Source: an optimization exercise on an open RTL-to-GDS flow (aim: small area). Production flows keep margins and buffers that such runs may drop. RTL that was checked went through simulation tests only; none was proved equivalent to the original. Some runs may be left out. An edit can pass the tests and still lose a function that they never use. Function not checked in runs 1, 2, 8, 11 and 13: the RTL went through the layout flow alone. Power and IR drop assume default switching activity.

==> flow/config.mk <==
export PLATFORM = sky130hd
export DESIGN_NAME = fpu
export DESIGN_NICKNAME = fpu
export VERILOG_FILES = /design/flow/design.v
export SDC_FILE = /design/flow/constraint.sdc
export NUM_CORES = 4
export LEC_CHECK = 0
export CAP_MARGIN = 20
export CORE_MARGIN = 2
export CORE_UTILIZATION = 40
export CTS_BUF_LIST = sky130_fd_sc_hd__clkbuf_8
export SLEW_MARGIN = 20
export SYNTH_HIERARCHICAL = 1
==> flow/design.v <==
module fmul_tree(input logic [22:0] a,
                 input logic [22:0] b,
                 output logic [25:0] X,
                 output logic [25:0] Y,
                 output logic c1,
                 output logic c2);
    logic p1;
    logic p2;
    logic p3;
    logic p4;
    logic p5;
    logic p6;
    logic p7;
    logic p8;
    logic p9;
    logic p10;
    logic p11;
    logic p12;
    logic p13;
    logic p14;
    logic p15;
    logic p16;
    logic p17;
    logic p18;
    logic p19;
    logic p20;
    logic p21;
    logic p22;
    logic p23;
    logic p24;
    logic p25;
    logic p26;
    logic p27;
    logic p28;
    logic p29;
    logic p30;
    logic p31;
    logic p32;
    logic p33;
    logic p34;
    logic p35;
    logic p36;
    logic p37;
    logic p38;
    logic p39;
    logic p40;
    logic p41;
    logic p42;
    logic p43;
    logic p44;
    logic p45;
    logic p46;
    logic p47;
    logic p48;
    logic p49;
    logic p50;
    logic p51;
    logic p52;
    logic p53;
    logic p54;
    logic p55;
    logic p56;
    logic p57;
    logic p58;
    logic p59;
    logic p60;
    logic p61;
    logic p62;
    logic p63;
    logic p64;
    logic p65;
    logic p66;
    logic p67;
    logic p68;
    logic p69;
    logic p70;
    logic p71;
    logic p72;
    logic p73;
    logic p74;
    logic p75;
    logic p76;
    logic p77;
    logic p78;
    logic p79;
    logic p80;
    logic p81;
    logic p82;
    logic p83;
    logic p84;
    logic p85;
    logic p86;
    logic p87;
    logic p88;
    logic p89;
    logic p90;
    logic p91;
    logic p92;
    logic p93;
    logic p94;
    logic p95;
    logic p96;
    logic p97;
    logic p98;
    logic p99;
    logic p100;
    logic p101;
    logic p102;
    logic p103;
    logic p104;
    logic p105;
    logic p106;
    logic p107;
    logic p108;
    logic p109;
    logic p110;
    logic p111;
    logic p112;
    logic p113;
    logic p114;
    logic p115;
    logic p116;
    logic p117;
    logic p118;
    logic p119;
    logic p120;
    logic p121;
    logic p122;
    logic p123;
    logic p124;
    logic p125;
    logic p126;
    logic p127;
    logic p128;
    logic p129;
    logic p130;
    logic p131;
    logic p132;
    logic p133;
    logic p134;
    logic p135;
    logic p136;
    logic p137;
    logic p138;
    logic p139;
    logic p140;
    logic p141;
    logic p142;
    logic p143;
    logic p144;
    logic p145;
    logic p146;
    logic p147;
    logic p148;
    logic p149;
    logic p150;
    logic p151;
    logic p152;
    logic p153;
    logic p154;
    logic p155;
    logic p156;
    logic p157;
    logic p158;
    logic p159;
    logic p160;
    logic p161;
    logic p162;
    logic p163;
    logic p164;
    logic p165;
    logic p166;
    logic p167;
    logic p168;
    logic p169;
    logic p170;
    logic p171;
    logic p172;
    logic p173;
    logic p174;
    logic p175;
    logic p176;
    logic p177;
    logic p178;
    logic p179;
    logic p180;
    logic p181;
    logic p182;
    logic p183;
    logic p184;
    logic p185;
    logic p186;
    logic p187;
    logic p188;
    logic p189;
    logic p190;
    logic p191;
    logic p192;
    logic p193;
    logic p194;
    logic p195;
    logic p196;
    logic p197;
    logic p198;
    logic p199;
    logic p200;
    logic p201;
    logic p202;
    logic p203;
    logic p204;
    logic p205;
    logic p206;
    logic p207;
    logic p208;
    logic p209;
    logic p210;
    logic p211;
    logic p212;
    logic p213;
    logic p214;
    logic p215;
    logic p216;
    logic p217;
    logic p218;
    logic p219;
    logic p220;
    logic p221;
    logic p222;
    logic p223;
    logic p224;
    logic p225;
    logic p226;
    logic p227;
    logic p228;
    logic p229;
    logic p230;
    logic p231;
    logic p232;
    logic p233;
    logic p234;
    logic p235;
    logic p236;
    logic p237;
    logic p238;
    logic p239;
    logic p240;
    logic p241;
    logic p242;
    logic p243;
    logic p244;
    logic p245;
    logic p246;
    logic p247;
    logic p248;
    logic p249;
    logic p250;
    logic p251;
    logic p252;
    logic p253;
    logic p254;
    logic p255;
    logic p256;
    logic p257;
    logic p258;
    logic p259;
    logic p260;
    logic p261;
    logic p262;
    logic p263;
    logic p264;
    logic p265;
    logic p266;
    logic p267;
    logic p268;
    logic p269;
    logic p270;
    logic p271;
    logic p272;
    logic p273;
    logic p274;
    logic p275;
    logic p276;
    logic p277;
    logic p278;
    logic p279;
    logic p280;
    logic p281;
    logic p282;
    logic p283;
    logic p284;
    logic p285;
    logic p286;
    logic p287;
    logic p288;
    logic p289;
    logic p290;
    logic p291;
    logic p292;
    logic p293;
    logic p294;
    logic p295;
    logic p296;
    logic p297;
    logic p298;
    logic p299;
    logic p300;
    logic p301;
    logic p302;
    logic p303;
    logic p304;
    logic p305;
    logic p306;
    logic p307;
    logic p308;
    logic p309;
    logic p310;
    logic p311;
    logic p312;
    logic p313;
    logic p314;
    logic p315;
    logic p316;
    logic p317;
    logic p318;
    logic p319;
    logic p320;
    logic p321;
    logic p322;
    logic p323;
    logic p324;
    logic p325;
    logic p326;
    logic p327;
    logic p328;
    logic p329;
    logic p330;
    logic p331;
    logic p332;
    logic p333;
    logic p334;
    logic p335;
    logic p336;
    logic p337;
    logic p338;
    logic p339;
    logic p340;
    logic p341;
    logic p342;
    logic p343;
    logic p344;
    logic p345;
    logic p346;
    logic p347;
    logic p348;
    logic p349;
    logic p350;
    logic p351;
    logic p352;
    logic p353;
    logic p354;
    logic p355;
    logic p356;
    logic p357;
    logic p358;
    logic p359;
    logic p360;
    logic p361;
    logic p362;
    logic p363;
    logic p364;
    logic p365;
    logic p366;
    logic p367;
    logic p368;
    logic p369;
    logic p370;
    logic p371;
    logic p372;
    logic p373;
    logic p374;
    logic p375;
    logic p376;
    logic p377;
    logic p378;
    logic p379;
    logic p380;
    logic p381;
    logic p382;
    logic p383;
    logic p384;
    logic p385;
    logic p386;
    logic p387;
    logic p388;
    logic p389;
    logic p390;
    logic p391;
    logic p392;
    logic p393;
    logic p394;
    logic p395;
    logic p396;
    logic p397;
    logic p398;
    logic p399;
    logic p400;
    logic p401;
    logic p402;
    logic p403;
    logic p404;
    logic p405;
    logic p406;
    logic p407;
    logic p408;
    logic p409;
    logic p410;
    logic p411;
    logic p412;
    logic p413;
    logic p414;
    logic p415;
    logic p416;
    logic p417;
    logic p418;
    logic p419;
    logic p420;
    logic p421;
    logic p422;
    logic p423;
    logic p424;
    logic p425;
    logic p426;
    logic p427;
    logic p428;
    logic p429;
    logic p430;
    logic p431;
    logic p432;
    logic p433;
    logic p434;
    logic p435;
    logic p436;
    logic p437;
    logic p438;
    logic p439;
    logic p440;
    logic p441;
    logic p442;
    logic p443;
    logic p444;
    logic p445;
    logic p446;
    logic p447;
    logic p448;
    logic p449;
    logic p450;
    logic p451;
    logic p452;
    logic p453;
    logic p454;
    logic s455;
    logic c456;
    logic s457;
    logic c458;
    logic s459;
    logic c460;
    logic s461;
    logic c462;
    logic s463;
    logic c464;
    logic s465;
    logic c466;
    logic s467;
    logic c468;
    logic s469;
    logic c470;
    logic s471;
    logic c472;
    logic s473;
    logic c474;
    logic s475;
    logic c476;
    logic s477;
    logic c478;
    logic s479;
    logic c480;
    logic s481;
    logic c482;
    logic s483;
    logic c484;
    logic s485;
    logic c486;
    logic s487;
    logic c488;
    logic s489;
    logic c490;
    logic s491;
    logic c492;
    logic s493;
    logic c494;
    logic s495;
    logic c496;
    logic s497;
    logic c498;
    logic s499;
    logic c500;
    logic s501;
    logic c502;
    logic s503;
    logic c504;
    logic s505;
    logic c506;
    logic s507;
    logic c508;
    logic s509;
    logic c510;
    logic s511;
    logic c512;
    logic s513;
    logic c514;
    logic s515;
    logic c516;
    logic s517;
    logic c518;
    logic s519;
    logic c520;
    logic s521;
    logic c522;
    logic s523;
    logic c524;
    logic s525;
    logic c526;
    logic s527;
    logic c528;
    logic s529;
    logic c530;
    logic s531;
    logic c532;
    logic s533;
    logic c534;
    logic s535;
    logic c536;
    logic s537;
    logic c538;
    logic s539;
    logic c540;
    logic s541;
    logic c542;
    logic s543;
    logic c544;
    logic k545;
    logic k546;
    logic k547;
    logic k548;
    logic k549;
    logic k550;
    logic k551;
    logic k552;
    logic k553;
    logic k554;
    logic s555;
    logic c556;
    logic s557;
    logic c558;
    logic s559;
    logic c560;
    logic s561;
    logic c562;
    logic s563;
    logic c564;
    logic s565;
    logic c566;
    logic s567;
    logic c568;
    logic s569;
    logic c570;
    logic s571;
    logic c572;
    logic s573;
    logic c574;
    logic s575;
    logic c576;
    logic s577;
    logic c578;
    logic s579;
    logic c580;
    logic s581;
    logic c582;
    logic s583;
    logic c584;
    logic s585;
    logic c586;
    logic s587;
    logic c588;
    logic s589;
    logic c590;
    logic s591;
    logic c592;
    logic s593;
    logic c594;
    logic s595;
    logic c596;
    logic s597;
    logic c598;
    logic s599;
    logic c600;
    logic s601;
    logic c602;
    logic s603;
    logic c604;
    logic s605;
    logic c606;
    logic s607;
    logic c608;
    logic s609;
    logic c610;
    logic s611;
    logic c612;
    logic s613;
    logic c614;
    logic s615;
    logic c616;
    logic s617;
    logic c618;
    logic s619;
    logic c620;
    logic s621;
    logic c622;
    logic s623;
    logic c624;
    logic s625;
    logic c626;
    logic s627;
    logic c628;
    logic s629;
    logic c630;
    logic s631;
    logic c632;
    logic s633;
    logic c634;
    logic s635;
    logic c636;
    logic s637;
    logic c638;
    logic s639;
    logic c640;
    logic s641;
    logic c642;
    logic s643;
    logic c644;
    logic k645;
    logic k646;
    logic k647;
    logic k648;
    logic k649;
    logic k650;
    logic k651;
    logic k652;
    logic k653;
    logic k654;
    logic s655;
    logic c656;
    logic s657;
    logic c658;
    logic s659;
    logic c660;
    logic s661;
    logic c662;
    logic s663;
    logic c664;
    logic s665;
    logic c666;
    logic s667;
    logic c668;
    logic s669;
    logic c670;
    logic s671;
    logic c672;
    logic s673;
    logic c674;
    logic s675;
    logic c676;
    logic s677;
    logic c678;
    logic s679;
    logic c680;
    logic s681;
    logic c682;
    logic s683;
    logic c684;
    logic s685;
    logic c686;
    logic s687;
    logic c688;
    logic s689;
    logic c690;
    logic s691;
    logic c692;
    logic s693;
    logic c694;
    logic s695;
    logic c696;
    logic s697;
    logic c698;
    logic s699;
    logic c700;
    logic s701;
    logic c702;
    logic s703;
    logic c704;
    logic s705;
    logic c706;
    logic s707;
    logic c708;
    logic s709;
    logic c710;
    logic s711;
    logic c712;
    logic s713;
    logic c714;
    logic s715;
    logic c716;
    logic s717;
    logic c718;
    logic s719;
    logic c720;
    logic s721;
    logic c722;
    logic s723;
    logic c724;
    logic s725;
    logic c726;
    logic s727;
    logic c728;
    logic s729;
    logic c730;
    logic s731;
    logic c732;
    logic s733;
    logic c734;
    logic s735;
    logic c736;
    logic s737;
    logic c738;
    logic s739;
    logic c740;
    logic s741;
    logic c742;
    logic s743;
    logic c744;
    logic s745;
    logic c746;
    logic s747;
    logic c748;
    logic s749;
    logic c750;
    logic s751;
    logic c752;
    logic s753;
    logic c754;
    logic s755;
    logic c756;
    logic s757;
    logic c758;
    logic s759;
    logic c760;
    logic s761;
    logic c762;
    logic s763;
    logic c764;
    logic s765;
    logic c766;
    logic s767;
    logic c768;
    logic s769;
    logic c770;
    logic s771;
    logic c772;
    logic s773;
    logic c774;
    logic s775;
    logic c776;
    logic s777;
    logic c778;
    logic s779;
    logic c780;
    logic s781;
    logic c782;
    logic s783;
    logic c784;
    logic s785;
    logic c786;
    logic s787;
    logic c788;
    logic s789;
    logic c790;
    logic s791;
    logic c792;
    logic s793;
    logic c794;
    logic s795;
    logic c796;
    logic s797;
    logic c798;
    logic s799;
    logic c800;
    logic s801;
    logic c802;
    logic s803;
    logic c804;
    logic s805;
    logic c806;
    logic s807;
    logic c808;
    logic s809;
    logic c810;
    logic s811;
    logic c812;
    logic s813;
    logic c814;
    logic s815;
    logic c816;
    logic s817;
    logic c818;
    logic s819;
    logic c820;
    logic s821;
    logic c822;
    logic s823;
    logic c824;
    logic s825;
    logic c826;
    logic s827;
    logic c828;
    logic s829;
    logic c830;
    logic s831;
    logic c832;
    logic s833;
    logic c834;
    logic s835;
    logic c836;
    logic s837;
    logic c838;
    logic s839;
    logic c840;
    logic s841;
    logic c842;
    logic s843;
    logic c844;
    logic s845;
    logic c846;
    logic s847;
    logic c848;
    logic s849;
    logic c850;
    logic s851;
    logic c852;
    logic s853;
    logic c854;
    logic s855;
    logic c856;
    logic s857;
    logic c858;
    logic s859;
    logic c860;
    logic s861;
    logic c862;
    logic s863;
    logic c864;
    logic s865;
    logic c866;
    logic s867;
    logic c868;
    logic s869;
    logic c870;
    logic s871;
    logic c872;
    logic s873;
    logic c874;
    logic s875;
    logic c876;
    logic s877;
    logic c878;
    logic s879;
    logic c880;
    logic s881;
    logic c882;
    logic s883;
    logic c884;
    logic s885;
    logic c886;
    logic s887;
    logic c888;
    logic s889;
    logic c890;
    logic s891;
    logic c892;
    logic s893;
    logic c894;
    logic s895;
    logic c896;
    logic s897;
    logic c898;
    logic s899;
    logic c900;
    logic s901;
    logic c902;
    logic s903;
    logic c904;
    logic s905;
    logic c906;
    logic s907;
    logic c908;
    logic s909;
    logic c910;
    logic s911;
    logic c912;
    logic s913;
    logic c914;
    logic s915;
    logic c916;
    logic s917;
    logic c918;
    logic s919;
    logic c920;
    logic s921;
    logic c922;
    logic s923;
    logic c924;
    logic s925;
    logic c926;
    logic s927;
    logic c928;
    logic s929;
    logic c930;
    logic s931;
    logic c932;
    logic s933;
    logic c934;
    logic s935;
    logic c936;
    logic s937;
    logic c938;
    logic s939;
    logic c940;
    logic s941;
    logic c942;
    logic s943;
    logic c944;
    logic s945;
    logic c946;
    logic s947;
    logic c948;
    logic s949;
    logic c950;
    logic s951;
    logic c952;
    logic s953;
    logic c954;
    logic s955;
    logic c956;
    logic s957;
    logic c958;
    logic s959;
    logic c960;
    logic s961;
    logic c962;
    logic s963;
    logic c964;
    logic s965;
    logic c966;
    logic s967;
    logic c968;
    logic s969;
    logic c970;
    logic s971;
    logic c972;
    logic s973;
    logic c974;
    logic s975;
    logic c976;
    logic s977;
    logic c978;
    logic s979;
    logic c980;
    logic s981;
    logic c982;
    logic s983;
    logic c984;
    logic s985;
    logic c986;
    logic s987;
    logic c988;
    logic s989;
    logic c990;
    logic s991;
    logic c992;
    logic s993;
    logic c994;
    logic s995;
    logic c996;
    logic s997;
    logic c998;
    logic s999;
    logic c1000;
    logic s1001;
    logic c1002;
    logic s1003;
    logic c1004;
    logic s1005;
    logic c1006;
    logic s1007;
    logic c1008;
    logic s1009;
    logic c1010;
    logic s1011;
    logic c1012;
    logic s1013;
    logic c1014;
    logic s1015;
    logic c1016;
    logic s1017;
    logic c1018;
    logic s1019;
    logic c1020;
    logic s1021;
    logic c1022;
    logic s1023;
    logic c1024;
    logic s1025;
    logic c1026;
    logic s1027;
    logic c1028;
    logic s1029;
    logic c1030;
    logic s1031;
    logic c1032;
    logic s1033;
    logic c1034;
    logic s1035;
    logic c1036;
    logic s1037;
    logic c1038;
    logic s1039;
    logic c1040;
    logic s1041;
    logic c1042;
    logic s1043;
    logic c1044;
    logic s1045;
    logic c1046;
    logic s1047;
    logic c1048;
    logic s1049;
    logic c1050;
    logic s1051;
    logic c1052;
    logic s1053;
    logic c1054;
    logic s1055;
    logic c1056;
    logic s1057;
    logic c1058;
    logic s1059;
    logic c1060;
    logic s1061;
    logic c1062;
    logic s1063;
    logic c1064;
    logic s1065;
    logic c1066;
    logic s1067;
    logic c1068;
    logic s1069;
    logic c1070;
    logic s1071;
    logic c1072;
    logic s1073;
    logic c1074;
    logic s1075;
    logic c1076;
    logic s1077;
    logic c1078;
    logic s1079;
    logic c1080;
    logic s1081;
    logic c1082;
    logic s1083;
    logic c1084;
    logic s1085;
    logic c1086;
    logic s1087;
    logic c1088;
    logic s1089;
    logic c1090;
    logic s1091;
    logic c1092;
    logic s1093;
    logic c1094;
    logic s1095;
    logic c1096;
    logic s1097;
    logic c1098;
    logic s1099;
    logic c1100;
    logic s1101;
    logic c1102;
    logic s1103;
    logic c1104;
    logic s1105;
    logic c1106;
    logic s1107;
    logic c1108;
    logic s1109;
    logic c1110;
    logic s1111;
    logic c1112;
    logic s1113;
    logic c1114;
    logic s1115;
    logic c1116;
    logic s1117;
    logic c1118;
    logic s1119;
    logic c1120;
    logic s1121;
    logic c1122;
    logic s1123;
    logic c1124;
    logic s1125;
    logic c1126;
    logic s1127;
    logic c1128;
    logic s1129;
    logic c1130;
    logic s1131;
    logic c1132;
    logic s1133;
    logic c1134;
    logic s1135;
    logic c1136;
    logic s1137;
    logic c1138;
    logic s1139;
    logic c1140;
    logic s1141;
    logic c1142;
    logic s1143;
    logic c1144;
    logic s1145;
    logic c1146;
    logic s1147;
    logic c1148;
    logic s1149;
    logic c1150;
    logic s1151;
    logic c1152;
    logic s1153;
    logic c1154;
    logic s1155;
    logic c1156;
    logic s1157;
    logic c1158;
    logic s1159;
    logic c1160;
    logic s1161;
    logic c1162;
    logic s1163;
    logic c1164;
    logic s1165;
    logic c1166;
    logic s1167;
    logic c1168;
    logic s1169;
    logic c1170;
    logic s1171;
    logic c1172;
    logic s1173;
    logic c1174;
    logic s1175;
    logic c1176;
    logic s1177;
    logic c1178;
    logic s1179;
    logic c1180;
    logic s1181;
    logic c1182;
    logic s1183;
    logic c1184;
    logic s1185;
    logic c1186;
    logic s1187;
    logic c1188;
    logic s1189;
    logic c1190;
    logic s1191;
    logic c1192;
    logic s1193;
    logic c1194;
    logic s1195;
    logic c1196;
    logic s1197;
    logic c1198;
    logic s1199;
    logic c1200;
    logic s1201;
    logic c1202;
    logic s1203;
    logic c1204;
    logic s1205;
    logic c1206;
    logic s1207;
    logic c1208;
    logic s1209;
    logic c1210;
    logic s1211;
    logic c1212;
    logic s1213;
    logic c1214;
    logic s1215;
    logic c1216;
    logic s1217;
    logic c1218;
    logic s1219;
    logic c1220;
    logic s1221;
    logic c1222;
    logic s1223;
    logic c1224;
    logic s1225;
    logic c1226;
    logic s1227;
    logic c1228;
    logic s1229;
    logic c1230;
    logic s1231;
    logic c1232;
    logic s1233;
    logic c1234;
    logic s1235;
    logic c1236;
    logic s1237;
    logic c1238;
    logic s1239;
    logic c1240;
    logic s1241;
    logic c1242;
    logic s1243;
    logic c1244;
    assign p1 = ~(a[11] & b[11]);
    assign p2 = ~(a[11] & b[12]);
    assign p3 = ~(a[11] & b[13]);
    assign p4 = ~(a[11] & b[14]);
    assign p5 = ~(a[11] & b[15]);
    assign p6 = ~(a[11] & b[16]);
    assign p7 = ~(a[11] & b[17]);
    assign p8 = ~(a[11] & b[18]);
    assign p9 = ~(a[11] & b[19]);
    assign p10 = ~(a[11] & b[20]);
    assign p11 = ~(a[11] & b[21]);
    assign p12 = ~(a[11] & b[22]);
    assign p13 = ~a[11];
    assign p14 = ~(a[12] & b[11]);
    assign p15 = ~(a[12] & b[12]);
    assign p16 = ~(a[12] & b[13]);
    assign p17 = ~(a[12] & b[14]);
    assign p18 = ~(a[12] & b[15]);
    assign p19 = ~(a[12] & b[16]);
    assign p20 = ~(a[12] & b[17]);
    assign p21 = ~(a[12] & b[18]);
    assign p22 = ~(a[12] & b[19]);
    assign p23 = ~(a[12] & b[20]);
    assign p24 = ~(a[12] & b[21]);
    assign p25 = ~(a[12] & b[22]);
    assign p26 = ~a[12];
    assign p27 = ~(a[13] & b[11]);
    assign p28 = ~(a[13] & b[12]);
    assign p29 = ~(a[13] & b[13]);
    assign p30 = ~(a[13] & b[14]);
    assign p31 = ~(a[13] & b[15]);
    assign p32 = ~(a[13] & b[16]);
    assign p33 = ~(a[13] & b[17]);
    assign p34 = ~(a[13] & b[18]);
    assign p35 = ~(a[13] & b[19]);
    assign p36 = ~(a[13] & b[20]);
    assign p37 = ~(a[13] & b[21]);
    assign p38 = ~(a[13] & b[22]);
    assign p39 = ~a[13];
    assign p40 = ~(a[14] & b[11]);
    assign p41 = ~(a[14] & b[12]);
    assign p42 = ~(a[14] & b[13]);
    assign p43 = ~(a[14] & b[14]);
    assign p44 = ~(a[14] & b[15]);
    assign p45 = ~(a[14] & b[16]);
    assign p46 = ~(a[14] & b[17]);
    assign p47 = ~(a[14] & b[18]);
    assign p48 = ~(a[14] & b[19]);
    assign p49 = ~(a[14] & b[20]);
    assign p50 = ~(a[14] & b[21]);
    assign p51 = ~(a[14] & b[22]);
    assign p52 = ~a[14];
    assign p53 = ~(a[15] & b[11]);
    assign p54 = ~(a[15] & b[12]);
    assign p55 = ~(a[15] & b[13]);
    assign p56 = ~(a[15] & b[14]);
    assign p57 = ~(a[15] & b[15]);
    assign p58 = ~(a[15] & b[16]);
    assign p59 = ~(a[15] & b[17]);
    assign p60 = ~(a[15] & b[18]);
    assign p61 = ~(a[15] & b[19]);
    assign p62 = ~(a[15] & b[20]);
    assign p63 = ~(a[15] & b[21]);
    assign p64 = ~(a[15] & b[22]);
    assign p65 = ~a[15];
    assign p66 = ~(a[16] & b[11]);
    assign p67 = ~(a[16] & b[12]);
    assign p68 = ~(a[16] & b[13]);
    assign p69 = ~(a[16] & b[14]);
    assign p70 = ~(a[16] & b[15]);
    assign p71 = ~(a[16] & b[16]);
    assign p72 = ~(a[16] & b[17]);
    assign p73 = ~(a[16] & b[18]);
    assign p74 = ~(a[16] & b[19]);
    assign p75 = ~(a[16] & b[20]);
    assign p76 = ~(a[16] & b[21]);
    assign p77 = ~(a[16] & b[22]);
    assign p78 = ~a[16];
    assign p79 = ~(a[17] & b[11]);
    assign p80 = ~(a[17] & b[12]);
    assign p81 = ~(a[17] & b[13]);
    assign p82 = ~(a[17] & b[14]);
    assign p83 = ~(a[17] & b[15]);
    assign p84 = ~(a[17] & b[16]);
    assign p85 = ~(a[17] & b[17]);
    assign p86 = ~(a[17] & b[18]);
    assign p87 = ~(a[17] & b[19]);
    assign p88 = ~(a[17] & b[20]);
    assign p89 = ~(a[17] & b[21]);
    assign p90 = ~(a[17] & b[22]);
    assign p91 = ~a[17];
    assign p92 = ~(a[18] & b[11]);
    assign p93 = ~(a[18] & b[12]);
    assign p94 = ~(a[18] & b[13]);
    assign p95 = ~(a[18] & b[14]);
    assign p96 = ~(a[18] & b[15]);
    assign p97 = ~(a[18] & b[16]);
    assign p98 = ~(a[18] & b[17]);
    assign p99 = ~(a[18] & b[18]);
    assign p100 = ~(a[18] & b[19]);
    assign p101 = ~(a[18] & b[20]);
    assign p102 = ~(a[18] & b[21]);
    assign p103 = ~(a[18] & b[22]);
    assign p104 = ~a[18];
    assign p105 = ~(a[19] & b[11]);
    assign p106 = ~(a[19] & b[12]);
    assign p107 = ~(a[19] & b[13]);
    assign p108 = ~(a[19] & b[14]);
    assign p109 = ~(a[19] & b[15]);
    assign p110 = ~(a[19] & b[16]);
    assign p111 = ~(a[19] & b[17]);
    assign p112 = ~(a[19] & b[18]);
    assign p113 = ~(a[19] & b[19]);
    assign p114 = ~(a[19] & b[20]);
    assign p115 = ~(a[19] & b[21]);
    assign p116 = ~(a[19] & b[22]);
    assign p117 = ~a[19];
    assign p118 = ~(a[20] & b[11]);
    assign p119 = ~(a[20] & b[12]);
    assign p120 = ~(a[20] & b[13]);
    assign p121 = ~(a[20] & b[14]);
    assign p122 = ~(a[20] & b[15]);
    assign p123 = ~(a[20] & b[16]);
    assign p124 = ~(a[20] & b[17]);
    assign p125 = ~(a[20] & b[18]);
    assign p126 = ~(a[20] & b[19]);
    assign p127 = ~(a[20] & b[20]);
    assign p128 = ~(a[20] & b[21]);
    assign p129 = ~(a[20] & b[22]);
    assign p130 = ~a[20];
    assign p131 = ~(a[21] & b[11]);
    assign p132 = ~(a[21] & b[12]);
    assign p133 = ~(a[21] & b[13]);
    assign p134 = ~(a[21] & b[14]);
    assign p135 = ~(a[21] & b[15]);
    assign p136 = ~(a[21] & b[16]);
    assign p137 = ~(a[21] & b[17]);
    assign p138 = ~(a[21] & b[18]);
    assign p139 = ~(a[21] & b[19]);
    assign p140 = ~(a[21] & b[20]);
    assign p141 = ~(a[21] & b[21]);
    assign p142 = ~(a[21] & b[22]);
    assign p143 = ~a[21];
    assign p144 = ~(a[22] & b[11]);
    assign p145 = ~(a[22] & b[12]);
    assign p146 = ~(a[22] & b[13]);
    assign p147 = ~(a[22] & b[14]);
    assign p148 = ~(a[22] & b[15]);
    assign p149 = ~(a[22] & b[16]);
    assign p150 = ~(a[22] & b[17]);
    assign p151 = ~(a[22] & b[18]);
    assign p152 = ~(a[22] & b[19]);
    assign p153 = ~(a[22] & b[20]);
    assign p154 = ~(a[22] & b[21]);
    assign p155 = ~(a[22] & b[22]);
    assign p156 = ~a[22];
    assign p157 = ~b[11];
    assign p158 = ~b[12];
    assign p159 = ~b[13];
    assign p160 = ~b[14];
    assign p161 = ~b[15];
    assign p162 = ~b[16];
    assign p163 = ~b[17];
    assign p164 = ~b[18];
    assign p165 = ~b[19];
    assign p166 = ~b[20];
    assign p167 = ~b[21];
    assign p168 = ~b[22];
    assign p169 = ~(a[11] & b[0]);
    assign p170 = ~(a[0] & b[11]);
    assign p171 = ~(a[11] & b[1]);
    assign p172 = ~(a[1] & b[11]);
    assign p173 = ~(a[11] & b[2]);
    assign p174 = ~(a[2] & b[11]);
    assign p175 = ~(a[11] & b[3]);
    assign p176 = ~(a[3] & b[11]);
    assign p177 = ~(a[11] & b[4]);
    assign p178 = ~(a[4] & b[11]);
    assign p179 = ~(a[11] & b[5]);
    assign p180 = ~(a[5] & b[11]);
    assign p181 = ~(a[11] & b[6]);
    assign p182 = ~(a[6] & b[11]);
    assign p183 = ~(a[11] & b[7]);
    assign p184 = ~(a[7] & b[11]);
    assign p185 = ~(a[11] & b[8]);
    assign p186 = ~(a[8] & b[11]);
    assign p187 = ~(a[11] & b[9]);
    assign p188 = ~(a[9] & b[11]);
    assign p189 = ~(a[11] & b[10]);
    assign p190 = ~(a[10] & b[11]);
    assign p191 = ~(a[12] & b[0]);
    assign p192 = ~(a[0] & b[12]);
    assign p193 = ~(a[12] & b[1]);
    assign p194 = ~(a[1] & b[12]);
    assign p195 = ~(a[12] & b[2]);
    assign p196 = ~(a[2] & b[12]);
    assign p197 = ~(a[12] & b[3]);
    assign p198 = ~(a[3] & b[12]);
    assign p199 = ~(a[12] & b[4]);
    assign p200 = ~(a[4] & b[12]);
    assign p201 = ~(a[12] & b[5]);
    assign p202 = ~(a[5] & b[12]);
    assign p203 = ~(a[12] & b[6]);
    assign p204 = ~(a[6] & b[12]);
    assign p205 = ~(a[12] & b[7]);
    assign p206 = ~(a[7] & b[12]);
    assign p207 = ~(a[12] & b[8]);
    assign p208 = ~(a[8] & b[12]);
    assign p209 = ~(a[12] & b[9]);
    assign p210 = ~(a[9] & b[12]);
    assign p211 = ~(a[12] & b[10]);
    assign p212 = ~(a[10] & b[12]);
    assign p213 = ~(a[13] & b[0]);
    assign p214 = ~(a[0] & b[13]);
    assign p215 = ~(a[13] & b[1]);
    assign p216 = ~(a[1] & b[13]);
    assign p217 = ~(a[13] & b[2]);
    assign p218 = ~(a[2] & b[13]);
    assign p219 = ~(a[13] & b[3]);
    assign p220 = ~(a[3] & b[13]);
    assign p221 = ~(a[13] & b[4]);
    assign p222 = ~(a[4] & b[13]);
    assign p223 = ~(a[13] & b[5]);
    assign p224 = ~(a[5] & b[13]);
    assign p225 = ~(a[13] & b[6]);
    assign p226 = ~(a[6] & b[13]);
    assign p227 = ~(a[13] & b[7]);
    assign p228 = ~(a[7] & b[13]);
    assign p229 = ~(a[13] & b[8]);
    assign p230 = ~(a[8] & b[13]);
    assign p231 = ~(a[13] & b[9]);
    assign p232 = ~(a[9] & b[13]);
    assign p233 = ~(a[13] & b[10]);
    assign p234 = ~(a[10] & b[13]);
    assign p235 = ~(a[14] & b[0]);
    assign p236 = ~(a[0] & b[14]);
    assign p237 = ~(a[14] & b[1]);
    assign p238 = ~(a[1] & b[14]);
    assign p239 = ~(a[14] & b[2]);
    assign p240 = ~(a[2] & b[14]);
    assign p241 = ~(a[14] & b[3]);
    assign p242 = ~(a[3] & b[14]);
    assign p243 = ~(a[14] & b[4]);
    assign p244 = ~(a[4] & b[14]);
    assign p245 = ~(a[14] & b[5]);
    assign p246 = ~(a[5] & b[14]);
    assign p247 = ~(a[14] & b[6]);
    assign p248 = ~(a[6] & b[14]);
    assign p249 = ~(a[14] & b[7]);
    assign p250 = ~(a[7] & b[14]);
    assign p251 = ~(a[14] & b[8]);
    assign p252 = ~(a[8] & b[14]);
    assign p253 = ~(a[14] & b[9]);
    assign p254 = ~(a[9] & b[14]);
    assign p255 = ~(a[14] & b[10]);
    assign p256 = ~(a[10] & b[14]);
    assign p257 = ~(a[15] & b[0]);
    assign p258 = ~(a[0] & b[15]);
    assign p259 = ~(a[15] & b[1]);
    assign p260 = ~(a[1] & b[15]);
    assign p261 = ~(a[15] & b[2]);
    assign p262 = ~(a[2] & b[15]);
    assign p263 = ~(a[15] & b[3]);
    assign p264 = ~(a[3] & b[15]);
    assign p265 = ~(a[15] & b[4]);
    assign p266 = ~(a[4] & b[15]);
    assign p267 = ~(a[15] & b[5]);
    assign p268 = ~(a[5] & b[15]);
    assign p269 = ~(a[15] & b[6]);
    assign p270 = ~(a[6] & b[15]);
    assign p271 = ~(a[15] & b[7]);
    assign p272 = ~(a[7] & b[15]);
    assign p273 = ~(a[15] & b[8]);
    assign p274 = ~(a[8] & b[15]);
    assign p275 = ~(a[15] & b[9]);
    assign p276 = ~(a[9] & b[15]);
    assign p277 = ~(a[15] & b[10]);
    assign p278 = ~(a[10] & b[15]);
    assign p279 = ~(a[16] & b[0]);
    assign p280 = ~(a[0] & b[16]);
    assign p281 = ~(a[16] & b[1]);
    assign p282 = ~(a[1] & b[16]);
    assign p283 = ~(a[16] & b[2]);
    assign p284 = ~(a[2] & b[16]);
    assign p285 = ~(a[16] & b[3]);
    assign p286 = ~(a[3] & b[16]);
    assign p287 = ~(a[16] & b[4]);
    assign p288 = ~(a[4] & b[16]);
    assign p289 = ~(a[16] & b[5]);
    assign p290 = ~(a[5] & b[16]);
    assign p291 = ~(a[16] & b[6]);
    assign p292 = ~(a[6] & b[16]);
    assign p293 = ~(a[16] & b[7]);
    assign p294 = ~(a[7] & b[16]);
    assign p295 = ~(a[16] & b[8]);
    assign p296 = ~(a[8] & b[16]);
    assign p297 = ~(a[16] & b[9]);
    assign p298 = ~(a[9] & b[16]);
    assign p299 = ~(a[16] & b[10]);
    assign p300 = ~(a[10] & b[16]);
    assign p301 = ~(a[17] & b[0]);
    assign p302 = ~(a[0] & b[17]);
    assign p303 = ~(a[17] & b[1]);
    assign p304 = ~(a[1] & b[17]);
    assign p305 = ~(a[17] & b[2]);
    assign p306 = ~(a[2] & b[17]);
    assign p307 = ~(a[17] & b[3]);
    assign p308 = ~(a[3] & b[17]);
    assign p309 = ~(a[17] & b[4]);
    assign p310 = ~(a[4] & b[17]);
    assign p311 = ~(a[17] & b[5]);
    assign p312 = ~(a[5] & b[17]);
    assign p313 = ~(a[17] & b[6]);
    assign p314 = ~(a[6] & b[17]);
    assign p315 = ~(a[17] & b[7]);
    assign p316 = ~(a[7] & b[17]);
    assign p317 = ~(a[17] & b[8]);
    assign p318 = ~(a[8] & b[17]);
    assign p319 = ~(a[17] & b[9]);
    assign p320 = ~(a[9] & b[17]);
    assign p321 = ~(a[17] & b[10]);
    assign p322 = ~(a[10] & b[17]);
    assign p323 = ~(a[18] & b[0]);
    assign p324 = ~(a[0] & b[18]);
    assign p325 = ~(a[18] & b[1]);
    assign p326 = ~(a[1] & b[18]);
    assign p327 = ~(a[18] & b[2]);
    assign p328 = ~(a[2] & b[18]);
    assign p329 = ~(a[18] & b[3]);
    assign p330 = ~(a[3] & b[18]);
    assign p331 = ~(a[18] & b[4]);
    assign p332 = ~(a[4] & b[18]);
    assign p333 = ~(a[18] & b[5]);
    assign p334 = ~(a[5] & b[18]);
    assign p335 = ~(a[18] & b[6]);
    assign p336 = ~(a[6] & b[18]);
    assign p337 = ~(a[18] & b[7]);
    assign p338 = ~(a[7] & b[18]);
    assign p339 = ~(a[18] & b[8]);
    assign p340 = ~(a[8] & b[18]);
    assign p341 = ~(a[18] & b[9]);
    assign p342 = ~(a[9] & b[18]);
    assign p343 = ~(a[18] & b[10]);
    assign p344 = ~(a[10] & b[18]);
    assign p345 = ~(a[19] & b[0]);
    assign p346 = ~(a[0] & b[19]);
    assign p347 = ~(a[19] & b[1]);
    assign p348 = ~(a[1] & b[19]);
    assign p349 = ~(a[19] & b[2]);
    assign p350 = ~(a[2] & b[19]);
    assign p351 = ~(a[19] & b[3]);
    assign p352 = ~(a[3] & b[19]);
    assign p353 = ~(a[19] & b[4]);
    assign p354 = ~(a[4] & b[19]);
    assign p355 = ~(a[19] & b[5]);
    assign p356 = ~(a[5] & b[19]);
    assign p357 = ~(a[19] & b[6]);
    assign p358 = ~(a[6] & b[19]);
    assign p359 = ~(a[19] & b[7]);
    assign p360 = ~(a[7] & b[19]);
    assign p361 = ~(a[19] & b[8]);
    assign p362 = ~(a[8] & b[19]);
    assign p363 = ~(a[19] & b[9]);
    assign p364 = ~(a[9] & b[19]);
    assign p365 = ~(a[19] & b[10]);
    assign p366 = ~(a[10] & b[19]);
    assign p367 = ~(a[20] & b[0]);
    assign p368 = ~(a[0] & b[20]);
    assign p369 = ~(a[20] & b[1]);
    assign p370 = ~(a[1] & b[20]);
    assign p371 = ~(a[20] & b[2]);
    assign p372 = ~(a[2] & b[20]);
    assign p373 = ~(a[20] & b[3]);
    assign p374 = ~(a[3] & b[20]);
    assign p375 = ~(a[20] & b[4]);
    assign p376 = ~(a[4] & b[20]);
    assign p377 = ~(a[20] & b[5]);
    assign p378 = ~(a[5] & b[20]);
    assign p379 = ~(a[20] & b[6]);
    assign p380 = ~(a[6] & b[20]);
    assign p381 = ~(a[20] & b[7]);
    assign p382 = ~(a[7] & b[20]);
    assign p383 = ~(a[20] & b[8]);
    assign p384 = ~(a[8] & b[20]);
    assign p385 = ~(a[20] & b[9]);
    assign p386 = ~(a[9] & b[20]);
    assign p387 = ~(a[20] & b[10]);
    assign p388 = ~(a[10] & b[20]);
    assign p389 = ~(a[21] & b[0]);
    assign p390 = ~(a[0] & b[21]);
    assign p391 = ~(a[21] & b[1]);
    assign p392 = ~(a[1] & b[21]);
    assign p393 = ~(a[21] & b[2]);
    assign p394 = ~(a[2] & b[21]);
    assign p395 = ~(a[21] & b[3]);
    assign p396 = ~(a[3] & b[21]);
    assign p397 = ~(a[21] & b[4]);
    assign p398 = ~(a[4] & b[21]);
    assign p399 = ~(a[21] & b[5]);
    assign p400 = ~(a[5] & b[21]);
    assign p401 = ~(a[21] & b[6]);
    assign p402 = ~(a[6] & b[21]);
    assign p403 = ~(a[21] & b[7]);
    assign p404 = ~(a[7] & b[21]);
    assign p405 = ~(a[21] & b[8]);
    assign p406 = ~(a[8] & b[21]);
    assign p407 = ~(a[21] & b[9]);
    assign p408 = ~(a[9] & b[21]);
    assign p409 = ~(a[21] & b[10]);
    assign p410 = ~(a[10] & b[21]);
    assign p411 = ~(a[22] & b[0]);
    assign p412 = ~(a[0] & b[22]);
    assign p413 = ~(a[22] & b[1]);
    assign p414 = ~(a[1] & b[22]);
    assign p415 = ~(a[22] & b[2]);
    assign p416 = ~(a[2] & b[22]);
    assign p417 = ~(a[22] & b[3]);
    assign p418 = ~(a[3] & b[22]);
    assign p419 = ~(a[22] & b[4]);
    assign p420 = ~(a[4] & b[22]);
    assign p421 = ~(a[22] & b[5]);
    assign p422 = ~(a[5] & b[22]);
    assign p423 = ~(a[22] & b[6]);
    assign p424 = ~(a[6] & b[22]);
    assign p425 = ~(a[22] & b[7]);
    assign p426 = ~(a[7] & b[22]);
    assign p427 = ~(a[22] & b[8]);
    assign p428 = ~(a[8] & b[22]);
    assign p429 = ~(a[22] & b[9]);
    assign p430 = ~(a[9] & b[22]);
    assign p431 = ~(a[22] & b[10]);
    assign p432 = ~(a[10] & b[22]);
    assign p433 = ~b[0];
    assign p434 = ~a[0];
    assign p435 = ~b[1];
    assign p436 = ~a[1];
    assign p437 = ~b[2];
    assign p438 = ~a[2];
    assign p439 = ~b[3];
    assign p440 = ~a[3];
    assign p441 = ~b[4];
    assign p442 = ~a[4];
    assign p443 = ~b[5];
    assign p444 = ~a[5];
    assign p445 = ~b[6];
    assign p446 = ~a[6];
    assign p447 = ~b[7];
    assign p448 = ~a[7];
    assign p449 = ~b[8];
    assign p450 = ~a[8];
    assign p451 = ~b[9];
    assign p452 = ~a[9];
    assign p453 = ~b[10];
    assign p454 = ~a[10];
    fa3 us455(.a(p173), .b(p193), .c(p213), .s(s455), .co(c456));
    fa3 us457(.a(p175), .b(p195), .c(p215), .s(s457), .co(c458));
    fa3 us459(.a(p235), .b(c456), .c(s457), .s(s459), .co(c460));
    fa3 us461(.a(p177), .b(p197), .c(p217), .s(s461), .co(c462));
    fa3 us463(.a(p237), .b(p257), .c(c458), .s(s463), .co(c464));
    fa3 us465(.a(s461), .b(c460), .c(s463), .s(s465), .co(c466));
    fa3 us467(.a(p179), .b(p199), .c(p219), .s(s467), .co(c468));
    fa3 us469(.a(p239), .b(p259), .c(p279), .s(s469), .co(c470));
    fa3 us471(.a(c462), .b(s467), .c(s469), .s(s471), .co(c472));
    fa3 us473(.a(c464), .b(s471), .c(c466), .s(s473), .co(c474));
    fa3 us475(.a(p181), .b(p201), .c(p221), .s(s475), .co(c476));
    fa3 us477(.a(p241), .b(p261), .c(p281), .s(s477), .co(c478));
    fa3 us479(.a(p301), .b(c468), .c(c470), .s(s479), .co(c480));
    fa3 us481(.a(s475), .b(s477), .c(c472), .s(s481), .co(c482));
    fa3 us483(.a(s479), .b(s481), .c(c474), .s(s483), .co(c484));
    fa3 us485(.a(p183), .b(p203), .c(p223), .s(s485), .co(c486));
    fa3 us487(.a(p243), .b(p263), .c(p283), .s(s487), .co(c488));
    fa3 us489(.a(p303), .b(p323), .c(c476), .s(s489), .co(c490));
    fa3 us491(.a(c478), .b(s485), .c(s487), .s(s491), .co(c492));
    fa3 us493(.a(c480), .b(s489), .c(s491), .s(s493), .co(c494));
    fa3 us495(.a(c482), .b(s493), .c(c484), .s(s495), .co(c496));
    fa3 us497(.a(p185), .b(p205), .c(p225), .s(s497), .co(c498));
    fa3 us499(.a(p245), .b(p265), .c(p285), .s(s499), .co(c500));
    fa3 us501(.a(p305), .b(p325), .c(p345), .s(s501), .co(c502));
    fa3 us503(.a(c486), .b(c488), .c(s497), .s(s503), .co(c504));
    fa3 us505(.a(s499), .b(s501), .c(c490), .s(s505), .co(c506));
    fa3 us507(.a(c492), .b(s503), .c(c494), .s(s507), .co(c508));
    fa3 us509(.a(s505), .b(s507), .c(c496), .s(s509), .co(c510));
    fa3 us511(.a(p187), .b(p207), .c(p227), .s(s511), .co(c512));
    fa3 us513(.a(p247), .b(p267), .c(p287), .s(s513), .co(c514));
    fa3 us515(.a(p307), .b(p327), .c(p347), .s(s515), .co(c516));
    fa3 us517(.a(p367), .b(c498), .c(c500), .s(s517), .co(c518));
    fa3 us519(.a(c502), .b(s511), .c(s513), .s(s519), .co(c520));
    fa3 us521(.a(s515), .b(c504), .c(s517), .s(s521), .co(c522));
    fa3 us523(.a(s519), .b(c506), .c(s521), .s(s523), .co(c524));
    fa3 us525(.a(c508), .b(s523), .c(c510), .s(s525), .co(c526));
    fa3 us527(.a(p189), .b(p209), .c(p229), .s(s527), .co(c528));
    fa3 us529(.a(p249), .b(p269), .c(p289), .s(s529), .co(c530));
    fa3 us531(.a(p309), .b(p329), .c(p349), .s(s531), .co(c532));
    fa3 us533(.a(p369), .b(p389), .c(c512), .s(s533), .co(c534));
    fa3 us535(.a(c514), .b(c516), .c(s527), .s(s535), .co(c536));
    fa3 us537(.a(s529), .b(s531), .c(c518), .s(s537), .co(c538));
    fa3 us539(.a(c520), .b(s533), .c(s535), .s(s539), .co(c540));
    fa3 us541(.a(c522), .b(s537), .c(s539), .s(s541), .co(c542));
    fa3 us543(.a(c524), .b(s541), .c(c526), .s(s543), .co(c544));
    assign k545 = p171 | p191;
    assign k546 = s455 | k545;
    assign k547 = s459 | k546;
    assign k548 = s465 | k547;
    assign k549 = s473 | k548;
    assign k550 = s483 | k549;
    assign k551 = s495 | k550;
    assign k552 = s509 | k551;
    assign k553 = s525 | k552;
    assign k554 = s543 | k553;
    fa3 us555(.a(p174), .b(p194), .c(p214), .s(s555), .co(c556));
    fa3 us557(.a(p176), .b(p196), .c(p216), .s(s557), .co(c558));
    fa3 us559(.a(p236), .b(c556), .c(s557), .s(s559), .co(c560));
    fa3 us561(.a(p178), .b(p198), .c(p218), .s(s561), .co(c562));
    fa3 us563(.a(p238), .b(p258), .c(c558), .s(s563), .co(c564));
    fa3 us565(.a(s561), .b(c560), .c(s563), .s(s565), .co(c566));
    fa3 us567(.a(p180), .b(p200), .c(p220), .s(s567), .co(c568));
    fa3 us569(.a(p240), .b(p260), .c(p280), .s(s569), .co(c570));
    fa3 us571(.a(c562), .b(s567), .c(s569), .s(s571), .co(c572));
    fa3 us573(.a(c564), .b(s571), .c(c566), .s(s573), .co(c574));
    fa3 us575(.a(p182), .b(p202), .c(p222), .s(s575), .co(c576));
    fa3 us577(.a(p242), .b(p262), .c(p282), .s(s577), .co(c578));
    fa3 us579(.a(p302), .b(c568), .c(c570), .s(s579), .co(c580));
    fa3 us581(.a(s575), .b(s577), .c(c572), .s(s581), .co(c582));
    fa3 us583(.a(s579), .b(s581), .c(c574), .s(s583), .co(c584));
    fa3 us585(.a(p184), .b(p204), .c(p224), .s(s585), .co(c586));
    fa3 us587(.a(p244), .b(p264), .c(p284), .s(s587), .co(c588));
    fa3 us589(.a(p304), .b(p324), .c(c576), .s(s589), .co(c590));
    fa3 us591(.a(c578), .b(s585), .c(s587), .s(s591), .co(c592));
    fa3 us593(.a(c580), .b(s589), .c(s591), .s(s593), .co(c594));
    fa3 us595(.a(c582), .b(s593), .c(c584), .s(s595), .co(c596));
    fa3 us597(.a(p186), .b(p206), .c(p226), .s(s597), .co(c598));
    fa3 us599(.a(p246), .b(p266), .c(p286), .s(s599), .co(c600));
    fa3 us601(.a(p306), .b(p326), .c(p346), .s(s601), .co(c602));
    fa3 us603(.a(c586), .b(c588), .c(s597), .s(s603), .co(c604));
    fa3 us605(.a(s599), .b(s601), .c(c590), .s(s605), .co(c606));
    fa3 us607(.a(c592), .b(s603), .c(c594), .s(s607), .co(c608));
    fa3 us609(.a(s605), .b(s607), .c(c596), .s(s609), .co(c610));
    fa3 us611(.a(p188), .b(p208), .c(p228), .s(s611), .co(c612));
    fa3 us613(.a(p248), .b(p268), .c(p288), .s(s613), .co(c614));
    fa3 us615(.a(p308), .b(p328), .c(p348), .s(s615), .co(c616));
    fa3 us617(.a(p368), .b(c598), .c(c600), .s(s617), .co(c618));
    fa3 us619(.a(c602), .b(s611), .c(s613), .s(s619), .co(c620));
    fa3 us621(.a(s615), .b(c604), .c(s617), .s(s621), .co(c622));
    fa3 us623(.a(s619), .b(c606), .c(s621), .s(s623), .co(c624));
    fa3 us625(.a(c608), .b(s623), .c(c610), .s(s625), .co(c626));
    fa3 us627(.a(p190), .b(p210), .c(p230), .s(s627), .co(c628));
    fa3 us629(.a(p250), .b(p270), .c(p290), .s(s629), .co(c630));
    fa3 us631(.a(p310), .b(p330), .c(p350), .s(s631), .co(c632));
    fa3 us633(.a(p370), .b(p390), .c(c612), .s(s633), .co(c634));
    fa3 us635(.a(c614), .b(c616), .c(s627), .s(s635), .co(c636));
    fa3 us637(.a(s629), .b(s631), .c(c618), .s(s637), .co(c638));
    fa3 us639(.a(c620), .b(s633), .c(s635), .s(s639), .co(c640));
    fa3 us641(.a(c622), .b(s637), .c(s639), .s(s641), .co(c642));
    fa3 us643(.a(c624), .b(s641), .c(c626), .s(s643), .co(c644));
    assign k645 = p172 | p192;
    assign k646 = s555 | k645;
    assign k647 = s559 | k646;
    assign k648 = s565 | k647;
    assign k649 = s573 | k648;
    assign k650 = s583 | k649;
    assign k651 = s595 | k650;
    assign k652 = s609 | k651;
    assign k653 = s625 | k652;
    assign k654 = s643 | k653;
    fa3 us655(.a(p1), .b(p211), .c(p212), .s(s655), .co(c656));
    fa3 us657(.a(p231), .b(p232), .c(p251), .s(s657), .co(c658));
    fa3 us659(.a(p252), .b(p271), .c(p272), .s(s659), .co(c660));
    fa3 us661(.a(p291), .b(p292), .c(p311), .s(s661), .co(c662));
    fa3 us663(.a(p312), .b(p331), .c(p332), .s(s663), .co(c664));
    fa3 us665(.a(p351), .b(p352), .c(p371), .s(s665), .co(c666));
    fa3 us667(.a(p372), .b(p391), .c(p392), .s(s667), .co(c668));
    fa3 us669(.a(p411), .b(p412), .c(c528), .s(s669), .co(c670));
    fa3 us671(.a(c530), .b(c532), .c(c628), .s(s671), .co(c672));
    fa3 us673(.a(c630), .b(c632), .c(s655), .s(s673), .co(c674));
    fa3 us675(.a(s657), .b(s659), .c(s661), .s(s675), .co(c676));
    fa3 us677(.a(s663), .b(s665), .c(s667), .s(s677), .co(c678));
    fa3 us679(.a(c534), .b(c536), .c(c634), .s(s679), .co(c680));
    fa3 us681(.a(c636), .b(s669), .c(s671), .s(s681), .co(c682));
    fa3 us683(.a(s673), .b(s675), .c(s677), .s(s683), .co(c684));
    fa3 us685(.a(c538), .b(c540), .c(c638), .s(s685), .co(c686));
    fa3 us687(.a(c640), .b(s679), .c(s681), .s(s687), .co(c688));
    fa3 us689(.a(s683), .b(c542), .c(c642), .s(s689), .co(c690));
    fa3 us691(.a(s685), .b(s687), .c(s689), .s(s691), .co(c692));
    fa3 us693(.a(s691), .b(c544), .c(c644), .s(s693), .co(c694));
    ha2 us695(.a(p2), .b(p14), .s(s695), .co(c696));
    fa3 us697(.a(p233), .b(p234), .c(p253), .s(s697), .co(c698));
    fa3 us699(.a(p254), .b(p273), .c(p274), .s(s699), .co(c700));
    fa3 us701(.a(p293), .b(p294), .c(p313), .s(s701), .co(c702));
    fa3 us703(.a(p314), .b(p333), .c(p334), .s(s703), .co(c704));
    fa3 us705(.a(p353), .b(p354), .c(p373), .s(s705), .co(c706));
    fa3 us707(.a(p374), .b(p393), .c(p394), .s(s707), .co(c708));
    fa3 us709(.a(p413), .b(p414), .c(p433), .s(s709), .co(c710));
    fa3 us711(.a(p434), .b(s695), .c(c656), .s(s711), .co(c712));
    fa3 us713(.a(c658), .b(c660), .c(c662), .s(s713), .co(c714));
    fa3 us715(.a(c664), .b(c666), .c(c668), .s(s715), .co(c716));
    fa3 us717(.a(s697), .b(s699), .c(s701), .s(s717), .co(c718));
    fa3 us719(.a(s703), .b(s705), .c(s707), .s(s719), .co(c720));
    fa3 us721(.a(s709), .b(c670), .c(c672), .s(s721), .co(c722));
    fa3 us723(.a(c674), .b(c676), .c(c678), .s(s723), .co(c724));
    fa3 us725(.a(s711), .b(s713), .c(s715), .s(s725), .co(c726));
    fa3 us727(.a(s717), .b(s719), .c(c680), .s(s727), .co(c728));
    fa3 us729(.a(c682), .b(c684), .c(s721), .s(s729), .co(c730));
    fa3 us731(.a(s723), .b(s725), .c(c686), .s(s731), .co(c732));
    fa3 us733(.a(c688), .b(s727), .c(s729), .s(s733), .co(c734));
    fa3 us735(.a(c690), .b(s731), .c(s733), .s(s735), .co(c736));
    fa3 us737(.a(c692), .b(s735), .c(c694), .s(s737), .co(c738));
    fa3 us739(.a(p3), .b(p15), .c(p27), .s(s739), .co(c740));
    fa3 us741(.a(p255), .b(p256), .c(p275), .s(s741), .co(c742));
    fa3 us743(.a(p276), .b(p295), .c(p296), .s(s743), .co(c744));
    fa3 us745(.a(p315), .b(p316), .c(p335), .s(s745), .co(c746));
    fa3 us747(.a(p336), .b(p355), .c(p356), .s(s747), .co(c748));
    fa3 us749(.a(p375), .b(p376), .c(p395), .s(s749), .co(c750));
    fa3 us751(.a(p396), .b(p415), .c(p416), .s(s751), .co(c752));
    fa3 us753(.a(p435), .b(p436), .c(c696), .s(s753), .co(c754));
    fa3 us755(.a(c698), .b(c700), .c(c702), .s(s755), .co(c756));
    fa3 us757(.a(c704), .b(c706), .c(c708), .s(s757), .co(c758));
    fa3 us759(.a(c710), .b(s739), .c(s741), .s(s759), .co(c760));
    fa3 us761(.a(s743), .b(s745), .c(s747), .s(s761), .co(c762));
    fa3 us763(.a(s749), .b(s751), .c(s753), .s(s763), .co(c764));
    fa3 us765(.a(c712), .b(c714), .c(c716), .s(s765), .co(c766));
    fa3 us767(.a(c718), .b(c720), .c(s755), .s(s767), .co(c768));
    fa3 us769(.a(s757), .b(s759), .c(s761), .s(s769), .co(c770));
    fa3 us771(.a(s763), .b(c722), .c(c724), .s(s771), .co(c772));
    fa3 us773(.a(c726), .b(s765), .c(s767), .s(s773), .co(c774));
    fa3 us775(.a(s769), .b(c728), .c(c730), .s(s775), .co(c776));
    fa3 us777(.a(s771), .b(s773), .c(c732), .s(s777), .co(c778));
    fa3 us779(.a(c734), .b(s775), .c(c736), .s(s779), .co(c780));
    fa3 us781(.a(s777), .b(s779), .c(c738), .s(s781), .co(c782));
    fa3 us783(.a(p4), .b(p16), .c(p28), .s(s783), .co(c784));
    fa3 us785(.a(p40), .b(p277), .c(p278), .s(s785), .co(c786));
    fa3 us787(.a(p297), .b(p298), .c(p317), .s(s787), .co(c788));
    fa3 us789(.a(p318), .b(p337), .c(p338), .s(s789), .co(c790));
    fa3 us791(.a(p357), .b(p358), .c(p377), .s(s791), .co(c792));
    fa3 us793(.a(p378), .b(p397), .c(p398), .s(s793), .co(c794));
    fa3 us795(.a(p417), .b(p418), .c(p437), .s(s795), .co(c796));
    fa3 us797(.a(p438), .b(c740), .c(c742), .s(s797), .co(c798));
    fa3 us799(.a(c744), .b(c746), .c(c748), .s(s799), .co(c800));
    fa3 us801(.a(c750), .b(c752), .c(s783), .s(s801), .co(c802));
    fa3 us803(.a(s785), .b(s787), .c(s789), .s(s803), .co(c804));
    fa3 us805(.a(s791), .b(s793), .c(s795), .s(s805), .co(c806));
    fa3 us807(.a(c754), .b(c756), .c(c758), .s(s807), .co(c808));
    fa3 us809(.a(c760), .b(c762), .c(s797), .s(s809), .co(c810));
    fa3 us811(.a(s799), .b(s801), .c(s803), .s(s811), .co(c812));
    fa3 us813(.a(s805), .b(c764), .c(c766), .s(s813), .co(c814));
    fa3 us815(.a(c768), .b(c770), .c(s807), .s(s815), .co(c816));
    fa3 us817(.a(s809), .b(s811), .c(c772), .s(s817), .co(c818));
    fa3 us819(.a(c774), .b(s813), .c(s815), .s(s819), .co(c820));
    fa3 us821(.a(c776), .b(s817), .c(s819), .s(s821), .co(c822));
    fa3 us823(.a(c778), .b(s821), .c(c780), .s(s823), .co(c824));
    fa3 us825(.a(p5), .b(p17), .c(p29), .s(s825), .co(c826));
    fa3 us827(.a(p41), .b(p53), .c(p299), .s(s827), .co(c828));
    fa3 us829(.a(p300), .b(p319), .c(p320), .s(s829), .co(c830));
    fa3 us831(.a(p339), .b(p340), .c(p359), .s(s831), .co(c832));
    fa3 us833(.a(p360), .b(p379), .c(p380), .s(s833), .co(c834));
    fa3 us835(.a(p399), .b(p400), .c(p419), .s(s835), .co(c836));
    fa3 us837(.a(p420), .b(p439), .c(p440), .s(s837), .co(c838));
    fa3 us839(.a(c784), .b(c786), .c(c788), .s(s839), .co(c840));
    fa3 us841(.a(c790), .b(c792), .c(c794), .s(s841), .co(c842));
    fa3 us843(.a(c796), .b(s825), .c(s827), .s(s843), .co(c844));
    fa3 us845(.a(s829), .b(s831), .c(s833), .s(s845), .co(c846));
    fa3 us847(.a(s835), .b(s837), .c(c798), .s(s847), .co(c848));
    fa3 us849(.a(c800), .b(c802), .c(c804), .s(s849), .co(c850));
    fa3 us851(.a(c806), .b(s839), .c(s841), .s(s851), .co(c852));
    fa3 us853(.a(s843), .b(s845), .c(c808), .s(s853), .co(c854));
    fa3 us855(.a(c810), .b(c812), .c(s847), .s(s855), .co(c856));
    fa3 us857(.a(s849), .b(s851), .c(c814), .s(s857), .co(c858));
    fa3 us859(.a(c816), .b(s853), .c(s855), .s(s859), .co(c860));
    fa3 us861(.a(c818), .b(c820), .c(s857), .s(s861), .co(c862));
    fa3 us863(.a(s859), .b(c822), .c(s861), .s(s863), .co(c864));
    fa3 us865(.a(p6), .b(p18), .c(p30), .s(s865), .co(c866));
    fa3 us867(.a(p42), .b(p54), .c(p66), .s(s867), .co(c868));
    fa3 us869(.a(p321), .b(p322), .c(p341), .s(s869), .co(c870));
    fa3 us871(.a(p342), .b(p361), .c(p362), .s(s871), .co(c872));
    fa3 us873(.a(p381), .b(p382), .c(p401), .s(s873), .co(c874));
    fa3 us875(.a(p402), .b(p421), .c(p422), .s(s875), .co(c876));
    fa3 us877(.a(p441), .b(p442), .c(c826), .s(s877), .co(c878));
    fa3 us879(.a(c828), .b(c830), .c(c832), .s(s879), .co(c880));
    fa3 us881(.a(c834), .b(c836), .c(c838), .s(s881), .co(c882));
    fa3 us883(.a(s865), .b(s867), .c(s869), .s(s883), .co(c884));
    fa3 us885(.a(s871), .b(s873), .c(s875), .s(s885), .co(c886));
    fa3 us887(.a(c840), .b(c842), .c(c844), .s(s887), .co(c888));
    fa3 us889(.a(c846), .b(s877), .c(s879), .s(s889), .co(c890));
    fa3 us891(.a(s881), .b(s883), .c(s885), .s(s891), .co(c892));
    fa3 us893(.a(c848), .b(c850), .c(c852), .s(s893), .co(c894));
    fa3 us895(.a(s887), .b(s889), .c(s891), .s(s895), .co(c896));
    fa3 us897(.a(c854), .b(c856), .c(s893), .s(s897), .co(c898));
    fa3 us899(.a(s895), .b(c858), .c(c860), .s(s899), .co(c900));
    fa3 us901(.a(s897), .b(c862), .c(s899), .s(s901), .co(c902));
    fa3 us903(.a(p7), .b(p19), .c(p31), .s(s903), .co(c904));
    fa3 us905(.a(p43), .b(p55), .c(p67), .s(s905), .co(c906));
    fa3 us907(.a(p79), .b(p343), .c(p344), .s(s907), .co(c908));
    fa3 us909(.a(p363), .b(p364), .c(p383), .s(s909), .co(c910));
    fa3 us911(.a(p384), .b(p403), .c(p404), .s(s911), .co(c912));
    fa3 us913(.a(p423), .b(p424), .c(p443), .s(s913), .co(c914));
    fa3 us915(.a(p444), .b(c866), .c(c868), .s(s915), .co(c916));
    fa3 us917(.a(c870), .b(c872), .c(c874), .s(s917), .co(c918));
    fa3 us919(.a(c876), .b(s903), .c(s905), .s(s919), .co(c920));
    fa3 us921(.a(s907), .b(s909), .c(s911), .s(s921), .co(c922));
    fa3 us923(.a(s913), .b(c878), .c(c880), .s(s923), .co(c924));
    fa3 us925(.a(c882), .b(c884), .c(c886), .s(s925), .co(c926));
    fa3 us927(.a(s915), .b(s917), .c(s919), .s(s927), .co(c928));
    fa3 us929(.a(s921), .b(c888), .c(c890), .s(s929), .co(c930));
    fa3 us931(.a(c892), .b(s923), .c(s925), .s(s931), .co(c932));
    fa3 us933(.a(s927), .b(c894), .c(c896), .s(s933), .co(c934));
    fa3 us935(.a(s929), .b(s931), .c(c898), .s(s935), .co(c936));
    fa3 us937(.a(s933), .b(c900), .c(s935), .s(s937), .co(c938));
    fa3 us939(.a(p8), .b(p20), .c(p32), .s(s939), .co(c940));
    fa3 us941(.a(p44), .b(p56), .c(p68), .s(s941), .co(c942));
    fa3 us943(.a(p80), .b(p92), .c(p365), .s(s943), .co(c944));
    fa3 us945(.a(p366), .b(p385), .c(p386), .s(s945), .co(c946));
    fa3 us947(.a(p405), .b(p406), .c(p425), .s(s947), .co(c948));
    fa3 us949(.a(p426), .b(p445), .c(p446), .s(s949), .co(c950));
    fa3 us951(.a(c904), .b(c906), .c(c908), .s(s951), .co(c952));
    fa3 us953(.a(c910), .b(c912), .c(c914), .s(s953), .co(c954));
    fa3 us955(.a(s939), .b(s941), .c(s943), .s(s955), .co(c956));
    fa3 us957(.a(s945), .b(s947), .c(s949), .s(s957), .co(c958));
    fa3 us959(.a(c916), .b(c918), .c(c920), .s(s959), .co(c960));
    fa3 us961(.a(c922), .b(s951), .c(s953), .s(s961), .co(c962));
    fa3 us963(.a(s955), .b(s957), .c(c924), .s(s963), .co(c964));
    fa3 us965(.a(c926), .b(c928), .c(s959), .s(s965), .co(c966));
    fa3 us967(.a(s961), .b(c930), .c(c932), .s(s967), .co(c968));
    fa3 us969(.a(s963), .b(s965), .c(c934), .s(s969), .co(c970));
    fa3 us971(.a(s967), .b(c936), .c(s969), .s(s971), .co(c972));
    fa3 us973(.a(p9), .b(p21), .c(p33), .s(s973), .co(c974));
    fa3 us975(.a(p45), .b(p57), .c(p69), .s(s975), .co(c976));
    fa3 us977(.a(p81), .b(p93), .c(p105), .s(s977), .co(c978));
    fa3 us979(.a(p387), .b(p388), .c(p407), .s(s979), .co(c980));
    fa3 us981(.a(p408), .b(p427), .c(p428), .s(s981), .co(c982));
    fa3 us983(.a(p447), .b(p448), .c(c940), .s(s983), .co(c984));
    fa3 us985(.a(c942), .b(c944), .c(c946), .s(s985), .co(c986));
    fa3 us987(.a(c948), .b(c950), .c(s973), .s(s987), .co(c988));
    fa3 us989(.a(s975), .b(s977), .c(s979), .s(s989), .co(c990));
    fa3 us991(.a(s981), .b(c952), .c(c954), .s(s991), .co(c992));
    fa3 us993(.a(c956), .b(c958), .c(s983), .s(s993), .co(c994));
    fa3 us995(.a(s985), .b(s987), .c(s989), .s(s995), .co(c996));
    fa3 us997(.a(c960), .b(c962), .c(s991), .s(s997), .co(c998));
    fa3 us999(.a(s993), .b(s995), .c(c964), .s(s999), .co(c1000));
    fa3 us1001(.a(c966), .b(s997), .c(c968), .s(s1001), .co(c1002));
    fa3 us1003(.a(s999), .b(c970), .c(s1001), .s(s1003), .co(c1004));
    fa3 us1005(.a(p10), .b(p22), .c(p34), .s(s1005), .co(c1006));
    fa3 us1007(.a(p46), .b(p58), .c(p70), .s(s1007), .co(c1008));
    fa3 us1009(.a(p82), .b(p94), .c(p106), .s(s1009), .co(c1010));
    fa3 us1011(.a(p118), .b(p409), .c(p410), .s(s1011), .co(c1012));
    fa3 us1013(.a(p429), .b(p430), .c(p449), .s(s1013), .co(c1014));
    fa3 us1015(.a(p450), .b(c974), .c(c976), .s(s1015), .co(c1016));
    fa3 us1017(.a(c978), .b(c980), .c(c982), .s(s1017), .co(c1018));
    fa3 us1019(.a(s1005), .b(s1007), .c(s1009), .s(s1019), .co(c1020));
    fa3 us1021(.a(s1011), .b(s1013), .c(c984), .s(s1021), .co(c1022));
    fa3 us1023(.a(c986), .b(c988), .c(c990), .s(s1023), .co(c1024));
    fa3 us1025(.a(s1015), .b(s1017), .c(s1019), .s(s1025), .co(c1026));
    fa3 us1027(.a(c992), .b(c994), .c(c996), .s(s1027), .co(c1028));
    fa3 us1029(.a(s1021), .b(s1023), .c(s1025), .s(s1029), .co(c1030));
    fa3 us1031(.a(c998), .b(s1027), .c(s1029), .s(s1031), .co(c1032));
    fa3 us1033(.a(c1000), .b(s1031), .c(c1002), .s(s1033), .co(c1034));
    fa3 us1035(.a(p11), .b(p23), .c(p35), .s(s1035), .co(c1036));
    fa3 us1037(.a(p47), .b(p59), .c(p71), .s(s1037), .co(c1038));
    fa3 us1039(.a(p83), .b(p95), .c(p107), .s(s1039), .co(c1040));
    fa3 us1041(.a(p119), .b(p131), .c(p431), .s(s1041), .co(c1042));
    fa3 us1043(.a(p432), .b(p451), .c(p452), .s(s1043), .co(c1044));
    fa3 us1045(.a(c1006), .b(c1008), .c(c1010), .s(s1045), .co(c1046));
    fa3 us1047(.a(c1012), .b(c1014), .c(s1035), .s(s1047), .co(c1048));
    fa3 us1049(.a(s1037), .b(s1039), .c(s1041), .s(s1049), .co(c1050));
    fa3 us1051(.a(s1043), .b(c1016), .c(c1018), .s(s1051), .co(c1052));
    fa3 us1053(.a(c1020), .b(s1045), .c(s1047), .s(s1053), .co(c1054));
    fa3 us1055(.a(s1049), .b(c1022), .c(c1024), .s(s1055), .co(c1056));
    fa3 us1057(.a(c1026), .b(s1051), .c(s1053), .s(s1057), .co(c1058));
    fa3 us1059(.a(c1028), .b(c1030), .c(s1055), .s(s1059), .co(c1060));
    fa3 us1061(.a(s1057), .b(c1032), .c(s1059), .s(s1061), .co(c1062));
    fa3 us1063(.a(p12), .b(p24), .c(p36), .s(s1063), .co(c1064));
    fa3 us1065(.a(p48), .b(p60), .c(p72), .s(s1065), .co(c1066));
    fa3 us1067(.a(p84), .b(p96), .c(p108), .s(s1067), .co(c1068));
    fa3 us1069(.a(p120), .b(p132), .c(p144), .s(s1069), .co(c1070));
    fa3 us1071(.a(p453), .b(p454), .c(c1036), .s(s1071), .co(c1072));
    fa3 us1073(.a(c1038), .b(c1040), .c(c1042), .s(s1073), .co(c1074));
    fa3 us1075(.a(c1044), .b(s1063), .c(s1065), .s(s1075), .co(c1076));
    fa3 us1077(.a(s1067), .b(s1069), .c(c1046), .s(s1077), .co(c1078));
    fa3 us1079(.a(c1048), .b(c1050), .c(s1071), .s(s1079), .co(c1080));
    fa3 us1081(.a(s1073), .b(s1075), .c(c1052), .s(s1081), .co(c1082));
    fa3 us1083(.a(c1054), .b(s1077), .c(s1079), .s(s1083), .co(c1084));
    fa3 us1085(.a(c1056), .b(c1058), .c(s1081), .s(s1085), .co(c1086));
    fa3 us1087(.a(s1083), .b(c1060), .c(s1085), .s(s1087), .co(c1088));
    fa3 us1089(.a(p13), .b(p25), .c(p37), .s(s1089), .co(c1090));
    fa3 us1091(.a(p49), .b(p61), .c(p73), .s(s1091), .co(c1092));
    fa3 us1093(.a(p85), .b(p97), .c(p109), .s(s1093), .co(c1094));
    fa3 us1095(.a(p121), .b(p133), .c(p145), .s(s1095), .co(c1096));
    fa3 us1097(.a(p157), .b(c1064), .c(c1066), .s(s1097), .co(c1098));
    fa3 us1099(.a(c1068), .b(c1070), .c(s1089), .s(s1099), .co(c1100));
    fa3 us1101(.a(s1091), .b(s1093), .c(s1095), .s(s1101), .co(c1102));
    fa3 us1103(.a(c1072), .b(c1074), .c(c1076), .s(s1103), .co(c1104));
    fa3 us1105(.a(s1097), .b(s1099), .c(s1101), .s(s1105), .co(c1106));
    fa3 us1107(.a(c1078), .b(c1080), .c(s1103), .s(s1107), .co(c1108));
    fa3 us1109(.a(s1105), .b(c1082), .c(c1084), .s(s1109), .co(c1110));
    fa3 us1111(.a(s1107), .b(c1086), .c(s1109), .s(s1111), .co(c1112));
    fa3 us1113(.a(p26), .b(p38), .c(p50), .s(s1113), .co(c1114));
    fa3 us1115(.a(p62), .b(p74), .c(p86), .s(s1115), .co(c1116));
    fa3 us1117(.a(p98), .b(p110), .c(p122), .s(s1117), .co(c1118));
    fa3 us1119(.a(p134), .b(p146), .c(p158), .s(s1119), .co(c1120));
    fa3 us1121(.a(c1090), .b(c1092), .c(c1094), .s(s1121), .co(c1122));
    fa3 us1123(.a(c1096), .b(s1113), .c(s1115), .s(s1123), .co(c1124));
    fa3 us1125(.a(s1117), .b(s1119), .c(c1098), .s(s1125), .co(c1126));
    fa3 us1127(.a(c1100), .b(c1102), .c(s1121), .s(s1127), .co(c1128));
    fa3 us1129(.a(s1123), .b(c1104), .c(c1106), .s(s1129), .co(c1130));
    fa3 us1131(.a(s1125), .b(s1127), .c(c1108), .s(s1131), .co(c1132));
    fa3 us1133(.a(s1129), .b(c1110), .c(s1131), .s(s1133), .co(c1134));
    fa3 us1135(.a(p39), .b(p51), .c(p63), .s(s1135), .co(c1136));
    fa3 us1137(.a(p75), .b(p87), .c(p99), .s(s1137), .co(c1138));
    fa3 us1139(.a(p111), .b(p123), .c(p135), .s(s1139), .co(c1140));
    fa3 us1141(.a(p147), .b(p159), .c(c1114), .s(s1141), .co(c1142));
    fa3 us1143(.a(c1116), .b(c1118), .c(c1120), .s(s1143), .co(c1144));
    fa3 us1145(.a(s1135), .b(s1137), .c(s1139), .s(s1145), .co(c1146));
    fa3 us1147(.a(c1122), .b(c1124), .c(s1141), .s(s1147), .co(c1148));
    fa3 us1149(.a(s1143), .b(s1145), .c(c1126), .s(s1149), .co(c1150));
    fa3 us1151(.a(c1128), .b(s1147), .c(c1130), .s(s1151), .co(c1152));
    fa3 us1153(.a(s1149), .b(c1132), .c(s1151), .s(s1153), .co(c1154));
    fa3 us1155(.a(p52), .b(p64), .c(p76), .s(s1155), .co(c1156));
    fa3 us1157(.a(p88), .b(p100), .c(p112), .s(s1157), .co(c1158));
    fa3 us1159(.a(p124), .b(p136), .c(p148), .s(s1159), .co(c1160));
    fa3 us1161(.a(p160), .b(c1136), .c(c1138), .s(s1161), .co(c1162));
    fa3 us1163(.a(c1140), .b(s1155), .c(s1157), .s(s1163), .co(c1164));
    fa3 us1165(.a(s1159), .b(c1142), .c(c1144), .s(s1165), .co(c1166));
    fa3 us1167(.a(c1146), .b(s1161), .c(s1163), .s(s1167), .co(c1168));
    fa3 us1169(.a(c1148), .b(s1165), .c(s1167), .s(s1169), .co(c1170));
    fa3 us1171(.a(c1150), .b(s1169), .c(c1152), .s(s1171), .co(c1172));
    fa3 us1173(.a(p65), .b(p77), .c(p89), .s(s1173), .co(c1174));
    fa3 us1175(.a(p101), .b(p113), .c(p125), .s(s1175), .co(c1176));
    fa3 us1177(.a(p137), .b(p149), .c(p161), .s(s1177), .co(c1178));
    fa3 us1179(.a(c1156), .b(c1158), .c(c1160), .s(s1179), .co(c1180));
    fa3 us1181(.a(s1173), .b(s1175), .c(s1177), .s(s1181), .co(c1182));
    fa3 us1183(.a(c1162), .b(c1164), .c(s1179), .s(s1183), .co(c1184));
    fa3 us1185(.a(s1181), .b(c1166), .c(c1168), .s(s1185), .co(c1186));
    fa3 us1187(.a(s1183), .b(c1170), .c(s1185), .s(s1187), .co(c1188));
    fa3 us1189(.a(p78), .b(p90), .c(p102), .s(s1189), .co(c1190));
    fa3 us1191(.a(p114), .b(p126), .c(p138), .s(s1191), .co(c1192));
    fa3 us1193(.a(p150), .b(p162), .c(c1174), .s(s1193), .co(c1194));
    fa3 us1195(.a(c1176), .b(c1178), .c(s1189), .s(s1195), .co(c1196));
    fa3 us1197(.a(s1191), .b(c1180), .c(c1182), .s(s1197), .co(c1198));
    fa3 us1199(.a(s1193), .b(s1195), .c(c1184), .s(s1199), .co(c1200));
    fa3 us1201(.a(s1197), .b(c1186), .c(s1199), .s(s1201), .co(c1202));
    fa3 us1203(.a(p91), .b(p103), .c(p115), .s(s1203), .co(c1204));
    fa3 us1205(.a(p127), .b(p139), .c(p151), .s(s1205), .co(c1206));
    fa3 us1207(.a(p163), .b(c1190), .c(c1192), .s(s1207), .co(c1208));
    fa3 us1209(.a(s1203), .b(s1205), .c(c1194), .s(s1209), .co(c1210));
    fa3 us1211(.a(c1196), .b(s1207), .c(c1198), .s(s1211), .co(c1212));
    fa3 us1213(.a(s1209), .b(c1200), .c(s1211), .s(s1213), .co(c1214));
    fa3 us1215(.a(p104), .b(p116), .c(p128), .s(s1215), .co(c1216));
    fa3 us1217(.a(p140), .b(p152), .c(p164), .s(s1217), .co(c1218));
    fa3 us1219(.a(c1204), .b(c1206), .c(s1215), .s(s1219), .co(c1220));
    fa3 us1221(.a(s1217), .b(c1208), .c(s1219), .s(s1221), .co(c1222));
    fa3 us1223(.a(c1210), .b(s1221), .c(c1212), .s(s1223), .co(c1224));
    fa3 us1225(.a(p117), .b(p129), .c(p141), .s(s1225), .co(c1226));
    fa3 us1227(.a(p153), .b(p165), .c(c1216), .s(s1227), .co(c1228));
    fa3 us1229(.a(c1218), .b(s1225), .c(c1220), .s(s1229), .co(c1230));
    fa3 us1231(.a(s1227), .b(c1222), .c(s1229), .s(s1231), .co(c1232));
    fa3 us1233(.a(p130), .b(p142), .c(p154), .s(s1233), .co(c1234));
    fa3 us1235(.a(p166), .b(c1226), .c(s1233), .s(s1235), .co(c1236));
    fa3 us1237(.a(c1228), .b(s1235), .c(c1230), .s(s1237), .co(c1238));
    fa3 us1239(.a(p143), .b(p155), .c(p167), .s(s1239), .co(c1240));
    fa3 us1241(.a(c1234), .b(s1239), .c(c1236), .s(s1241), .co(c1242));
    fa3 us1243(.a(p156), .b(p168), .c(c1240), .s(s1243), .co(c1244));
    assign X = ~{1'b1, 1'b0, c1242, c1238, c1232, c1224, c1214, c1202, c1188, c1172, c1154, c1134, c1112, c1088, c1062, c1034, c1004, c972, c938, c902, c864, c824, c782, s781, s737, s693};
    assign Y = ~{1'b1, c1244, s1243, s1241, s1237, s1231, s1223, s1213, s1201, s1187, s1171, s1153, s1133, s1111, s1087, s1061, s1033, s1003, s971, s937, s901, s863, s823, 1'b1, 1'b1, 1'b1};
    assign c1 = ~k554;
    assign c2 = ~k654;
endmodule
module fa3(input logic a, input logic b, input logic c,
           output logic s, output logic co);
    assign s = a ^ b ^ c;
    assign co = (a & b) | (a & c) | (b & c);
endmodule
module ha2(input logic a, input logic b, output logic s, output logic co);
    assign s = a ^ b;
    assign co = a & b;
endmodule
module fpu(input logic clk,
           input logic [2:0] op,
           input logic [31:0] x1,
           input logic [31:0] x2,
           output logic [31:0] y);
    localparam logic [1:0] C_OTHER = 2'd0;   
    localparam logic [1:0] C_ITOF  = 2'd1;
    localparam logic [1:0] C_MUL   = 2'd2;
    localparam logic [1:0] C_FTOI  = 2'd3;
    logic is_add, is_mul, is_ftoi, is_itof, is_floor;
    assign is_add   = (op == 3'd0) | (op == 3'd1);
    assign is_mul   = (op == 3'd2);
    assign is_ftoi  = (op == 3'd3);
    assign is_itof  = (op == 3'd4);
    assign is_floor = (op == 3'd5);
    logic s1, s2;
    logic [7:0] e1, e2;
    logic [22:0] f1, f2;
    assign s1 = x1[31];
    assign s2 = x2[31] ^ (op == 3'd1);
    assign e1 = x1[30:23];
    assign e2 = x2[30:23];
    assign f1 = x1[22:0];
    assign f2 = x2[22:0];
    logic [8:0] d1, d2;
    logic [7:0] p2;
    logic big;
    assign d1 = {1'b0, e1} - {1'b0, e2};
    assign big = (e1 == e2) ? (f1 >= f2) : ~d1[8];
    assign p2 = is_add ? e2 : (is_ftoi ? 8'd157 : 8'd150);
    assign d2 = {1'b0, p2} - {1'b0, e1};
    logic [7:0] eb;
    logic [22:0] fb, fs;
    logic es_zero;
    assign eb = big ? e1 : e2;
    assign fb = big ? f1 : f2;
    assign fs = big ? f2 : f1;
    assign es_zero = big ? (e2 == 8'd0) : (e1 == 8'd0);
    logic fl_int;
    assign fl_int = d2[8] | (d2 == 9'd0);
    logic ft_158;
    assign ft_158 = (d2 == 9'h1ff);
    logic sticky;
    always_comb begin
        sticky = (e1 < 8'd127);
        for (int j = 0; j < 23; j++)
            if (f1[j] && (e1 < 8'(150 - j))) sticky = 1'b1;
    end
    logic inc;
    assign inc = s1 & sticky;
    logic itof_min;
    assign itof_min = (x1 == 32'h80000000);
    logic [32:0] sh_in, sh_out;
    logic [7:0] sh_amt;
    logic sh_kill;
    always_comb begin
        if (is_add) begin
            sh_in  = {2'b01, fs, 8'd0};
            sh_amt = big ? d1[7:0] : d2[7:0];
            sh_kill = es_zero;
        end else if (is_itof) begin
            sh_in  = {x1, 1'b0};
            sh_amt = 8'd0;
            sh_kill = itof_min;
        end else begin
            sh_in  = {2'b01, f1, 8'd0};
            sh_amt = ((is_floor & fl_int) | ft_158) ? 8'd0 : d2[7:0];
            sh_kill = (is_ftoi & d2[8] & ~ft_158) | ~(is_ftoi | is_floor | is_mul);
        end
    end
    assign sh_out = sh_kill ? 33'd0 : (sh_in >> sh_amt);
    logic [25:0] mx, my;
    logic mc1, mc2;
    fmul_tree u_tree(.a(f1), .b(f2), .X(mx), .Y(my), .c1(mc1), .c2(mc2));
    logic [8:0] me;
    logic [8:0] mec;
    assign mec[0] = 1'b1;
    for (genvar i = 0; i < 8; i++) begin : g_me
        fa3 u_fa(.a(e1[i]), .b(e2[i]), .c(mec[i]), .s(me[i]), .co(mec[i + 1]));
    end
    assign me[8] = mec[8];
    logic [32:7] a_d;
    logic [32:0] b_d;
    logic inv_d, s_d;
    logic [8:0] e_d;
    logic [1:0] cls_d;
    always_comb begin
        a_d = 26'd0;
        b_d = {sh_out[32:8], 8'd0};
        inv_d = 1'b0;
        s_d = s1;
        e_d = 9'd0;
        cls_d = C_OTHER;
        case (1'b1)
            is_add: begin
                a_d[31:8] = (e1 != 8'd0) | (e2 != 8'd0) ? {1'b1, fb} : 24'd0;
                inv_d = s1 ^ s2;
                s_d = big ? s1 : s2;
                e_d = {1'b0, eb};
            end
            is_mul: begin
                a_d[32:7] = mx;
                b_d = {my[25:1], mc2, {7{mc1}}};
                s_d = x1[31] ^ x2[31];
                e_d = {me[8] ^ me[7], ~me[7], me[6:0]};
                cls_d = C_MUL;
            end
            is_ftoi: begin
                b_d = sh_out;
                inv_d = s1;
                e_d = {8'd0, ft_158};
                cls_d = C_FTOI;
            end
            is_itof: begin
                b_d = sh_out;
                inv_d = s1 & ~itof_min;
                e_d = 9'd157;
                cls_d = C_ITOF;
            end
            is_floor: begin
                b_d[7:0] = {8{inc}};
                e_d = fl_int ? {1'b0, e1} : 9'd150;
            end
            default: ;
        endcase
    end
    logic [32:7] ra;
    logic [32:0] rb;
    logic rinv, rs, rmz;
    logic [8:0] re;
    logic [1:0] rcls;
    always_ff @(posedge clk) begin
        ra <= a_d;
        rb <= b_d;
        rinv <= inv_d;
        rs <= s_d;
        re <= e_d;
        rcls <= cls_d;
        rmz <= (e1 == 8'd0) | (e2 == 8'd0);
    end
    logic [32:0] bx;
    assign bx = rb ^ {33{rinv}};
    logic [6:0] half;
    always_comb begin
        for (int j = 0; j < 7; j++)
            half[j] = (rcls == C_ITOF) & bx[j + 25] & ~|(bx[31:25] >> (j + 1));
    end
    logic [32:0] ax;
    assign ax = {ra[32:8], ra[7] | half[6], half[5:0], 1'b0};
    logic cin;
    assign cin = (rcls == C_FTOI) | rinv | rb[0];
    logic [32:0] sum;
    add33 u_add(.a(ax), .b(bx), .cin(cin), .s(sum));
    logic [31:0] rm;
    logic [8:0] re1;
    logic rs2, rmz2, rmu2;
    logic [1:0] rcls2;
    always_ff @(posedge clk) begin
        rm <= sum[32:1];
        re1 <= re + 9'd1;
        rs2 <= rs;
        rmz2 <= rmz;
        rmu2 <= ~re[8];
        rcls2 <= rcls;
    end
    logic [31:0] n16, n8, n4, n2, n1;
    logic [4:0] lz;
    assign lz[4] = ~|rm[31:16];
    assign n16 = lz[4] ? {rm[15:0], 16'd0} : rm;
    assign lz[3] = ~|n16[31:24];
    assign n8 = lz[3] ? {n16[23:0], 8'd0} : n16;
    assign lz[2] = ~|n8[31:28];
    assign n4 = lz[2] ? {n8[27:0], 4'd0} : n8;
    assign lz[1] = ~|n4[31:30];
    assign n2 = lz[1] ? {n4[29:0], 2'd0} : n4;
    assign lz[0] = ~n2[31];
    assign n1 = lz[0] ? {n2[30:0], 1'd0} : n2;
    logic zero;
    assign zero = ~n1[31];
    logic [9:0] t;
    assign t = {1'b0, re1} - {5'd0, lz};
    always_comb begin
        case (rcls2)
            C_FTOI: y = re1[1] ? {rm[30:0], 1'b0} : rm;
            C_MUL: begin
                if (rmz2) y = 32'd0;
                else if (rmu2 | (t[7:0] == 8'd0)) y = {rs2, 8'd1, 23'd0};
                else y = {rs2, t[7:0], n1[30:8]};
            end
            default: begin
                if (zero) y = {rs2 & (rcls2 == C_ITOF), 31'd0};
                else if (t[9] | (t == 10'd0)) y = 32'd0;
                else y = {rs2, t[7:0], n1[30:8]};
            end
        endcase
    end
endmodule
module add33(input logic [32:0] a,
             input logic [32:0] b,
             input logic cin,
             output logic [32:0] s);
    logic [17:0] cl;
    assign cl[0] = cin;
    for (genvar i = 0; i < 17; i++) begin : g_lo
        fa3 u_fa(.a(a[i]), .b(b[i]), .c(cl[i]), .s(s[i]), .co(cl[i + 1]));
    end
    logic [15:0] h;
    logic [16:0] ch;
    logic [15:0] pa;
    assign h[0] = a[17] ^ b[17];
    assign ch[1] = a[17] & b[17];
    for (genvar i = 1; i < 16; i++) begin : g_hi
        fa3 u_fa(.a(a[17 + i]), .b(b[17 + i]), .c(ch[i]), .s(h[i]), .co(ch[i + 1]));
    end
    assign pa[0] = 1'b1;
    for (genvar i = 1; i < 16; i++) begin : g_pa
        assign pa[i] = pa[i - 1] & h[i - 1];
    end
    assign s[32:17] = h ^ (pa & {16{cl[17]}});
endmodule
==> flow/flow/run.sh <==
#!/bin/bash
# The standard layout, with the port buffers that placement inserts
# made sky130_fd_sc_hd__buf_1 (the standard flow picks a larger buffer).
set -euo pipefail
export BUFFER_PORTS_ARGS="-buffer_cell sky130_fd_sc_hd__buf_1"
bash standard.sh > standard.log 2>&1
==> flow/standard.sh <==
#!/bin/bash
# synth_recipe.tcl (not shown) runs the flow's synth.tcl, then flattens the netlist and writes it again
# the make line also repeats each setting of config.mk as NAME=value (left out here)
make -C /OpenROAD-flow-scripts/flow DESIGN_CONFIG=/design/flow/config.mk WORK_HOME=/design/flow/orfs CLKGATE_MAP_FILE= SYNTH_SCRIPT=/design/flow/synth_recipe.tcl "${@:-finish}"
==> flow/constraint.sdc <==
create_clock -name core_clock -period 10.0 [get_ports {clk}]
set_input_delay 2.0000 -clock core_clock [delete_from_list [all_inputs] [get_ports {clk}]]
set_output_delay 2.0000 -clock core_clock [all_outputs]
set_load 0.01 [all_outputs]
run_1/sizes.png
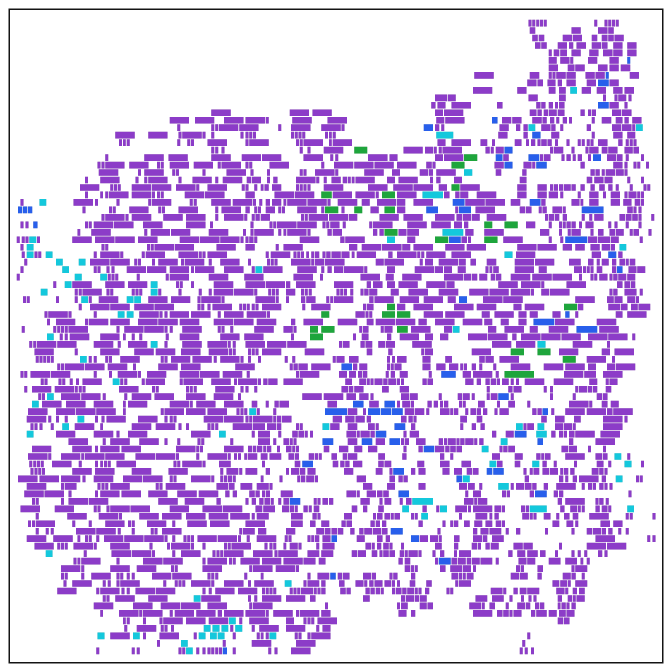
colour	size	cells	share
blue	_2 cells	62	2.5%
cyan	_3 and _4 cells	78	3.2%
purple	_0 and _1 cells	2,292	93%
green	_6 and larger	27	1.1%
bufs w/o clock: 166
Final WS setup: 0.925 ns
Area growth, synth to finish: 6.48%
post-route cell area: 0.0232 mm²

run_1/flops_by_reg.png
Bar = 50 µm.
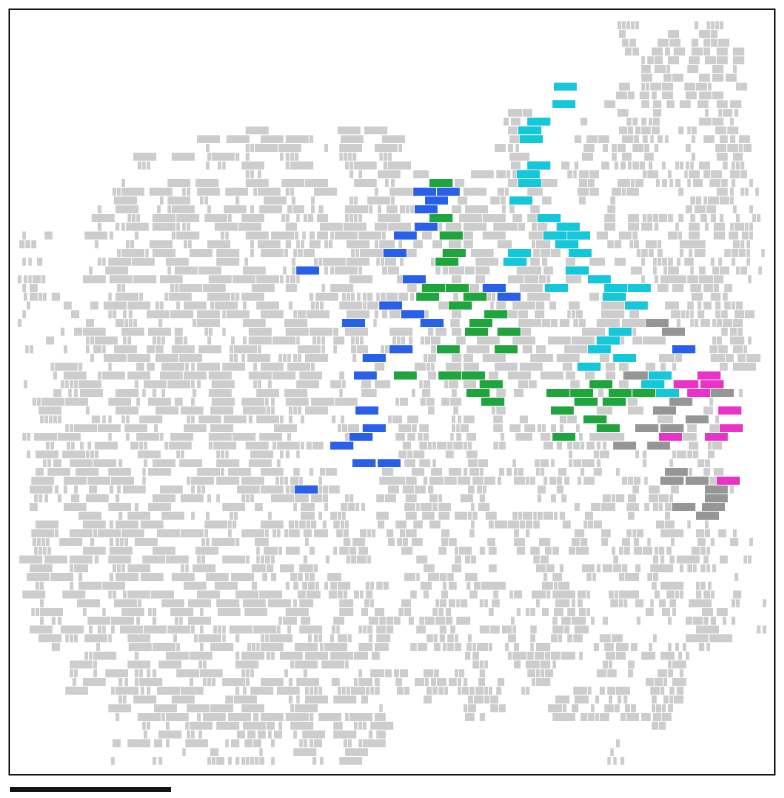
colour	netlist name	flops
cyan	`rm`	32
blue	`ra`	26
green	`rb`	33
magenta	`re1`	9
not coloured	19
sequential cell area share: 0.103
Register Area: 0.00238 mm²

==> flow_summary.json, run 1 <==
{
  "grt_pass1_vias": 20108,
  "io_buffers": 99,
  "largestRegisters": "rb x33, rm x32, ra x26",
  "post-route-period-util": 0.908,
  "global_route.usage.met1": 0.377,
  "skew_ns": 0.0104,
  "rr_endpoint": "rm[31]$_DFF_P_",
  "busiest_layer": "met2",
  "wirelength_mm": 79.3,
  "grt_usage": 0.283,
  "maxCapViolCount": 0,
  "worst_slew_pin_slew_ns": 1.10,
  "worst-path-buf-inv": 6,
  "hold_violations": 0,
  "syn_area_mm2": 0.0218,
  "cts.sinks": 119,
  "synth_cells": 2420,
  "taps": 696,
  "cp.arrival_ns": 7.08,
  "met3_length_mm": 7.41,
  "fmax_mhz": 110,
  "drc": 0,
  "grt_pass1_wl_mm": 122,
  "antenna_cells": 0,
  "whs_path_depth": 0,
  "wl_per_cell_um": 25.1,
  "pin_count": 100,
  "ys_warn_count": 7,
  "drt-pass1-iter-count": 6,
  "outcome": "complete, no violations",
  "cp.required_ns": 8.00,
  "buffer_area_frac": 0.0380,
  "p_total_mw": 5.50,
  "cts_setup_buffers": 0,
  "wl_met1_mm": 32.5,
  "criticalPathCategory": "reg -> out",
  "rsz0062_at_grt": "false",
  "drt_iter0_drc": 2081,
  "clkTransAtPathRegs_ns": 0.08,
  "cts_resized": 0,
  "holdCritStartpoint": "rmz$_DFF_P_",
  "use_met3": 0.0540,
  "cp-start-kind": "flop",
  "grt_overflow": 0,
  "wl_met2_mm": 36.6,
  "powerDensity_mw_per_mm2": 237,
  "syn_area_per_cell_um2": 9.00,
  "vias": 19221,
  "fillCellCount": 5323,
  "crit_fanout": 30,
  "slowest_delay_ns": 0.48,
  "relSlewSlack": 0.266,
  "grt_max_degree": 58,
  "seq_cells": 119,
  "hpwl_mm": 59.3,
  "finalSetupViolCount": 0,
  "largest_cell_class": "multi-input gates",
  "rr_worst_depth": 24,
  "cts_max_level": 4,
  "worstReg2RegStart": "rinv$_DFF_P_",
  "multiInputGateArea_mm2": 0.0180,
  "largest_register": "rb",
  "largest_register_ffs": 33,
  "use_met2": 0.460,
  "hold_buffers": 0,
  "clock_buffers": 17,
  "whs_endpoint": "rmz2$_DFF_P_",
  "cp_top_family": "compound AO/OA/AOI/OAI gates",
  "clkCellAreaFrac": 0.0168,
  "worstSetupEndpoint": "y[2]",
  "topRoutingLayerUsed": "met4",
  "inv_count": 163,
  "ff2ff_setup_slack_ns": 1.29,
  "min_period_ns": 9.08,
  "p_leak_nw": 9.31,
  "multi_input_cells": 1979,
  "ir_worst_vdd_v": 0.000158,
  "die-area_mm2": 0.0563,
  "cts_tree": "done"
}
run_1/logic_types.png
Bar = 50 µm.
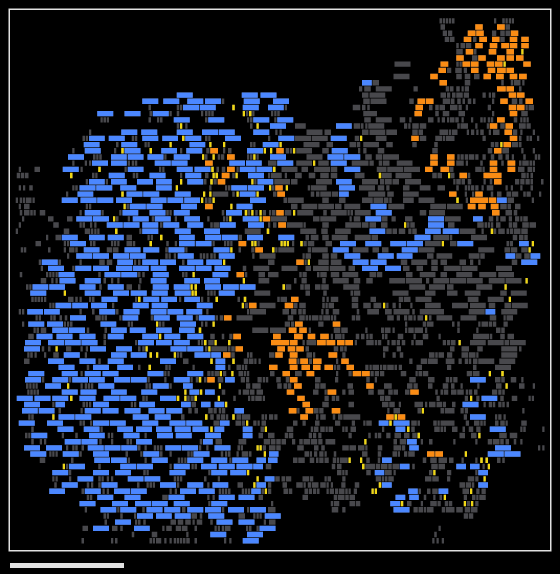
colour	family	cells	most used
orange	multiplexers	157	mux2i_1
yellow	inverters	163	inv_1
blue	adder and majority cells	476	fa_1
Final Non-Filler Cells: 3,155
fraction of area in multi-input gates: 0.778
commonest non-fill, non-tap cell in the layout: nand2_1

run_1/cell_density.png
The die is cut into 24 by 24 equal tiles; black is low, pale yellow is high, 0 to 100% covered.
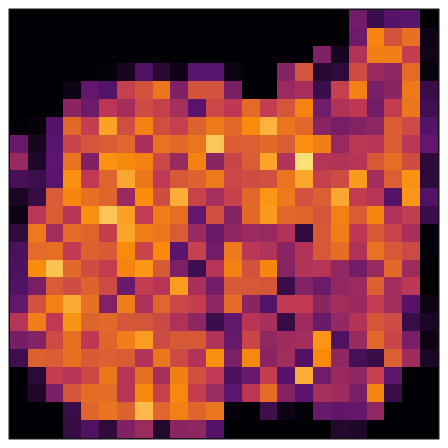
fullest tile	93%
nearly empty tiles	18%
mean over tiles	40%
emptiest ninth of the die	upper left
initial core utilization: 0.405
fin util: 0.431
core box area: 0.0538 mm²

-- run 1: through the flow --
stage	area [µm²]	cells	utilization	setup slack, ns	hold slack, ns
floorplan	21800	2423	-	1.73	0.310
global placement	22800	3123	0.423	1.33	0.317
detailed placement	22800	3123	0.424	1.22	0.318
CTS	23200	3155	0.431	0.732	0.337
global route	23200	3155	0.431	0.274	0.349
finish	23200	3155	0.431	0.925	0.335
-- run 1: report_power, final --
| part | internal, mW | switching, mW | leakage [nW] |
|---|---|---|---|
| clock network | 0.207 | 0.222 | 0.202 |
| registers | 0.596 | 0.179 | 0.986 |
| logic | 1.73 | 2.56 | 8.13 |
| total | 2.53 | 2.96 | 9.31 |
-- run 1: cell usage in the layout (no fill, tap or decap), drive strengths merged, types with 17 or more instances in the layout --
cell type  count
o21ai         94
nand2        547
mux2          17
nor2         117
inv          169
buf          162
o22ai         48
xnor2         26
ha            49
nand3         36
a21o          24
nor4          23
dfxtp        119
xor2          47
fa           427
clkbuf        21
nor3          25
mux2i        137
a21oi         78
==> run 2, diff against run 1 <==
--- a/flow/config.mk
+++ b/flow/config.mk
@@ -9,5 +9,7 @@
 export CORE_MARGIN = 2
 export CORE_UTILIZATION = 40
 export CTS_BUF_LIST = sky130_fd_sc_hd__clkbuf_8
+export CTS_CLUSTER_DIAMETER = 100
+export CTS_CLUSTER_SIZE = 30
 export SLEW_MARGIN = 20
 export SYNTH_HIERARCHICAL = 1
run_2/clock_tree.png
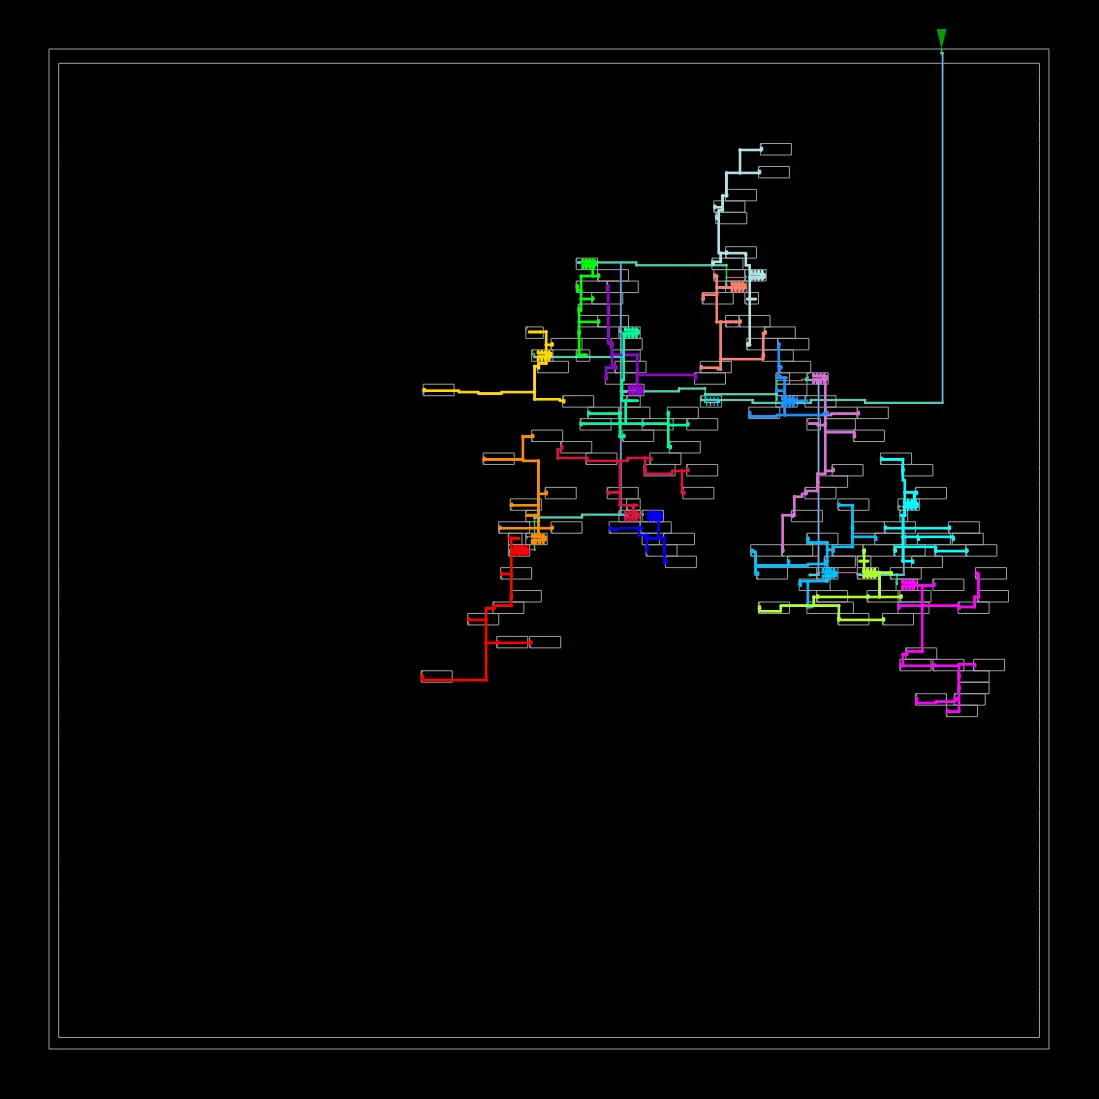
CTS root buffer: clkbuf_8
CTS buffer count: 17
FF+latch count: 119
H-tree Lvls: 4

==> run 2 against run 1 <==
Net effect:
- clock power about the same
- sequential share of layout area unchanged
- critical path depth unchanged
- worst hold slack unchanged
- final area unchanged
- die area unchanged
- critical endpoint unchanged
- largest power group unchanged
==> flow_summary.json, run 2 <==
{
  "outcome": "complete, no violations",
  "maxCapViolCount": 0,
  "met3_length_mm": 7.41,
  "drive_above_1_share": 0.0679,
  "slowest_stage": "nor4_1",
  "areaGrowthSynthToFinish_pct": 6.48,
  "place_congestion": 0.970,
  "die-area_mm2": 0.0563,
  "dpl.cell_count": 3123,
  "cts.sinks": 119,
  "initial_core_util": 0.405,
  "wl_met2_mm": 36.6,
  "wl_per_cell_um": 25.1,
  "grt_pass1_wl_mm": 122,
  "grt_pass1_vias": 20108,
  "worst-path-buf-inv": 6,
  "post-route-period-util": 0.908,
  "finalNonFillerCells": 3155,
  "clkTransAtPathRegs_ns": 0.08,
  "crit_fanout": 30,
  "whs_ns": 0.335,
  "powerDensity_mw_per_mm2": 237,
  "synth_cells": 2420,
  "ys_warn_count": 7,
  "io_buffers": 99,
  "final_cell_mix": "nand2_1, fa_1, inv_1, mux2i_1, dfxtp_1",
  "cp_top_family": "compound AO/OA/AOI/OAI gates",
  "wirelength_mm": 79.3,
  "insertion_delay_ns": 0.44,
  "fmax_mhz": 110,
  "vias": 19221,
  "grt_max_degree": 58,
  "chipHeight_um": 237,
  "cp.required_ns": 8.00,
  "final_common_cell": "nand2_1",
  "cp-start-kind": "flop",
  "syn_area_mm2": 0.0218,
  "slowest_delay_ns": 0.48,
  "syn_area_per_cell_um2": 9.00,
  "vias_per_cell": 6.09,
  "criticalPathCategory": "reg -> out",
  "largest_register": "rb",
  "hold_path_class": "reg -> reg",
  "p_leak_nw": 9.31,
  "global_route.usage.met1": 0.377,
  "cts_setup_buffers": 0,
  "wl_met1_mm": 32.5,
  "finalSetupTns_ns": 0,
  "grt_overflow": 0,
  "use_met3": 0.0540,
  "worst_slew_pin_slew_ns": 1.10,
  "drt_iter0_drc": 2081,
  "grt_usage": 0.283,
  "cts.path.max_buffers": 2,
  "core_area_mm2": 0.0538,
  "cts_tree": "done",
  "drc": 0,
  "relSlewSlack": 0.266,
  "drt-pass1-iter-count": 6,
  "setup_slack_ns": 0.925,
  "ant_nets": 0,
  "topRoutingLayerUsed": "met4",
  "setup.worst_path.end_class": "primary output",
  "skew_ns": 0.0104,
  "nets": 2990,
  "use_met2": 0.460,
  "rows": 85,
  "rsz0062_at_grt": "false",
  "die_w_um": 237,
  "ir_worst_vdd_v": 0.000158,
  "min_period_ns": 9.08,
  "slew_violations": 0,
  "hold_violations": 0,
  "pre_cts_slack_ns": 1.22,
  "finalSetupViolCount": 0,
  "largest_register_ffs": 33,
  "antenna_found_initial": 0,
  "cp.arrival_ns": 7.08,
  "hpwl_mm": 59.3,
  "busiest_layer": "met2",
  "largestRegisters": "rb x33, rm x32, ra x26",
  "pin_count": 100,
  "antenna_cells": 0
}
## run 2: through the flow
stage	power, mW	utilization	area (µm²)
floorplan	3.58	-	21800
global placement	4.90	0.423	22800
detailed placement	4.99	0.424	22800
CTS	5.43	0.431	23200
global route	5.99	0.431	23200
finish	5.50	0.431	23200
## run 2: timing repair
item,4_1_cts,5_1_grt
endpoints found under the setup margin,0,1
hold buffers,0,0
resized for setup,0,1
## run 2: final timing paths
path	slack [ns]	cells past startpoint	endpoint	start
setup / recovery	0.92	27	y[2]	rm[29]$_DFF_P_
hold / removal	0.33	0	rmz2$_DFF_P_	rmz$_DFF_P_
setup reg to reg	1.29	24	rm[31]$_DFF_P_	rinv$_DFF_P_
hold reg to reg	0.33	0	rmz2$_DFF_P_	rmz$_DFF_P_
## run 2: report_power, final
part	total [mW]	switching (mW)	internal, mW
Combinational	4.29	2.56	1.73
Sequential	0.776	0.179	0.596
Clock	0.429	0.222	0.207
## run 2: cell type report
class,count,area [µm²]
fill,5323,30600
timing repair buffer,166,881
clock buffer,17,234
inverter,163,612
multi-input combinational,1979,18000
clock inverter,15,156
sequential,119,2380
tap,696,871
==> run 3, diff against run 2 <==
--- a/flow/design.v
+++ b/flow/design.v
@@ -1,9 +1,9 @@
 module fmul_tree(input logic [22:0] a,
                  input logic [22:0] b,
-                 output logic [25:0] X,
-                 output logic [25:0] Y,
-                 output logic c1,
-                 output logic c2);
+                 output logic [25:0] Xn,
+                 output logic [25:0] Yn,
+                 output logic c1n,
+                 output logic c2n);
     logic p1;
     logic p2;
     logic p3;
@@ -2107,10 +2107,10 @@
     fa3 us1239(.a(p143), .b(p155), .c(p167), .s(s1239), .co(c1240));
     fa3 us1241(.a(c1234), .b(s1239), .c(c1236), .s(s1241), .co(c1242));
     fa3 us1243(.a(p156), .b(p168), .c(c1240), .s(s1243), .co(c1244));
-    assign X = ~{1'b1, 1'b0, c1242, c1238, c1232, c1224, c1214, c1202, c1188, c1172, c1154, c1134, c1112, c1088, c1062, c1034, c1004, c972, c938, c902, c864, c824, c782, s781, s737, s693};
-    assign Y = ~{1'b1, c1244, s1243, s1241, s1237, s1231, s1223, s1213, s1201, s1187, s1171, s1153, s1133, s1111, s1087, s1061, s1033, s1003, s971, s937, s901, s863, s823, 1'b1, 1'b1, 1'b1};
-    assign c1 = ~k554;
-    assign c2 = ~k654;
+    assign Xn = {1'b1, 1'b0, c1242, c1238, c1232, c1224, c1214, c1202, c1188, c1172, c1154, c1134, c1112, c1088, c1062, c1034, c1004, c972, c938, c902, c864, c824, c782, s781, s737, s693};
+    assign Yn = {1'b1, c1244, s1243, s1241, s1237, s1231, s1223, s1213, s1201, s1187, s1171, s1153, s1133, s1111, s1087, s1061, s1033, s1003, s971, s937, s901, s863, s823, 1'b1, 1'b1, 1'b1};
+    assign c1n = k554;
+    assign c2n = k654;
 endmodule
 module fa3(input logic a, input logic b, input logic c,
            output logic s, output logic co);
@@ -2192,9 +2192,13 @@
         end
     end
     assign sh_out = sh_kill ? 33'd0 : (sh_in >> sh_amt);
-    logic [25:0] mx, my;
-    logic mc1, mc2;
-    fmul_tree u_tree(.a(f1), .b(f2), .X(mx), .Y(my), .c1(mc1), .c2(mc2));
+    logic [25:0] mxn, myn, mx, my;
+    logic mc1n, mc2n, mc1, mc2;
+    fmul_tree u_tree(.a(f1), .b(f2), .Xn(mxn), .Yn(myn), .c1n(mc1n), .c2n(mc2n));
+    assign mx = ~mxn;
+    assign my = ~myn;
+    assign mc1 = ~mc1n;
+    assign mc2 = ~mc2n;
     logic [8:0] me;
     logic [8:0] mec;
     assign mec[0] = 1'b1;
--- a/flow/config.mk
+++ b/flow/config.mk
@@ -7,9 +7,8 @@
 export LEC_CHECK = 0
 export CAP_MARGIN = 20
 export CORE_MARGIN = 2
-export CORE_UTILIZATION = 40
+export CORE_UTILIZATION = 65
 export CTS_BUF_LIST = sky130_fd_sc_hd__clkbuf_8
-export CTS_CLUSTER_DIAMETER = 100
-export CTS_CLUSTER_SIZE = 30
+export PLACE_DENSITY = 0.75
 export SLEW_MARGIN = 20
 export SYNTH_HIERARCHICAL = 1
run_3/cell_density.png
The die is cut into 19 by 19 equal tiles; black is low, pale yellow is high, 0 to 100% covered.
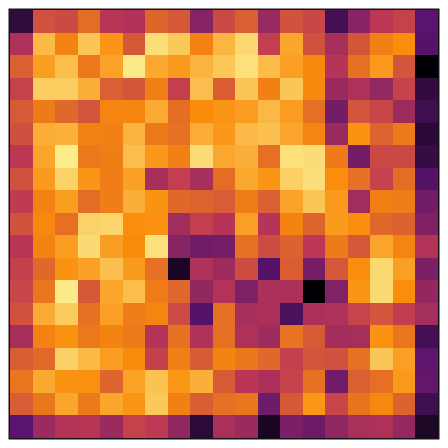
mean over tiles	62%
fullest tile	96%
tiles over 75% full	31%
nearly empty tiles	0.60%
fin util: 0.677
initial core utilization: 0.658
core box area: 0.0334 mm²

run_3/flops_by_reg.png
Bar = 50 µm.
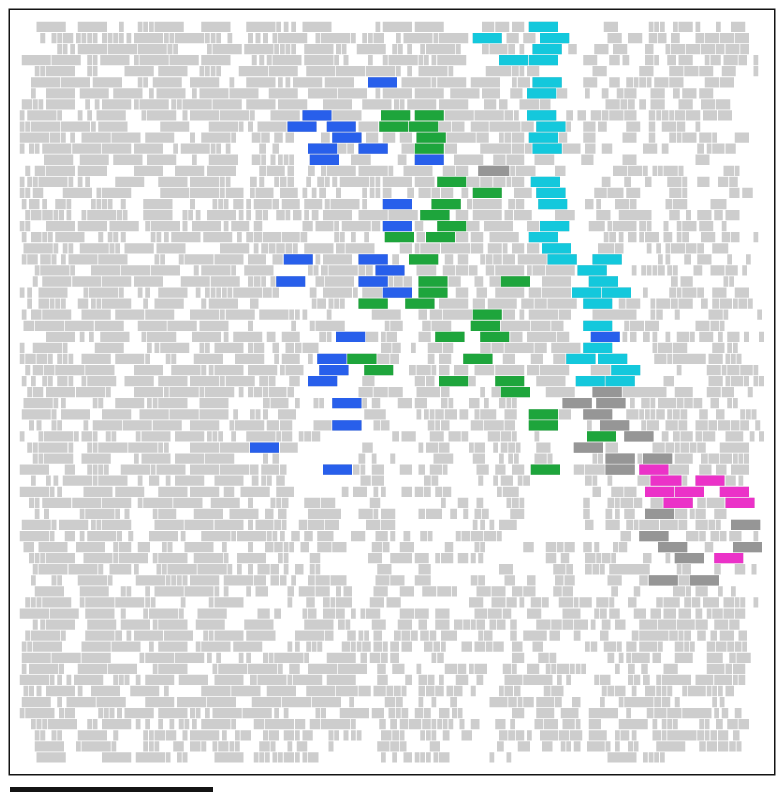
colour	netlist name	flops
magenta	`re1`	9
green	`rb`	33
cyan	`rm`	32
blue	`ra`	26
not coloured	19
seq pwr: 0.770 mW
sequential cell area share: 0.106

==> run 3 against run 2 <==
Net effect:
- final area down 2.6%
- still clean
- sequential power shrank 0.8%
- sequential share of layout area is 0.28 points higher
- die area decreased by 37%
- non-clock buffer count did not move
- via count rose by 0.94%
- largest power group unchanged
- register-to-register slack got worse by 0.12 ns
- worst hold slack got worse by 0.0024 ns
- first-iteration DRC count up 22%
==> flow_summary.json, run 3 <==
{
  "die-area_mm2": 0.0353,
  "powerDensity_mw_per_mm2": 235,
  "vias_per_cell": 6.84,
  "min_period_ns": 9.08,
  "cp.required_ns": 8.00,
  "rsz0062_at_grt": "false",
  "hold_buffers": 0,
  "grt_usage": 0.435,
  "final_common_cell": "nand2_1",
  "cts.path.max_buffers": 2,
  "p_leak_nw": 8.89,
  "setup.worst_path.end_class": "primary output",
  "cts-root-buf": "clkbuf_8",
  "cts_buffers": 17,
  "skew_ns": 0.0118,
  "synth_cells": 2398,
  "largest_register_ffs": 33,
  "ir_worst_vdd_v": 0.000155,
  "clock_buffers": 19,
  "wl_met1_mm": 27.6,
  "pin_count": 100,
  "grt_pass1_wl_mm": 117,
  "relSlewSlack": 0.260,
  "holdCritStartpoint": "rmz$_DFF_P_",
  "topRoutingLayerUsed": "met4",
  "drc": 0,
  "buffer_area_frac": 0.0387,
  "buffers": 166,
  "slew_violations": 0,
  "worstSetupEndpoint": "y[8]",
  "drt-pass1-iter-count": 6,
  "seqCellArea_mm2": 0.00238,
  "hpwl_mm": 56.4,
  "whs_ns": 0.332,
  "maxCapViolCount": 0,
  "hold_path_class": "reg -> reg",
  "antenna_cells": 1,
  "drive_above_1_share": 0.0724,
  "finalSetupTns_ns": 0,
  "rows": 67,
  "fmax_mhz": 110,
  "cts_setup_buffers": 0,
  "fillCellCount": 2792,
  "drt_iter0_drc": 2530,
  "whs_path_depth": 0,
  "io_buffers": 99,
  "clkCellAreaFrac": 0.0180,
  "multiInputGateArea_mm2": 0.0179,
  "largest_register": "rb",
  "nets": 2920,
  "ant_nets": 0,
  "cts_max_level": 4,
  "place_congestion": 1.04,
  "dpl.cell_count": 2805,
  "outcome": "complete, no violations",
  "cp.arrival_ns": 7.08,
  "cts_tree": "done",
  "die_w_um": 188,
  "antenna_found_initial": 1,
  "cts.sinks": 119,
  "crit_fanout": 30,
  "multi_input_cells": 1957,
  "grt_pass1_vias": 20425,
  "whs_endpoint": "rmz2$_DFF_P_",
  "grt_max_degree": 59,
  "final_cell_mix": "nand2_1, fa_1, nor2_1, mux2i_1, dfxtp_1",
  "wl_per_cell_um": 26.6,
  "placed_area_mm2": 0.0222,
  "cp-start-kind": "flop",
  "rr_endpoint": "rm[31]$_DFF_P_",
  "finalSetupViolCount": 0,
  "criticalPathCategory": "reg -> out",
  "hold_violations": 0,
  "seq_cells": 119,
  "multi_input_area_share": 0.794
}
run_3/sizes.png
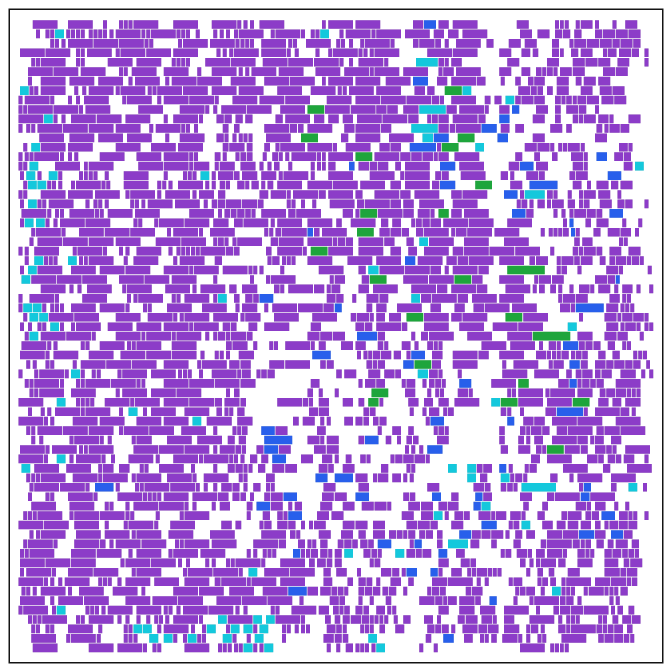
colour	size	cells	share
blue	_2 cells	70	2.9%
purple	_0 and _1 cells	2,216	93%
cyan	_3 and _4 cells	79	3.3%
green	_6 and larger	24	1.0%
Area growth, synth to finish: 2.85%
Final WS setup: 0.924 ns
post-route cell area: 0.0226 mm²

==> run 3: metal layers <==
| metal | global-route usage | vias up |
|---|---|---|
| met4 | 0.273 | 0 |
| met1 | 0.548 | 9457 |
| met3 | 0.0936 | 364 |
| met5 | 0 | - |
| met2 | 0.690 | 1565 |
| li1 | - | 8015 |
==> run 3: where the power goes <==
part / internal (mW) / switching, mW / leakage [nW]
registers: 0.597 / 0.173 / 0.985
logic: 1.72 / 2.37 / 7.71
clock network: 0.237 / 0.206 / 0.199
==> run 3: critical path, cell delays in order (launching register included) <==
cell and delay [ns]:
dfxtp_1 0.34, or3_1 0.45, nor4_2 0.37, and2_1 0.18, buf_4 0.27, inv_1 0.26
o221a_2 0.29, o221a_2 0.46, nand2_1 0.18, nand2b_1 0.08, a21o_1 0.43, inv_2 0.45
ha_1 0.23, inv_1 0.06, fa_1 0.39, a21o_1 0.19, a21oi_1 0.21, nor2b_1 0.07
nor3_1 0.18, xnor2_1 0.16, and3_1 0.20, nand3_1 0.07, a21oi_1 0.21, a211oi_2 0.08
a21oi_2 0.13, buf_4 0.31, o32ai_1 0.15, buf_1 0.18
run_3/logic_types.png
Bar = 50 µm.
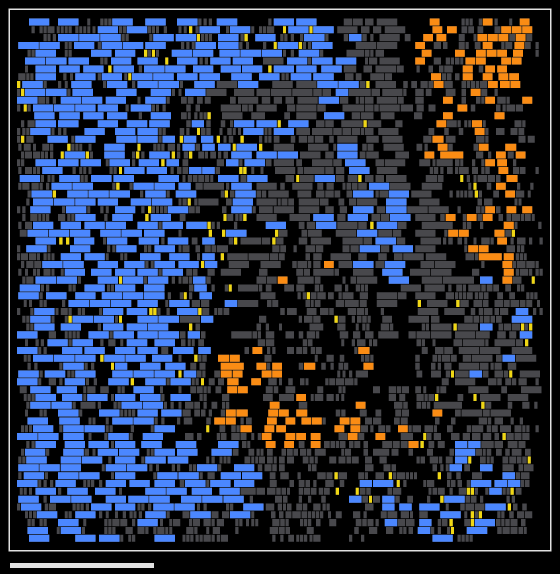

==> run 4, diff against run 3 <==
--- a/flow/config.mk
+++ b/flow/config.mk
@@ -7,8 +7,8 @@
 export LEC_CHECK = 0
 export CAP_MARGIN = 20
 export CORE_MARGIN = 2
-export CORE_UTILIZATION = 65
+export CORE_UTILIZATION = 40
 export CTS_BUF_LIST = sky130_fd_sc_hd__clkbuf_8
-export PLACE_DENSITY = 0.75
+export GPL_TIMING_DRIVEN = 0
 export SLEW_MARGIN = 20
 export SYNTH_HIERARCHICAL = 1
run_4/logic_types.png
Bar = 50 µm.
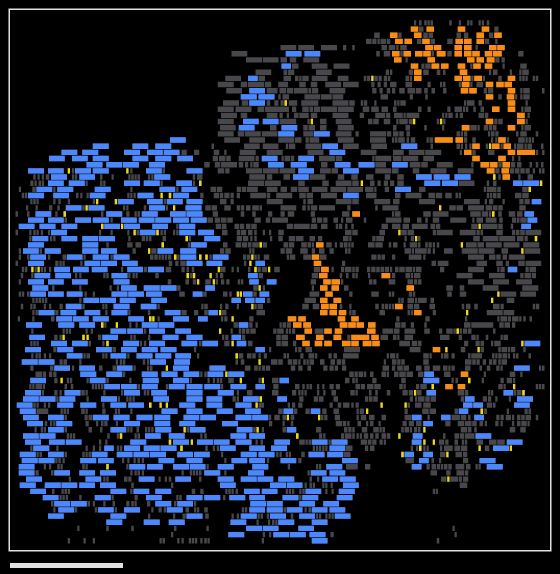
colour	family	cells	most used
yellow	inverters	115	inv_1
orange	multiplexers	134	mux2i_1
blue	adder and majority cells	476	fa_1
Final Non-Filler Cells: 3,227
fraction of area in multi-input gates: 0.759

run_4/clock_tree.png
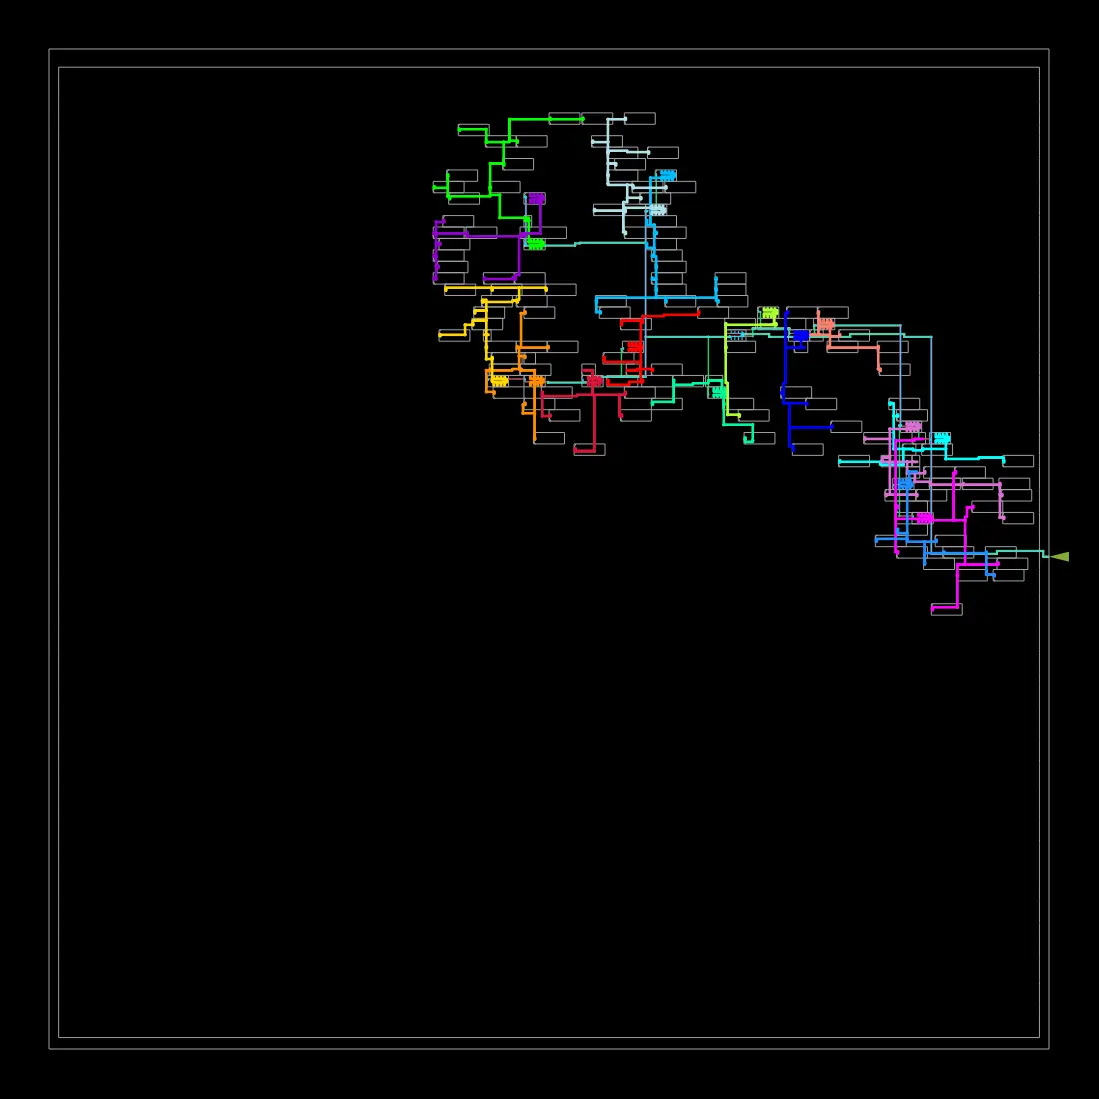
CTS sink count: 119

run_4/sizes.png
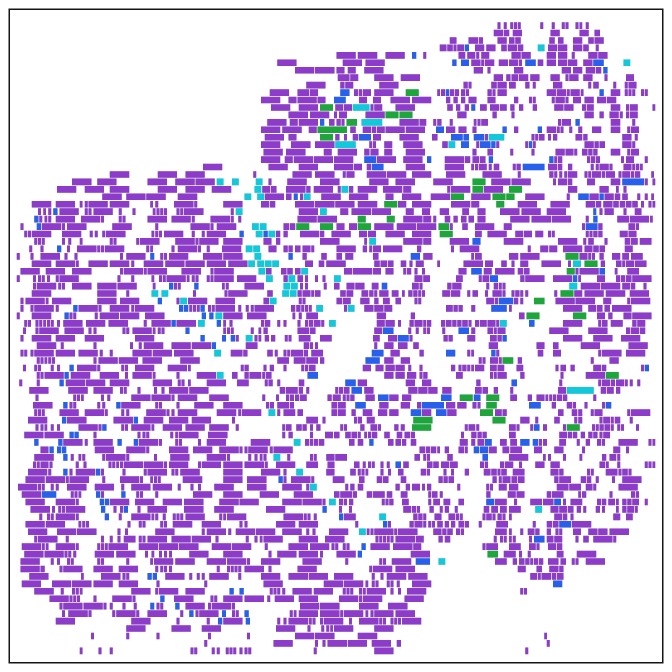
colour	size	cells	share
blue	_2 cells	156	6.2%
purple	_0 and _1 cells	2,271	90%
green	_6 and larger	40	1.6%
cyan	_3 and _4 cells	64	2.5%
bufs w/o clock: 308
Area growth, synth to finish: 7.44%
post-route cell area: 0.0236 mm²
Final WS setup: 0.719 ns

==> run 4 against run 3 <==
Net effect:
- fmax shrank 2.2%
- clock skew grew 0.00067 ns
- cell count grew 14%
- combinational power grew 26%
- setup slack lost 0.21 ns
- via count grew 1.6%
- global-route usage shrank 14 points
- non-clock buffer count grew 142
- routed wire length grew 11%
- power grew 19%
- first-iteration DRC count shrank 25%
- largest cell class unchanged
- largest power group unchanged
==> flow_summary.json, run 4 <==
{
  "criticalPathCategory": "reg -> out",
  "whs_endpoint": "rmz2$_DFF_P_",
  "worst_slew_pin_slew_ns": 1.16,
  "holdCritStartpoint": "rmz$_DFF_P_",
  "cts_resized": 0,
  "relSlewSlack": 0.227,
  "cts_tree": "done",
  "rsz0062_at_grt": "false",
  "maxCapViolCount": 0,
  "inv_count": 115,
  "initial_core_util": 0.406,
  "die-area_mm2": 0.0568,
  "worstReg2RegStart": "rinv$_DFF_P_",
  "clkTransAtPathRegs_ns": 0.08,
  "wirelength_mm": 83.7,
  "antenna_found_initial": 2,
  "slowest_delay_ns": 0.55,
  "nets": 3062,
  "powerDensity_mw_per_mm2": 268,
  "cts_setup_buffers": 0,
  "core_area_mm2": 0.0540,
  "grt_overflow": 0,
  "netSwitchingPower_mw": 3.13,
  "cp_top_family": "buffers and inverters",
  "grt_max_degree": 17,
  "cts_max_level": 4,
  "cp.required_ns": 8.00,
  "grt_usage": 0.296,
  "ir_worst_vdd_v": 0.000160,
  "cts.path.max_buffers": 2,
  "ff2ff_setup_slack_ns": 0.97,
  "clkCellAreaFrac": 0.0163,
  "io_buffers": 98,
  "p_comb_mw": 5.16,
  "final_common_cell": "nand2_1",
  "post-route-period-util": 0.928,
  "drive_above_1_share": 0.103,
  "hold_buffers": 0,
  "largest_register": "rb",
  "pin_count": 100,
  "pwr-share-seq": 0.118,
  "slew_violations": 0,
  "seqCellArea_mm2": 0.00238,
  "cts-root-buf": "clkbuf_8",
  "finalSetupTns_ns": 0,
  "rows": 85,
  "top_power_group": "combinational logic",
  "syn_area_mm2": 0.0219,
  "vias": 19712,
  "vias_per_cell": 6.11,
  "cp-start-kind": "flop",
  "seq_cells": 119,
  "p_clk_mw": 0.421,
  "drt-pass1-iter-count": 6,
  "ant_nets": 0,
  "wl_per_cell_um": 25.9,
  "worst-path-buf-inv": 10,
  "crit_fanout": 10,
  "grt_pass1_vias": 20633,
  "p_clk_frac": 0.067,
  "taps": 696,
  "rr_worst_depth": 24,
  "syn_area_per_cell_um2": 9.15,
  "chipHeight_um": 238,
  "skew_ns": 0.0125,
  "multi_input_cells": 1957,
  "cts_buffers": 17,
  "whs_ns": 0.328,
  "seq_power_mw": 0.749,
  "cp.depth": 30,
  "fillCellCount": 5371,
  "drt_iter0_drc": 1900,
  "insertion_delay_ns": 0.43,
  "outcome": "complete, no violations",
  "die_w_um": 238,
  "pre_cts_slack_ns": 0.968,
  "sh_seq_area": 0.101,
  "slowest_stage": "or4_1",
  "clock_buffers": 18,
  "pwr-share-comb": 0.815,
  "post-route-util": 0.437,
  "largest_register_ffs": 33,
  "switching_share": 0.494,
  "p_leak_nw": 9.34,
  "final_cell_mix": "nand2_1, fa_1, nor2_1, mux2i_1, dfxtp_1",
  "largestRegisters": "rb x33, rm x32, ra x26",
  "grt_pass1_wl_mm": 127,
  "finalSetupViolCount": 0
}
run 4: worst max-delay path by stage:
| stage | start | end | slack (ns) |
|---|---|---|---|
| 6_report | rm[21]$_DFF_P_ | y[13] | 0.72 |
| 5_1_grt | rm[29]$_DFF_P_ | y[20] | 0.23 |
| 4_1_cts | rm[20]$_DFF_P_ | y[13] | 0.81 |
| 3_5_place_dp | rinv$_DFF_P_ | rm[25]$_DFF_P_ | 0.97 |
| 3_3_place_gp | x1[12] | ra[9]$_DFF_P_ | 1.07 |
| 2_1_floorplan | rinv$_DFF_P_ | rm[25]$_DFF_P_ | 1.73 |
run 4: per-stage QoR:
| stage | total power [mW] | instance area (µm²) | std cells |
|---|---|---|---|
| floorplan | 4.22 | 22000 | 2401 |
| global route | 6.80 | 23600 | 3227 |
| CTS | 6.29 | 23600 | 3227 |
| finish | 6.33 | 23600 | 3227 |
| detailed placement | 5.84 | 23200 | 3195 |
| global placement | 5.78 | 23200 | 3195 |
run 4: layer usage:
layer / share of wire / up-vias / track usage
li1: - / 8304 / -
met1: 0.41 / 10016 / 0.396
met2: 0.45 / 1196 / 0.474
met3: 0.096 / 196 / 0.0581
met4: 0.041 / 0 / 0.117
met5: 0 / - / 0
run_4/flops_by_reg.png
Bar = 50 µm.
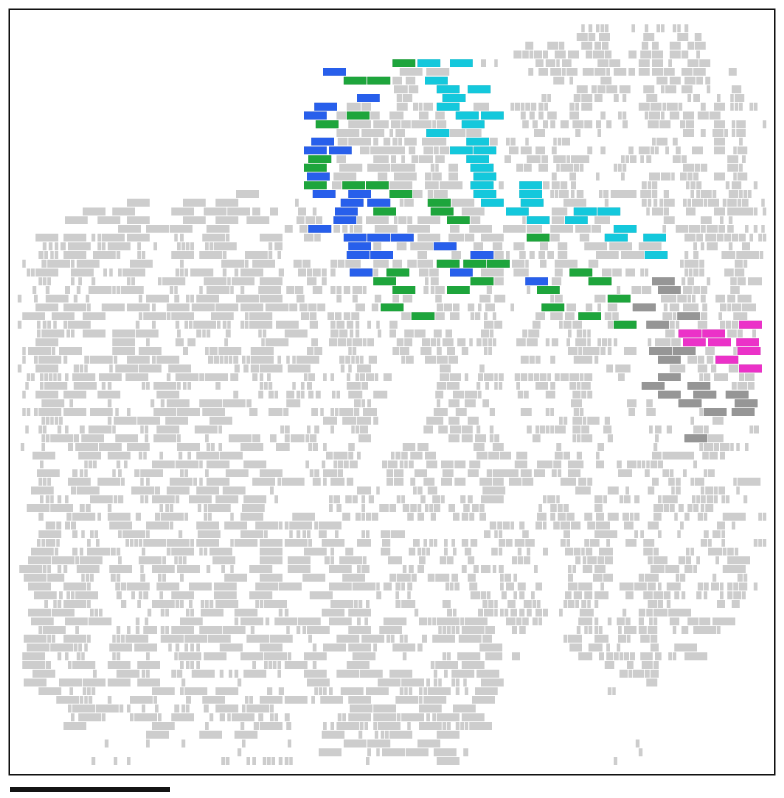

==> run 5, diff against run 4 <==
--- a/flow/config.mk
+++ b/flow/config.mk
@@ -9,6 +9,5 @@
 export CORE_MARGIN = 2
 export CORE_UTILIZATION = 40
 export CTS_BUF_LIST = sky130_fd_sc_hd__clkbuf_8
-export GPL_TIMING_DRIVEN = 0
 export SLEW_MARGIN = 20
 export SYNTH_HIERARCHICAL = 1
run_5/flops_by_reg.png
Bar = 50 µm.
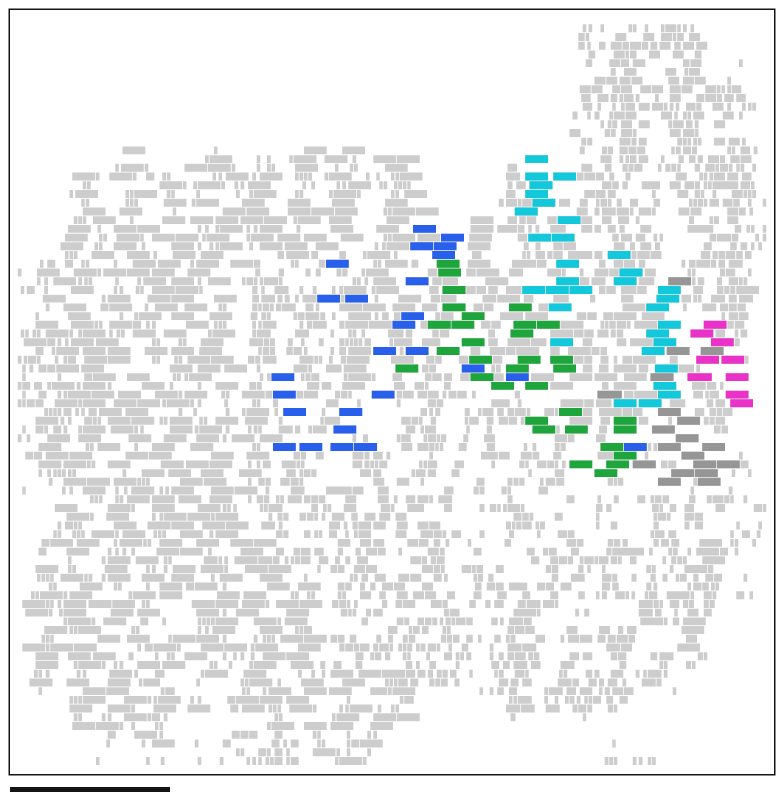
colour	netlist name	flops
magenta	`re1`	9
cyan	`rm`	32
green	`rb`	33
blue	`ra`	26
sequential cell area share: 0.104
seq pwr: 0.785 mW

run_5/logic_types.png
Bar = 50 µm.
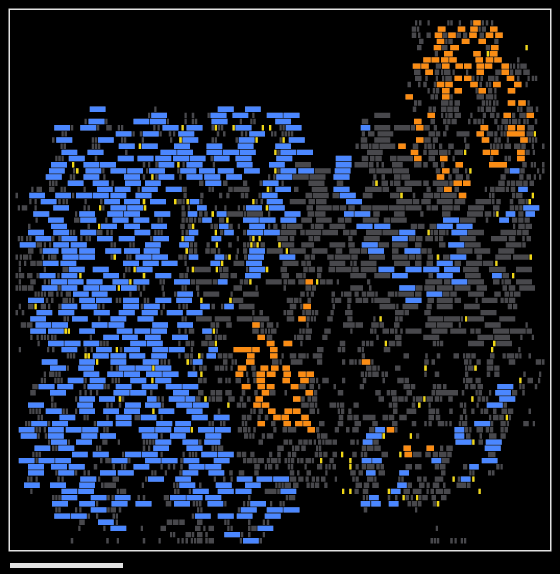
colour	family	cells	most used
orange	multiplexers	134	mux2i_1
yellow	inverters	115	inv_1
blue	adder and majority cells	476	fa_1
fraction of area in multi-input gates: 0.782
Final Non-Filler Cells: 3,094

==> run 5 against run 4 <==
Net effect:
- worst hold slack better by 0.0087 ns
- clock-buffer cell count down 1
- sequential share of layout area grew 0.30 points
- sequential power grew 4.8%
- critical path depth is 2 lower
- clock skew grew 0.0010 ns
- largest cell class unchanged
==> flow_summary.json, run 5 <==
{
  "nets": 2927,
  "worst-path-buf-inv": 7,
  "buffers": 173,
  "multiInputGateArea_mm2": 0.0179,
  "die-area_mm2": 0.0568,
  "areaGrowthSynthToFinish_pct": 4.43,
  "powerDensity_mw_per_mm2": 238,
  "grt_max_degree": 58,
  "place_congestion": 0.959,
  "min_period_ns": 8.90,
  "netSwitchingPower_mw": 2.91,
  "pre_cts_slack_ns": 1.52,
  "design_area_mm2": 0.0229,
  "clkTransAtPathRegs_ns": 0.09,
  "antenna_found_initial": 1,
  "buffer_area_frac": 0.0404,
  "dpl.cell_count": 3060,
  "pin_count": 100,
  "switching_share": 0.533,
  "grt_usage": 0.282,
  "placed_area_mm2": 0.0225,
  "seq_cells": 119,
  "slowest_delay_ns": 0.46,
  "cts_resized": 0,
  "cts_tree": "done",
  "fmax_mhz": 112,
  "final_cell_mix": "nand2_1, fa_1, nor2_1, mux2i_1, dfxtp_1",
  "setup.worst_path.end_class": "primary output",
  "cp_top_family": "compound AO/OA/AOI/OAI gates",
  "cts_max_level": 4,
  "vias": 19109,
  "clkCellAreaFrac": 0.0169,
  "hold_buffers": 0,
  "p_leak_nw": 8.92,
  "hold_violations": 0,
  "crit_fanout": 30,
  "cts_setup_buffers": 0,
  "outcome": "complete, no violations",
  "vias_per_cell": 6.18,
  "io_buffers": 99,
  "chipHeight_um": 238,
  "setup_slack_ns": 1.10,
  "largest_register": "rb",
  "insertion_delay_ns": 0.44
}
run_5/cell_density.png
The die is cut into 24 by 24 equal tiles; black is low, pale yellow is high, 0 to 100% covered.
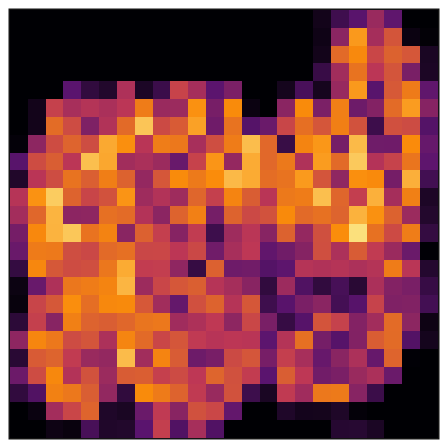
tiles over 75% full	6.8%
densest ninth of the die	middle left
nearly empty tiles	19%
fin util: 0.424
initial core utilization: 0.406
core box area: 0.0540 mm²

==> run 5: cell count changes in the layout (fill, tap and decap cells not counted), moves of 3 or more <==
cell	before	now
buf_1	107	99
buf_2	88	0
buf_4	56	74
buf_6	5	0
clkbuf_1	42	0
clkbuf_8	25	17
clkinv_2	3	0
==> run 5: worst register-to-register path, delay by kind of cell, from the launching register on <==
kind | cells | cell delay, ns
fa+ha+maj | 17 | 6.73
simple gates | 2 | 0.45
flops | 1 | 0.41
compound gates | 1 | 0.33
buf+inv | 1 | 0.30
xor+xnor | 1 | 0.16
==> run 5: metal layers <==
layer,vias up,routed length (µm),global-route usage
met3,194,7570,0.0546
met1,9720,32600,0.381
li1,8025,-,-
met5,-,0,0
met2,1170,36300,0.454
met4,0,2680,0.0932
==> run 5: worst paths after layout <==
| path | from | to | slack, ns | cells past startpoint |
|---|---|---|---|---|
| min reg2reg | rs$_DFF_P_ | rs2$_DFF_P_ | 0.34 | 0 |
| min | rs$_DFF_P_ | rs2$_DFF_P_ | 0.34 | 0 |
| max reg2reg | rinv$_DFF_P_ | rm[31]$_DFF_P_ | 1.50 | 22 |
| max | rm[29]$_DFF_P_ | y[9] | 1.10 | 28 |
run_5/clock_tree.png
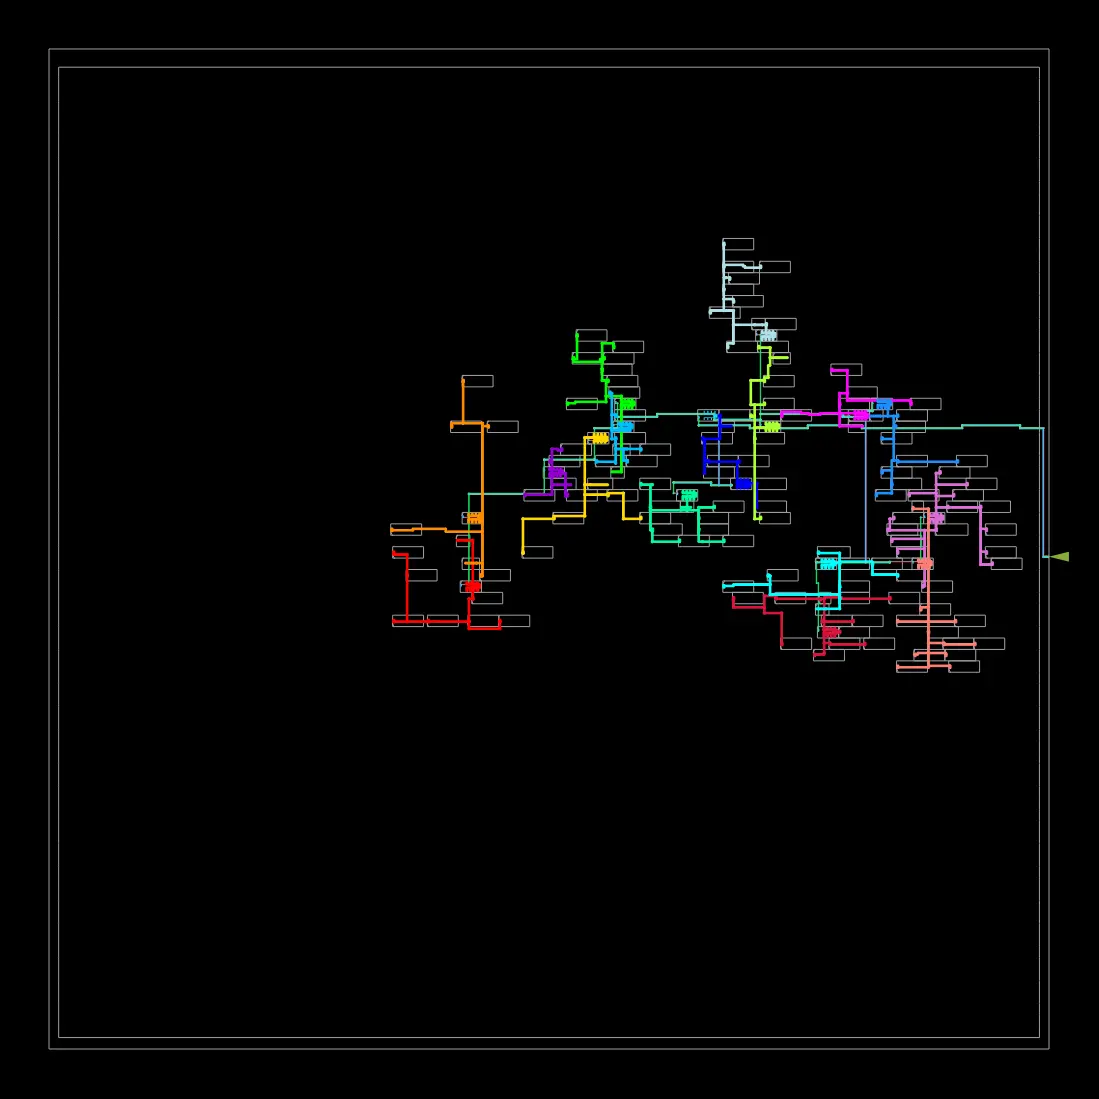

==> run 6, diff against run 5 <==
==> flow/flow/run.sh (replaced) <==
#!/bin/bash
# The standard layout, with the port buffers that placement inserts
# made sky130_fd_sc_hd__buf_1 (the standard flow picks a larger buffer).
set -euo pipefail
export BUFFER_PORTS_ARGS="-buffer_cell sky130_fd_sc_hd__buf_2"
bash standard.sh > standard.log 2>&1
run_6/clock_tree.png
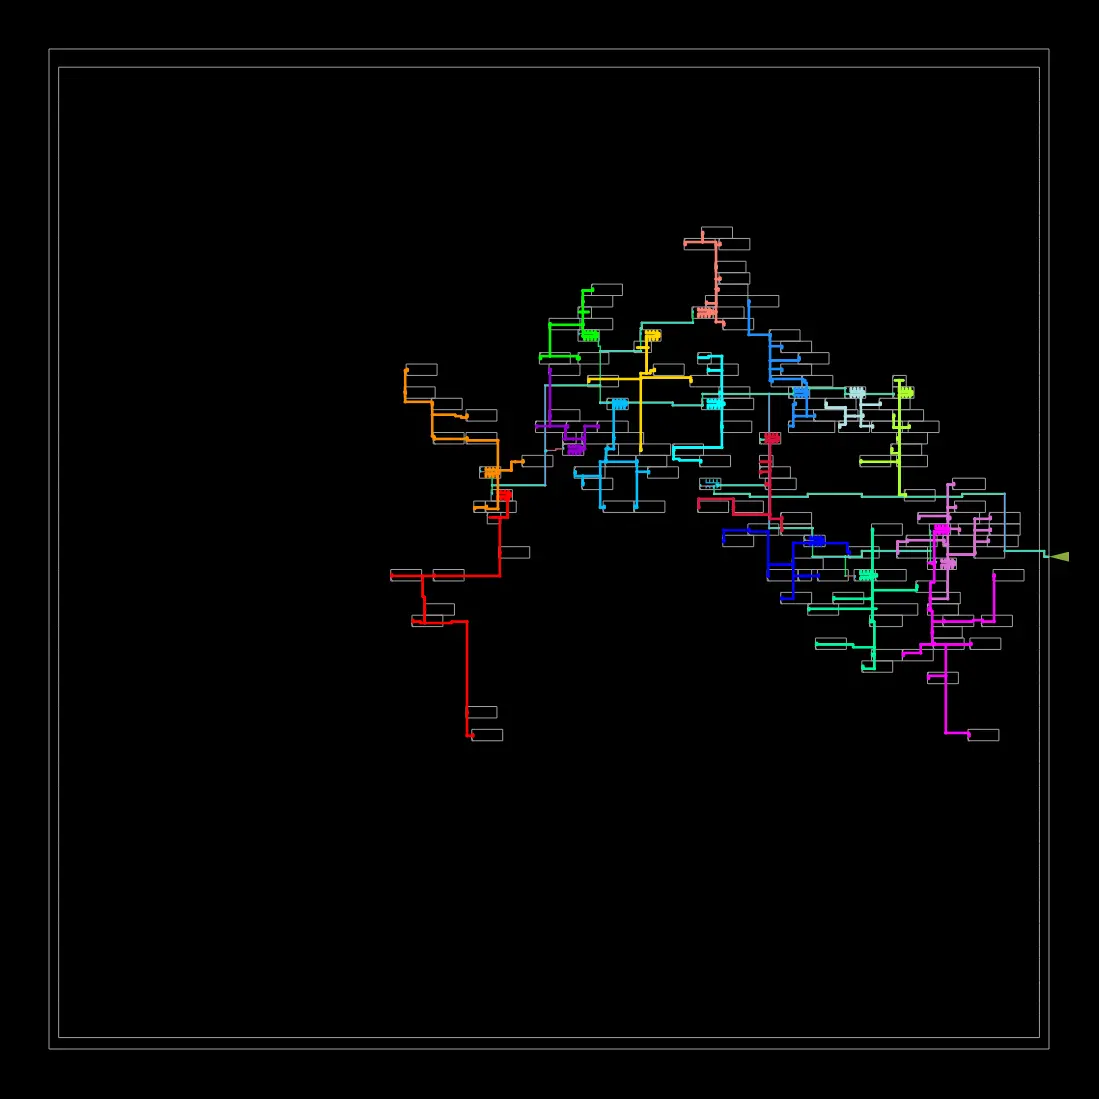

run_6/logic_types.png
Bar = 50 µm.
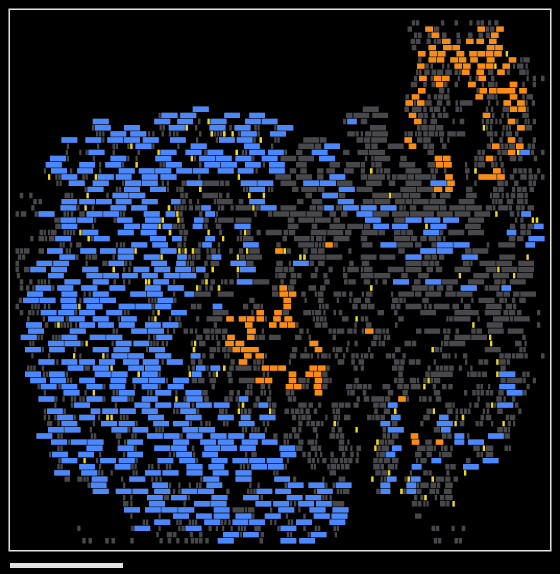
colour	family	cells	most used
yellow	inverters	115	inv_1
blue	adder and majority cells	476	fa_1
orange	multiplexers	134	mux2i_1
fraction of area in multi-input gates: 0.785
Final Non-Filler Cells: 3,061

run_6/cell_density.png
The die is cut into 24 by 24 equal tiles; black is low, pale yellow is high, 0 to 100% covered.
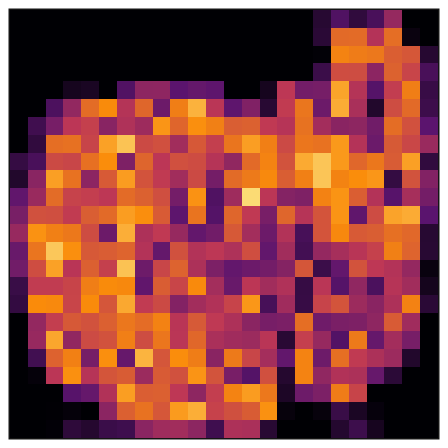
tiles over 75% full	8.0%
mean over tiles	39%
nearly empty tiles	21%
fullest tile	92%
emptiest ninth of the die	upper left
densest ninth of the die	middle left
fin util: 0.422

==> run 6 against run 5 <==
Net effect:
- routed wire length is 0.19% lower
- power is 0.54% higher
- critical endpoint unchanged
- largest cell class unchanged
- final area is 0.43% lower
==> flow_summary.json, run 6 <==
{
  "drt-pass1-iter-count": 8,
  "rsz0062_at_grt": "false",
  "final_cell_mix": "nand2_1, fa_1, nor2_1, mux2i_1, dfxtp_1",
  "ff2ff_setup_slack_ns": 1.36,
  "cts_buffers": 17,
  "cts_tree": "done",
  "vias_per_cell": 6.19,
  "final_common_cell": "nand2_1",
  "grt_pass1_vias": 20270,
  "cts_max_level": 4,
  "p_leak_nw": 9.08,
  "areaGrowthSynthToFinish_pct": 3.98,
  "worstReg2RegStart": "rinv$_DFF_P_",
  "cts_resized": 0,
  "maxCapViolCount": 0,
  "largest_register": "rb",
  "grt_overflow": 0,
  "wl_per_cell_um": 25.8,
  "hold_buffers": 0,
  "post-route-period-util": 0.898,
  "drive_above_1_share": 0.105,
  "place_congestion": 0.982,
  "fmax_mhz": 111,
  "antenna_cells": 0,
  "core_area_mm2": 0.0540,
  "syn_area_per_cell_um2": 9.15,
  "slowest_stage": "or3_1",
  "pin_count": 100,
  "nets": 2896,
  "cp_top_family": "simple AND/OR/NAND/NOR gates",
  "vias": 18940,
  "cp.arrival_ns": 6.98,
  "setup.worst_path.end_class": "primary output",
  "drt_iter0_drc": 1894,
  "p_total_mw": 5.48,
  "cts.sinks": 119,
  "outcome": "complete, no violations",
  "criticalPathCategory": "reg -> out",
  "worst_slew_pin_slew_ns": 1.04,
  "cpMostUsedCell": "buf_4",
  "crit_fanout": 30,
  "cts.path.max_buffers": 2,
  "rows": 85,
  "slowest_delay_ns": 0.47,
  "skew_ns": 0.0181,
  "hold_path_class": "reg -> reg",
  "insertion_delay_ns": 0.44,
  "syn_area_mm2": 0.0219,
  "grt_max_degree": 58,
  "io_buffers": 99,
  "cp-start-kind": "flop"
}
[run 6: per-layer routing]
metal / vias to the layer above / GRT usage / share of wire
met4: 2 / 0.0883 / 0.034
met2: 1122 / 0.453 / 0.46
li1: 7947 / - / -
met5: - / 0 / 0.00011
met3: 204 / 0.0626 / 0.097
met1: 9665 / 0.376 / 0.41
[run 6: power breakdown]
group	leakage, nW	internal, mW	switching [mW]
clock	0.196	0.227	0.213
sequential	0.985	0.597	0.185
combinational	7.90	1.78	2.48
[run 6: final cells by class]
| class | count | area, µm² | area share |
|---|---|---|---|
| clock buffer | 17 | 234 | 0.0103 |
| clock inverter | 15 | 169 | 0.00740 |
| inverter | 115 | 432 | 0.0189 |
| multi-input combinational | 1957 | 17900 | 0.785 |
| sequential | 119 | 2380 | 0.104 |
| tap | 696 | 871 | 0.0382 |
| timing repair buffer | 142 | 818 | 0.0359 |
[run 6: worst paths after layout]
path,to,depth (start not counted)
max,y[9],28
min,rmz2$_DFF_P_,0
max reg2reg,rm[31]$_DFF_P_,24
min reg2reg,rmz2$_DFF_P_,0
==> run 7, diff against run 6 <==
==> flow/flow/run.sh (replaced) <==
#!/bin/bash
# The standard layout, with the port buffers that placement inserts
# made sky130_fd_sc_hd__buf_2 (the standard flow picks a larger buffer).
set -euo pipefail
export BUFFER_PORTS_ARGS="-buffer_cell sky130_fd_sc_hd__buf_2"
bash standard.sh > standard.log 2>&1
run_7/flops_by_reg.png
Bar = 50 µm.
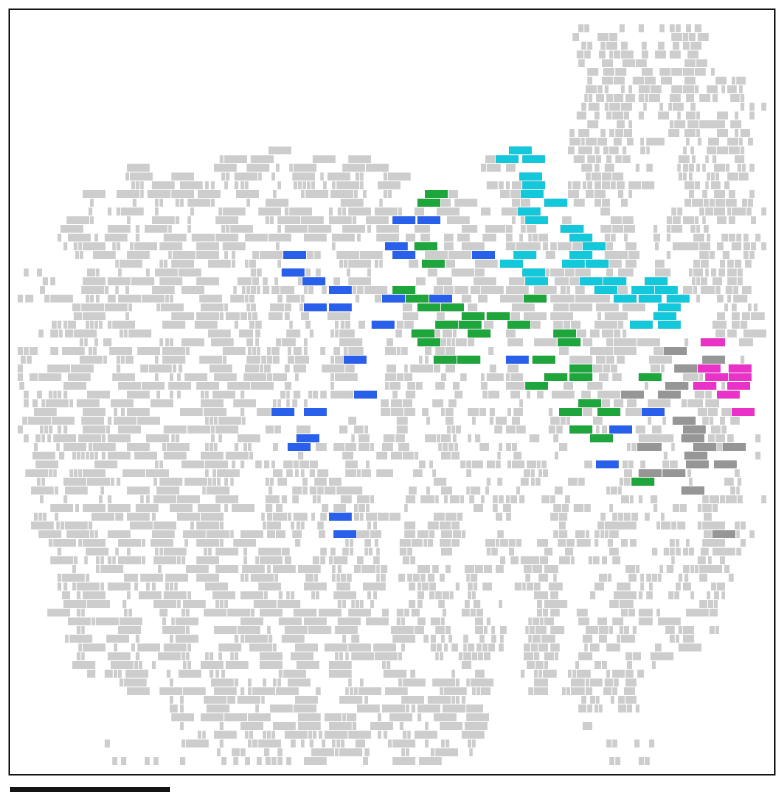
colour	netlist name	flops
magenta	`re1`	9
green	`rb`	33
blue	`ra`	26
cyan	`rm`	32
sequential cell area share: 0.104
seq pwr: 0.782 mW

==> run 7 against run 6 <==
Net effect:
- clock power about the same
- clock skew unchanged
- utilization unchanged
- fmax unchanged
- synthesized cell count unchanged
- sequential share of layout area unchanged
- clock-buffer cell count unchanged
- via count unchanged
- non-clock buffer count unchanged
==> flow_summary.json, run 7 <==
{
  "outcome": "complete, no violations",
  "cts.sinks": 119,
  "drive_above_1_share": 0.105,
  "syn_area_mm2": 0.0219,
  "design_area_mm2": 0.0228,
  "final_common_cell": "nand2_1",
  "min_period_ns": 8.98,
  "criticalPathCategory": "reg -> out",
  "ant_nets": 0,
  "cts-root-buf": "clkbuf_8",
  "finalSetupViolCount": 0,
  "largest_register": "rb",
  "worstReg2RegStart": "rinv$_DFF_P_",
  "whs_endpoint": "rmz2$_DFF_P_",
  "p_clk_mw": 0.440,
  "cpMostUsedCell": "buf_4",
  "core_area_mm2": 0.0540,
  "wl_per_cell_um": 25.8,
  "initial_core_util": 0.406,
  "p_leak_nw": 9.08,
  "insertion_delay_ns": 0.44,
  "p_clk_frac": 0.080,
  "whs_path_depth": 0,
  "p_total_mw": 5.48,
  "final_cell_mix": "nand2_1, fa_1, nor2_1, mux2i_1, dfxtp_1",
  "relSlewSlack": 0.306,
  "vias": 18940,
  "fmax_mhz": 111,
  "hold_buffers": 0,
  "post-route-util": 0.422,
  "cts_tree": "done",
  "cts.path.max_buffers": 2,
  "pin_count": 100,
  "pwr-share-seq": 0.143,
  "antenna_found_initial": 1,
  "cp.depth": 28,
  "holdCritStartpoint": "rmz$_DFF_P_",
  "die_w_um": 238,
  "rows": 85,
  "areaGrowthSynthToFinish_pct": 3.98,
  "switching_share": 0.524,
  "wirelength_mm": 79.0,
  "buffer_area_frac": 0.0359,
  "clock_buffers": 17,
  "hold_path_class": "reg -> reg",
  "maxCapViolCount": 0,
  "cts_resized": 0,
  "rr_endpoint": "rm[31]$_DFF_P_",
  "hold_violations": 0,
  "skew_ns": 0.0181,
  "worst_slew_pin_slew_ns": 1.04,
  "grt_overflow": 0,
  "slowest_delay_ns": 0.47,
  "powerDensity_mw_per_mm2": 240,
  "seq_cells": 119,
  "top_power_group": "combinational logic",
  "p_comb_mw": 4.26,
  "vias_per_cell": 6.19,
  "grt_usage": 0.281,
  "cp-start-kind": "flop",
  "multiInputGateArea_mm2": 0.0179,
  "syn_area_per_cell_um2": 9.15,
  "slowest_stage": "or3_1",
  "intPower_mw": 2.61,
  "grt_pass1_wl_mm": 122,
  "rsz0062_at_grt": "false",
  "multi_input_cells": 1957,
  "drt_iter0_drc": 1894
}
run_7/sizes.png
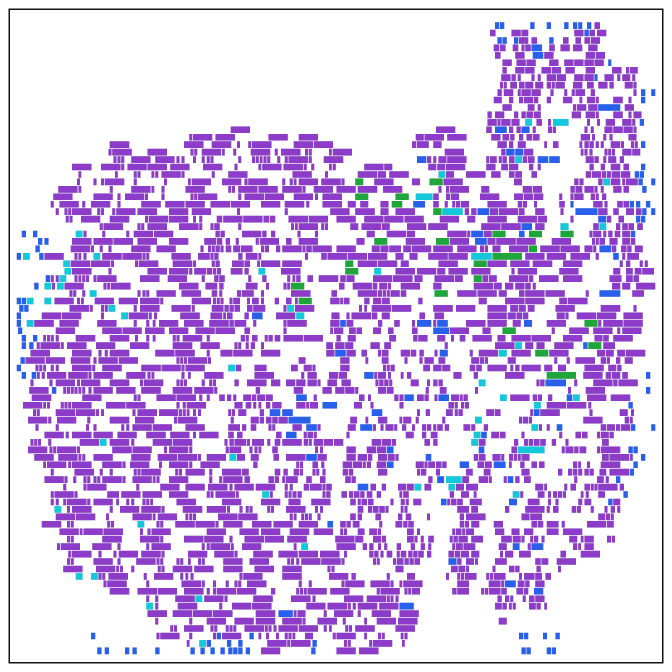
colour	size	cells	share
green	_6 and larger	25	1.1%
blue	_2 cells	169	7.1%
cyan	_3 and _4 cells	55	2.3%
purple	_0 and _1 cells	2,116	89%
bufs w/o clock: 142
Final WS setup: 1.02 ns

## run 7: stage by stage
stage | cells | setup slack [ns] | hold WS [ns]
floorplan | 2401 | 1.73 | 0.310
global placement | 3029 | 1.60 | 0.316
detailed placement | 3029 | 1.40 | 0.312
CTS | 3061 | 1.12 | 0.324
global route | 3061 | 0.586 | 0.324
finish | 3061 | 1.02 | 0.328
## run 7: worst max path at each step
stage	slack, ns	endpoint	startpoint
final	1.02	y[9]	rm[29]$_DFF_P_
after global routing	0.59	y[8]	rm[29]$_DFF_P_
after CTS	1.12	y[9]	rm[29]$_DFF_P_
after detailed placement	1.40	rm[31]$_DFF_P_	rinv$_DFF_P_
after global placement	1.60	rm[31]$_DFF_P_	rinv$_DFF_P_
after floorplan	1.73	rm[25]$_DFF_P_	rinv$_DFF_P_
## run 7: per-layer routing
| metal | share of wire | track usage | vias up |
|---|---|---|---|
| met1 | 0.41 | 0.376 | 9665 |
| met3 | 0.097 | 0.0626 | 204 |
| met5 | 0.00011 | 0 | - |
| met2 | 0.46 | 0.453 | 1122 |
| li1 | - | - | 7947 |
| met4 | 0.034 | 0.0883 | 2 |
==> run 8, diff against run 7 <==
--- a/flow/design.v
+++ b/flow/design.v
@@ -2220,7 +2220,7 @@
         cls_d = C_OTHER;
         case (1'b1)
             is_add: begin
-                a_d[31:8] = (e1 != 8'd0) | (e2 != 8'd0) ? {1'b1, fb} : 24'd0;
+                a_d[31:8] = {(e1 != 8'd0) | (e2 != 8'd0), fb};
                 inv_d = s1 ^ s2;
                 s_d = big ? s1 : s2;
                 e_d = {1'b0, eb};
run_8/sizes.png
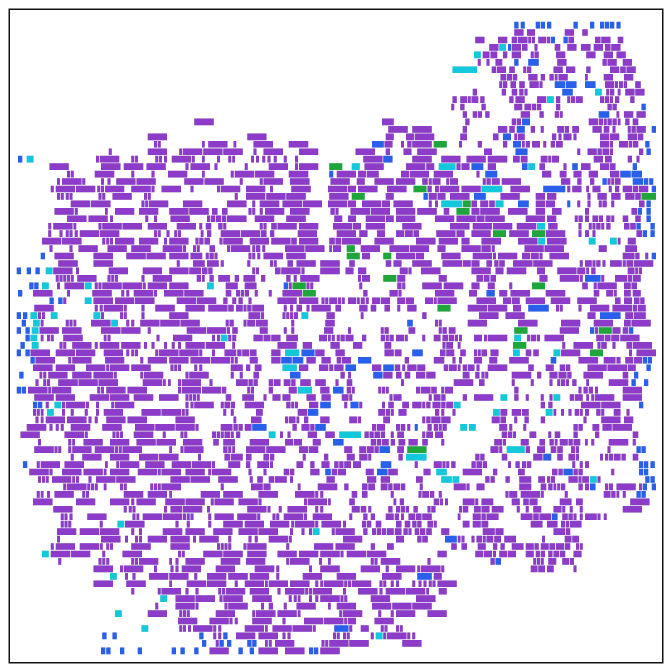
colour	size	cells	share
purple	_0 and _1 cells	2,146	90%
green	_6 and larger	22	0.92%
cyan	_3 and _4 cells	62	2.6%
blue	_2 cells	163	6.8%
Final WS setup: 1.01 ns
Area growth, synth to finish: 4.62%

run_8/clock_tree.png
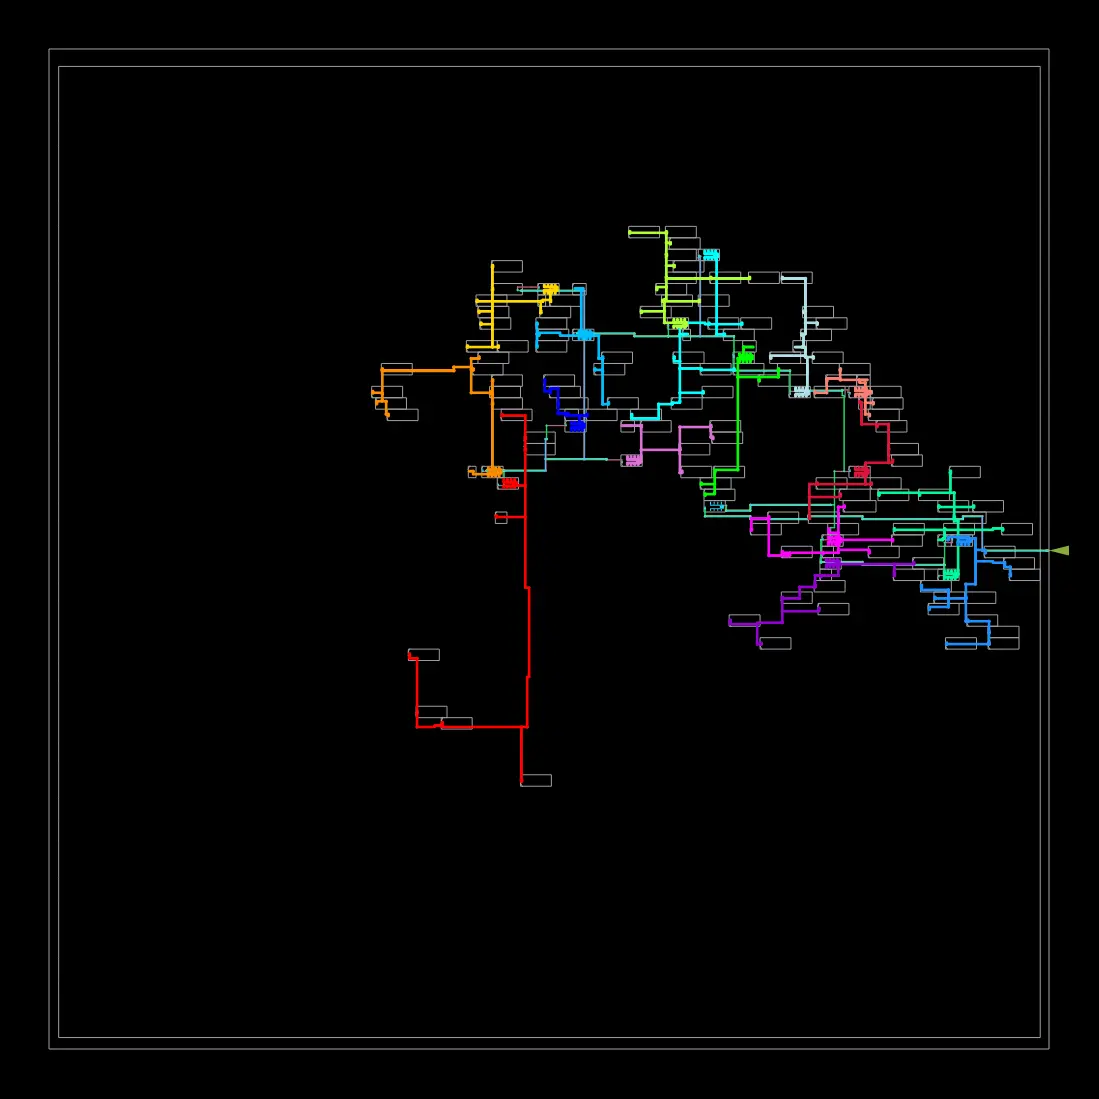

==> run 8 against run 7 <==
Net effect:
- global-route usage rose by 0.16 points
- synthesized cell count rose by 0.92%
- routed wire length rose by 0.92%
- sequential share of layout area barely moved
- worst hold slack improved by 0.0025 ns
- synthesized area fell by 0.16%
- setup slack got worse by 0.0062 ns
- power fell by 1.2%
- cell count rose by 0.91%
- critical path depth fell by 4
- clock power fell by 14%
- critical path type is now reg -> reg
- largest cell class unchanged
==> flow_summary.json, run 8 <==
{
  "finalSetupTns_ns": 0,
  "whs_endpoint": "rs2$_DFF_P_",
  "pwr-share-comb": 0.781,
  "initial_core_util": 0.406,
  "p_leak_nw": 8.97,
  "busiest_layer": "met2",
  "use_met3": 0.0552,
  "wl_met1_mm": 33.1,
  "clock_buffers": 17,
  "clkTransAtPathRegs_ns": 0.07,
  "outcome": "complete, no violations",
  "antenna_cells": 0,
  "global_route.usage.met1": 0.388,
  "wl_per_cell_um": 25.8,
  "cts_setup_buffers": 0,
  "rr_worst_depth": 24,
  "multi_input_area_share": 0.788,
  "cts_max_level": 4,
  "drt_iter0_drc": 2065,
  "grt_max_degree": 57,
  "finalSetupViolCount": 0,
  "grt_pass1_wl_mm": 122,
  "p_total_mw": 5.41,
  "cts_resized": 0,
  "worstReg2RegStart": "rinv$_DFF_P_",
  "cts_buffers": 17,
  "final_cell_mix": "nand2_1, fa_1, nor2_1, dfxtp_1, a21oi_1",
  "powerDensity_mw_per_mm2": 236,
  "synth_cells": 2420,
  "cp.depth": 24,
  "met3_length_mm": 8.10,
  "antenna_found_initial": 2,
  "clkCellAreaFrac": 0.0148,
  "p_clk_frac": 0.070,
  "slowest_delay_ns": 0.95,
  "switching_share": 0.526,
  "post-route-period-util": 0.899,
  "design_area_mm2": 0.0229,
  "finalNonFillerCells": 3089,
  "multi_input_cells": 1986,
  "inv_count": 113,
  "rows": 85,
  "cts.path.max_buffers": 2,
  "pre_cts_slack_ns": 1.04,
  "largestRegisters": "rb x33, rm x32, ra x26",
  "syn_area_mm2": 0.0219,
  "cts_tree": "done",
  "worst-path-buf-inv": 0,
  "die-area_mm2": 0.0567,
  "fillCellCount": 5311,
  "relSlewSlack": 0.295,
  "cpMostUsedCell": "fa_1",
  "syn_area_per_cell_um2": 9.06,
  "largest_cell_class": "multi-input gates",
  "nets": 2924,
  "rr_endpoint": "rm[31]$_DFF_P_",
  "fmax_mhz": 111,
  "slew_violations": 0,
  "worst_slew_pin_slew_ns": 1.06,
  "cp_top_family": "adder cells",
  "cp.arrival_ns": 9.30,
  "hold_path_class": "reg -> reg",
  "rsz0062_at_grt": "false",
  "vias_per_cell": 6.26,
  "min_period_ns": 8.99,
  "holdCritStartpoint": "rs$_DFF_P_",
  "drt-pass1-iter-count": 7,
  "pwr-share-seq": 0.149,
  "insertion_delay_ns": 0.46,
  "setup.worst_path.end_class": "flop",
  "buffer_area_frac": 0.0363,
  "dpl.cell_count": 3056,
  "use_met2": 0.451,
  "io_buffers": 99,
  "die_w_um": 238,
  "crit_fanout": 34,
  "buffers": 143,
  "maxCapViolCount": 0
}
run_8/flops_by_reg.png
Bar = 50 µm.
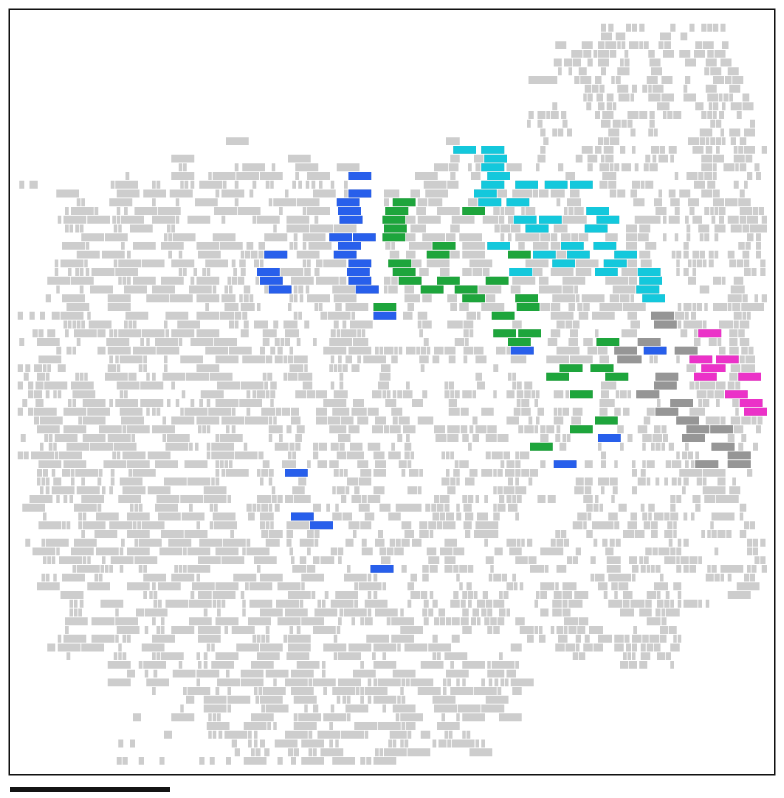
colour	netlist name	flops
green	`rb`	33
magenta	`re1`	9
blue	`ra`	26
cyan	`rm`	32
not coloured	19
fin util: 0.424
seq pwr: 0.807 mW
sequential cell area share: 0.104

==> run 8: cell types whose count changed in the layout (fill, tap and decap cells not counted), sizes merged, moves of 7 or more <==
cell / change
o211ai: +7
mux2: +15
nor2: -9
a21oi: +26
or4: +7
a222oi: +7
mux2i: -24
nand2: +10
o21ai: +19
o22ai: -14
o221ai: +11
==> run 8: worst max path at each step <==
stage	slack, ns	startpoint	endpoint
2_1_floorplan	1.73	rinv$_DFF_P_	rm[25]$_DFF_P_
3_3_place_gp	1.20	rinv$_DFF_P_	rm[31]$_DFF_P_
3_5_place_dp	1.04	rinv$_DFF_P_	rm[31]$_DFF_P_
4_1_cts	1.02	rinv$_DFF_P_	rm[31]$_DFF_P_
5_1_grt	0.58	rinv$_DFF_P_	rm[31]$_DFF_P_
6_report	1.01	rinv$_DFF_P_	rm[31]$_DFF_P_
==> run 8: power groups by stage <==
stage / clock [mW] / combinational (mW) / sequential, mW
CTS: 0.388 / 4.16 / 0.804
global route: 0.410 / 4.61 / 0.819
global placement: 0 / 4.07 / 0.815
finish: 0.378 / 4.23 / 0.807
floorplan: 0 / 3.55 / 0.694
detailed placement: 0 / 4.14 / 0.816
run_8/logic_types.png
Bar = 50 µm.
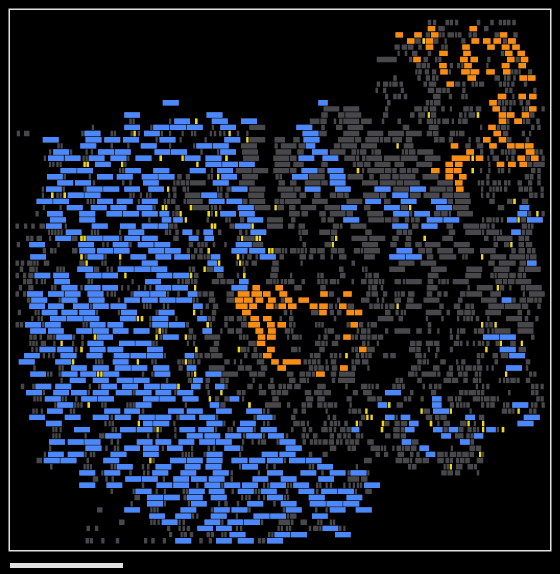

==> run 9, diff against run 8 <==
--- a/flow/design.v
+++ b/flow/design.v
@@ -2191,7 +2191,7 @@
             sh_kill = (is_ftoi & d2[8] & ~ft_158) | ~(is_ftoi | is_floor | is_mul);
         end
     end
-    assign sh_out = sh_kill ? 33'd0 : (sh_in >> sh_amt);
+    assign sh_out = (sh_kill | (sh_amt[7:5] != 3'd0)) ? 33'd0 : (sh_in >> sh_amt[4:0]);
     logic [25:0] mxn, myn, mx, my;
     logic mc1n, mc2n, mc1, mc2;
     fmul_tree u_tree(.a(f1), .b(f2), .Xn(mxn), .Yn(myn), .c1n(mc1n), .c2n(mc2n));
@@ -2220,7 +2220,7 @@
         cls_d = C_OTHER;
         case (1'b1)
             is_add: begin
-                a_d[31:8] = {(e1 != 8'd0) | (e2 != 8'd0), fb};
+                a_d[31:8] = (e1 != 8'd0) | (e2 != 8'd0) ? {1'b1, fb} : 24'd0;
                 inv_d = s1 ^ s2;
                 s_d = big ? s1 : s2;
                 e_d = {1'b0, eb};
run_9/logic_types.png
Bar = 50 µm.
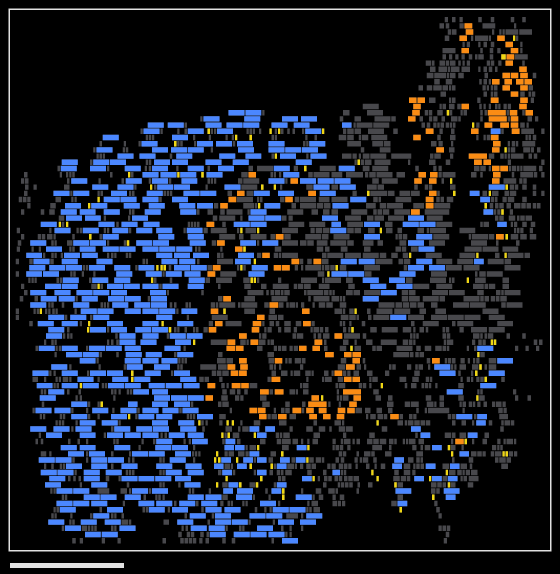
colour	family	cells	most used
blue	adder and majority cells	476	fa_1
orange	multiplexers	139	mux2i_1
yellow	inverters	117	inv_1
fraction of area in multi-input gates: 0.786
Final Non-Filler Cells: 3,013

run_9/clock_tree.png
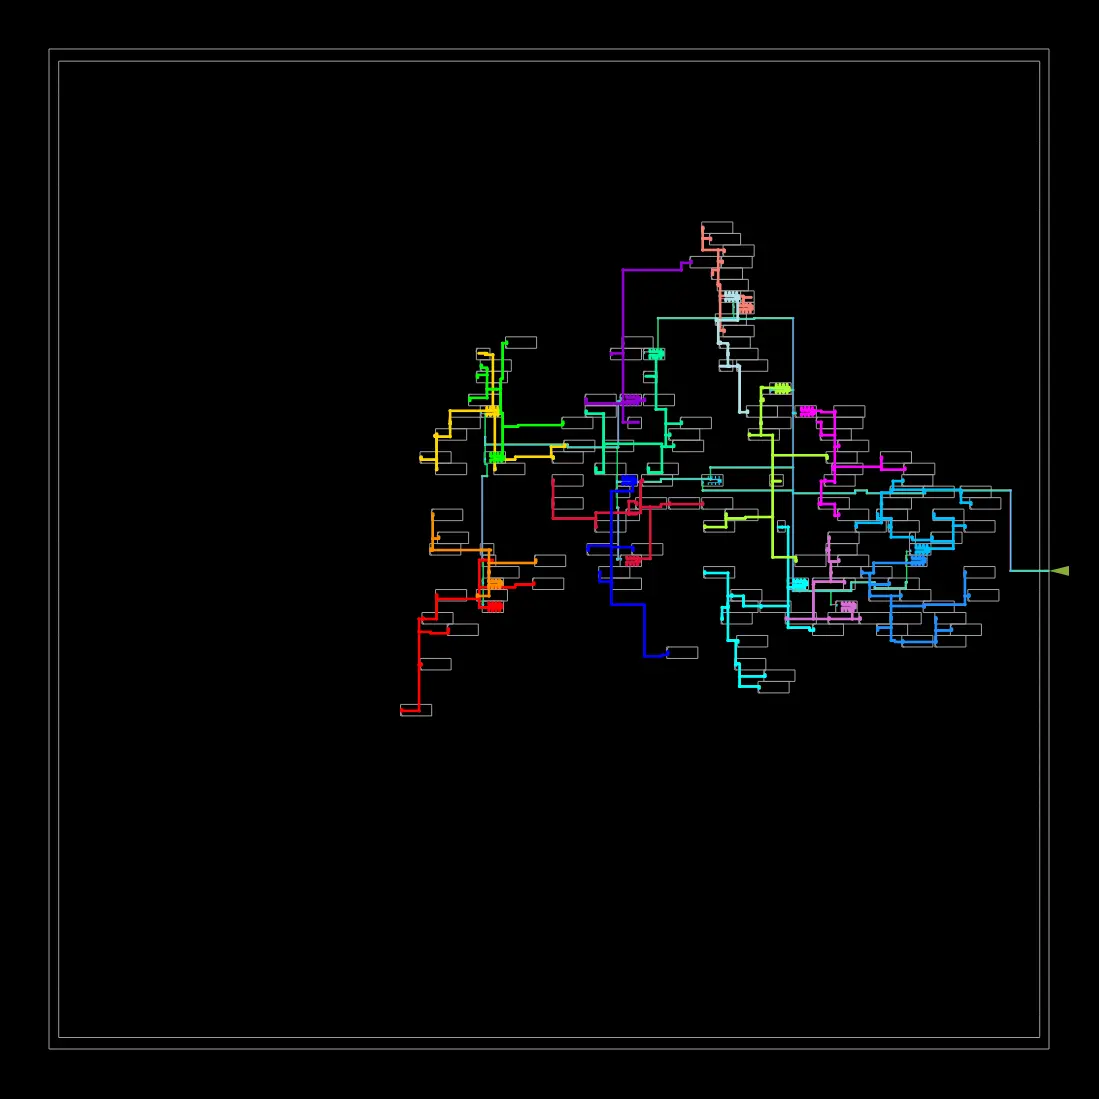

run_9/sizes.png
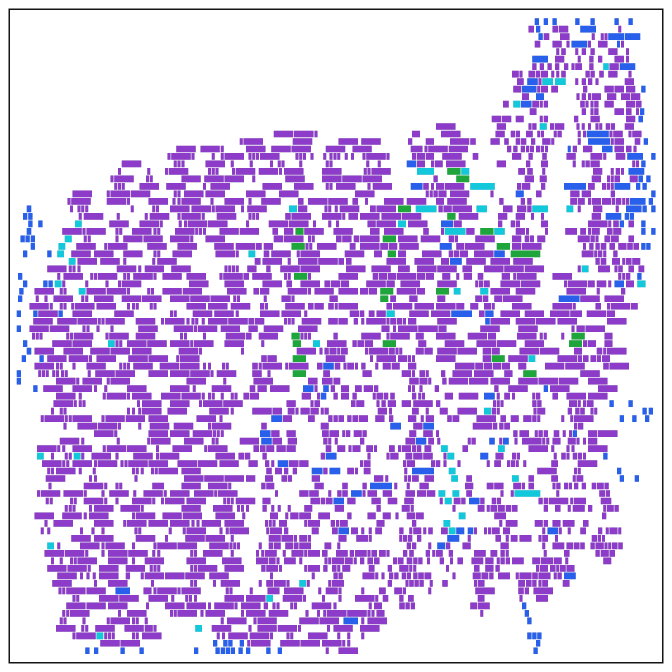
colour	size	cells	share
blue	_2 cells	165	7.1%
cyan	_3 and _4 cells	53	2.3%
green	_6 and larger	24	1.0%
purple	_0 and _1 cells	2,074	90%
bufs w/o clock: 134
post-route cell area: 0.0226 mm²

==> run 9 against run 8 <==
Net effect:
- combinational power rose by 0.9%
- final area is 1.5% lower
- still clean
- setup slack worse by 0.37 ns
- highest routed layer is now met4
- worst hold slack worse by 0.0043 ns
- via count down 2.8%
- cell count down 2.5%
- sequential power shrank 2%
- global-route usage fell by 0.42 points
- clock skew is 0.016 ns lower
==> flow_summary.json, run 9 <==
{
  "syn_area_mm2": 0.0217,
  "hold_violations": 0,
  "die-area_mm2": 0.0561,
  "ys_warn_count": 7,
  "largest_register": "rb",
  "drt-pass1-iter-count": 7,
  "path_cells": "or4_4 > nor4bb_4 > a21oi_1 > and4_1 > a21oi_4 > inv_2 > o21a_1 > o221ai_1 > nor2_4 > inv_4 > ha_1 > nor2b_1 > o21ai_0 > a21oi_1 > o21ai_0 > nor2b_1 > xnor2_1 > and3_1 > o21bai_1 > nand3_2 > and2_4 > o32ai_2 > buf_2",
  "cts_tree": "done",
  "insertion_delay_ns": 0.44,
  "wl_per_cell_um": 25.9,
  "clkTransAtPathRegs_ns": 0.08,
  "largest_register_ffs": 33,
  "nets": 2846,
  "rsz0062_at_grt": "false",
  "global_route.usage.met1": 0.374,
  "die_w_um": 237,
  "slowest_delay_ns": 0.91,
  "synth_cells": 2350,
  "outcome": "complete, no violations",
  "grt_max_degree": 57,
  "areaGrowthSynthToFinish_pct": 4.14,
  "initial_core_util": 0.404,
  "post-route-period-util": 0.936,
  "syn_area_per_cell_um2": 9.22,
  "final_cell_mix": "nand2_1, fa_1, nor2_1, mux2i_1, dfxtp_1",
  "slew_violations": 0,
  "drt_iter0_drc": 2024,
  "largestRegisters": "rb x33, rm x32, ra x26",
  "final_common_cell": "nand2_1",
  "vias": 18783,
  "setup_slack_ns": 0.642,
  "slowest_stage": "nor4bb_4",
  "whs_ns": 0.327,
  "fillCellCount": 5282,
  "grt_pass1_vias": 19690,
  "cp.arrival_ns": 7.36,
  "post-route-util": 0.420,
  "crit_fanout": 30,
  "drc": 0,
  "setup.worst_path.end_class": "primary output",
  "p_leak_nw": 8.89,
  "core_area_mm2": 0.0537,
  "met3_length_mm": 7.50,
  "fmax_mhz": 107,
  "criticalPathCategory": "reg -> out",
  "chipHeight_um": 237,
  "finalSetupViolCount": 0,
  "cts_buffers": 17,
  "skew_ns": 0.0143,
  "cts.path.max_buffers": 2,
  "relSlewSlack": 0.217,
  "cts_max_level": 4,
  "cp-start-kind": "flop",
  "cp.required_ns": 8.00,
  "use_met3": 0.0550,
  "ff2ff_setup_slack_ns": 1.40,
  "p_total_mw": 5.48,
  "powerDensity_mw_per_mm2": 243,
  "dpl.cell_count": 2980,
  "placed_area_mm2": 0.0222,
  "use_met2": 0.449,
  "pin_count": 100,
  "vias_per_cell": 6.23,
  "wl_met1_mm": 32.2,
  "cts-root-buf": "clkbuf_8",
  "worst-path-buf-inv": 3,
  "cts_resized": 0,
  "place_congestion": 0.987,
  "rows": 85,
  "worst_slew_pin_slew_ns": 1.17,
  "hpwl_mm": 57.1,
  "grt_overflow": 0,
  "maxCapViolCount": 0,
  "ir_worst_vdd_v": 0.000175,
  "ant_nets": 0,
  "antenna_found_initial": 2,
  "wirelength_mm": 77.9,
  "finalSetupTns_ns": 0,
  "drive_above_1_share": 0.104,
  "cts.sinks": 119,
  "wl_met2_mm": 35.6,
  "busiest_layer": "met2",
  "pre_cts_slack_ns": 1.27,
  "hold_buffers": 0,
  "min_period_ns": 9.36,
  "topRoutingLayerUsed": "met4",
  "hold_path_class": "reg -> reg",
  "grt_usage": 0.278,
  "grt_pass1_wl_mm": 119,
  "cts_setup_buffers": 0,
  "io_buffers": 99,
  "cp_top_family": "simple AND/OR/NAND/NOR gates"
}
run 9: power by group:
group | internal (mW) | total, mW | leakage (nW) | switching [mW]
sequential | 0.606 | 0.790 | 0.987 | 0.184
combinational | 1.80 | 4.27 | 7.71 | 2.47
clock | 0.201 | 0.420 | 0.194 | 0.219
total | 2.61 | 5.48 | 8.89 | 2.87
run 9: worst paths after layout:
path                  start             end  cells past startpoint
max reg2reg    rinv$_DFF_P_  rm[31]$_DFF_P_                     22
min reg2reg     rmz$_DFF_P_    rmz2$_DFF_P_                      0
min             rmz$_DFF_P_    rmz2$_DFF_P_                      0
max          rm[28]$_DFF_P_           y[21]                     23
run 9: final cells by class:
| cell class | instances | area [µm²] | share of cell area |
|---|---|---|---|
| repair buffers | 134 | 758 | 0.0336 |
| diodes | 1 | 2.50 | 0.000111 |
| well taps | 696 | 871 | 0.0386 |
| inverters | 117 | 442 | 0.0196 |
| clock inverters | 15 | 143 | 0.00632 |
| clock buffers | 17 | 234 | 0.0104 |
| multi-input cells | 1914 | 17700 | 0.786 |
| flip-flops and latches | 119 | 2380 | 0.106 |
run_9/cell_density.png
The die is cut into 24 by 24 equal tiles; black is low, pale yellow is high, 0 to 100% covered.
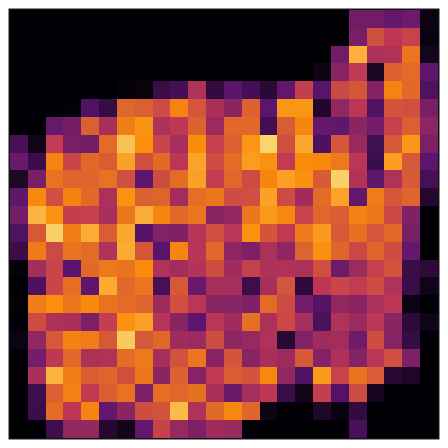

==> run 10, diff against run 9 <==
--- a/flow/config.mk
+++ b/flow/config.mk
@@ -7,7 +7,8 @@
 export LEC_CHECK = 0
 export CAP_MARGIN = 20
 export CORE_MARGIN = 2
-export CORE_UTILIZATION = 40
+export CORE_UTILIZATION = 65
 export CTS_BUF_LIST = sky130_fd_sc_hd__clkbuf_8
+export PLACE_DENSITY = 0.75
 export SLEW_MARGIN = 20
 export SYNTH_HIERARCHICAL = 1
run_10/cell_density.png
The die is cut into 19 by 19 equal tiles; black is low, pale yellow is high, 0 to 100% covered.
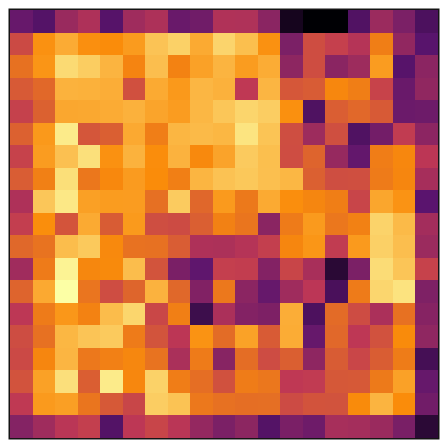
mean over tiles	62%
nearly empty tiles	0.60%
tiles over 75% full	33%
emptiest ninth of the die	upper right
fullest tile	100%
initial core utilization: 0.663
fin util: 0.681

run_10/sizes.png
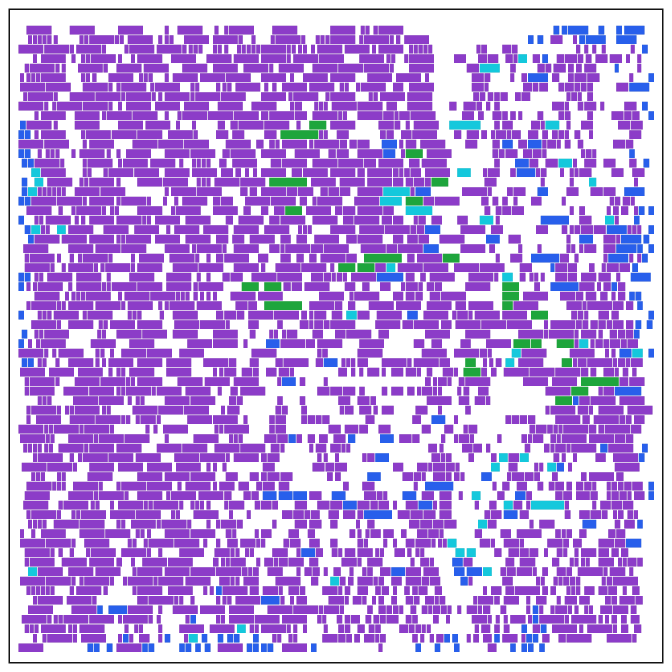
colour	size	cells	share
purple	_0 and _1 cells	2,072	90%
blue	_2 cells	166	7.2%
cyan	_3 and _4 cells	40	1.7%
green	_6 and larger	27	1.2%
bufs w/o clock: 124
Final WS setup: 0.692 ns

==> run 10 against run 9 <==
Net effect:
- combinational power fell by 4%
- power fell by 2.0%
- final area fell by 1.4%
- first-iteration DRC count fell by 3.3%
- clock power rose by about 20%
- fmax rose by 0.54%
- die area fell by 38%
- synthesized cell count did not move
- critical endpoint unchanged
- cell count fell by 8.8%
- sequential power fell by 2%
==> flow_summary.json, run 10 <==
{
  "largest_register": "rb",
  "slew_violations": 0,
  "clkTransAtPathRegs_ns": 0.08,
  "min_period_ns": 9.31,
  "areaGrowthSynthToFinish_pct": 2.74,
  "relSlewSlack": 0.250,
  "p_total_mw": 5.37,
  "core_area_mm2": 0.0327,
  "cts_tree": "done",
  "cts_max_level": 4,
  "busiest_layer": "met2",
  "p_comb_mw": 4.09,
  "netSwitchingPower_mw": 2.71,
  "worst_slew_pin_slew_ns": 1.12,
  "chipHeight_um": 187,
  "rsz0062_at_grt": "false",
  "worstReg2RegStart": "rinv$_DFF_P_",
  "grt_pass1_wl_mm": 111,
  "drc": 0,
  "crit_fanout": 30,
  "rr_endpoint": "rm[31]$_DFF_P_",
  "slowest_stage": "nor4bb_4",
  "ir_worst_vdd_v": 0.000183,
  "cts.sinks": 119,
  "hold_path_class": "reg -> reg",
  "drt_iter0_drc": 1957,
  "skew_ns": 0.0160,
  "use_met2": 0.657,
  "hold_buffers": 0,
  "die_w_um": 187,
  "top_power_group": "combinational logic",
  "cts_resized": 0,
  "global_route.usage.met1": 0.549,
  "dpl.cell_count": 2716,
  "hpwl_mm": 51.6,
  "grt_usage": 0.413,
  "ant_nets": 0,
  "p_clk_mw": 0.506,
  "rows": 66,
  "slowest_delay_ns": 0.86,
  "intPower_mw": 2.66,
  "insertion_delay_ns": 0.43,
  "place_congestion": 0.979,
  "post-route-period-util": 0.931,
  "syn_area_mm2": 0.0217,
  "cp.required_ns": 8.00,
  "ys_warn_count": 7,
  "final_cell_mix": "nand2_1, fa_1, nor2_1, mux2i_1, dfxtp_1",
  "p_leak_nw": 8.88,
  "finalSetupTns_ns": 0,
  "antenna_cells": 0,
  "pwr-share-comb": 0.762,
  "pin_count": 100,
  "cts.path.max_buffers": 2,
  "outcome": "complete, no violations",
  "cp-start-kind": "flop",
  "worst-path-buf-inv": 3,
  "nets": 2836,
  "drive_above_1_share": 0.101,
  "ff2ff_setup_slack_ns": 1.36,
  "powerDensity_mw_per_mm2": 241,
  "criticalPathCategory": "reg -> out",
  "cts_setup_buffers": 0,
  "wl_per_cell_um": 26.1,
  "vias_per_cell": 6.90,
  "finalNonFillerCells": 2747
}
run_10/clock_tree.png
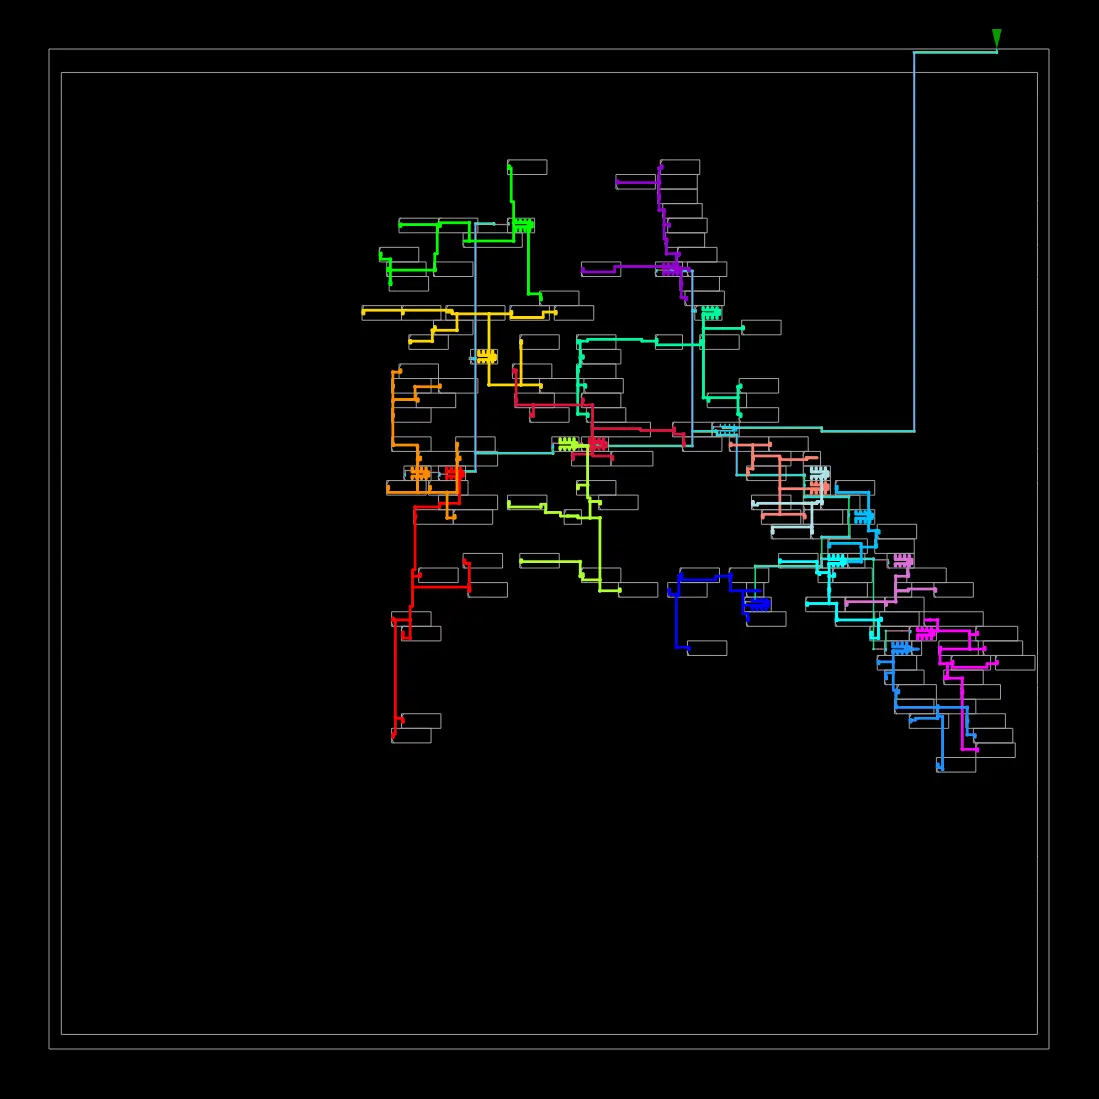

-- run 10: routing by layer --
metal / vias to the layer above / share of wire / routed length (µm)
met5: - / 0 / 0
met1: 9443 / 0.38 / 27100
met3: 275 / 0.12 / 8530
met4: 0 / 0.044 / 3180
met2: 1481 / 0.46 / 32800
li1: 7759 / - / -
-- run 10: area by class of cell --
type	instances	area [µm²]
Clock buffer	18	248
Clock inverter	13	215
Fill cell	2652	10400
Inverter	117	442
Multi-Input combinational cell	1914	17700
Sequential cell	119	2380
Tap cell	442	553
Timing Repair Buffer	124	683
-- run 10: worst max path at each step --
stage                        start              to  cells after the start
detailed placement  rm[28]$_DFF_P_            y[7]                     23
CTS                 rm[28]$_DFF_P_           y[21]                     23
global route        rm[28]$_DFF_P_            y[7]                     23
floorplan             rinv$_DFF_P_  rm[25]$_DFF_P_                     24
global placement    rm[28]$_DFF_P_           y[21]                     25
finish              rm[28]$_DFF_P_           y[21]                     23
-- run 10: stage by stage --
step,hold WS [ns],cell area (µm²)
6_report,0.329,22300
5_1_grt,0.332,22300
4_1_cts,0.329,22300
3_5_place_dp,0.313,21800
3_3_place_gp,0.316,21800
2_1_floorplan,0.310,21700
run_10/logic_types.png
Bar = 50 µm.
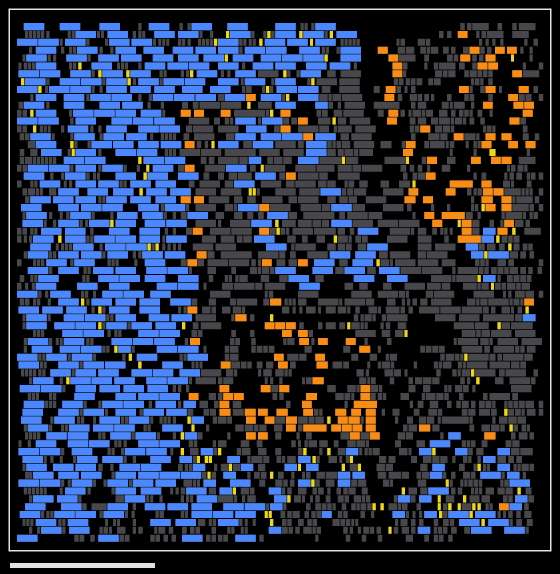

==> run 11, diff against run 10 <==
--- a/flow/design.v
+++ b/flow/design.v
@@ -2253,20 +2253,19 @@
     end
     logic [32:7] ra;
     logic [32:0] rb;
-    logic rinv, rs, rmz;
+    logic rs, rmz;
     logic [8:0] re;
     logic [1:0] rcls;
     always_ff @(posedge clk) begin
         ra <= a_d;
-        rb <= b_d;
-        rinv <= inv_d;
+        rb <= b_d ^ {33{inv_d}};
         rs <= s_d;
         re <= e_d;
         rcls <= cls_d;
         rmz <= (e1 == 8'd0) | (e2 == 8'd0);
     end
     logic [32:0] bx;
-    assign bx = rb ^ {33{rinv}};
+    assign bx = rb;
     logic [6:0] half;
     always_comb begin
         for (int j = 0; j < 7; j++)
@@ -2275,7 +2274,7 @@
     logic [32:0] ax;
     assign ax = {ra[32:8], ra[7] | half[6], half[5:0], 1'b0};
     logic cin;
-    assign cin = (rcls == C_FTOI) | rinv | rb[0];
+    assign cin = (rcls == C_FTOI) | rb[0];
     logic [32:0] sum;
     add33 u_add(.a(ax), .b(bx), .cin(cin), .s(sum));
     logic [31:0] rm;
--- a/flow/config.mk
+++ b/flow/config.mk
@@ -7,8 +7,7 @@
 export LEC_CHECK = 0
 export CAP_MARGIN = 20
 export CORE_MARGIN = 2
-export CORE_UTILIZATION = 65
+export CORE_UTILIZATION = 40
 export CTS_BUF_LIST = sky130_fd_sc_hd__clkbuf_8
-export PLACE_DENSITY = 0.75
 export SLEW_MARGIN = 20
 export SYNTH_HIERARCHICAL = 1
run_11/logic_types.png
Bar = 50 µm.
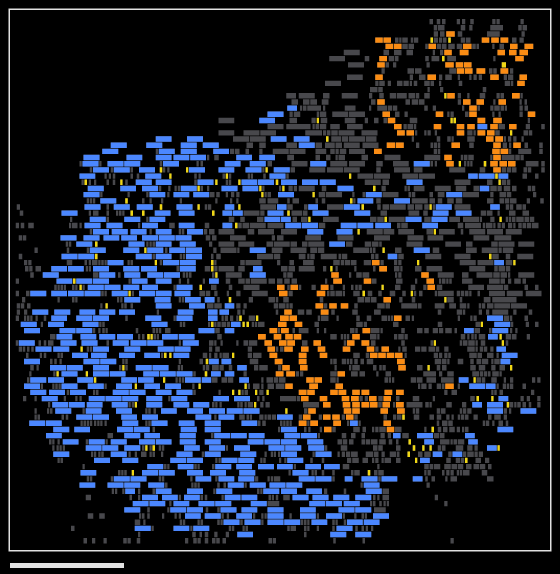
colour	family	cells	most used
blue	adder and majority cells	478	fa_1
yellow	inverters	122	inv_1
orange	multiplexers	177	mux2i_1
Final Non-Filler Cells: 3,054
fraction of area in multi-input gates: 0.784

run_11/flops_by_reg.png
Bar = 50 µm.
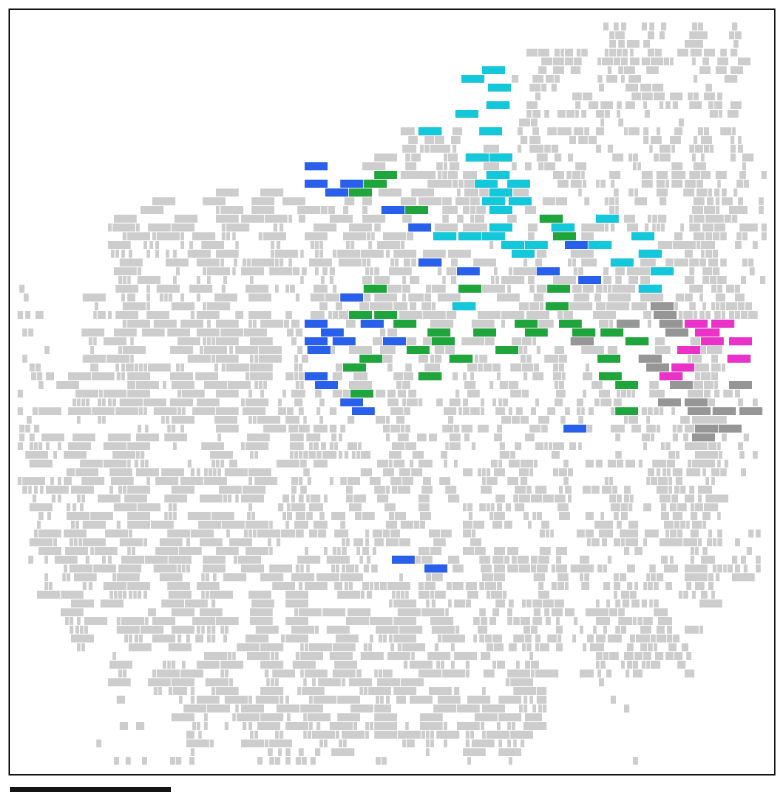
colour	netlist name	flops
green	`rb`	33
magenta	`re1`	9
blue	`ra`	26
cyan	`rm`	32
not coloured	18
seq pwr: 0.818 mW
Register Area: 0.00236 mm²

==> run 11 against run 10 <==
Net effect:
- still clean on timing, DRC and antenna
- flip-flop and latch count shrank 1
- cell count grew 11%
- synthesized area grew 0.75%
- worst hold slack gained 0.010 ns
- critical path depth grew 6
- critical path type unchanged
==> flow_summary.json, run 11 <==
{
  "outcome": "complete, no violations",
  "pre_cts_slack_ns": 1.67,
  "powerDensity_mw_per_mm2": 247,
  "multi_input_cells": 1943,
  "slew_violations": 0,
  "die_w_um": 238,
  "ff2ff_setup_slack_ns": 1.96,
  "relSlewSlack": 0.289,
  "cts-root-buf": "clkbuf_8",
  "cp-start-kind": "flop",
  "hpwl_mm": 59.3,
  "antenna_found_initial": 1,
  "cts.sinks": 118,
  "multiInputGateArea_mm2": 0.0179,
  "syn_area_mm2": 0.0218,
  "vias": 18770,
  "grt_overflow": 0,
  "pin_count": 100,
  "cp.arrival_ns": 6.93,
  "seq_cells": 118,
  "finalSetupViolCount": 0,
  "cts.path.max_buffers": 2,
  "clkTransAtPathRegs_ns": 0.08,
  "worstSetupEndpoint": "y[21]",
  "grt_max_degree": 51,
  "whs_endpoint": "rmz2$_DFF_P_",
  "largest_cell_class": "multi-input gates",
  "cts_max_level": 4,
  "io_buffers": 99,
  "drive_above_1_share": 0.101,
  "whs_ns": 0.339,
  "areaGrowthSynthToFinish_pct": 4.71,
  "taps": 696,
  "wl_per_cell_um": 25.8,
  "grt_usage": 0.283,
  "slowest_delay_ns": 0.44,
  "clkCellAreaFrac": 0.0179,
  "largestRegisters": "rb x33, rm x32, ra x26",
  "dpl.cell_count": 3022,
  "die-area_mm2": 0.0565,
  "hold_violations": 0,
  "inv_count": 122,
  "post-route-period-util": 0.893,
  "largest_register_ffs": 33,
  "clock_buffers": 18,
  "whs_path_depth": 0,
  "criticalPathCategory": "reg -> out",
  "skew_ns": 0.0228,
  "drt_iter0_drc": 1741,
  "grt_pass1_wl_mm": 121,
  "hold_path_class": "reg -> reg",
  "cp.required_ns": 8.00,
  "setup.worst_path.end_class": "primary output",
  "place_congestion": 1.00,
  "synth_cells": 2386,
  "rows": 85,
  "syn_area_per_cell_um2": 9.15,
  "buffer_area_frac": 0.0361,
  "antenna_cells": 0,
  "drc": 0,
  "ir_worst_vdd_v": 0.000206,
  "crit_path_start": "rm[24]$_DFF_P_",
  "design_area_mm2": 0.0229,
  "rr_endpoint": "rm[31]$_DFF_P_",
  "largest_register": "rb",
  "rsz0062_at_grt": "false",
  "rr_worst_depth": 21,
  "cts_setup_buffers": 0,
  "sh_seq_area": 0.103,
  "nets": 2888,
  "p_total_mw": 5.65,
  "worst_slew_pin_slew_ns": 1.06,
  "chipHeight_um": 238,
  "fillCellCount": 5269,
  "final_common_cell": "nand2_1",
  "ant_nets": 0,
  "insertion_delay_ns": 0.45,
  "grt_pass1_vias": 20024,
  "fmax_mhz": 112,
  "placed_area_mm2": 0.0225,
  "cts_buffers": 17,
  "p_leak_nw": 9.00,
  "drt-pass1-iter-count": 6,
  "maxCapViolCount": 0,
  "slowest_stage": "nor3_1",
  "buffers": 143,
  "holdCritStartpoint": "rmz$_DFF_P_",
  "wirelength_mm": 78.8,
  "cts_tree": "done",
  "finalSetupTns_ns": 0,
  "hold_buffers": 0,
  "vias_per_cell": 6.15,
  "worstReg2RegStart": "rcls[0]$_SDFF_PP0_",
  "cts_resized": 0,
  "ys_warn_count": 7,
  "min_period_ns": 8.93,
  "crit_fanout": 39,
  "final_cell_mix": "nand2_1, fa_1, mux2i_1, nor2_1, dfxtp_1",
  "setup_slack_ns": 1.07
}
run_11/cell_density.png
The die is cut into 24 by 24 equal tiles; black is low, pale yellow is high, 0 to 100% covered.
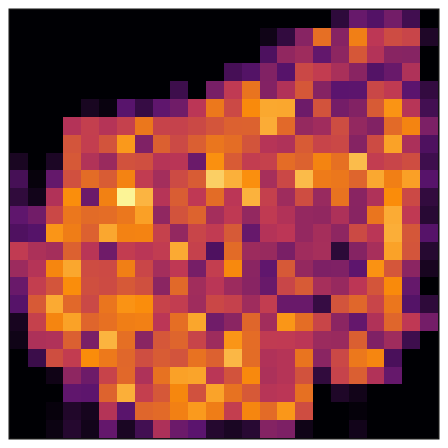
tiles over 75% full	7.6%
emptiest ninth of the die	upper left
mean over tiles	39%
nearly empty tiles	21%
fullest tile	98%
core box area: 0.0539 mm²
initial core utilization: 0.405
fin util: 0.424

run 11: cell types whose count changed in the layout (fill, tap and decap cells not counted), moves of 8 or more:
| cell | delta |
|---|---|
| a221oi_1 | -14 |
| nor3_1 | +15 |
| a21oi_1 | +18 |
| o32ai_1 | +8 |
| o211ai_1 | -11 |
| xor2_1 | -36 |
| o21ai_0 | -31 |
| mux2i_1 | +37 |
| xnor2_1 | +32 |
| buf_4 | +19 |
| nor2_1 | -13 |
| o21ai_1 | +15 |
run 11: routing by layer:
metal | vias up | track usage | wire length, µm
met5 | - | 0 | 13
met2 | 1117 | 0.438 | 35000
met1 | 9543 | 0.375 | 32400
li1 | 7896 | - | -
met3 | 212 | 0.0820 | 8380
met4 | 2 | 0.111 | 3030
run 11: power by group:
part / internal (mW) / switching, mW / total [mW]
clock network: 0.235 / 0.224 / 0.459
logic: 1.85 / 2.53 / 4.38
registers: 0.620 / 0.198 / 0.818
total: 2.70 / 2.95 / 5.65
run 11: critical path: cells and delay by family, from the launching register on:
kind	cells	cell delay, ns
adder cells (fa/ha/maj)	2	0.58
XOR/XNOR	1	0.16
AO/OA/AOI/OAI	10	2.02
buffers and inverters	8	1.58
AND/OR/NAND/NOR	8	1.77
flip-flops	1	0.34
run_11/clock_tree.png
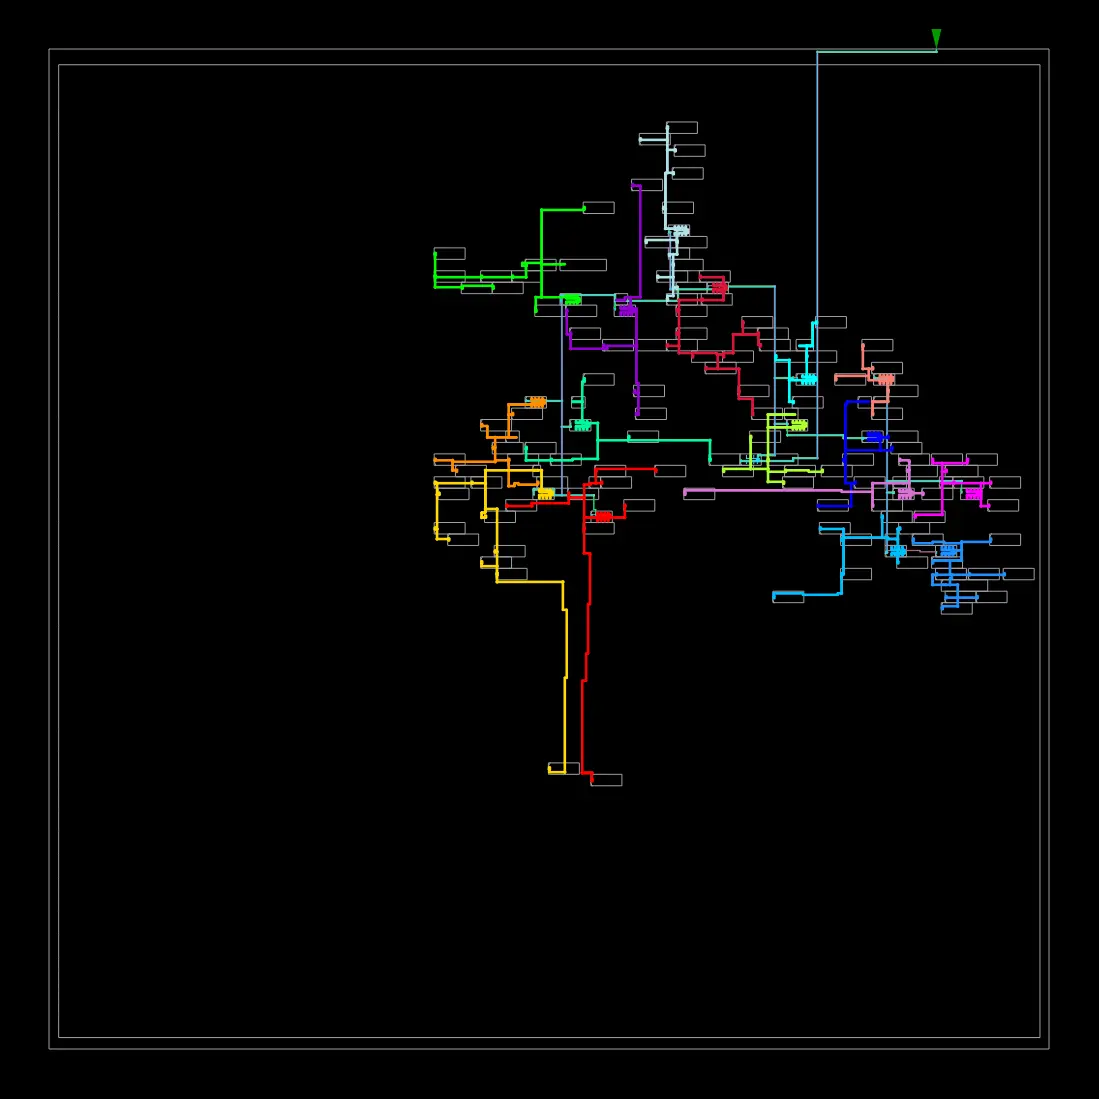

==> run 12, diff against run 11 <==
--- a/flow/design.v
+++ b/flow/design.v
@@ -2191,7 +2191,7 @@
             sh_kill = (is_ftoi & d2[8] & ~ft_158) | ~(is_ftoi | is_floor | is_mul);
         end
     end
-    assign sh_out = (sh_kill | (sh_amt[7:5] != 3'd0)) ? 33'd0 : (sh_in >> sh_amt[4:0]);
+    assign sh_out = sh_kill ? 33'd0 : (sh_in >> sh_amt);
     logic [25:0] mxn, myn, mx, my;
     logic mc1n, mc2n, mc1, mc2;
     fmul_tree u_tree(.a(f1), .b(f2), .Xn(mxn), .Yn(myn), .c1n(mc1n), .c2n(mc2n));
@@ -2253,19 +2253,20 @@
     end
     logic [32:7] ra;
     logic [32:0] rb;
-    logic rs, rmz;
+    logic rinv, rs, rmz;
     logic [8:0] re;
     logic [1:0] rcls;
     always_ff @(posedge clk) begin
         ra <= a_d;
-        rb <= b_d ^ {33{inv_d}};
+        rb <= b_d;
+        rinv <= inv_d;
         rs <= s_d;
         re <= e_d;
         rcls <= cls_d;
         rmz <= (e1 == 8'd0) | (e2 == 8'd0);
     end
     logic [32:0] bx;
-    assign bx = rb;
+    assign bx = rb ^ {33{rinv}};
     logic [6:0] half;
     always_comb begin
         for (int j = 0; j < 7; j++)
@@ -2274,7 +2275,7 @@
     logic [32:0] ax;
     assign ax = {ra[32:8], ra[7] | half[6], half[5:0], 1'b0};
     logic cin;
-    assign cin = (rcls == C_FTOI) | rb[0];
+    assign cin = (rcls == C_FTOI) | rinv | rb[0];
     logic [32:0] sum;
     add33 u_add(.a(ax), .b(bx), .cin(cin), .s(sum));
     logic [31:0] rm;
==> flow/flow/run.sh (replaced) <==
#!/bin/bash
# The standard layout, with the port buffers that placement inserts
# chosen here: sky130_fd_sc_hd__buf_4 on the inputs (they fan out widely),
# sky130_fd_sc_hd__buf_1 on the outputs (the standard flow picks a larger
# buffer for all ports).
set -euo pipefail
export PRE_GLOBAL_PLACE_TCL="$PWD/flow/ports.tcl"
bash standard.sh > standard.log 2>&1
==> flow/flow/ports.tcl (new file) <==
# Sourced before global placement: buffer_ports, as global_place.tcl calls
# it, buffers the inputs with buf_4 and the outputs with buf_1.
rename buffer_ports my_orig_buffer_ports
proc buffer_ports {args} {
  my_orig_buffer_ports -inputs -buffer_cell sky130_fd_sc_hd__buf_4
  my_orig_buffer_ports -outputs -buffer_cell sky130_fd_sc_hd__buf_1
}
run_12/clock_tree.png
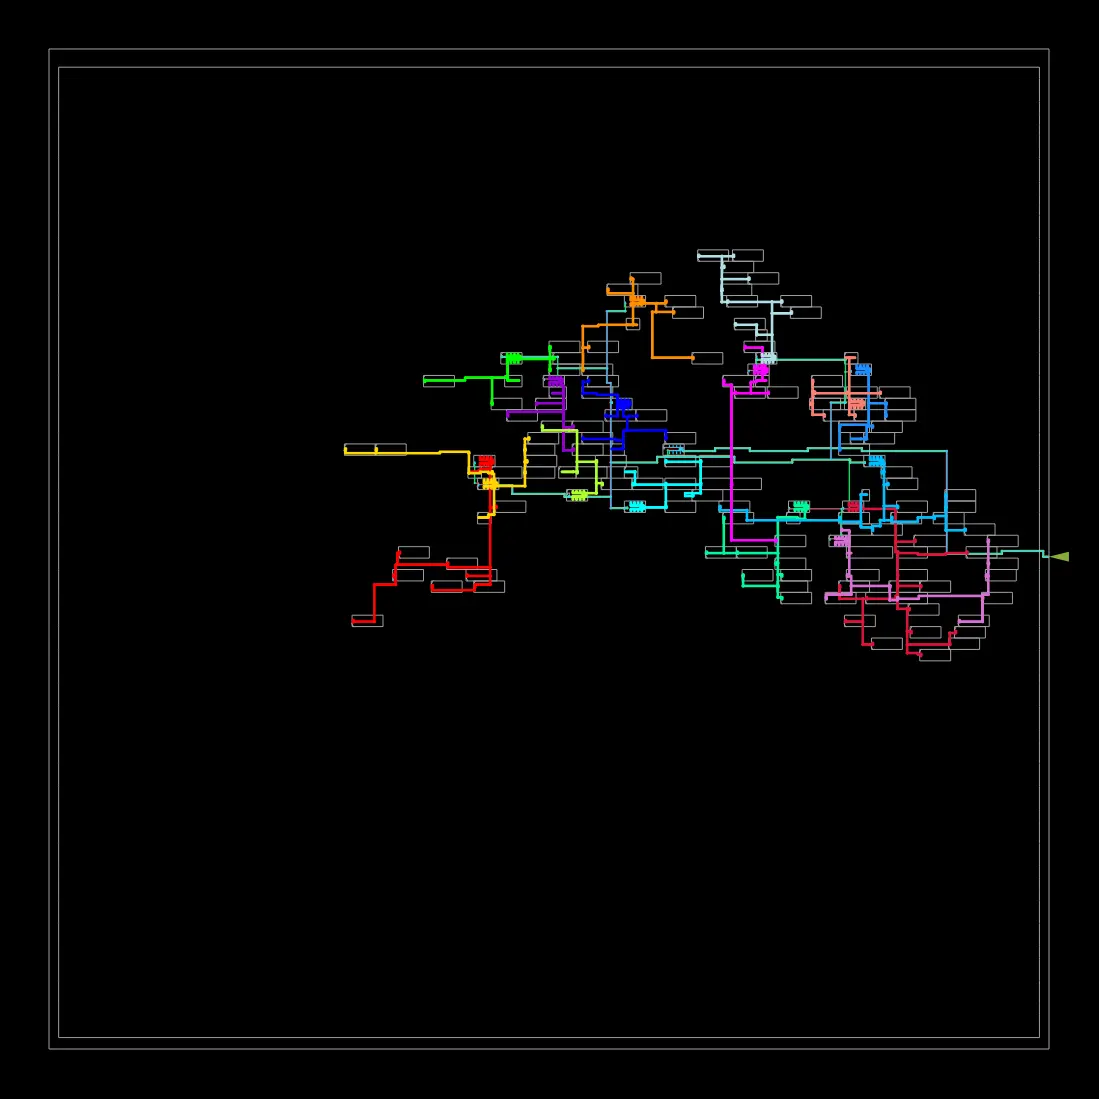

run_12/sizes.png
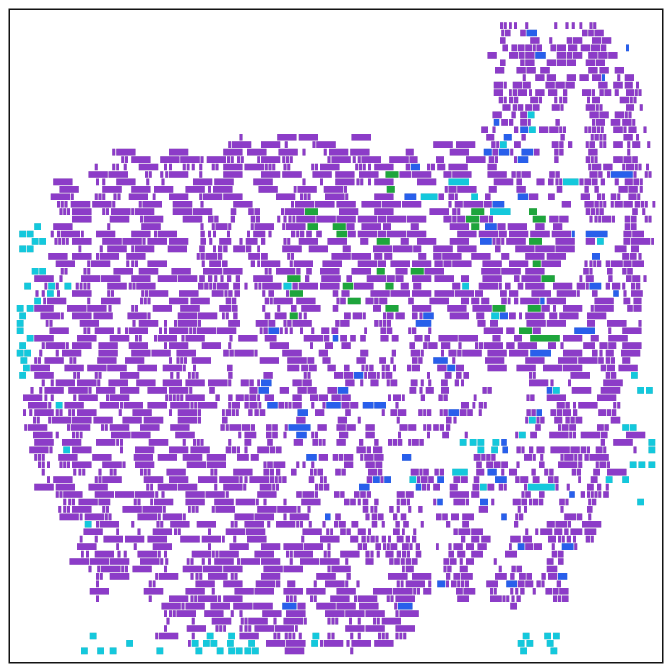
colour	size	cells	share
cyan	_3 and _4 cells	96	4.1%
blue	_2 cells	70	3.0%
green	_6 and larger	28	1.2%
purple	_0 and _1 cells	2,148	92%
post-route cell area: 0.0228 mm²
Final WS setup: 1.19 ns

run_12/flops_by_reg.png
Bar = 50 µm.
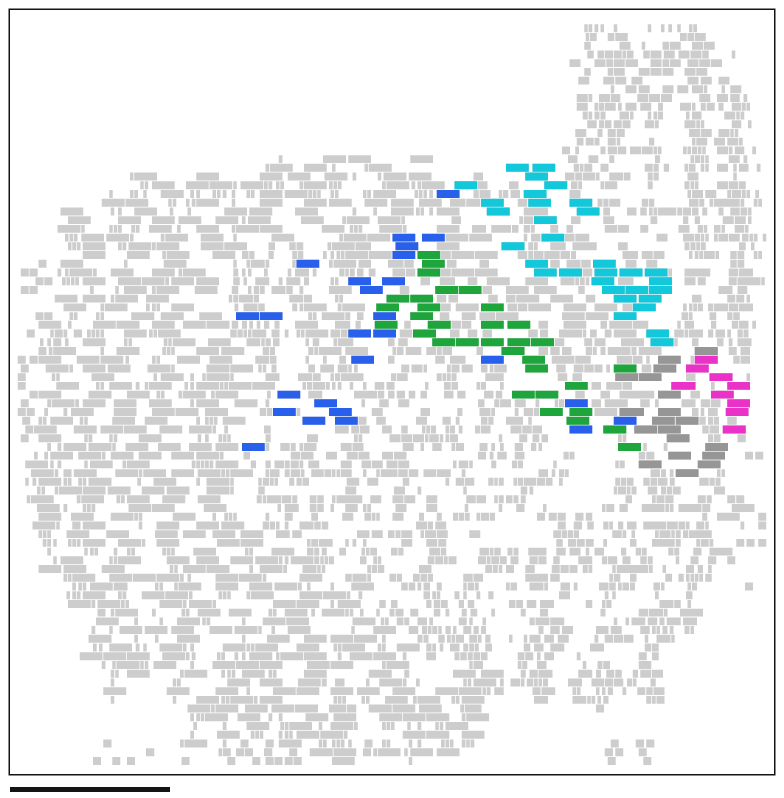
colour	netlist name	flops
green	`rb`	33
blue	`ra`	26
magenta	`re1`	9
cyan	`rm`	32
fin util: 0.421
Register Area: 0.00238 mm²
sequential cell area share: 0.105

==> run 12 against run 11 <==
Net effect:
- combinational power decreased by 4%
- clock power fell by 5.4%
- worst hold slack got worse by 0.0084 ns
- fmax rose by 1.4%
- clock-buffer cell count shrank 1
- utilization shrank 0.27 points
- die area is 0.50% higher
- first-iteration DRC count grew 15%
- non-clock buffer count shrank 24
- clock skew down 0.0069 ns
- critical path type is now reg -> reg
- largest power group unchanged
- highest routed layer is now met4
==> flow_summary.json, run 12 <==
{
  "outcome": "complete, no violations",
  "final_cell_mix": "nand2_1, fa_1, nor2_1, mux2i_1, dfxtp_1",
  "antenna_found_initial": 0,
  "slew_violations": 0,
  "cp.arrival_ns": 9.12,
  "hold_buffers": 0,
  "pin_count": 100,
  "setup.worst_path.end_class": "flop",
  "finalNonFillerCells": 3038,
  "busiest_layer": "met2",
  "global_route.usage.met1": 0.362,
  "wl_per_cell_um": 25.3,
  "cp.required_ns": 10.31,
  "placed_area_mm2": 0.0224,
  "slowest_delay_ns": 0.60,
  "use_met2": 0.435,
  "maxCapViolCount": 0,
  "hold_path_class": "reg -> reg",
  "ant_nets": 0,
  "wl_met1_mm": 31.4,
  "rsz0062_at_grt": "false",
  "drive_above_1_share": 0.0828,
  "ir_worst_vdd_v": 0.000174,
  "powerDensity_mw_per_mm2": 238,
  "wirelength_mm": 76.7,
  "final_common_cell": "nand2_1",
  "crit_path_start": "rinv$_DFF_P_",
  "min_period_ns": 8.81,
  "whs_ns": 0.331,
  "cpMostUsedCell": "fa_1",
  "grt_usage": 0.271,
  "p_leak_nw": 8.91,
  "finalSetupTns_ns": 0,
  "topRoutingLayerUsed": "met4",
  "clkTransAtPathRegs_ns": 0.09,
  "worstReg2RegStart": "rinv$_DFF_P_",
  "use_met3": 0.0648,
  "antenna_cells": 0,
  "criticalPathCategory": "reg -> reg",
  "grt_overflow": 0,
  "largestRegisters": "rb x33, rm x32, ra x26",
  "slowest_stage": "dfxtp_2",
  "holdCritStartpoint": "rs$_DFF_P_",
  "syn_area_per_cell_um2": 9.15,
  "grt_max_degree": 58,
  "cts_buffers": 17,
  "syn_area_mm2": 0.0219,
  "chipHeight_um": 238,
  "fmax_mhz": 114,
  "p_total_mw": 5.42,
  "grt_pass1_wl_mm": 118,
  "finalSetupViolCount": 0,
  "drt-pass1-iter-count": 6,
  "cts_max_level": 4,
  "largest_register_ffs": 33,
  "cts.path.max_buffers": 2,
  "place_congestion": 0.989,
  "cts.sinks": 119,
  "relSlewSlack": 0.279,
  "insertion_delay_ns": 0.44,
  "drc": 0,
  "rows": 85,
  "cp-start-kind": "flop",
  "hold_violations": 0,
  "crit_fanout": 19,
  "die-area_mm2": 0.0568
}
-- run 12: worst paths after layout --
check                        end  slack [ns]  cells past startpoint
setup / recovery  rm[31]$_DFF_P_        1.19                     24
hold / removal       rs2$_DFF_P_        0.33                      0
setup reg to reg  rm[31]$_DFF_P_        1.19                     24
hold reg to reg      rs2$_DFF_P_        0.33                      0
-- run 12: cell type report --
cell class,count,area (µm²)
Tap cell,696,871
Fill cell,5306,31300
Multi-Input combinational cell,1957,17900
Clock inverter,15,155
Sequential cell,119,2380
Timing Repair Buffer,119,773
Inverter,115,432
Clock buffer,17,234
-- run 12: worst max-delay path, delay by kind of cell, from the launching register on --
kind | cells | cell delay, ns
adder cells (fa/ha/maj) | 16 | 6.40
AND/OR/NAND/NOR | 5 | 0.86
buffers and inverters | 1 | 0.38
flip-flops | 1 | 0.60
XOR/XNOR | 2 | 0.45
-- run 12: power breakdown --
| group | total (mW) | internal [mW] | switching (mW) | leakage [nW] |
|---|---|---|---|---|
| combinational | 4.20 | 1.76 | 2.44 | 7.73 |
| sequential | 0.787 | 0.597 | 0.190 | 0.985 |
| clock | 0.434 | 0.207 | 0.227 | 0.199 |
| total | 5.42 | 2.56 | 2.86 | 8.91 |
run_12/cell_density.png
The die is cut into 24 by 24 equal tiles; black is low, pale yellow is high, 0 to 100% covered.
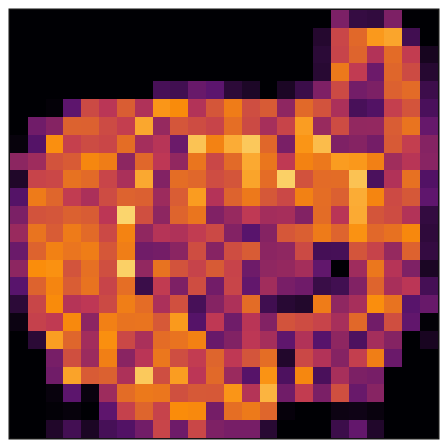

==> run 13, diff against run 12 <==
--- a/flow/design.v
+++ b/flow/design.v
@@ -2181,17 +2181,17 @@
             sh_in  = {2'b01, fs, 8'd0};
             sh_amt = big ? d1[7:0] : d2[7:0];
             sh_kill = es_zero;
-        end else if (is_itof) begin
+        end else if (is_itof | (is_floor & fl_int)) begin
             sh_in  = {x1, 1'b0};
             sh_amt = 8'd0;
-            sh_kill = itof_min;
+            sh_kill = is_itof & itof_min;
         end else begin
             sh_in  = {2'b01, f1, 8'd0};
-            sh_amt = ((is_floor & fl_int) | ft_158) ? 8'd0 : d2[7:0];
+            sh_amt = ft_158 ? 8'd0 : d2[7:0];
             sh_kill = (is_ftoi & d2[8] & ~ft_158) | ~(is_ftoi | is_floor | is_mul);
         end
     end
-    assign sh_out = sh_kill ? 33'd0 : (sh_in >> sh_amt);
+    assign sh_out = (sh_kill | (sh_amt[7:5] != 3'd0)) ? 33'd0 : (sh_in >> sh_amt[4:0]);
     logic [25:0] mxn, myn, mx, my;
     logic mc1n, mc2n, mc1, mc2;
     fmul_tree u_tree(.a(f1), .b(f2), .Xn(mxn), .Yn(myn), .c1n(mc1n), .c2n(mc2n));
@@ -2220,7 +2220,7 @@
         cls_d = C_OTHER;
         case (1'b1)
             is_add: begin
-                a_d[31:8] = (e1 != 8'd0) | (e2 != 8'd0) ? {1'b1, fb} : 24'd0;
+                a_d[31:8] = {(e1 != 8'd0) | (e2 != 8'd0), fb};
                 inv_d = s1 ^ s2;
                 s_d = big ? s1 : s2;
                 e_d = {1'b0, eb};
@@ -2245,8 +2245,13 @@
                 cls_d = C_ITOF;
             end
             is_floor: begin
-                b_d[7:0] = {8{inc}};
-                e_d = fl_int ? {1'b0, e1} : 9'd150;
+                if (fl_int) begin
+                    b_d = sh_out;
+                    cls_d = C_FTOI;
+                end else begin
+                    b_d[7:0] = {8{inc}};
+                    e_d = 9'd150;
+                end
             end
             default: ;
         endcase
==> flow/flow/run.sh (replaced) <==
#!/bin/bash
# The standard layout, with the port buffers that placement inserts
# made sky130_fd_sc_hd__buf_2 (the standard flow picks a larger buffer).
set -euo pipefail
export BUFFER_PORTS_ARGS="-buffer_cell sky130_fd_sc_hd__buf_2"
bash standard.sh > standard.log 2>&1
removed: flow/flow/ports.tcl
run_13/cell_density.png
The die is cut into 24 by 24 equal tiles; black is low, pale yellow is high, 0 to 100% covered.
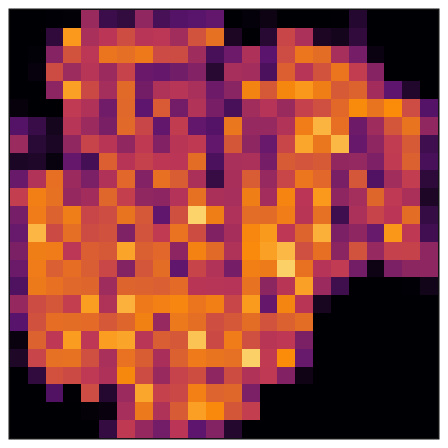
tiles over 75% full	4.9%
fullest tile	91%
mean over tiles	39%
emptiest ninth of the die	lower right
core box area: 0.0540 mm²
fin util: 0.425
initial core utilization: 0.406

run_13/sizes.png
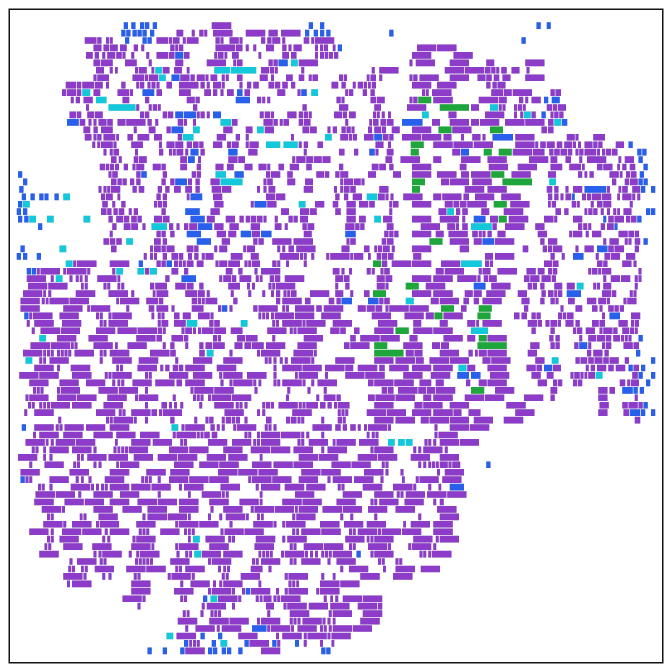
colour	size	cells	share
cyan	_3 and _4 cells	62	2.6%
purple	_0 and _1 cells	2,155	90%
green	_6 and larger	28	1.2%
blue	_2 cells	158	6.6%
bufs w/o clock: 140
post-route cell area: 0.0230 mm²
Final WS setup: 1.10 ns
Area growth, synth to finish: 4.60%

run_13/logic_types.png
Bar = 50 µm.
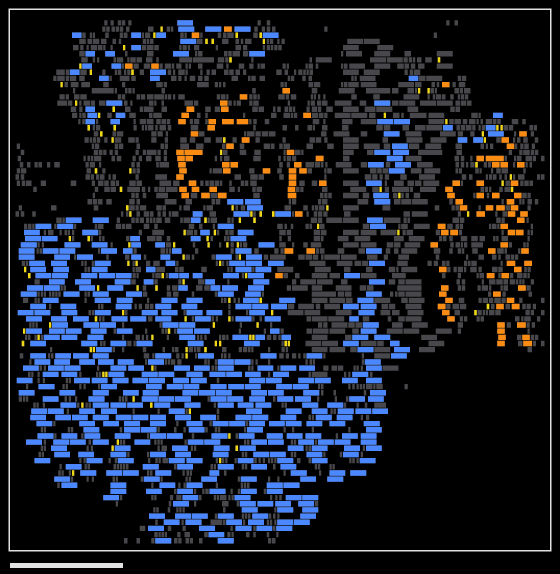
colour	family	cells	most used
orange	multiplexers	112	mux2i_1
yellow	inverters	117	inv_1
blue	adder and majority cells	475	fa_1
fraction of area in multi-input gates: 0.785
Final Non-Filler Cells: 3,099

==> run 13 against run 12 <==
Net effect:
- non-clock buffer count is 21 higher
- clock skew fell by 0.0027 ns
- flip-flop and latch count did not move
- clock power increased by 11%
- critical path depth is the same
- fmax shrank 1.1%
- sequential share of layout area down 0.090 points
- largest cell class unchanged
==> flow_summary.json, run 13 <==
{
  "post-route-period-util": 0.890,
  "cpMostUsedCell": "fa_1",
  "worstReg2RegStart": "rinv$_DFF_P_",
  "cp-start-kind": "flop",
  "chipHeight_um": 238,
  "cts_tree": "done",
  "ys_warn_count": 7,
  "cts_setup_buffers": 0,
  "die_w_um": 238,
  "outcome": "complete, no violations",
  "cts_resized": 0,
  "drive_above_1_share": 0.103,
  "rr_worst_depth": 24,
  "rows": 85,
  "p_leak_nw": 8.99,
  "grt_pass1_vias": 20069,
  "setup.worst_path.end_class": "flop",
  "finalSetupTns_ns": 0,
  "largestRegisters": "rb x33, rm x32, ra x26",
  "slew_violations": 0,
  "relSlewSlack": 0.287,
  "min_period_ns": 8.90,
  "io_buffers": 99,
  "hold_violations": 0,
  "slowest_delay_ns": 0.54,
  "cts.path.max_buffers": 2,
  "cts_max_level": 4,
  "maxCapViolCount": 0,
  "ir_worst_vdd_v": 0.000177,
  "final_common_cell": "nand2_1",
  "hold_buffers": 0,
  "cp.required_ns": 10.29,
  "wl_per_cell_um": 26.1,
  "rr_endpoint": "rm[31]$_DFF_P_",
  "pre_cts_slack_ns": 1.08,
  "pin_count": 100,
  "path_cells": "buf_4 > xor2_1 > or3_1 > nor2_1 > nor4bb_1 > fa_1 > fa_1 > fa_1 > fa_1 > fa_1 > fa_1 > fa_1 > fa_1 > fa_1 > fa_1 > fa_1 > fa_1 > fa_1 > fa_1 > fa_1 > fa_1 > nand4_2 > nor4_1 > xor2_1",
  "grt_pass1_wl_mm": 123,
  "cts-root-buf": "clkbuf_8",
  "whs_ns": 0.332,
  "clkTransAtPathRegs_ns": 0.07,
  "skew_ns": 0.0131,
  "slowest_stage": "dfxtp_2",
  "p_total_mw": 5.56,
  "whs_path_depth": 0,
  "fillCellCount": 5312,
  "nets": 2933,
  "worstSetupEndpoint": "rm[31]$_DFF_P_",
  "hold_path_class": "reg -> reg",
  "fmax_mhz": 112,
  "antenna_cells": 0,
  "vias": 19203,
  "hpwl_mm": 61.1,
  "antenna_found_initial": 2,
  "die-area_mm2": 0.0568,
  "syn_area_mm2": 0.0220,
  "grt_overflow": 0,
  "cts_buffers": 17,
  "crit_path_start": "rinv$_DFF_P_",
  "whs_endpoint": "rmz2$_DFF_P_",
  "ff2ff_setup_slack_ns": 1.10,
  "synth_cells": 2440,
  "grt_max_degree": 63,
  "worst_slew_pin_slew_ns": 1.07,
  "holdCritStartpoint": "rmz$_DFF_P_",
  "grt_usage": 0.286,
  "drt-pass1-iter-count": 6,
  "drc": 0,
  "placed_area_mm2": 0.0225,
  "powerDensity_mw_per_mm2": 242,
  "insertion_delay_ns": 0.42,
  "wirelength_mm": 81.0,
  "final_cell_mix": "nand2_1, fa_1, nor2_1, a21oi_1, dfxtp_1",
  "finalSetupViolCount": 0,
  "vias_per_cell": 6.20,
  "criticalPathCategory": "reg -> reg",
  "place_congestion": 0.942,
  "largest_register": "rb",
  "ant_nets": 0,
  "largest_register_ffs": 33,
  "drt_iter0_drc": 2008,
  "cp.arrival_ns": 9.19,
  "rsz0062_at_grt": "false",
  "cts.sinks": 119
}
run 13: critical path, delay by kind of cell (launching register included):
family                   cells  cell delay (ns)
XOR/XNOR                     2             0.45
AND/OR/NAND/NOR              5             0.87
adder cells (fa/ha/maj)     16             6.52
flip-flops                   1             0.54
buffers and inverters        1             0.39
run 13: where the power goes:
| part | switching, mW | total [mW] | internal, mW |
|---|---|---|---|
| logic | 2.55 | 4.31 | 1.76 |
| registers | 0.164 | 0.769 | 0.605 |
| clock network | 0.202 | 0.481 | 0.278 |
run 13: routing by layer:
metal  wire length (µm)  global-route usage
met1              32700               0.374
met2              37800               0.470
met3               6890              0.0465
met4               3590               0.123
met5                 13                   0
run 13: layout make-up:
| type | instances | area (µm²) | share of cell area |
|---|---|---|---|
| multi-input cells | 1995 | 18000 | 0.785 |
| flip-flops and latches | 119 | 2380 | 0.104 |
| well taps | 696 | 871 | 0.0379 |
| repair buffers | 140 | 803 | 0.0350 |
| inverters | 117 | 439 | 0.0191 |
| clock buffers | 17 | 234 | 0.0102 |
| clock inverters | 15 | 215 | 0.00937 |

==> notes/layouts.md <==
Pictures saved along the way, in no particular order.

Register map, names as in the netlist.
Bar = 50 µm.
picture 1
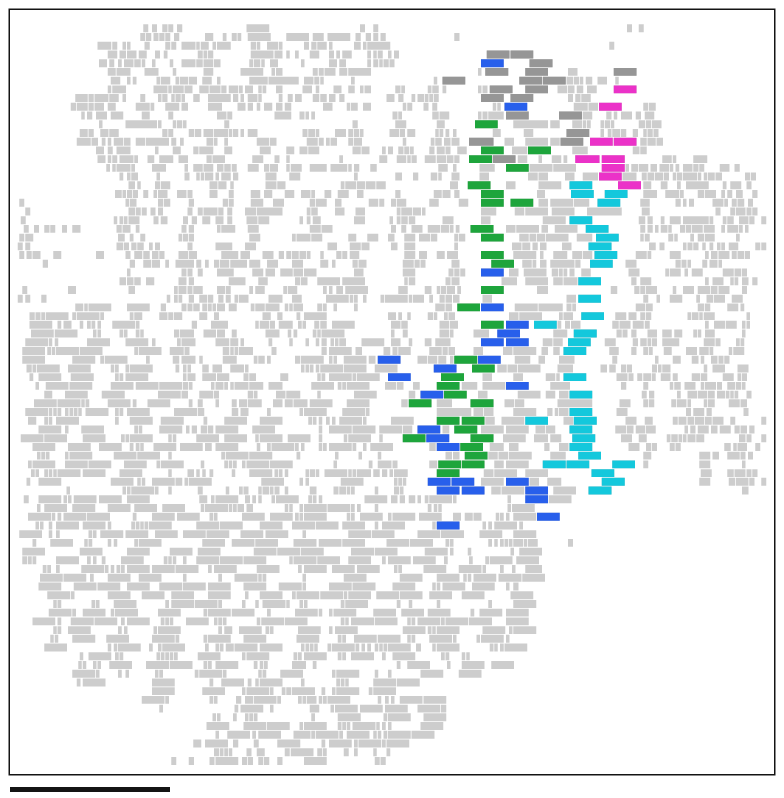
picture 2
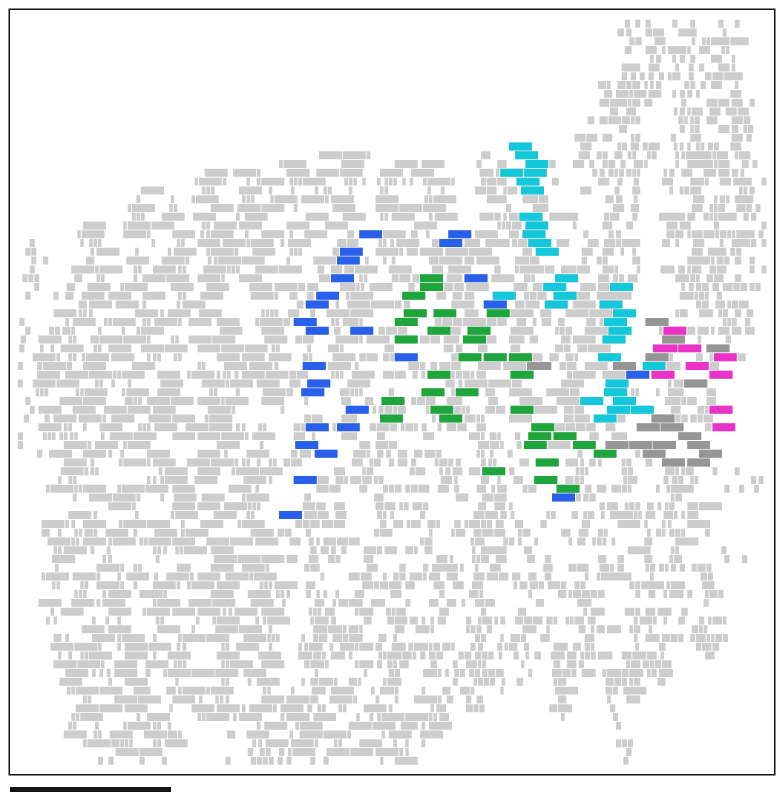
picture 3
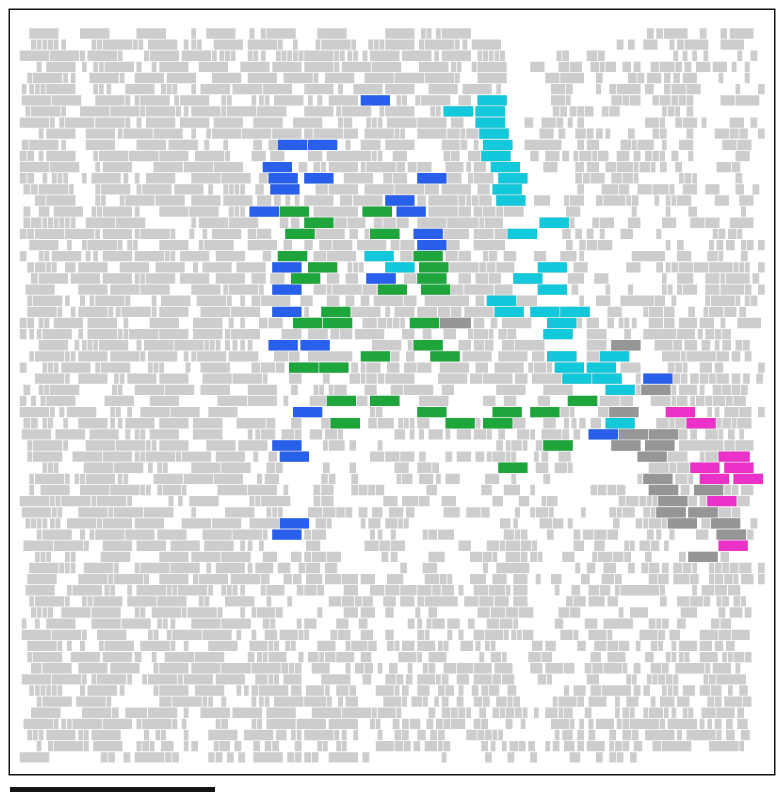
The one with the smallest die is picture 3.
run 13: picture 1
run 10: picture 3
run 9: picture 2

==> port drivers added, routing unchanged <==
In the flow no input, the clock included, has a driving cell. The finished layouts below were timed again as built, in two steps.
Step 1 assumes that a clkbuf_16 drives the clock port and a buf_2 every other input.
Step 2 also shifts input and output timing later by t, the mid clock arrival at the registers, as if the neighbouring blocks saw the same clock.
Slacks: ideal ports / drivers / drivers and shift; pairs: ideal ports / drivers.
run | shift t [ns] | slack for setup (ns) | worst data-port slew with drivers (ns)
run 1 | 0.483 | 0.925 / 0.877 / 1.293 | 0.05
run 2 | 0.483 | 0.925 / 0.877 / 1.293 | 0.05
run 3 | 0.480 | 0.924 / 0.883 / 1.168 | 0.08
run 4 | 0.465 | 0.719 / 0.676 / 0.877 | 0.05
run 5 | 0.468 | 1.098 / 1.061 / 1.504 | 0.06
run 6 | 0.463 | 1.020 / 0.987 / 1.356 | 0.04
run 7 | 0.463 | 1.020 / 0.987 / 1.356 | 0.04
run 8 | 0.477 | 1.014 / 1.014 / 1.014 | 0.04
run 9 | 0.473 | 0.642 / 0.607 / 1.080 | 0.06
run 10 | 0.464 | 0.692 / 0.650 / 1.114 | 0.04
run 11 | 0.486 | 1.071 / 1.028 / 1.514 | 0.06
run 12 | 0.474 | 1.192 / 1.192 / 1.192 | 0.06
run 13 | 0.453 | 1.096 / 1.096 / 1.096 | 0.06
After both steps every run listed still meets setup and hold.
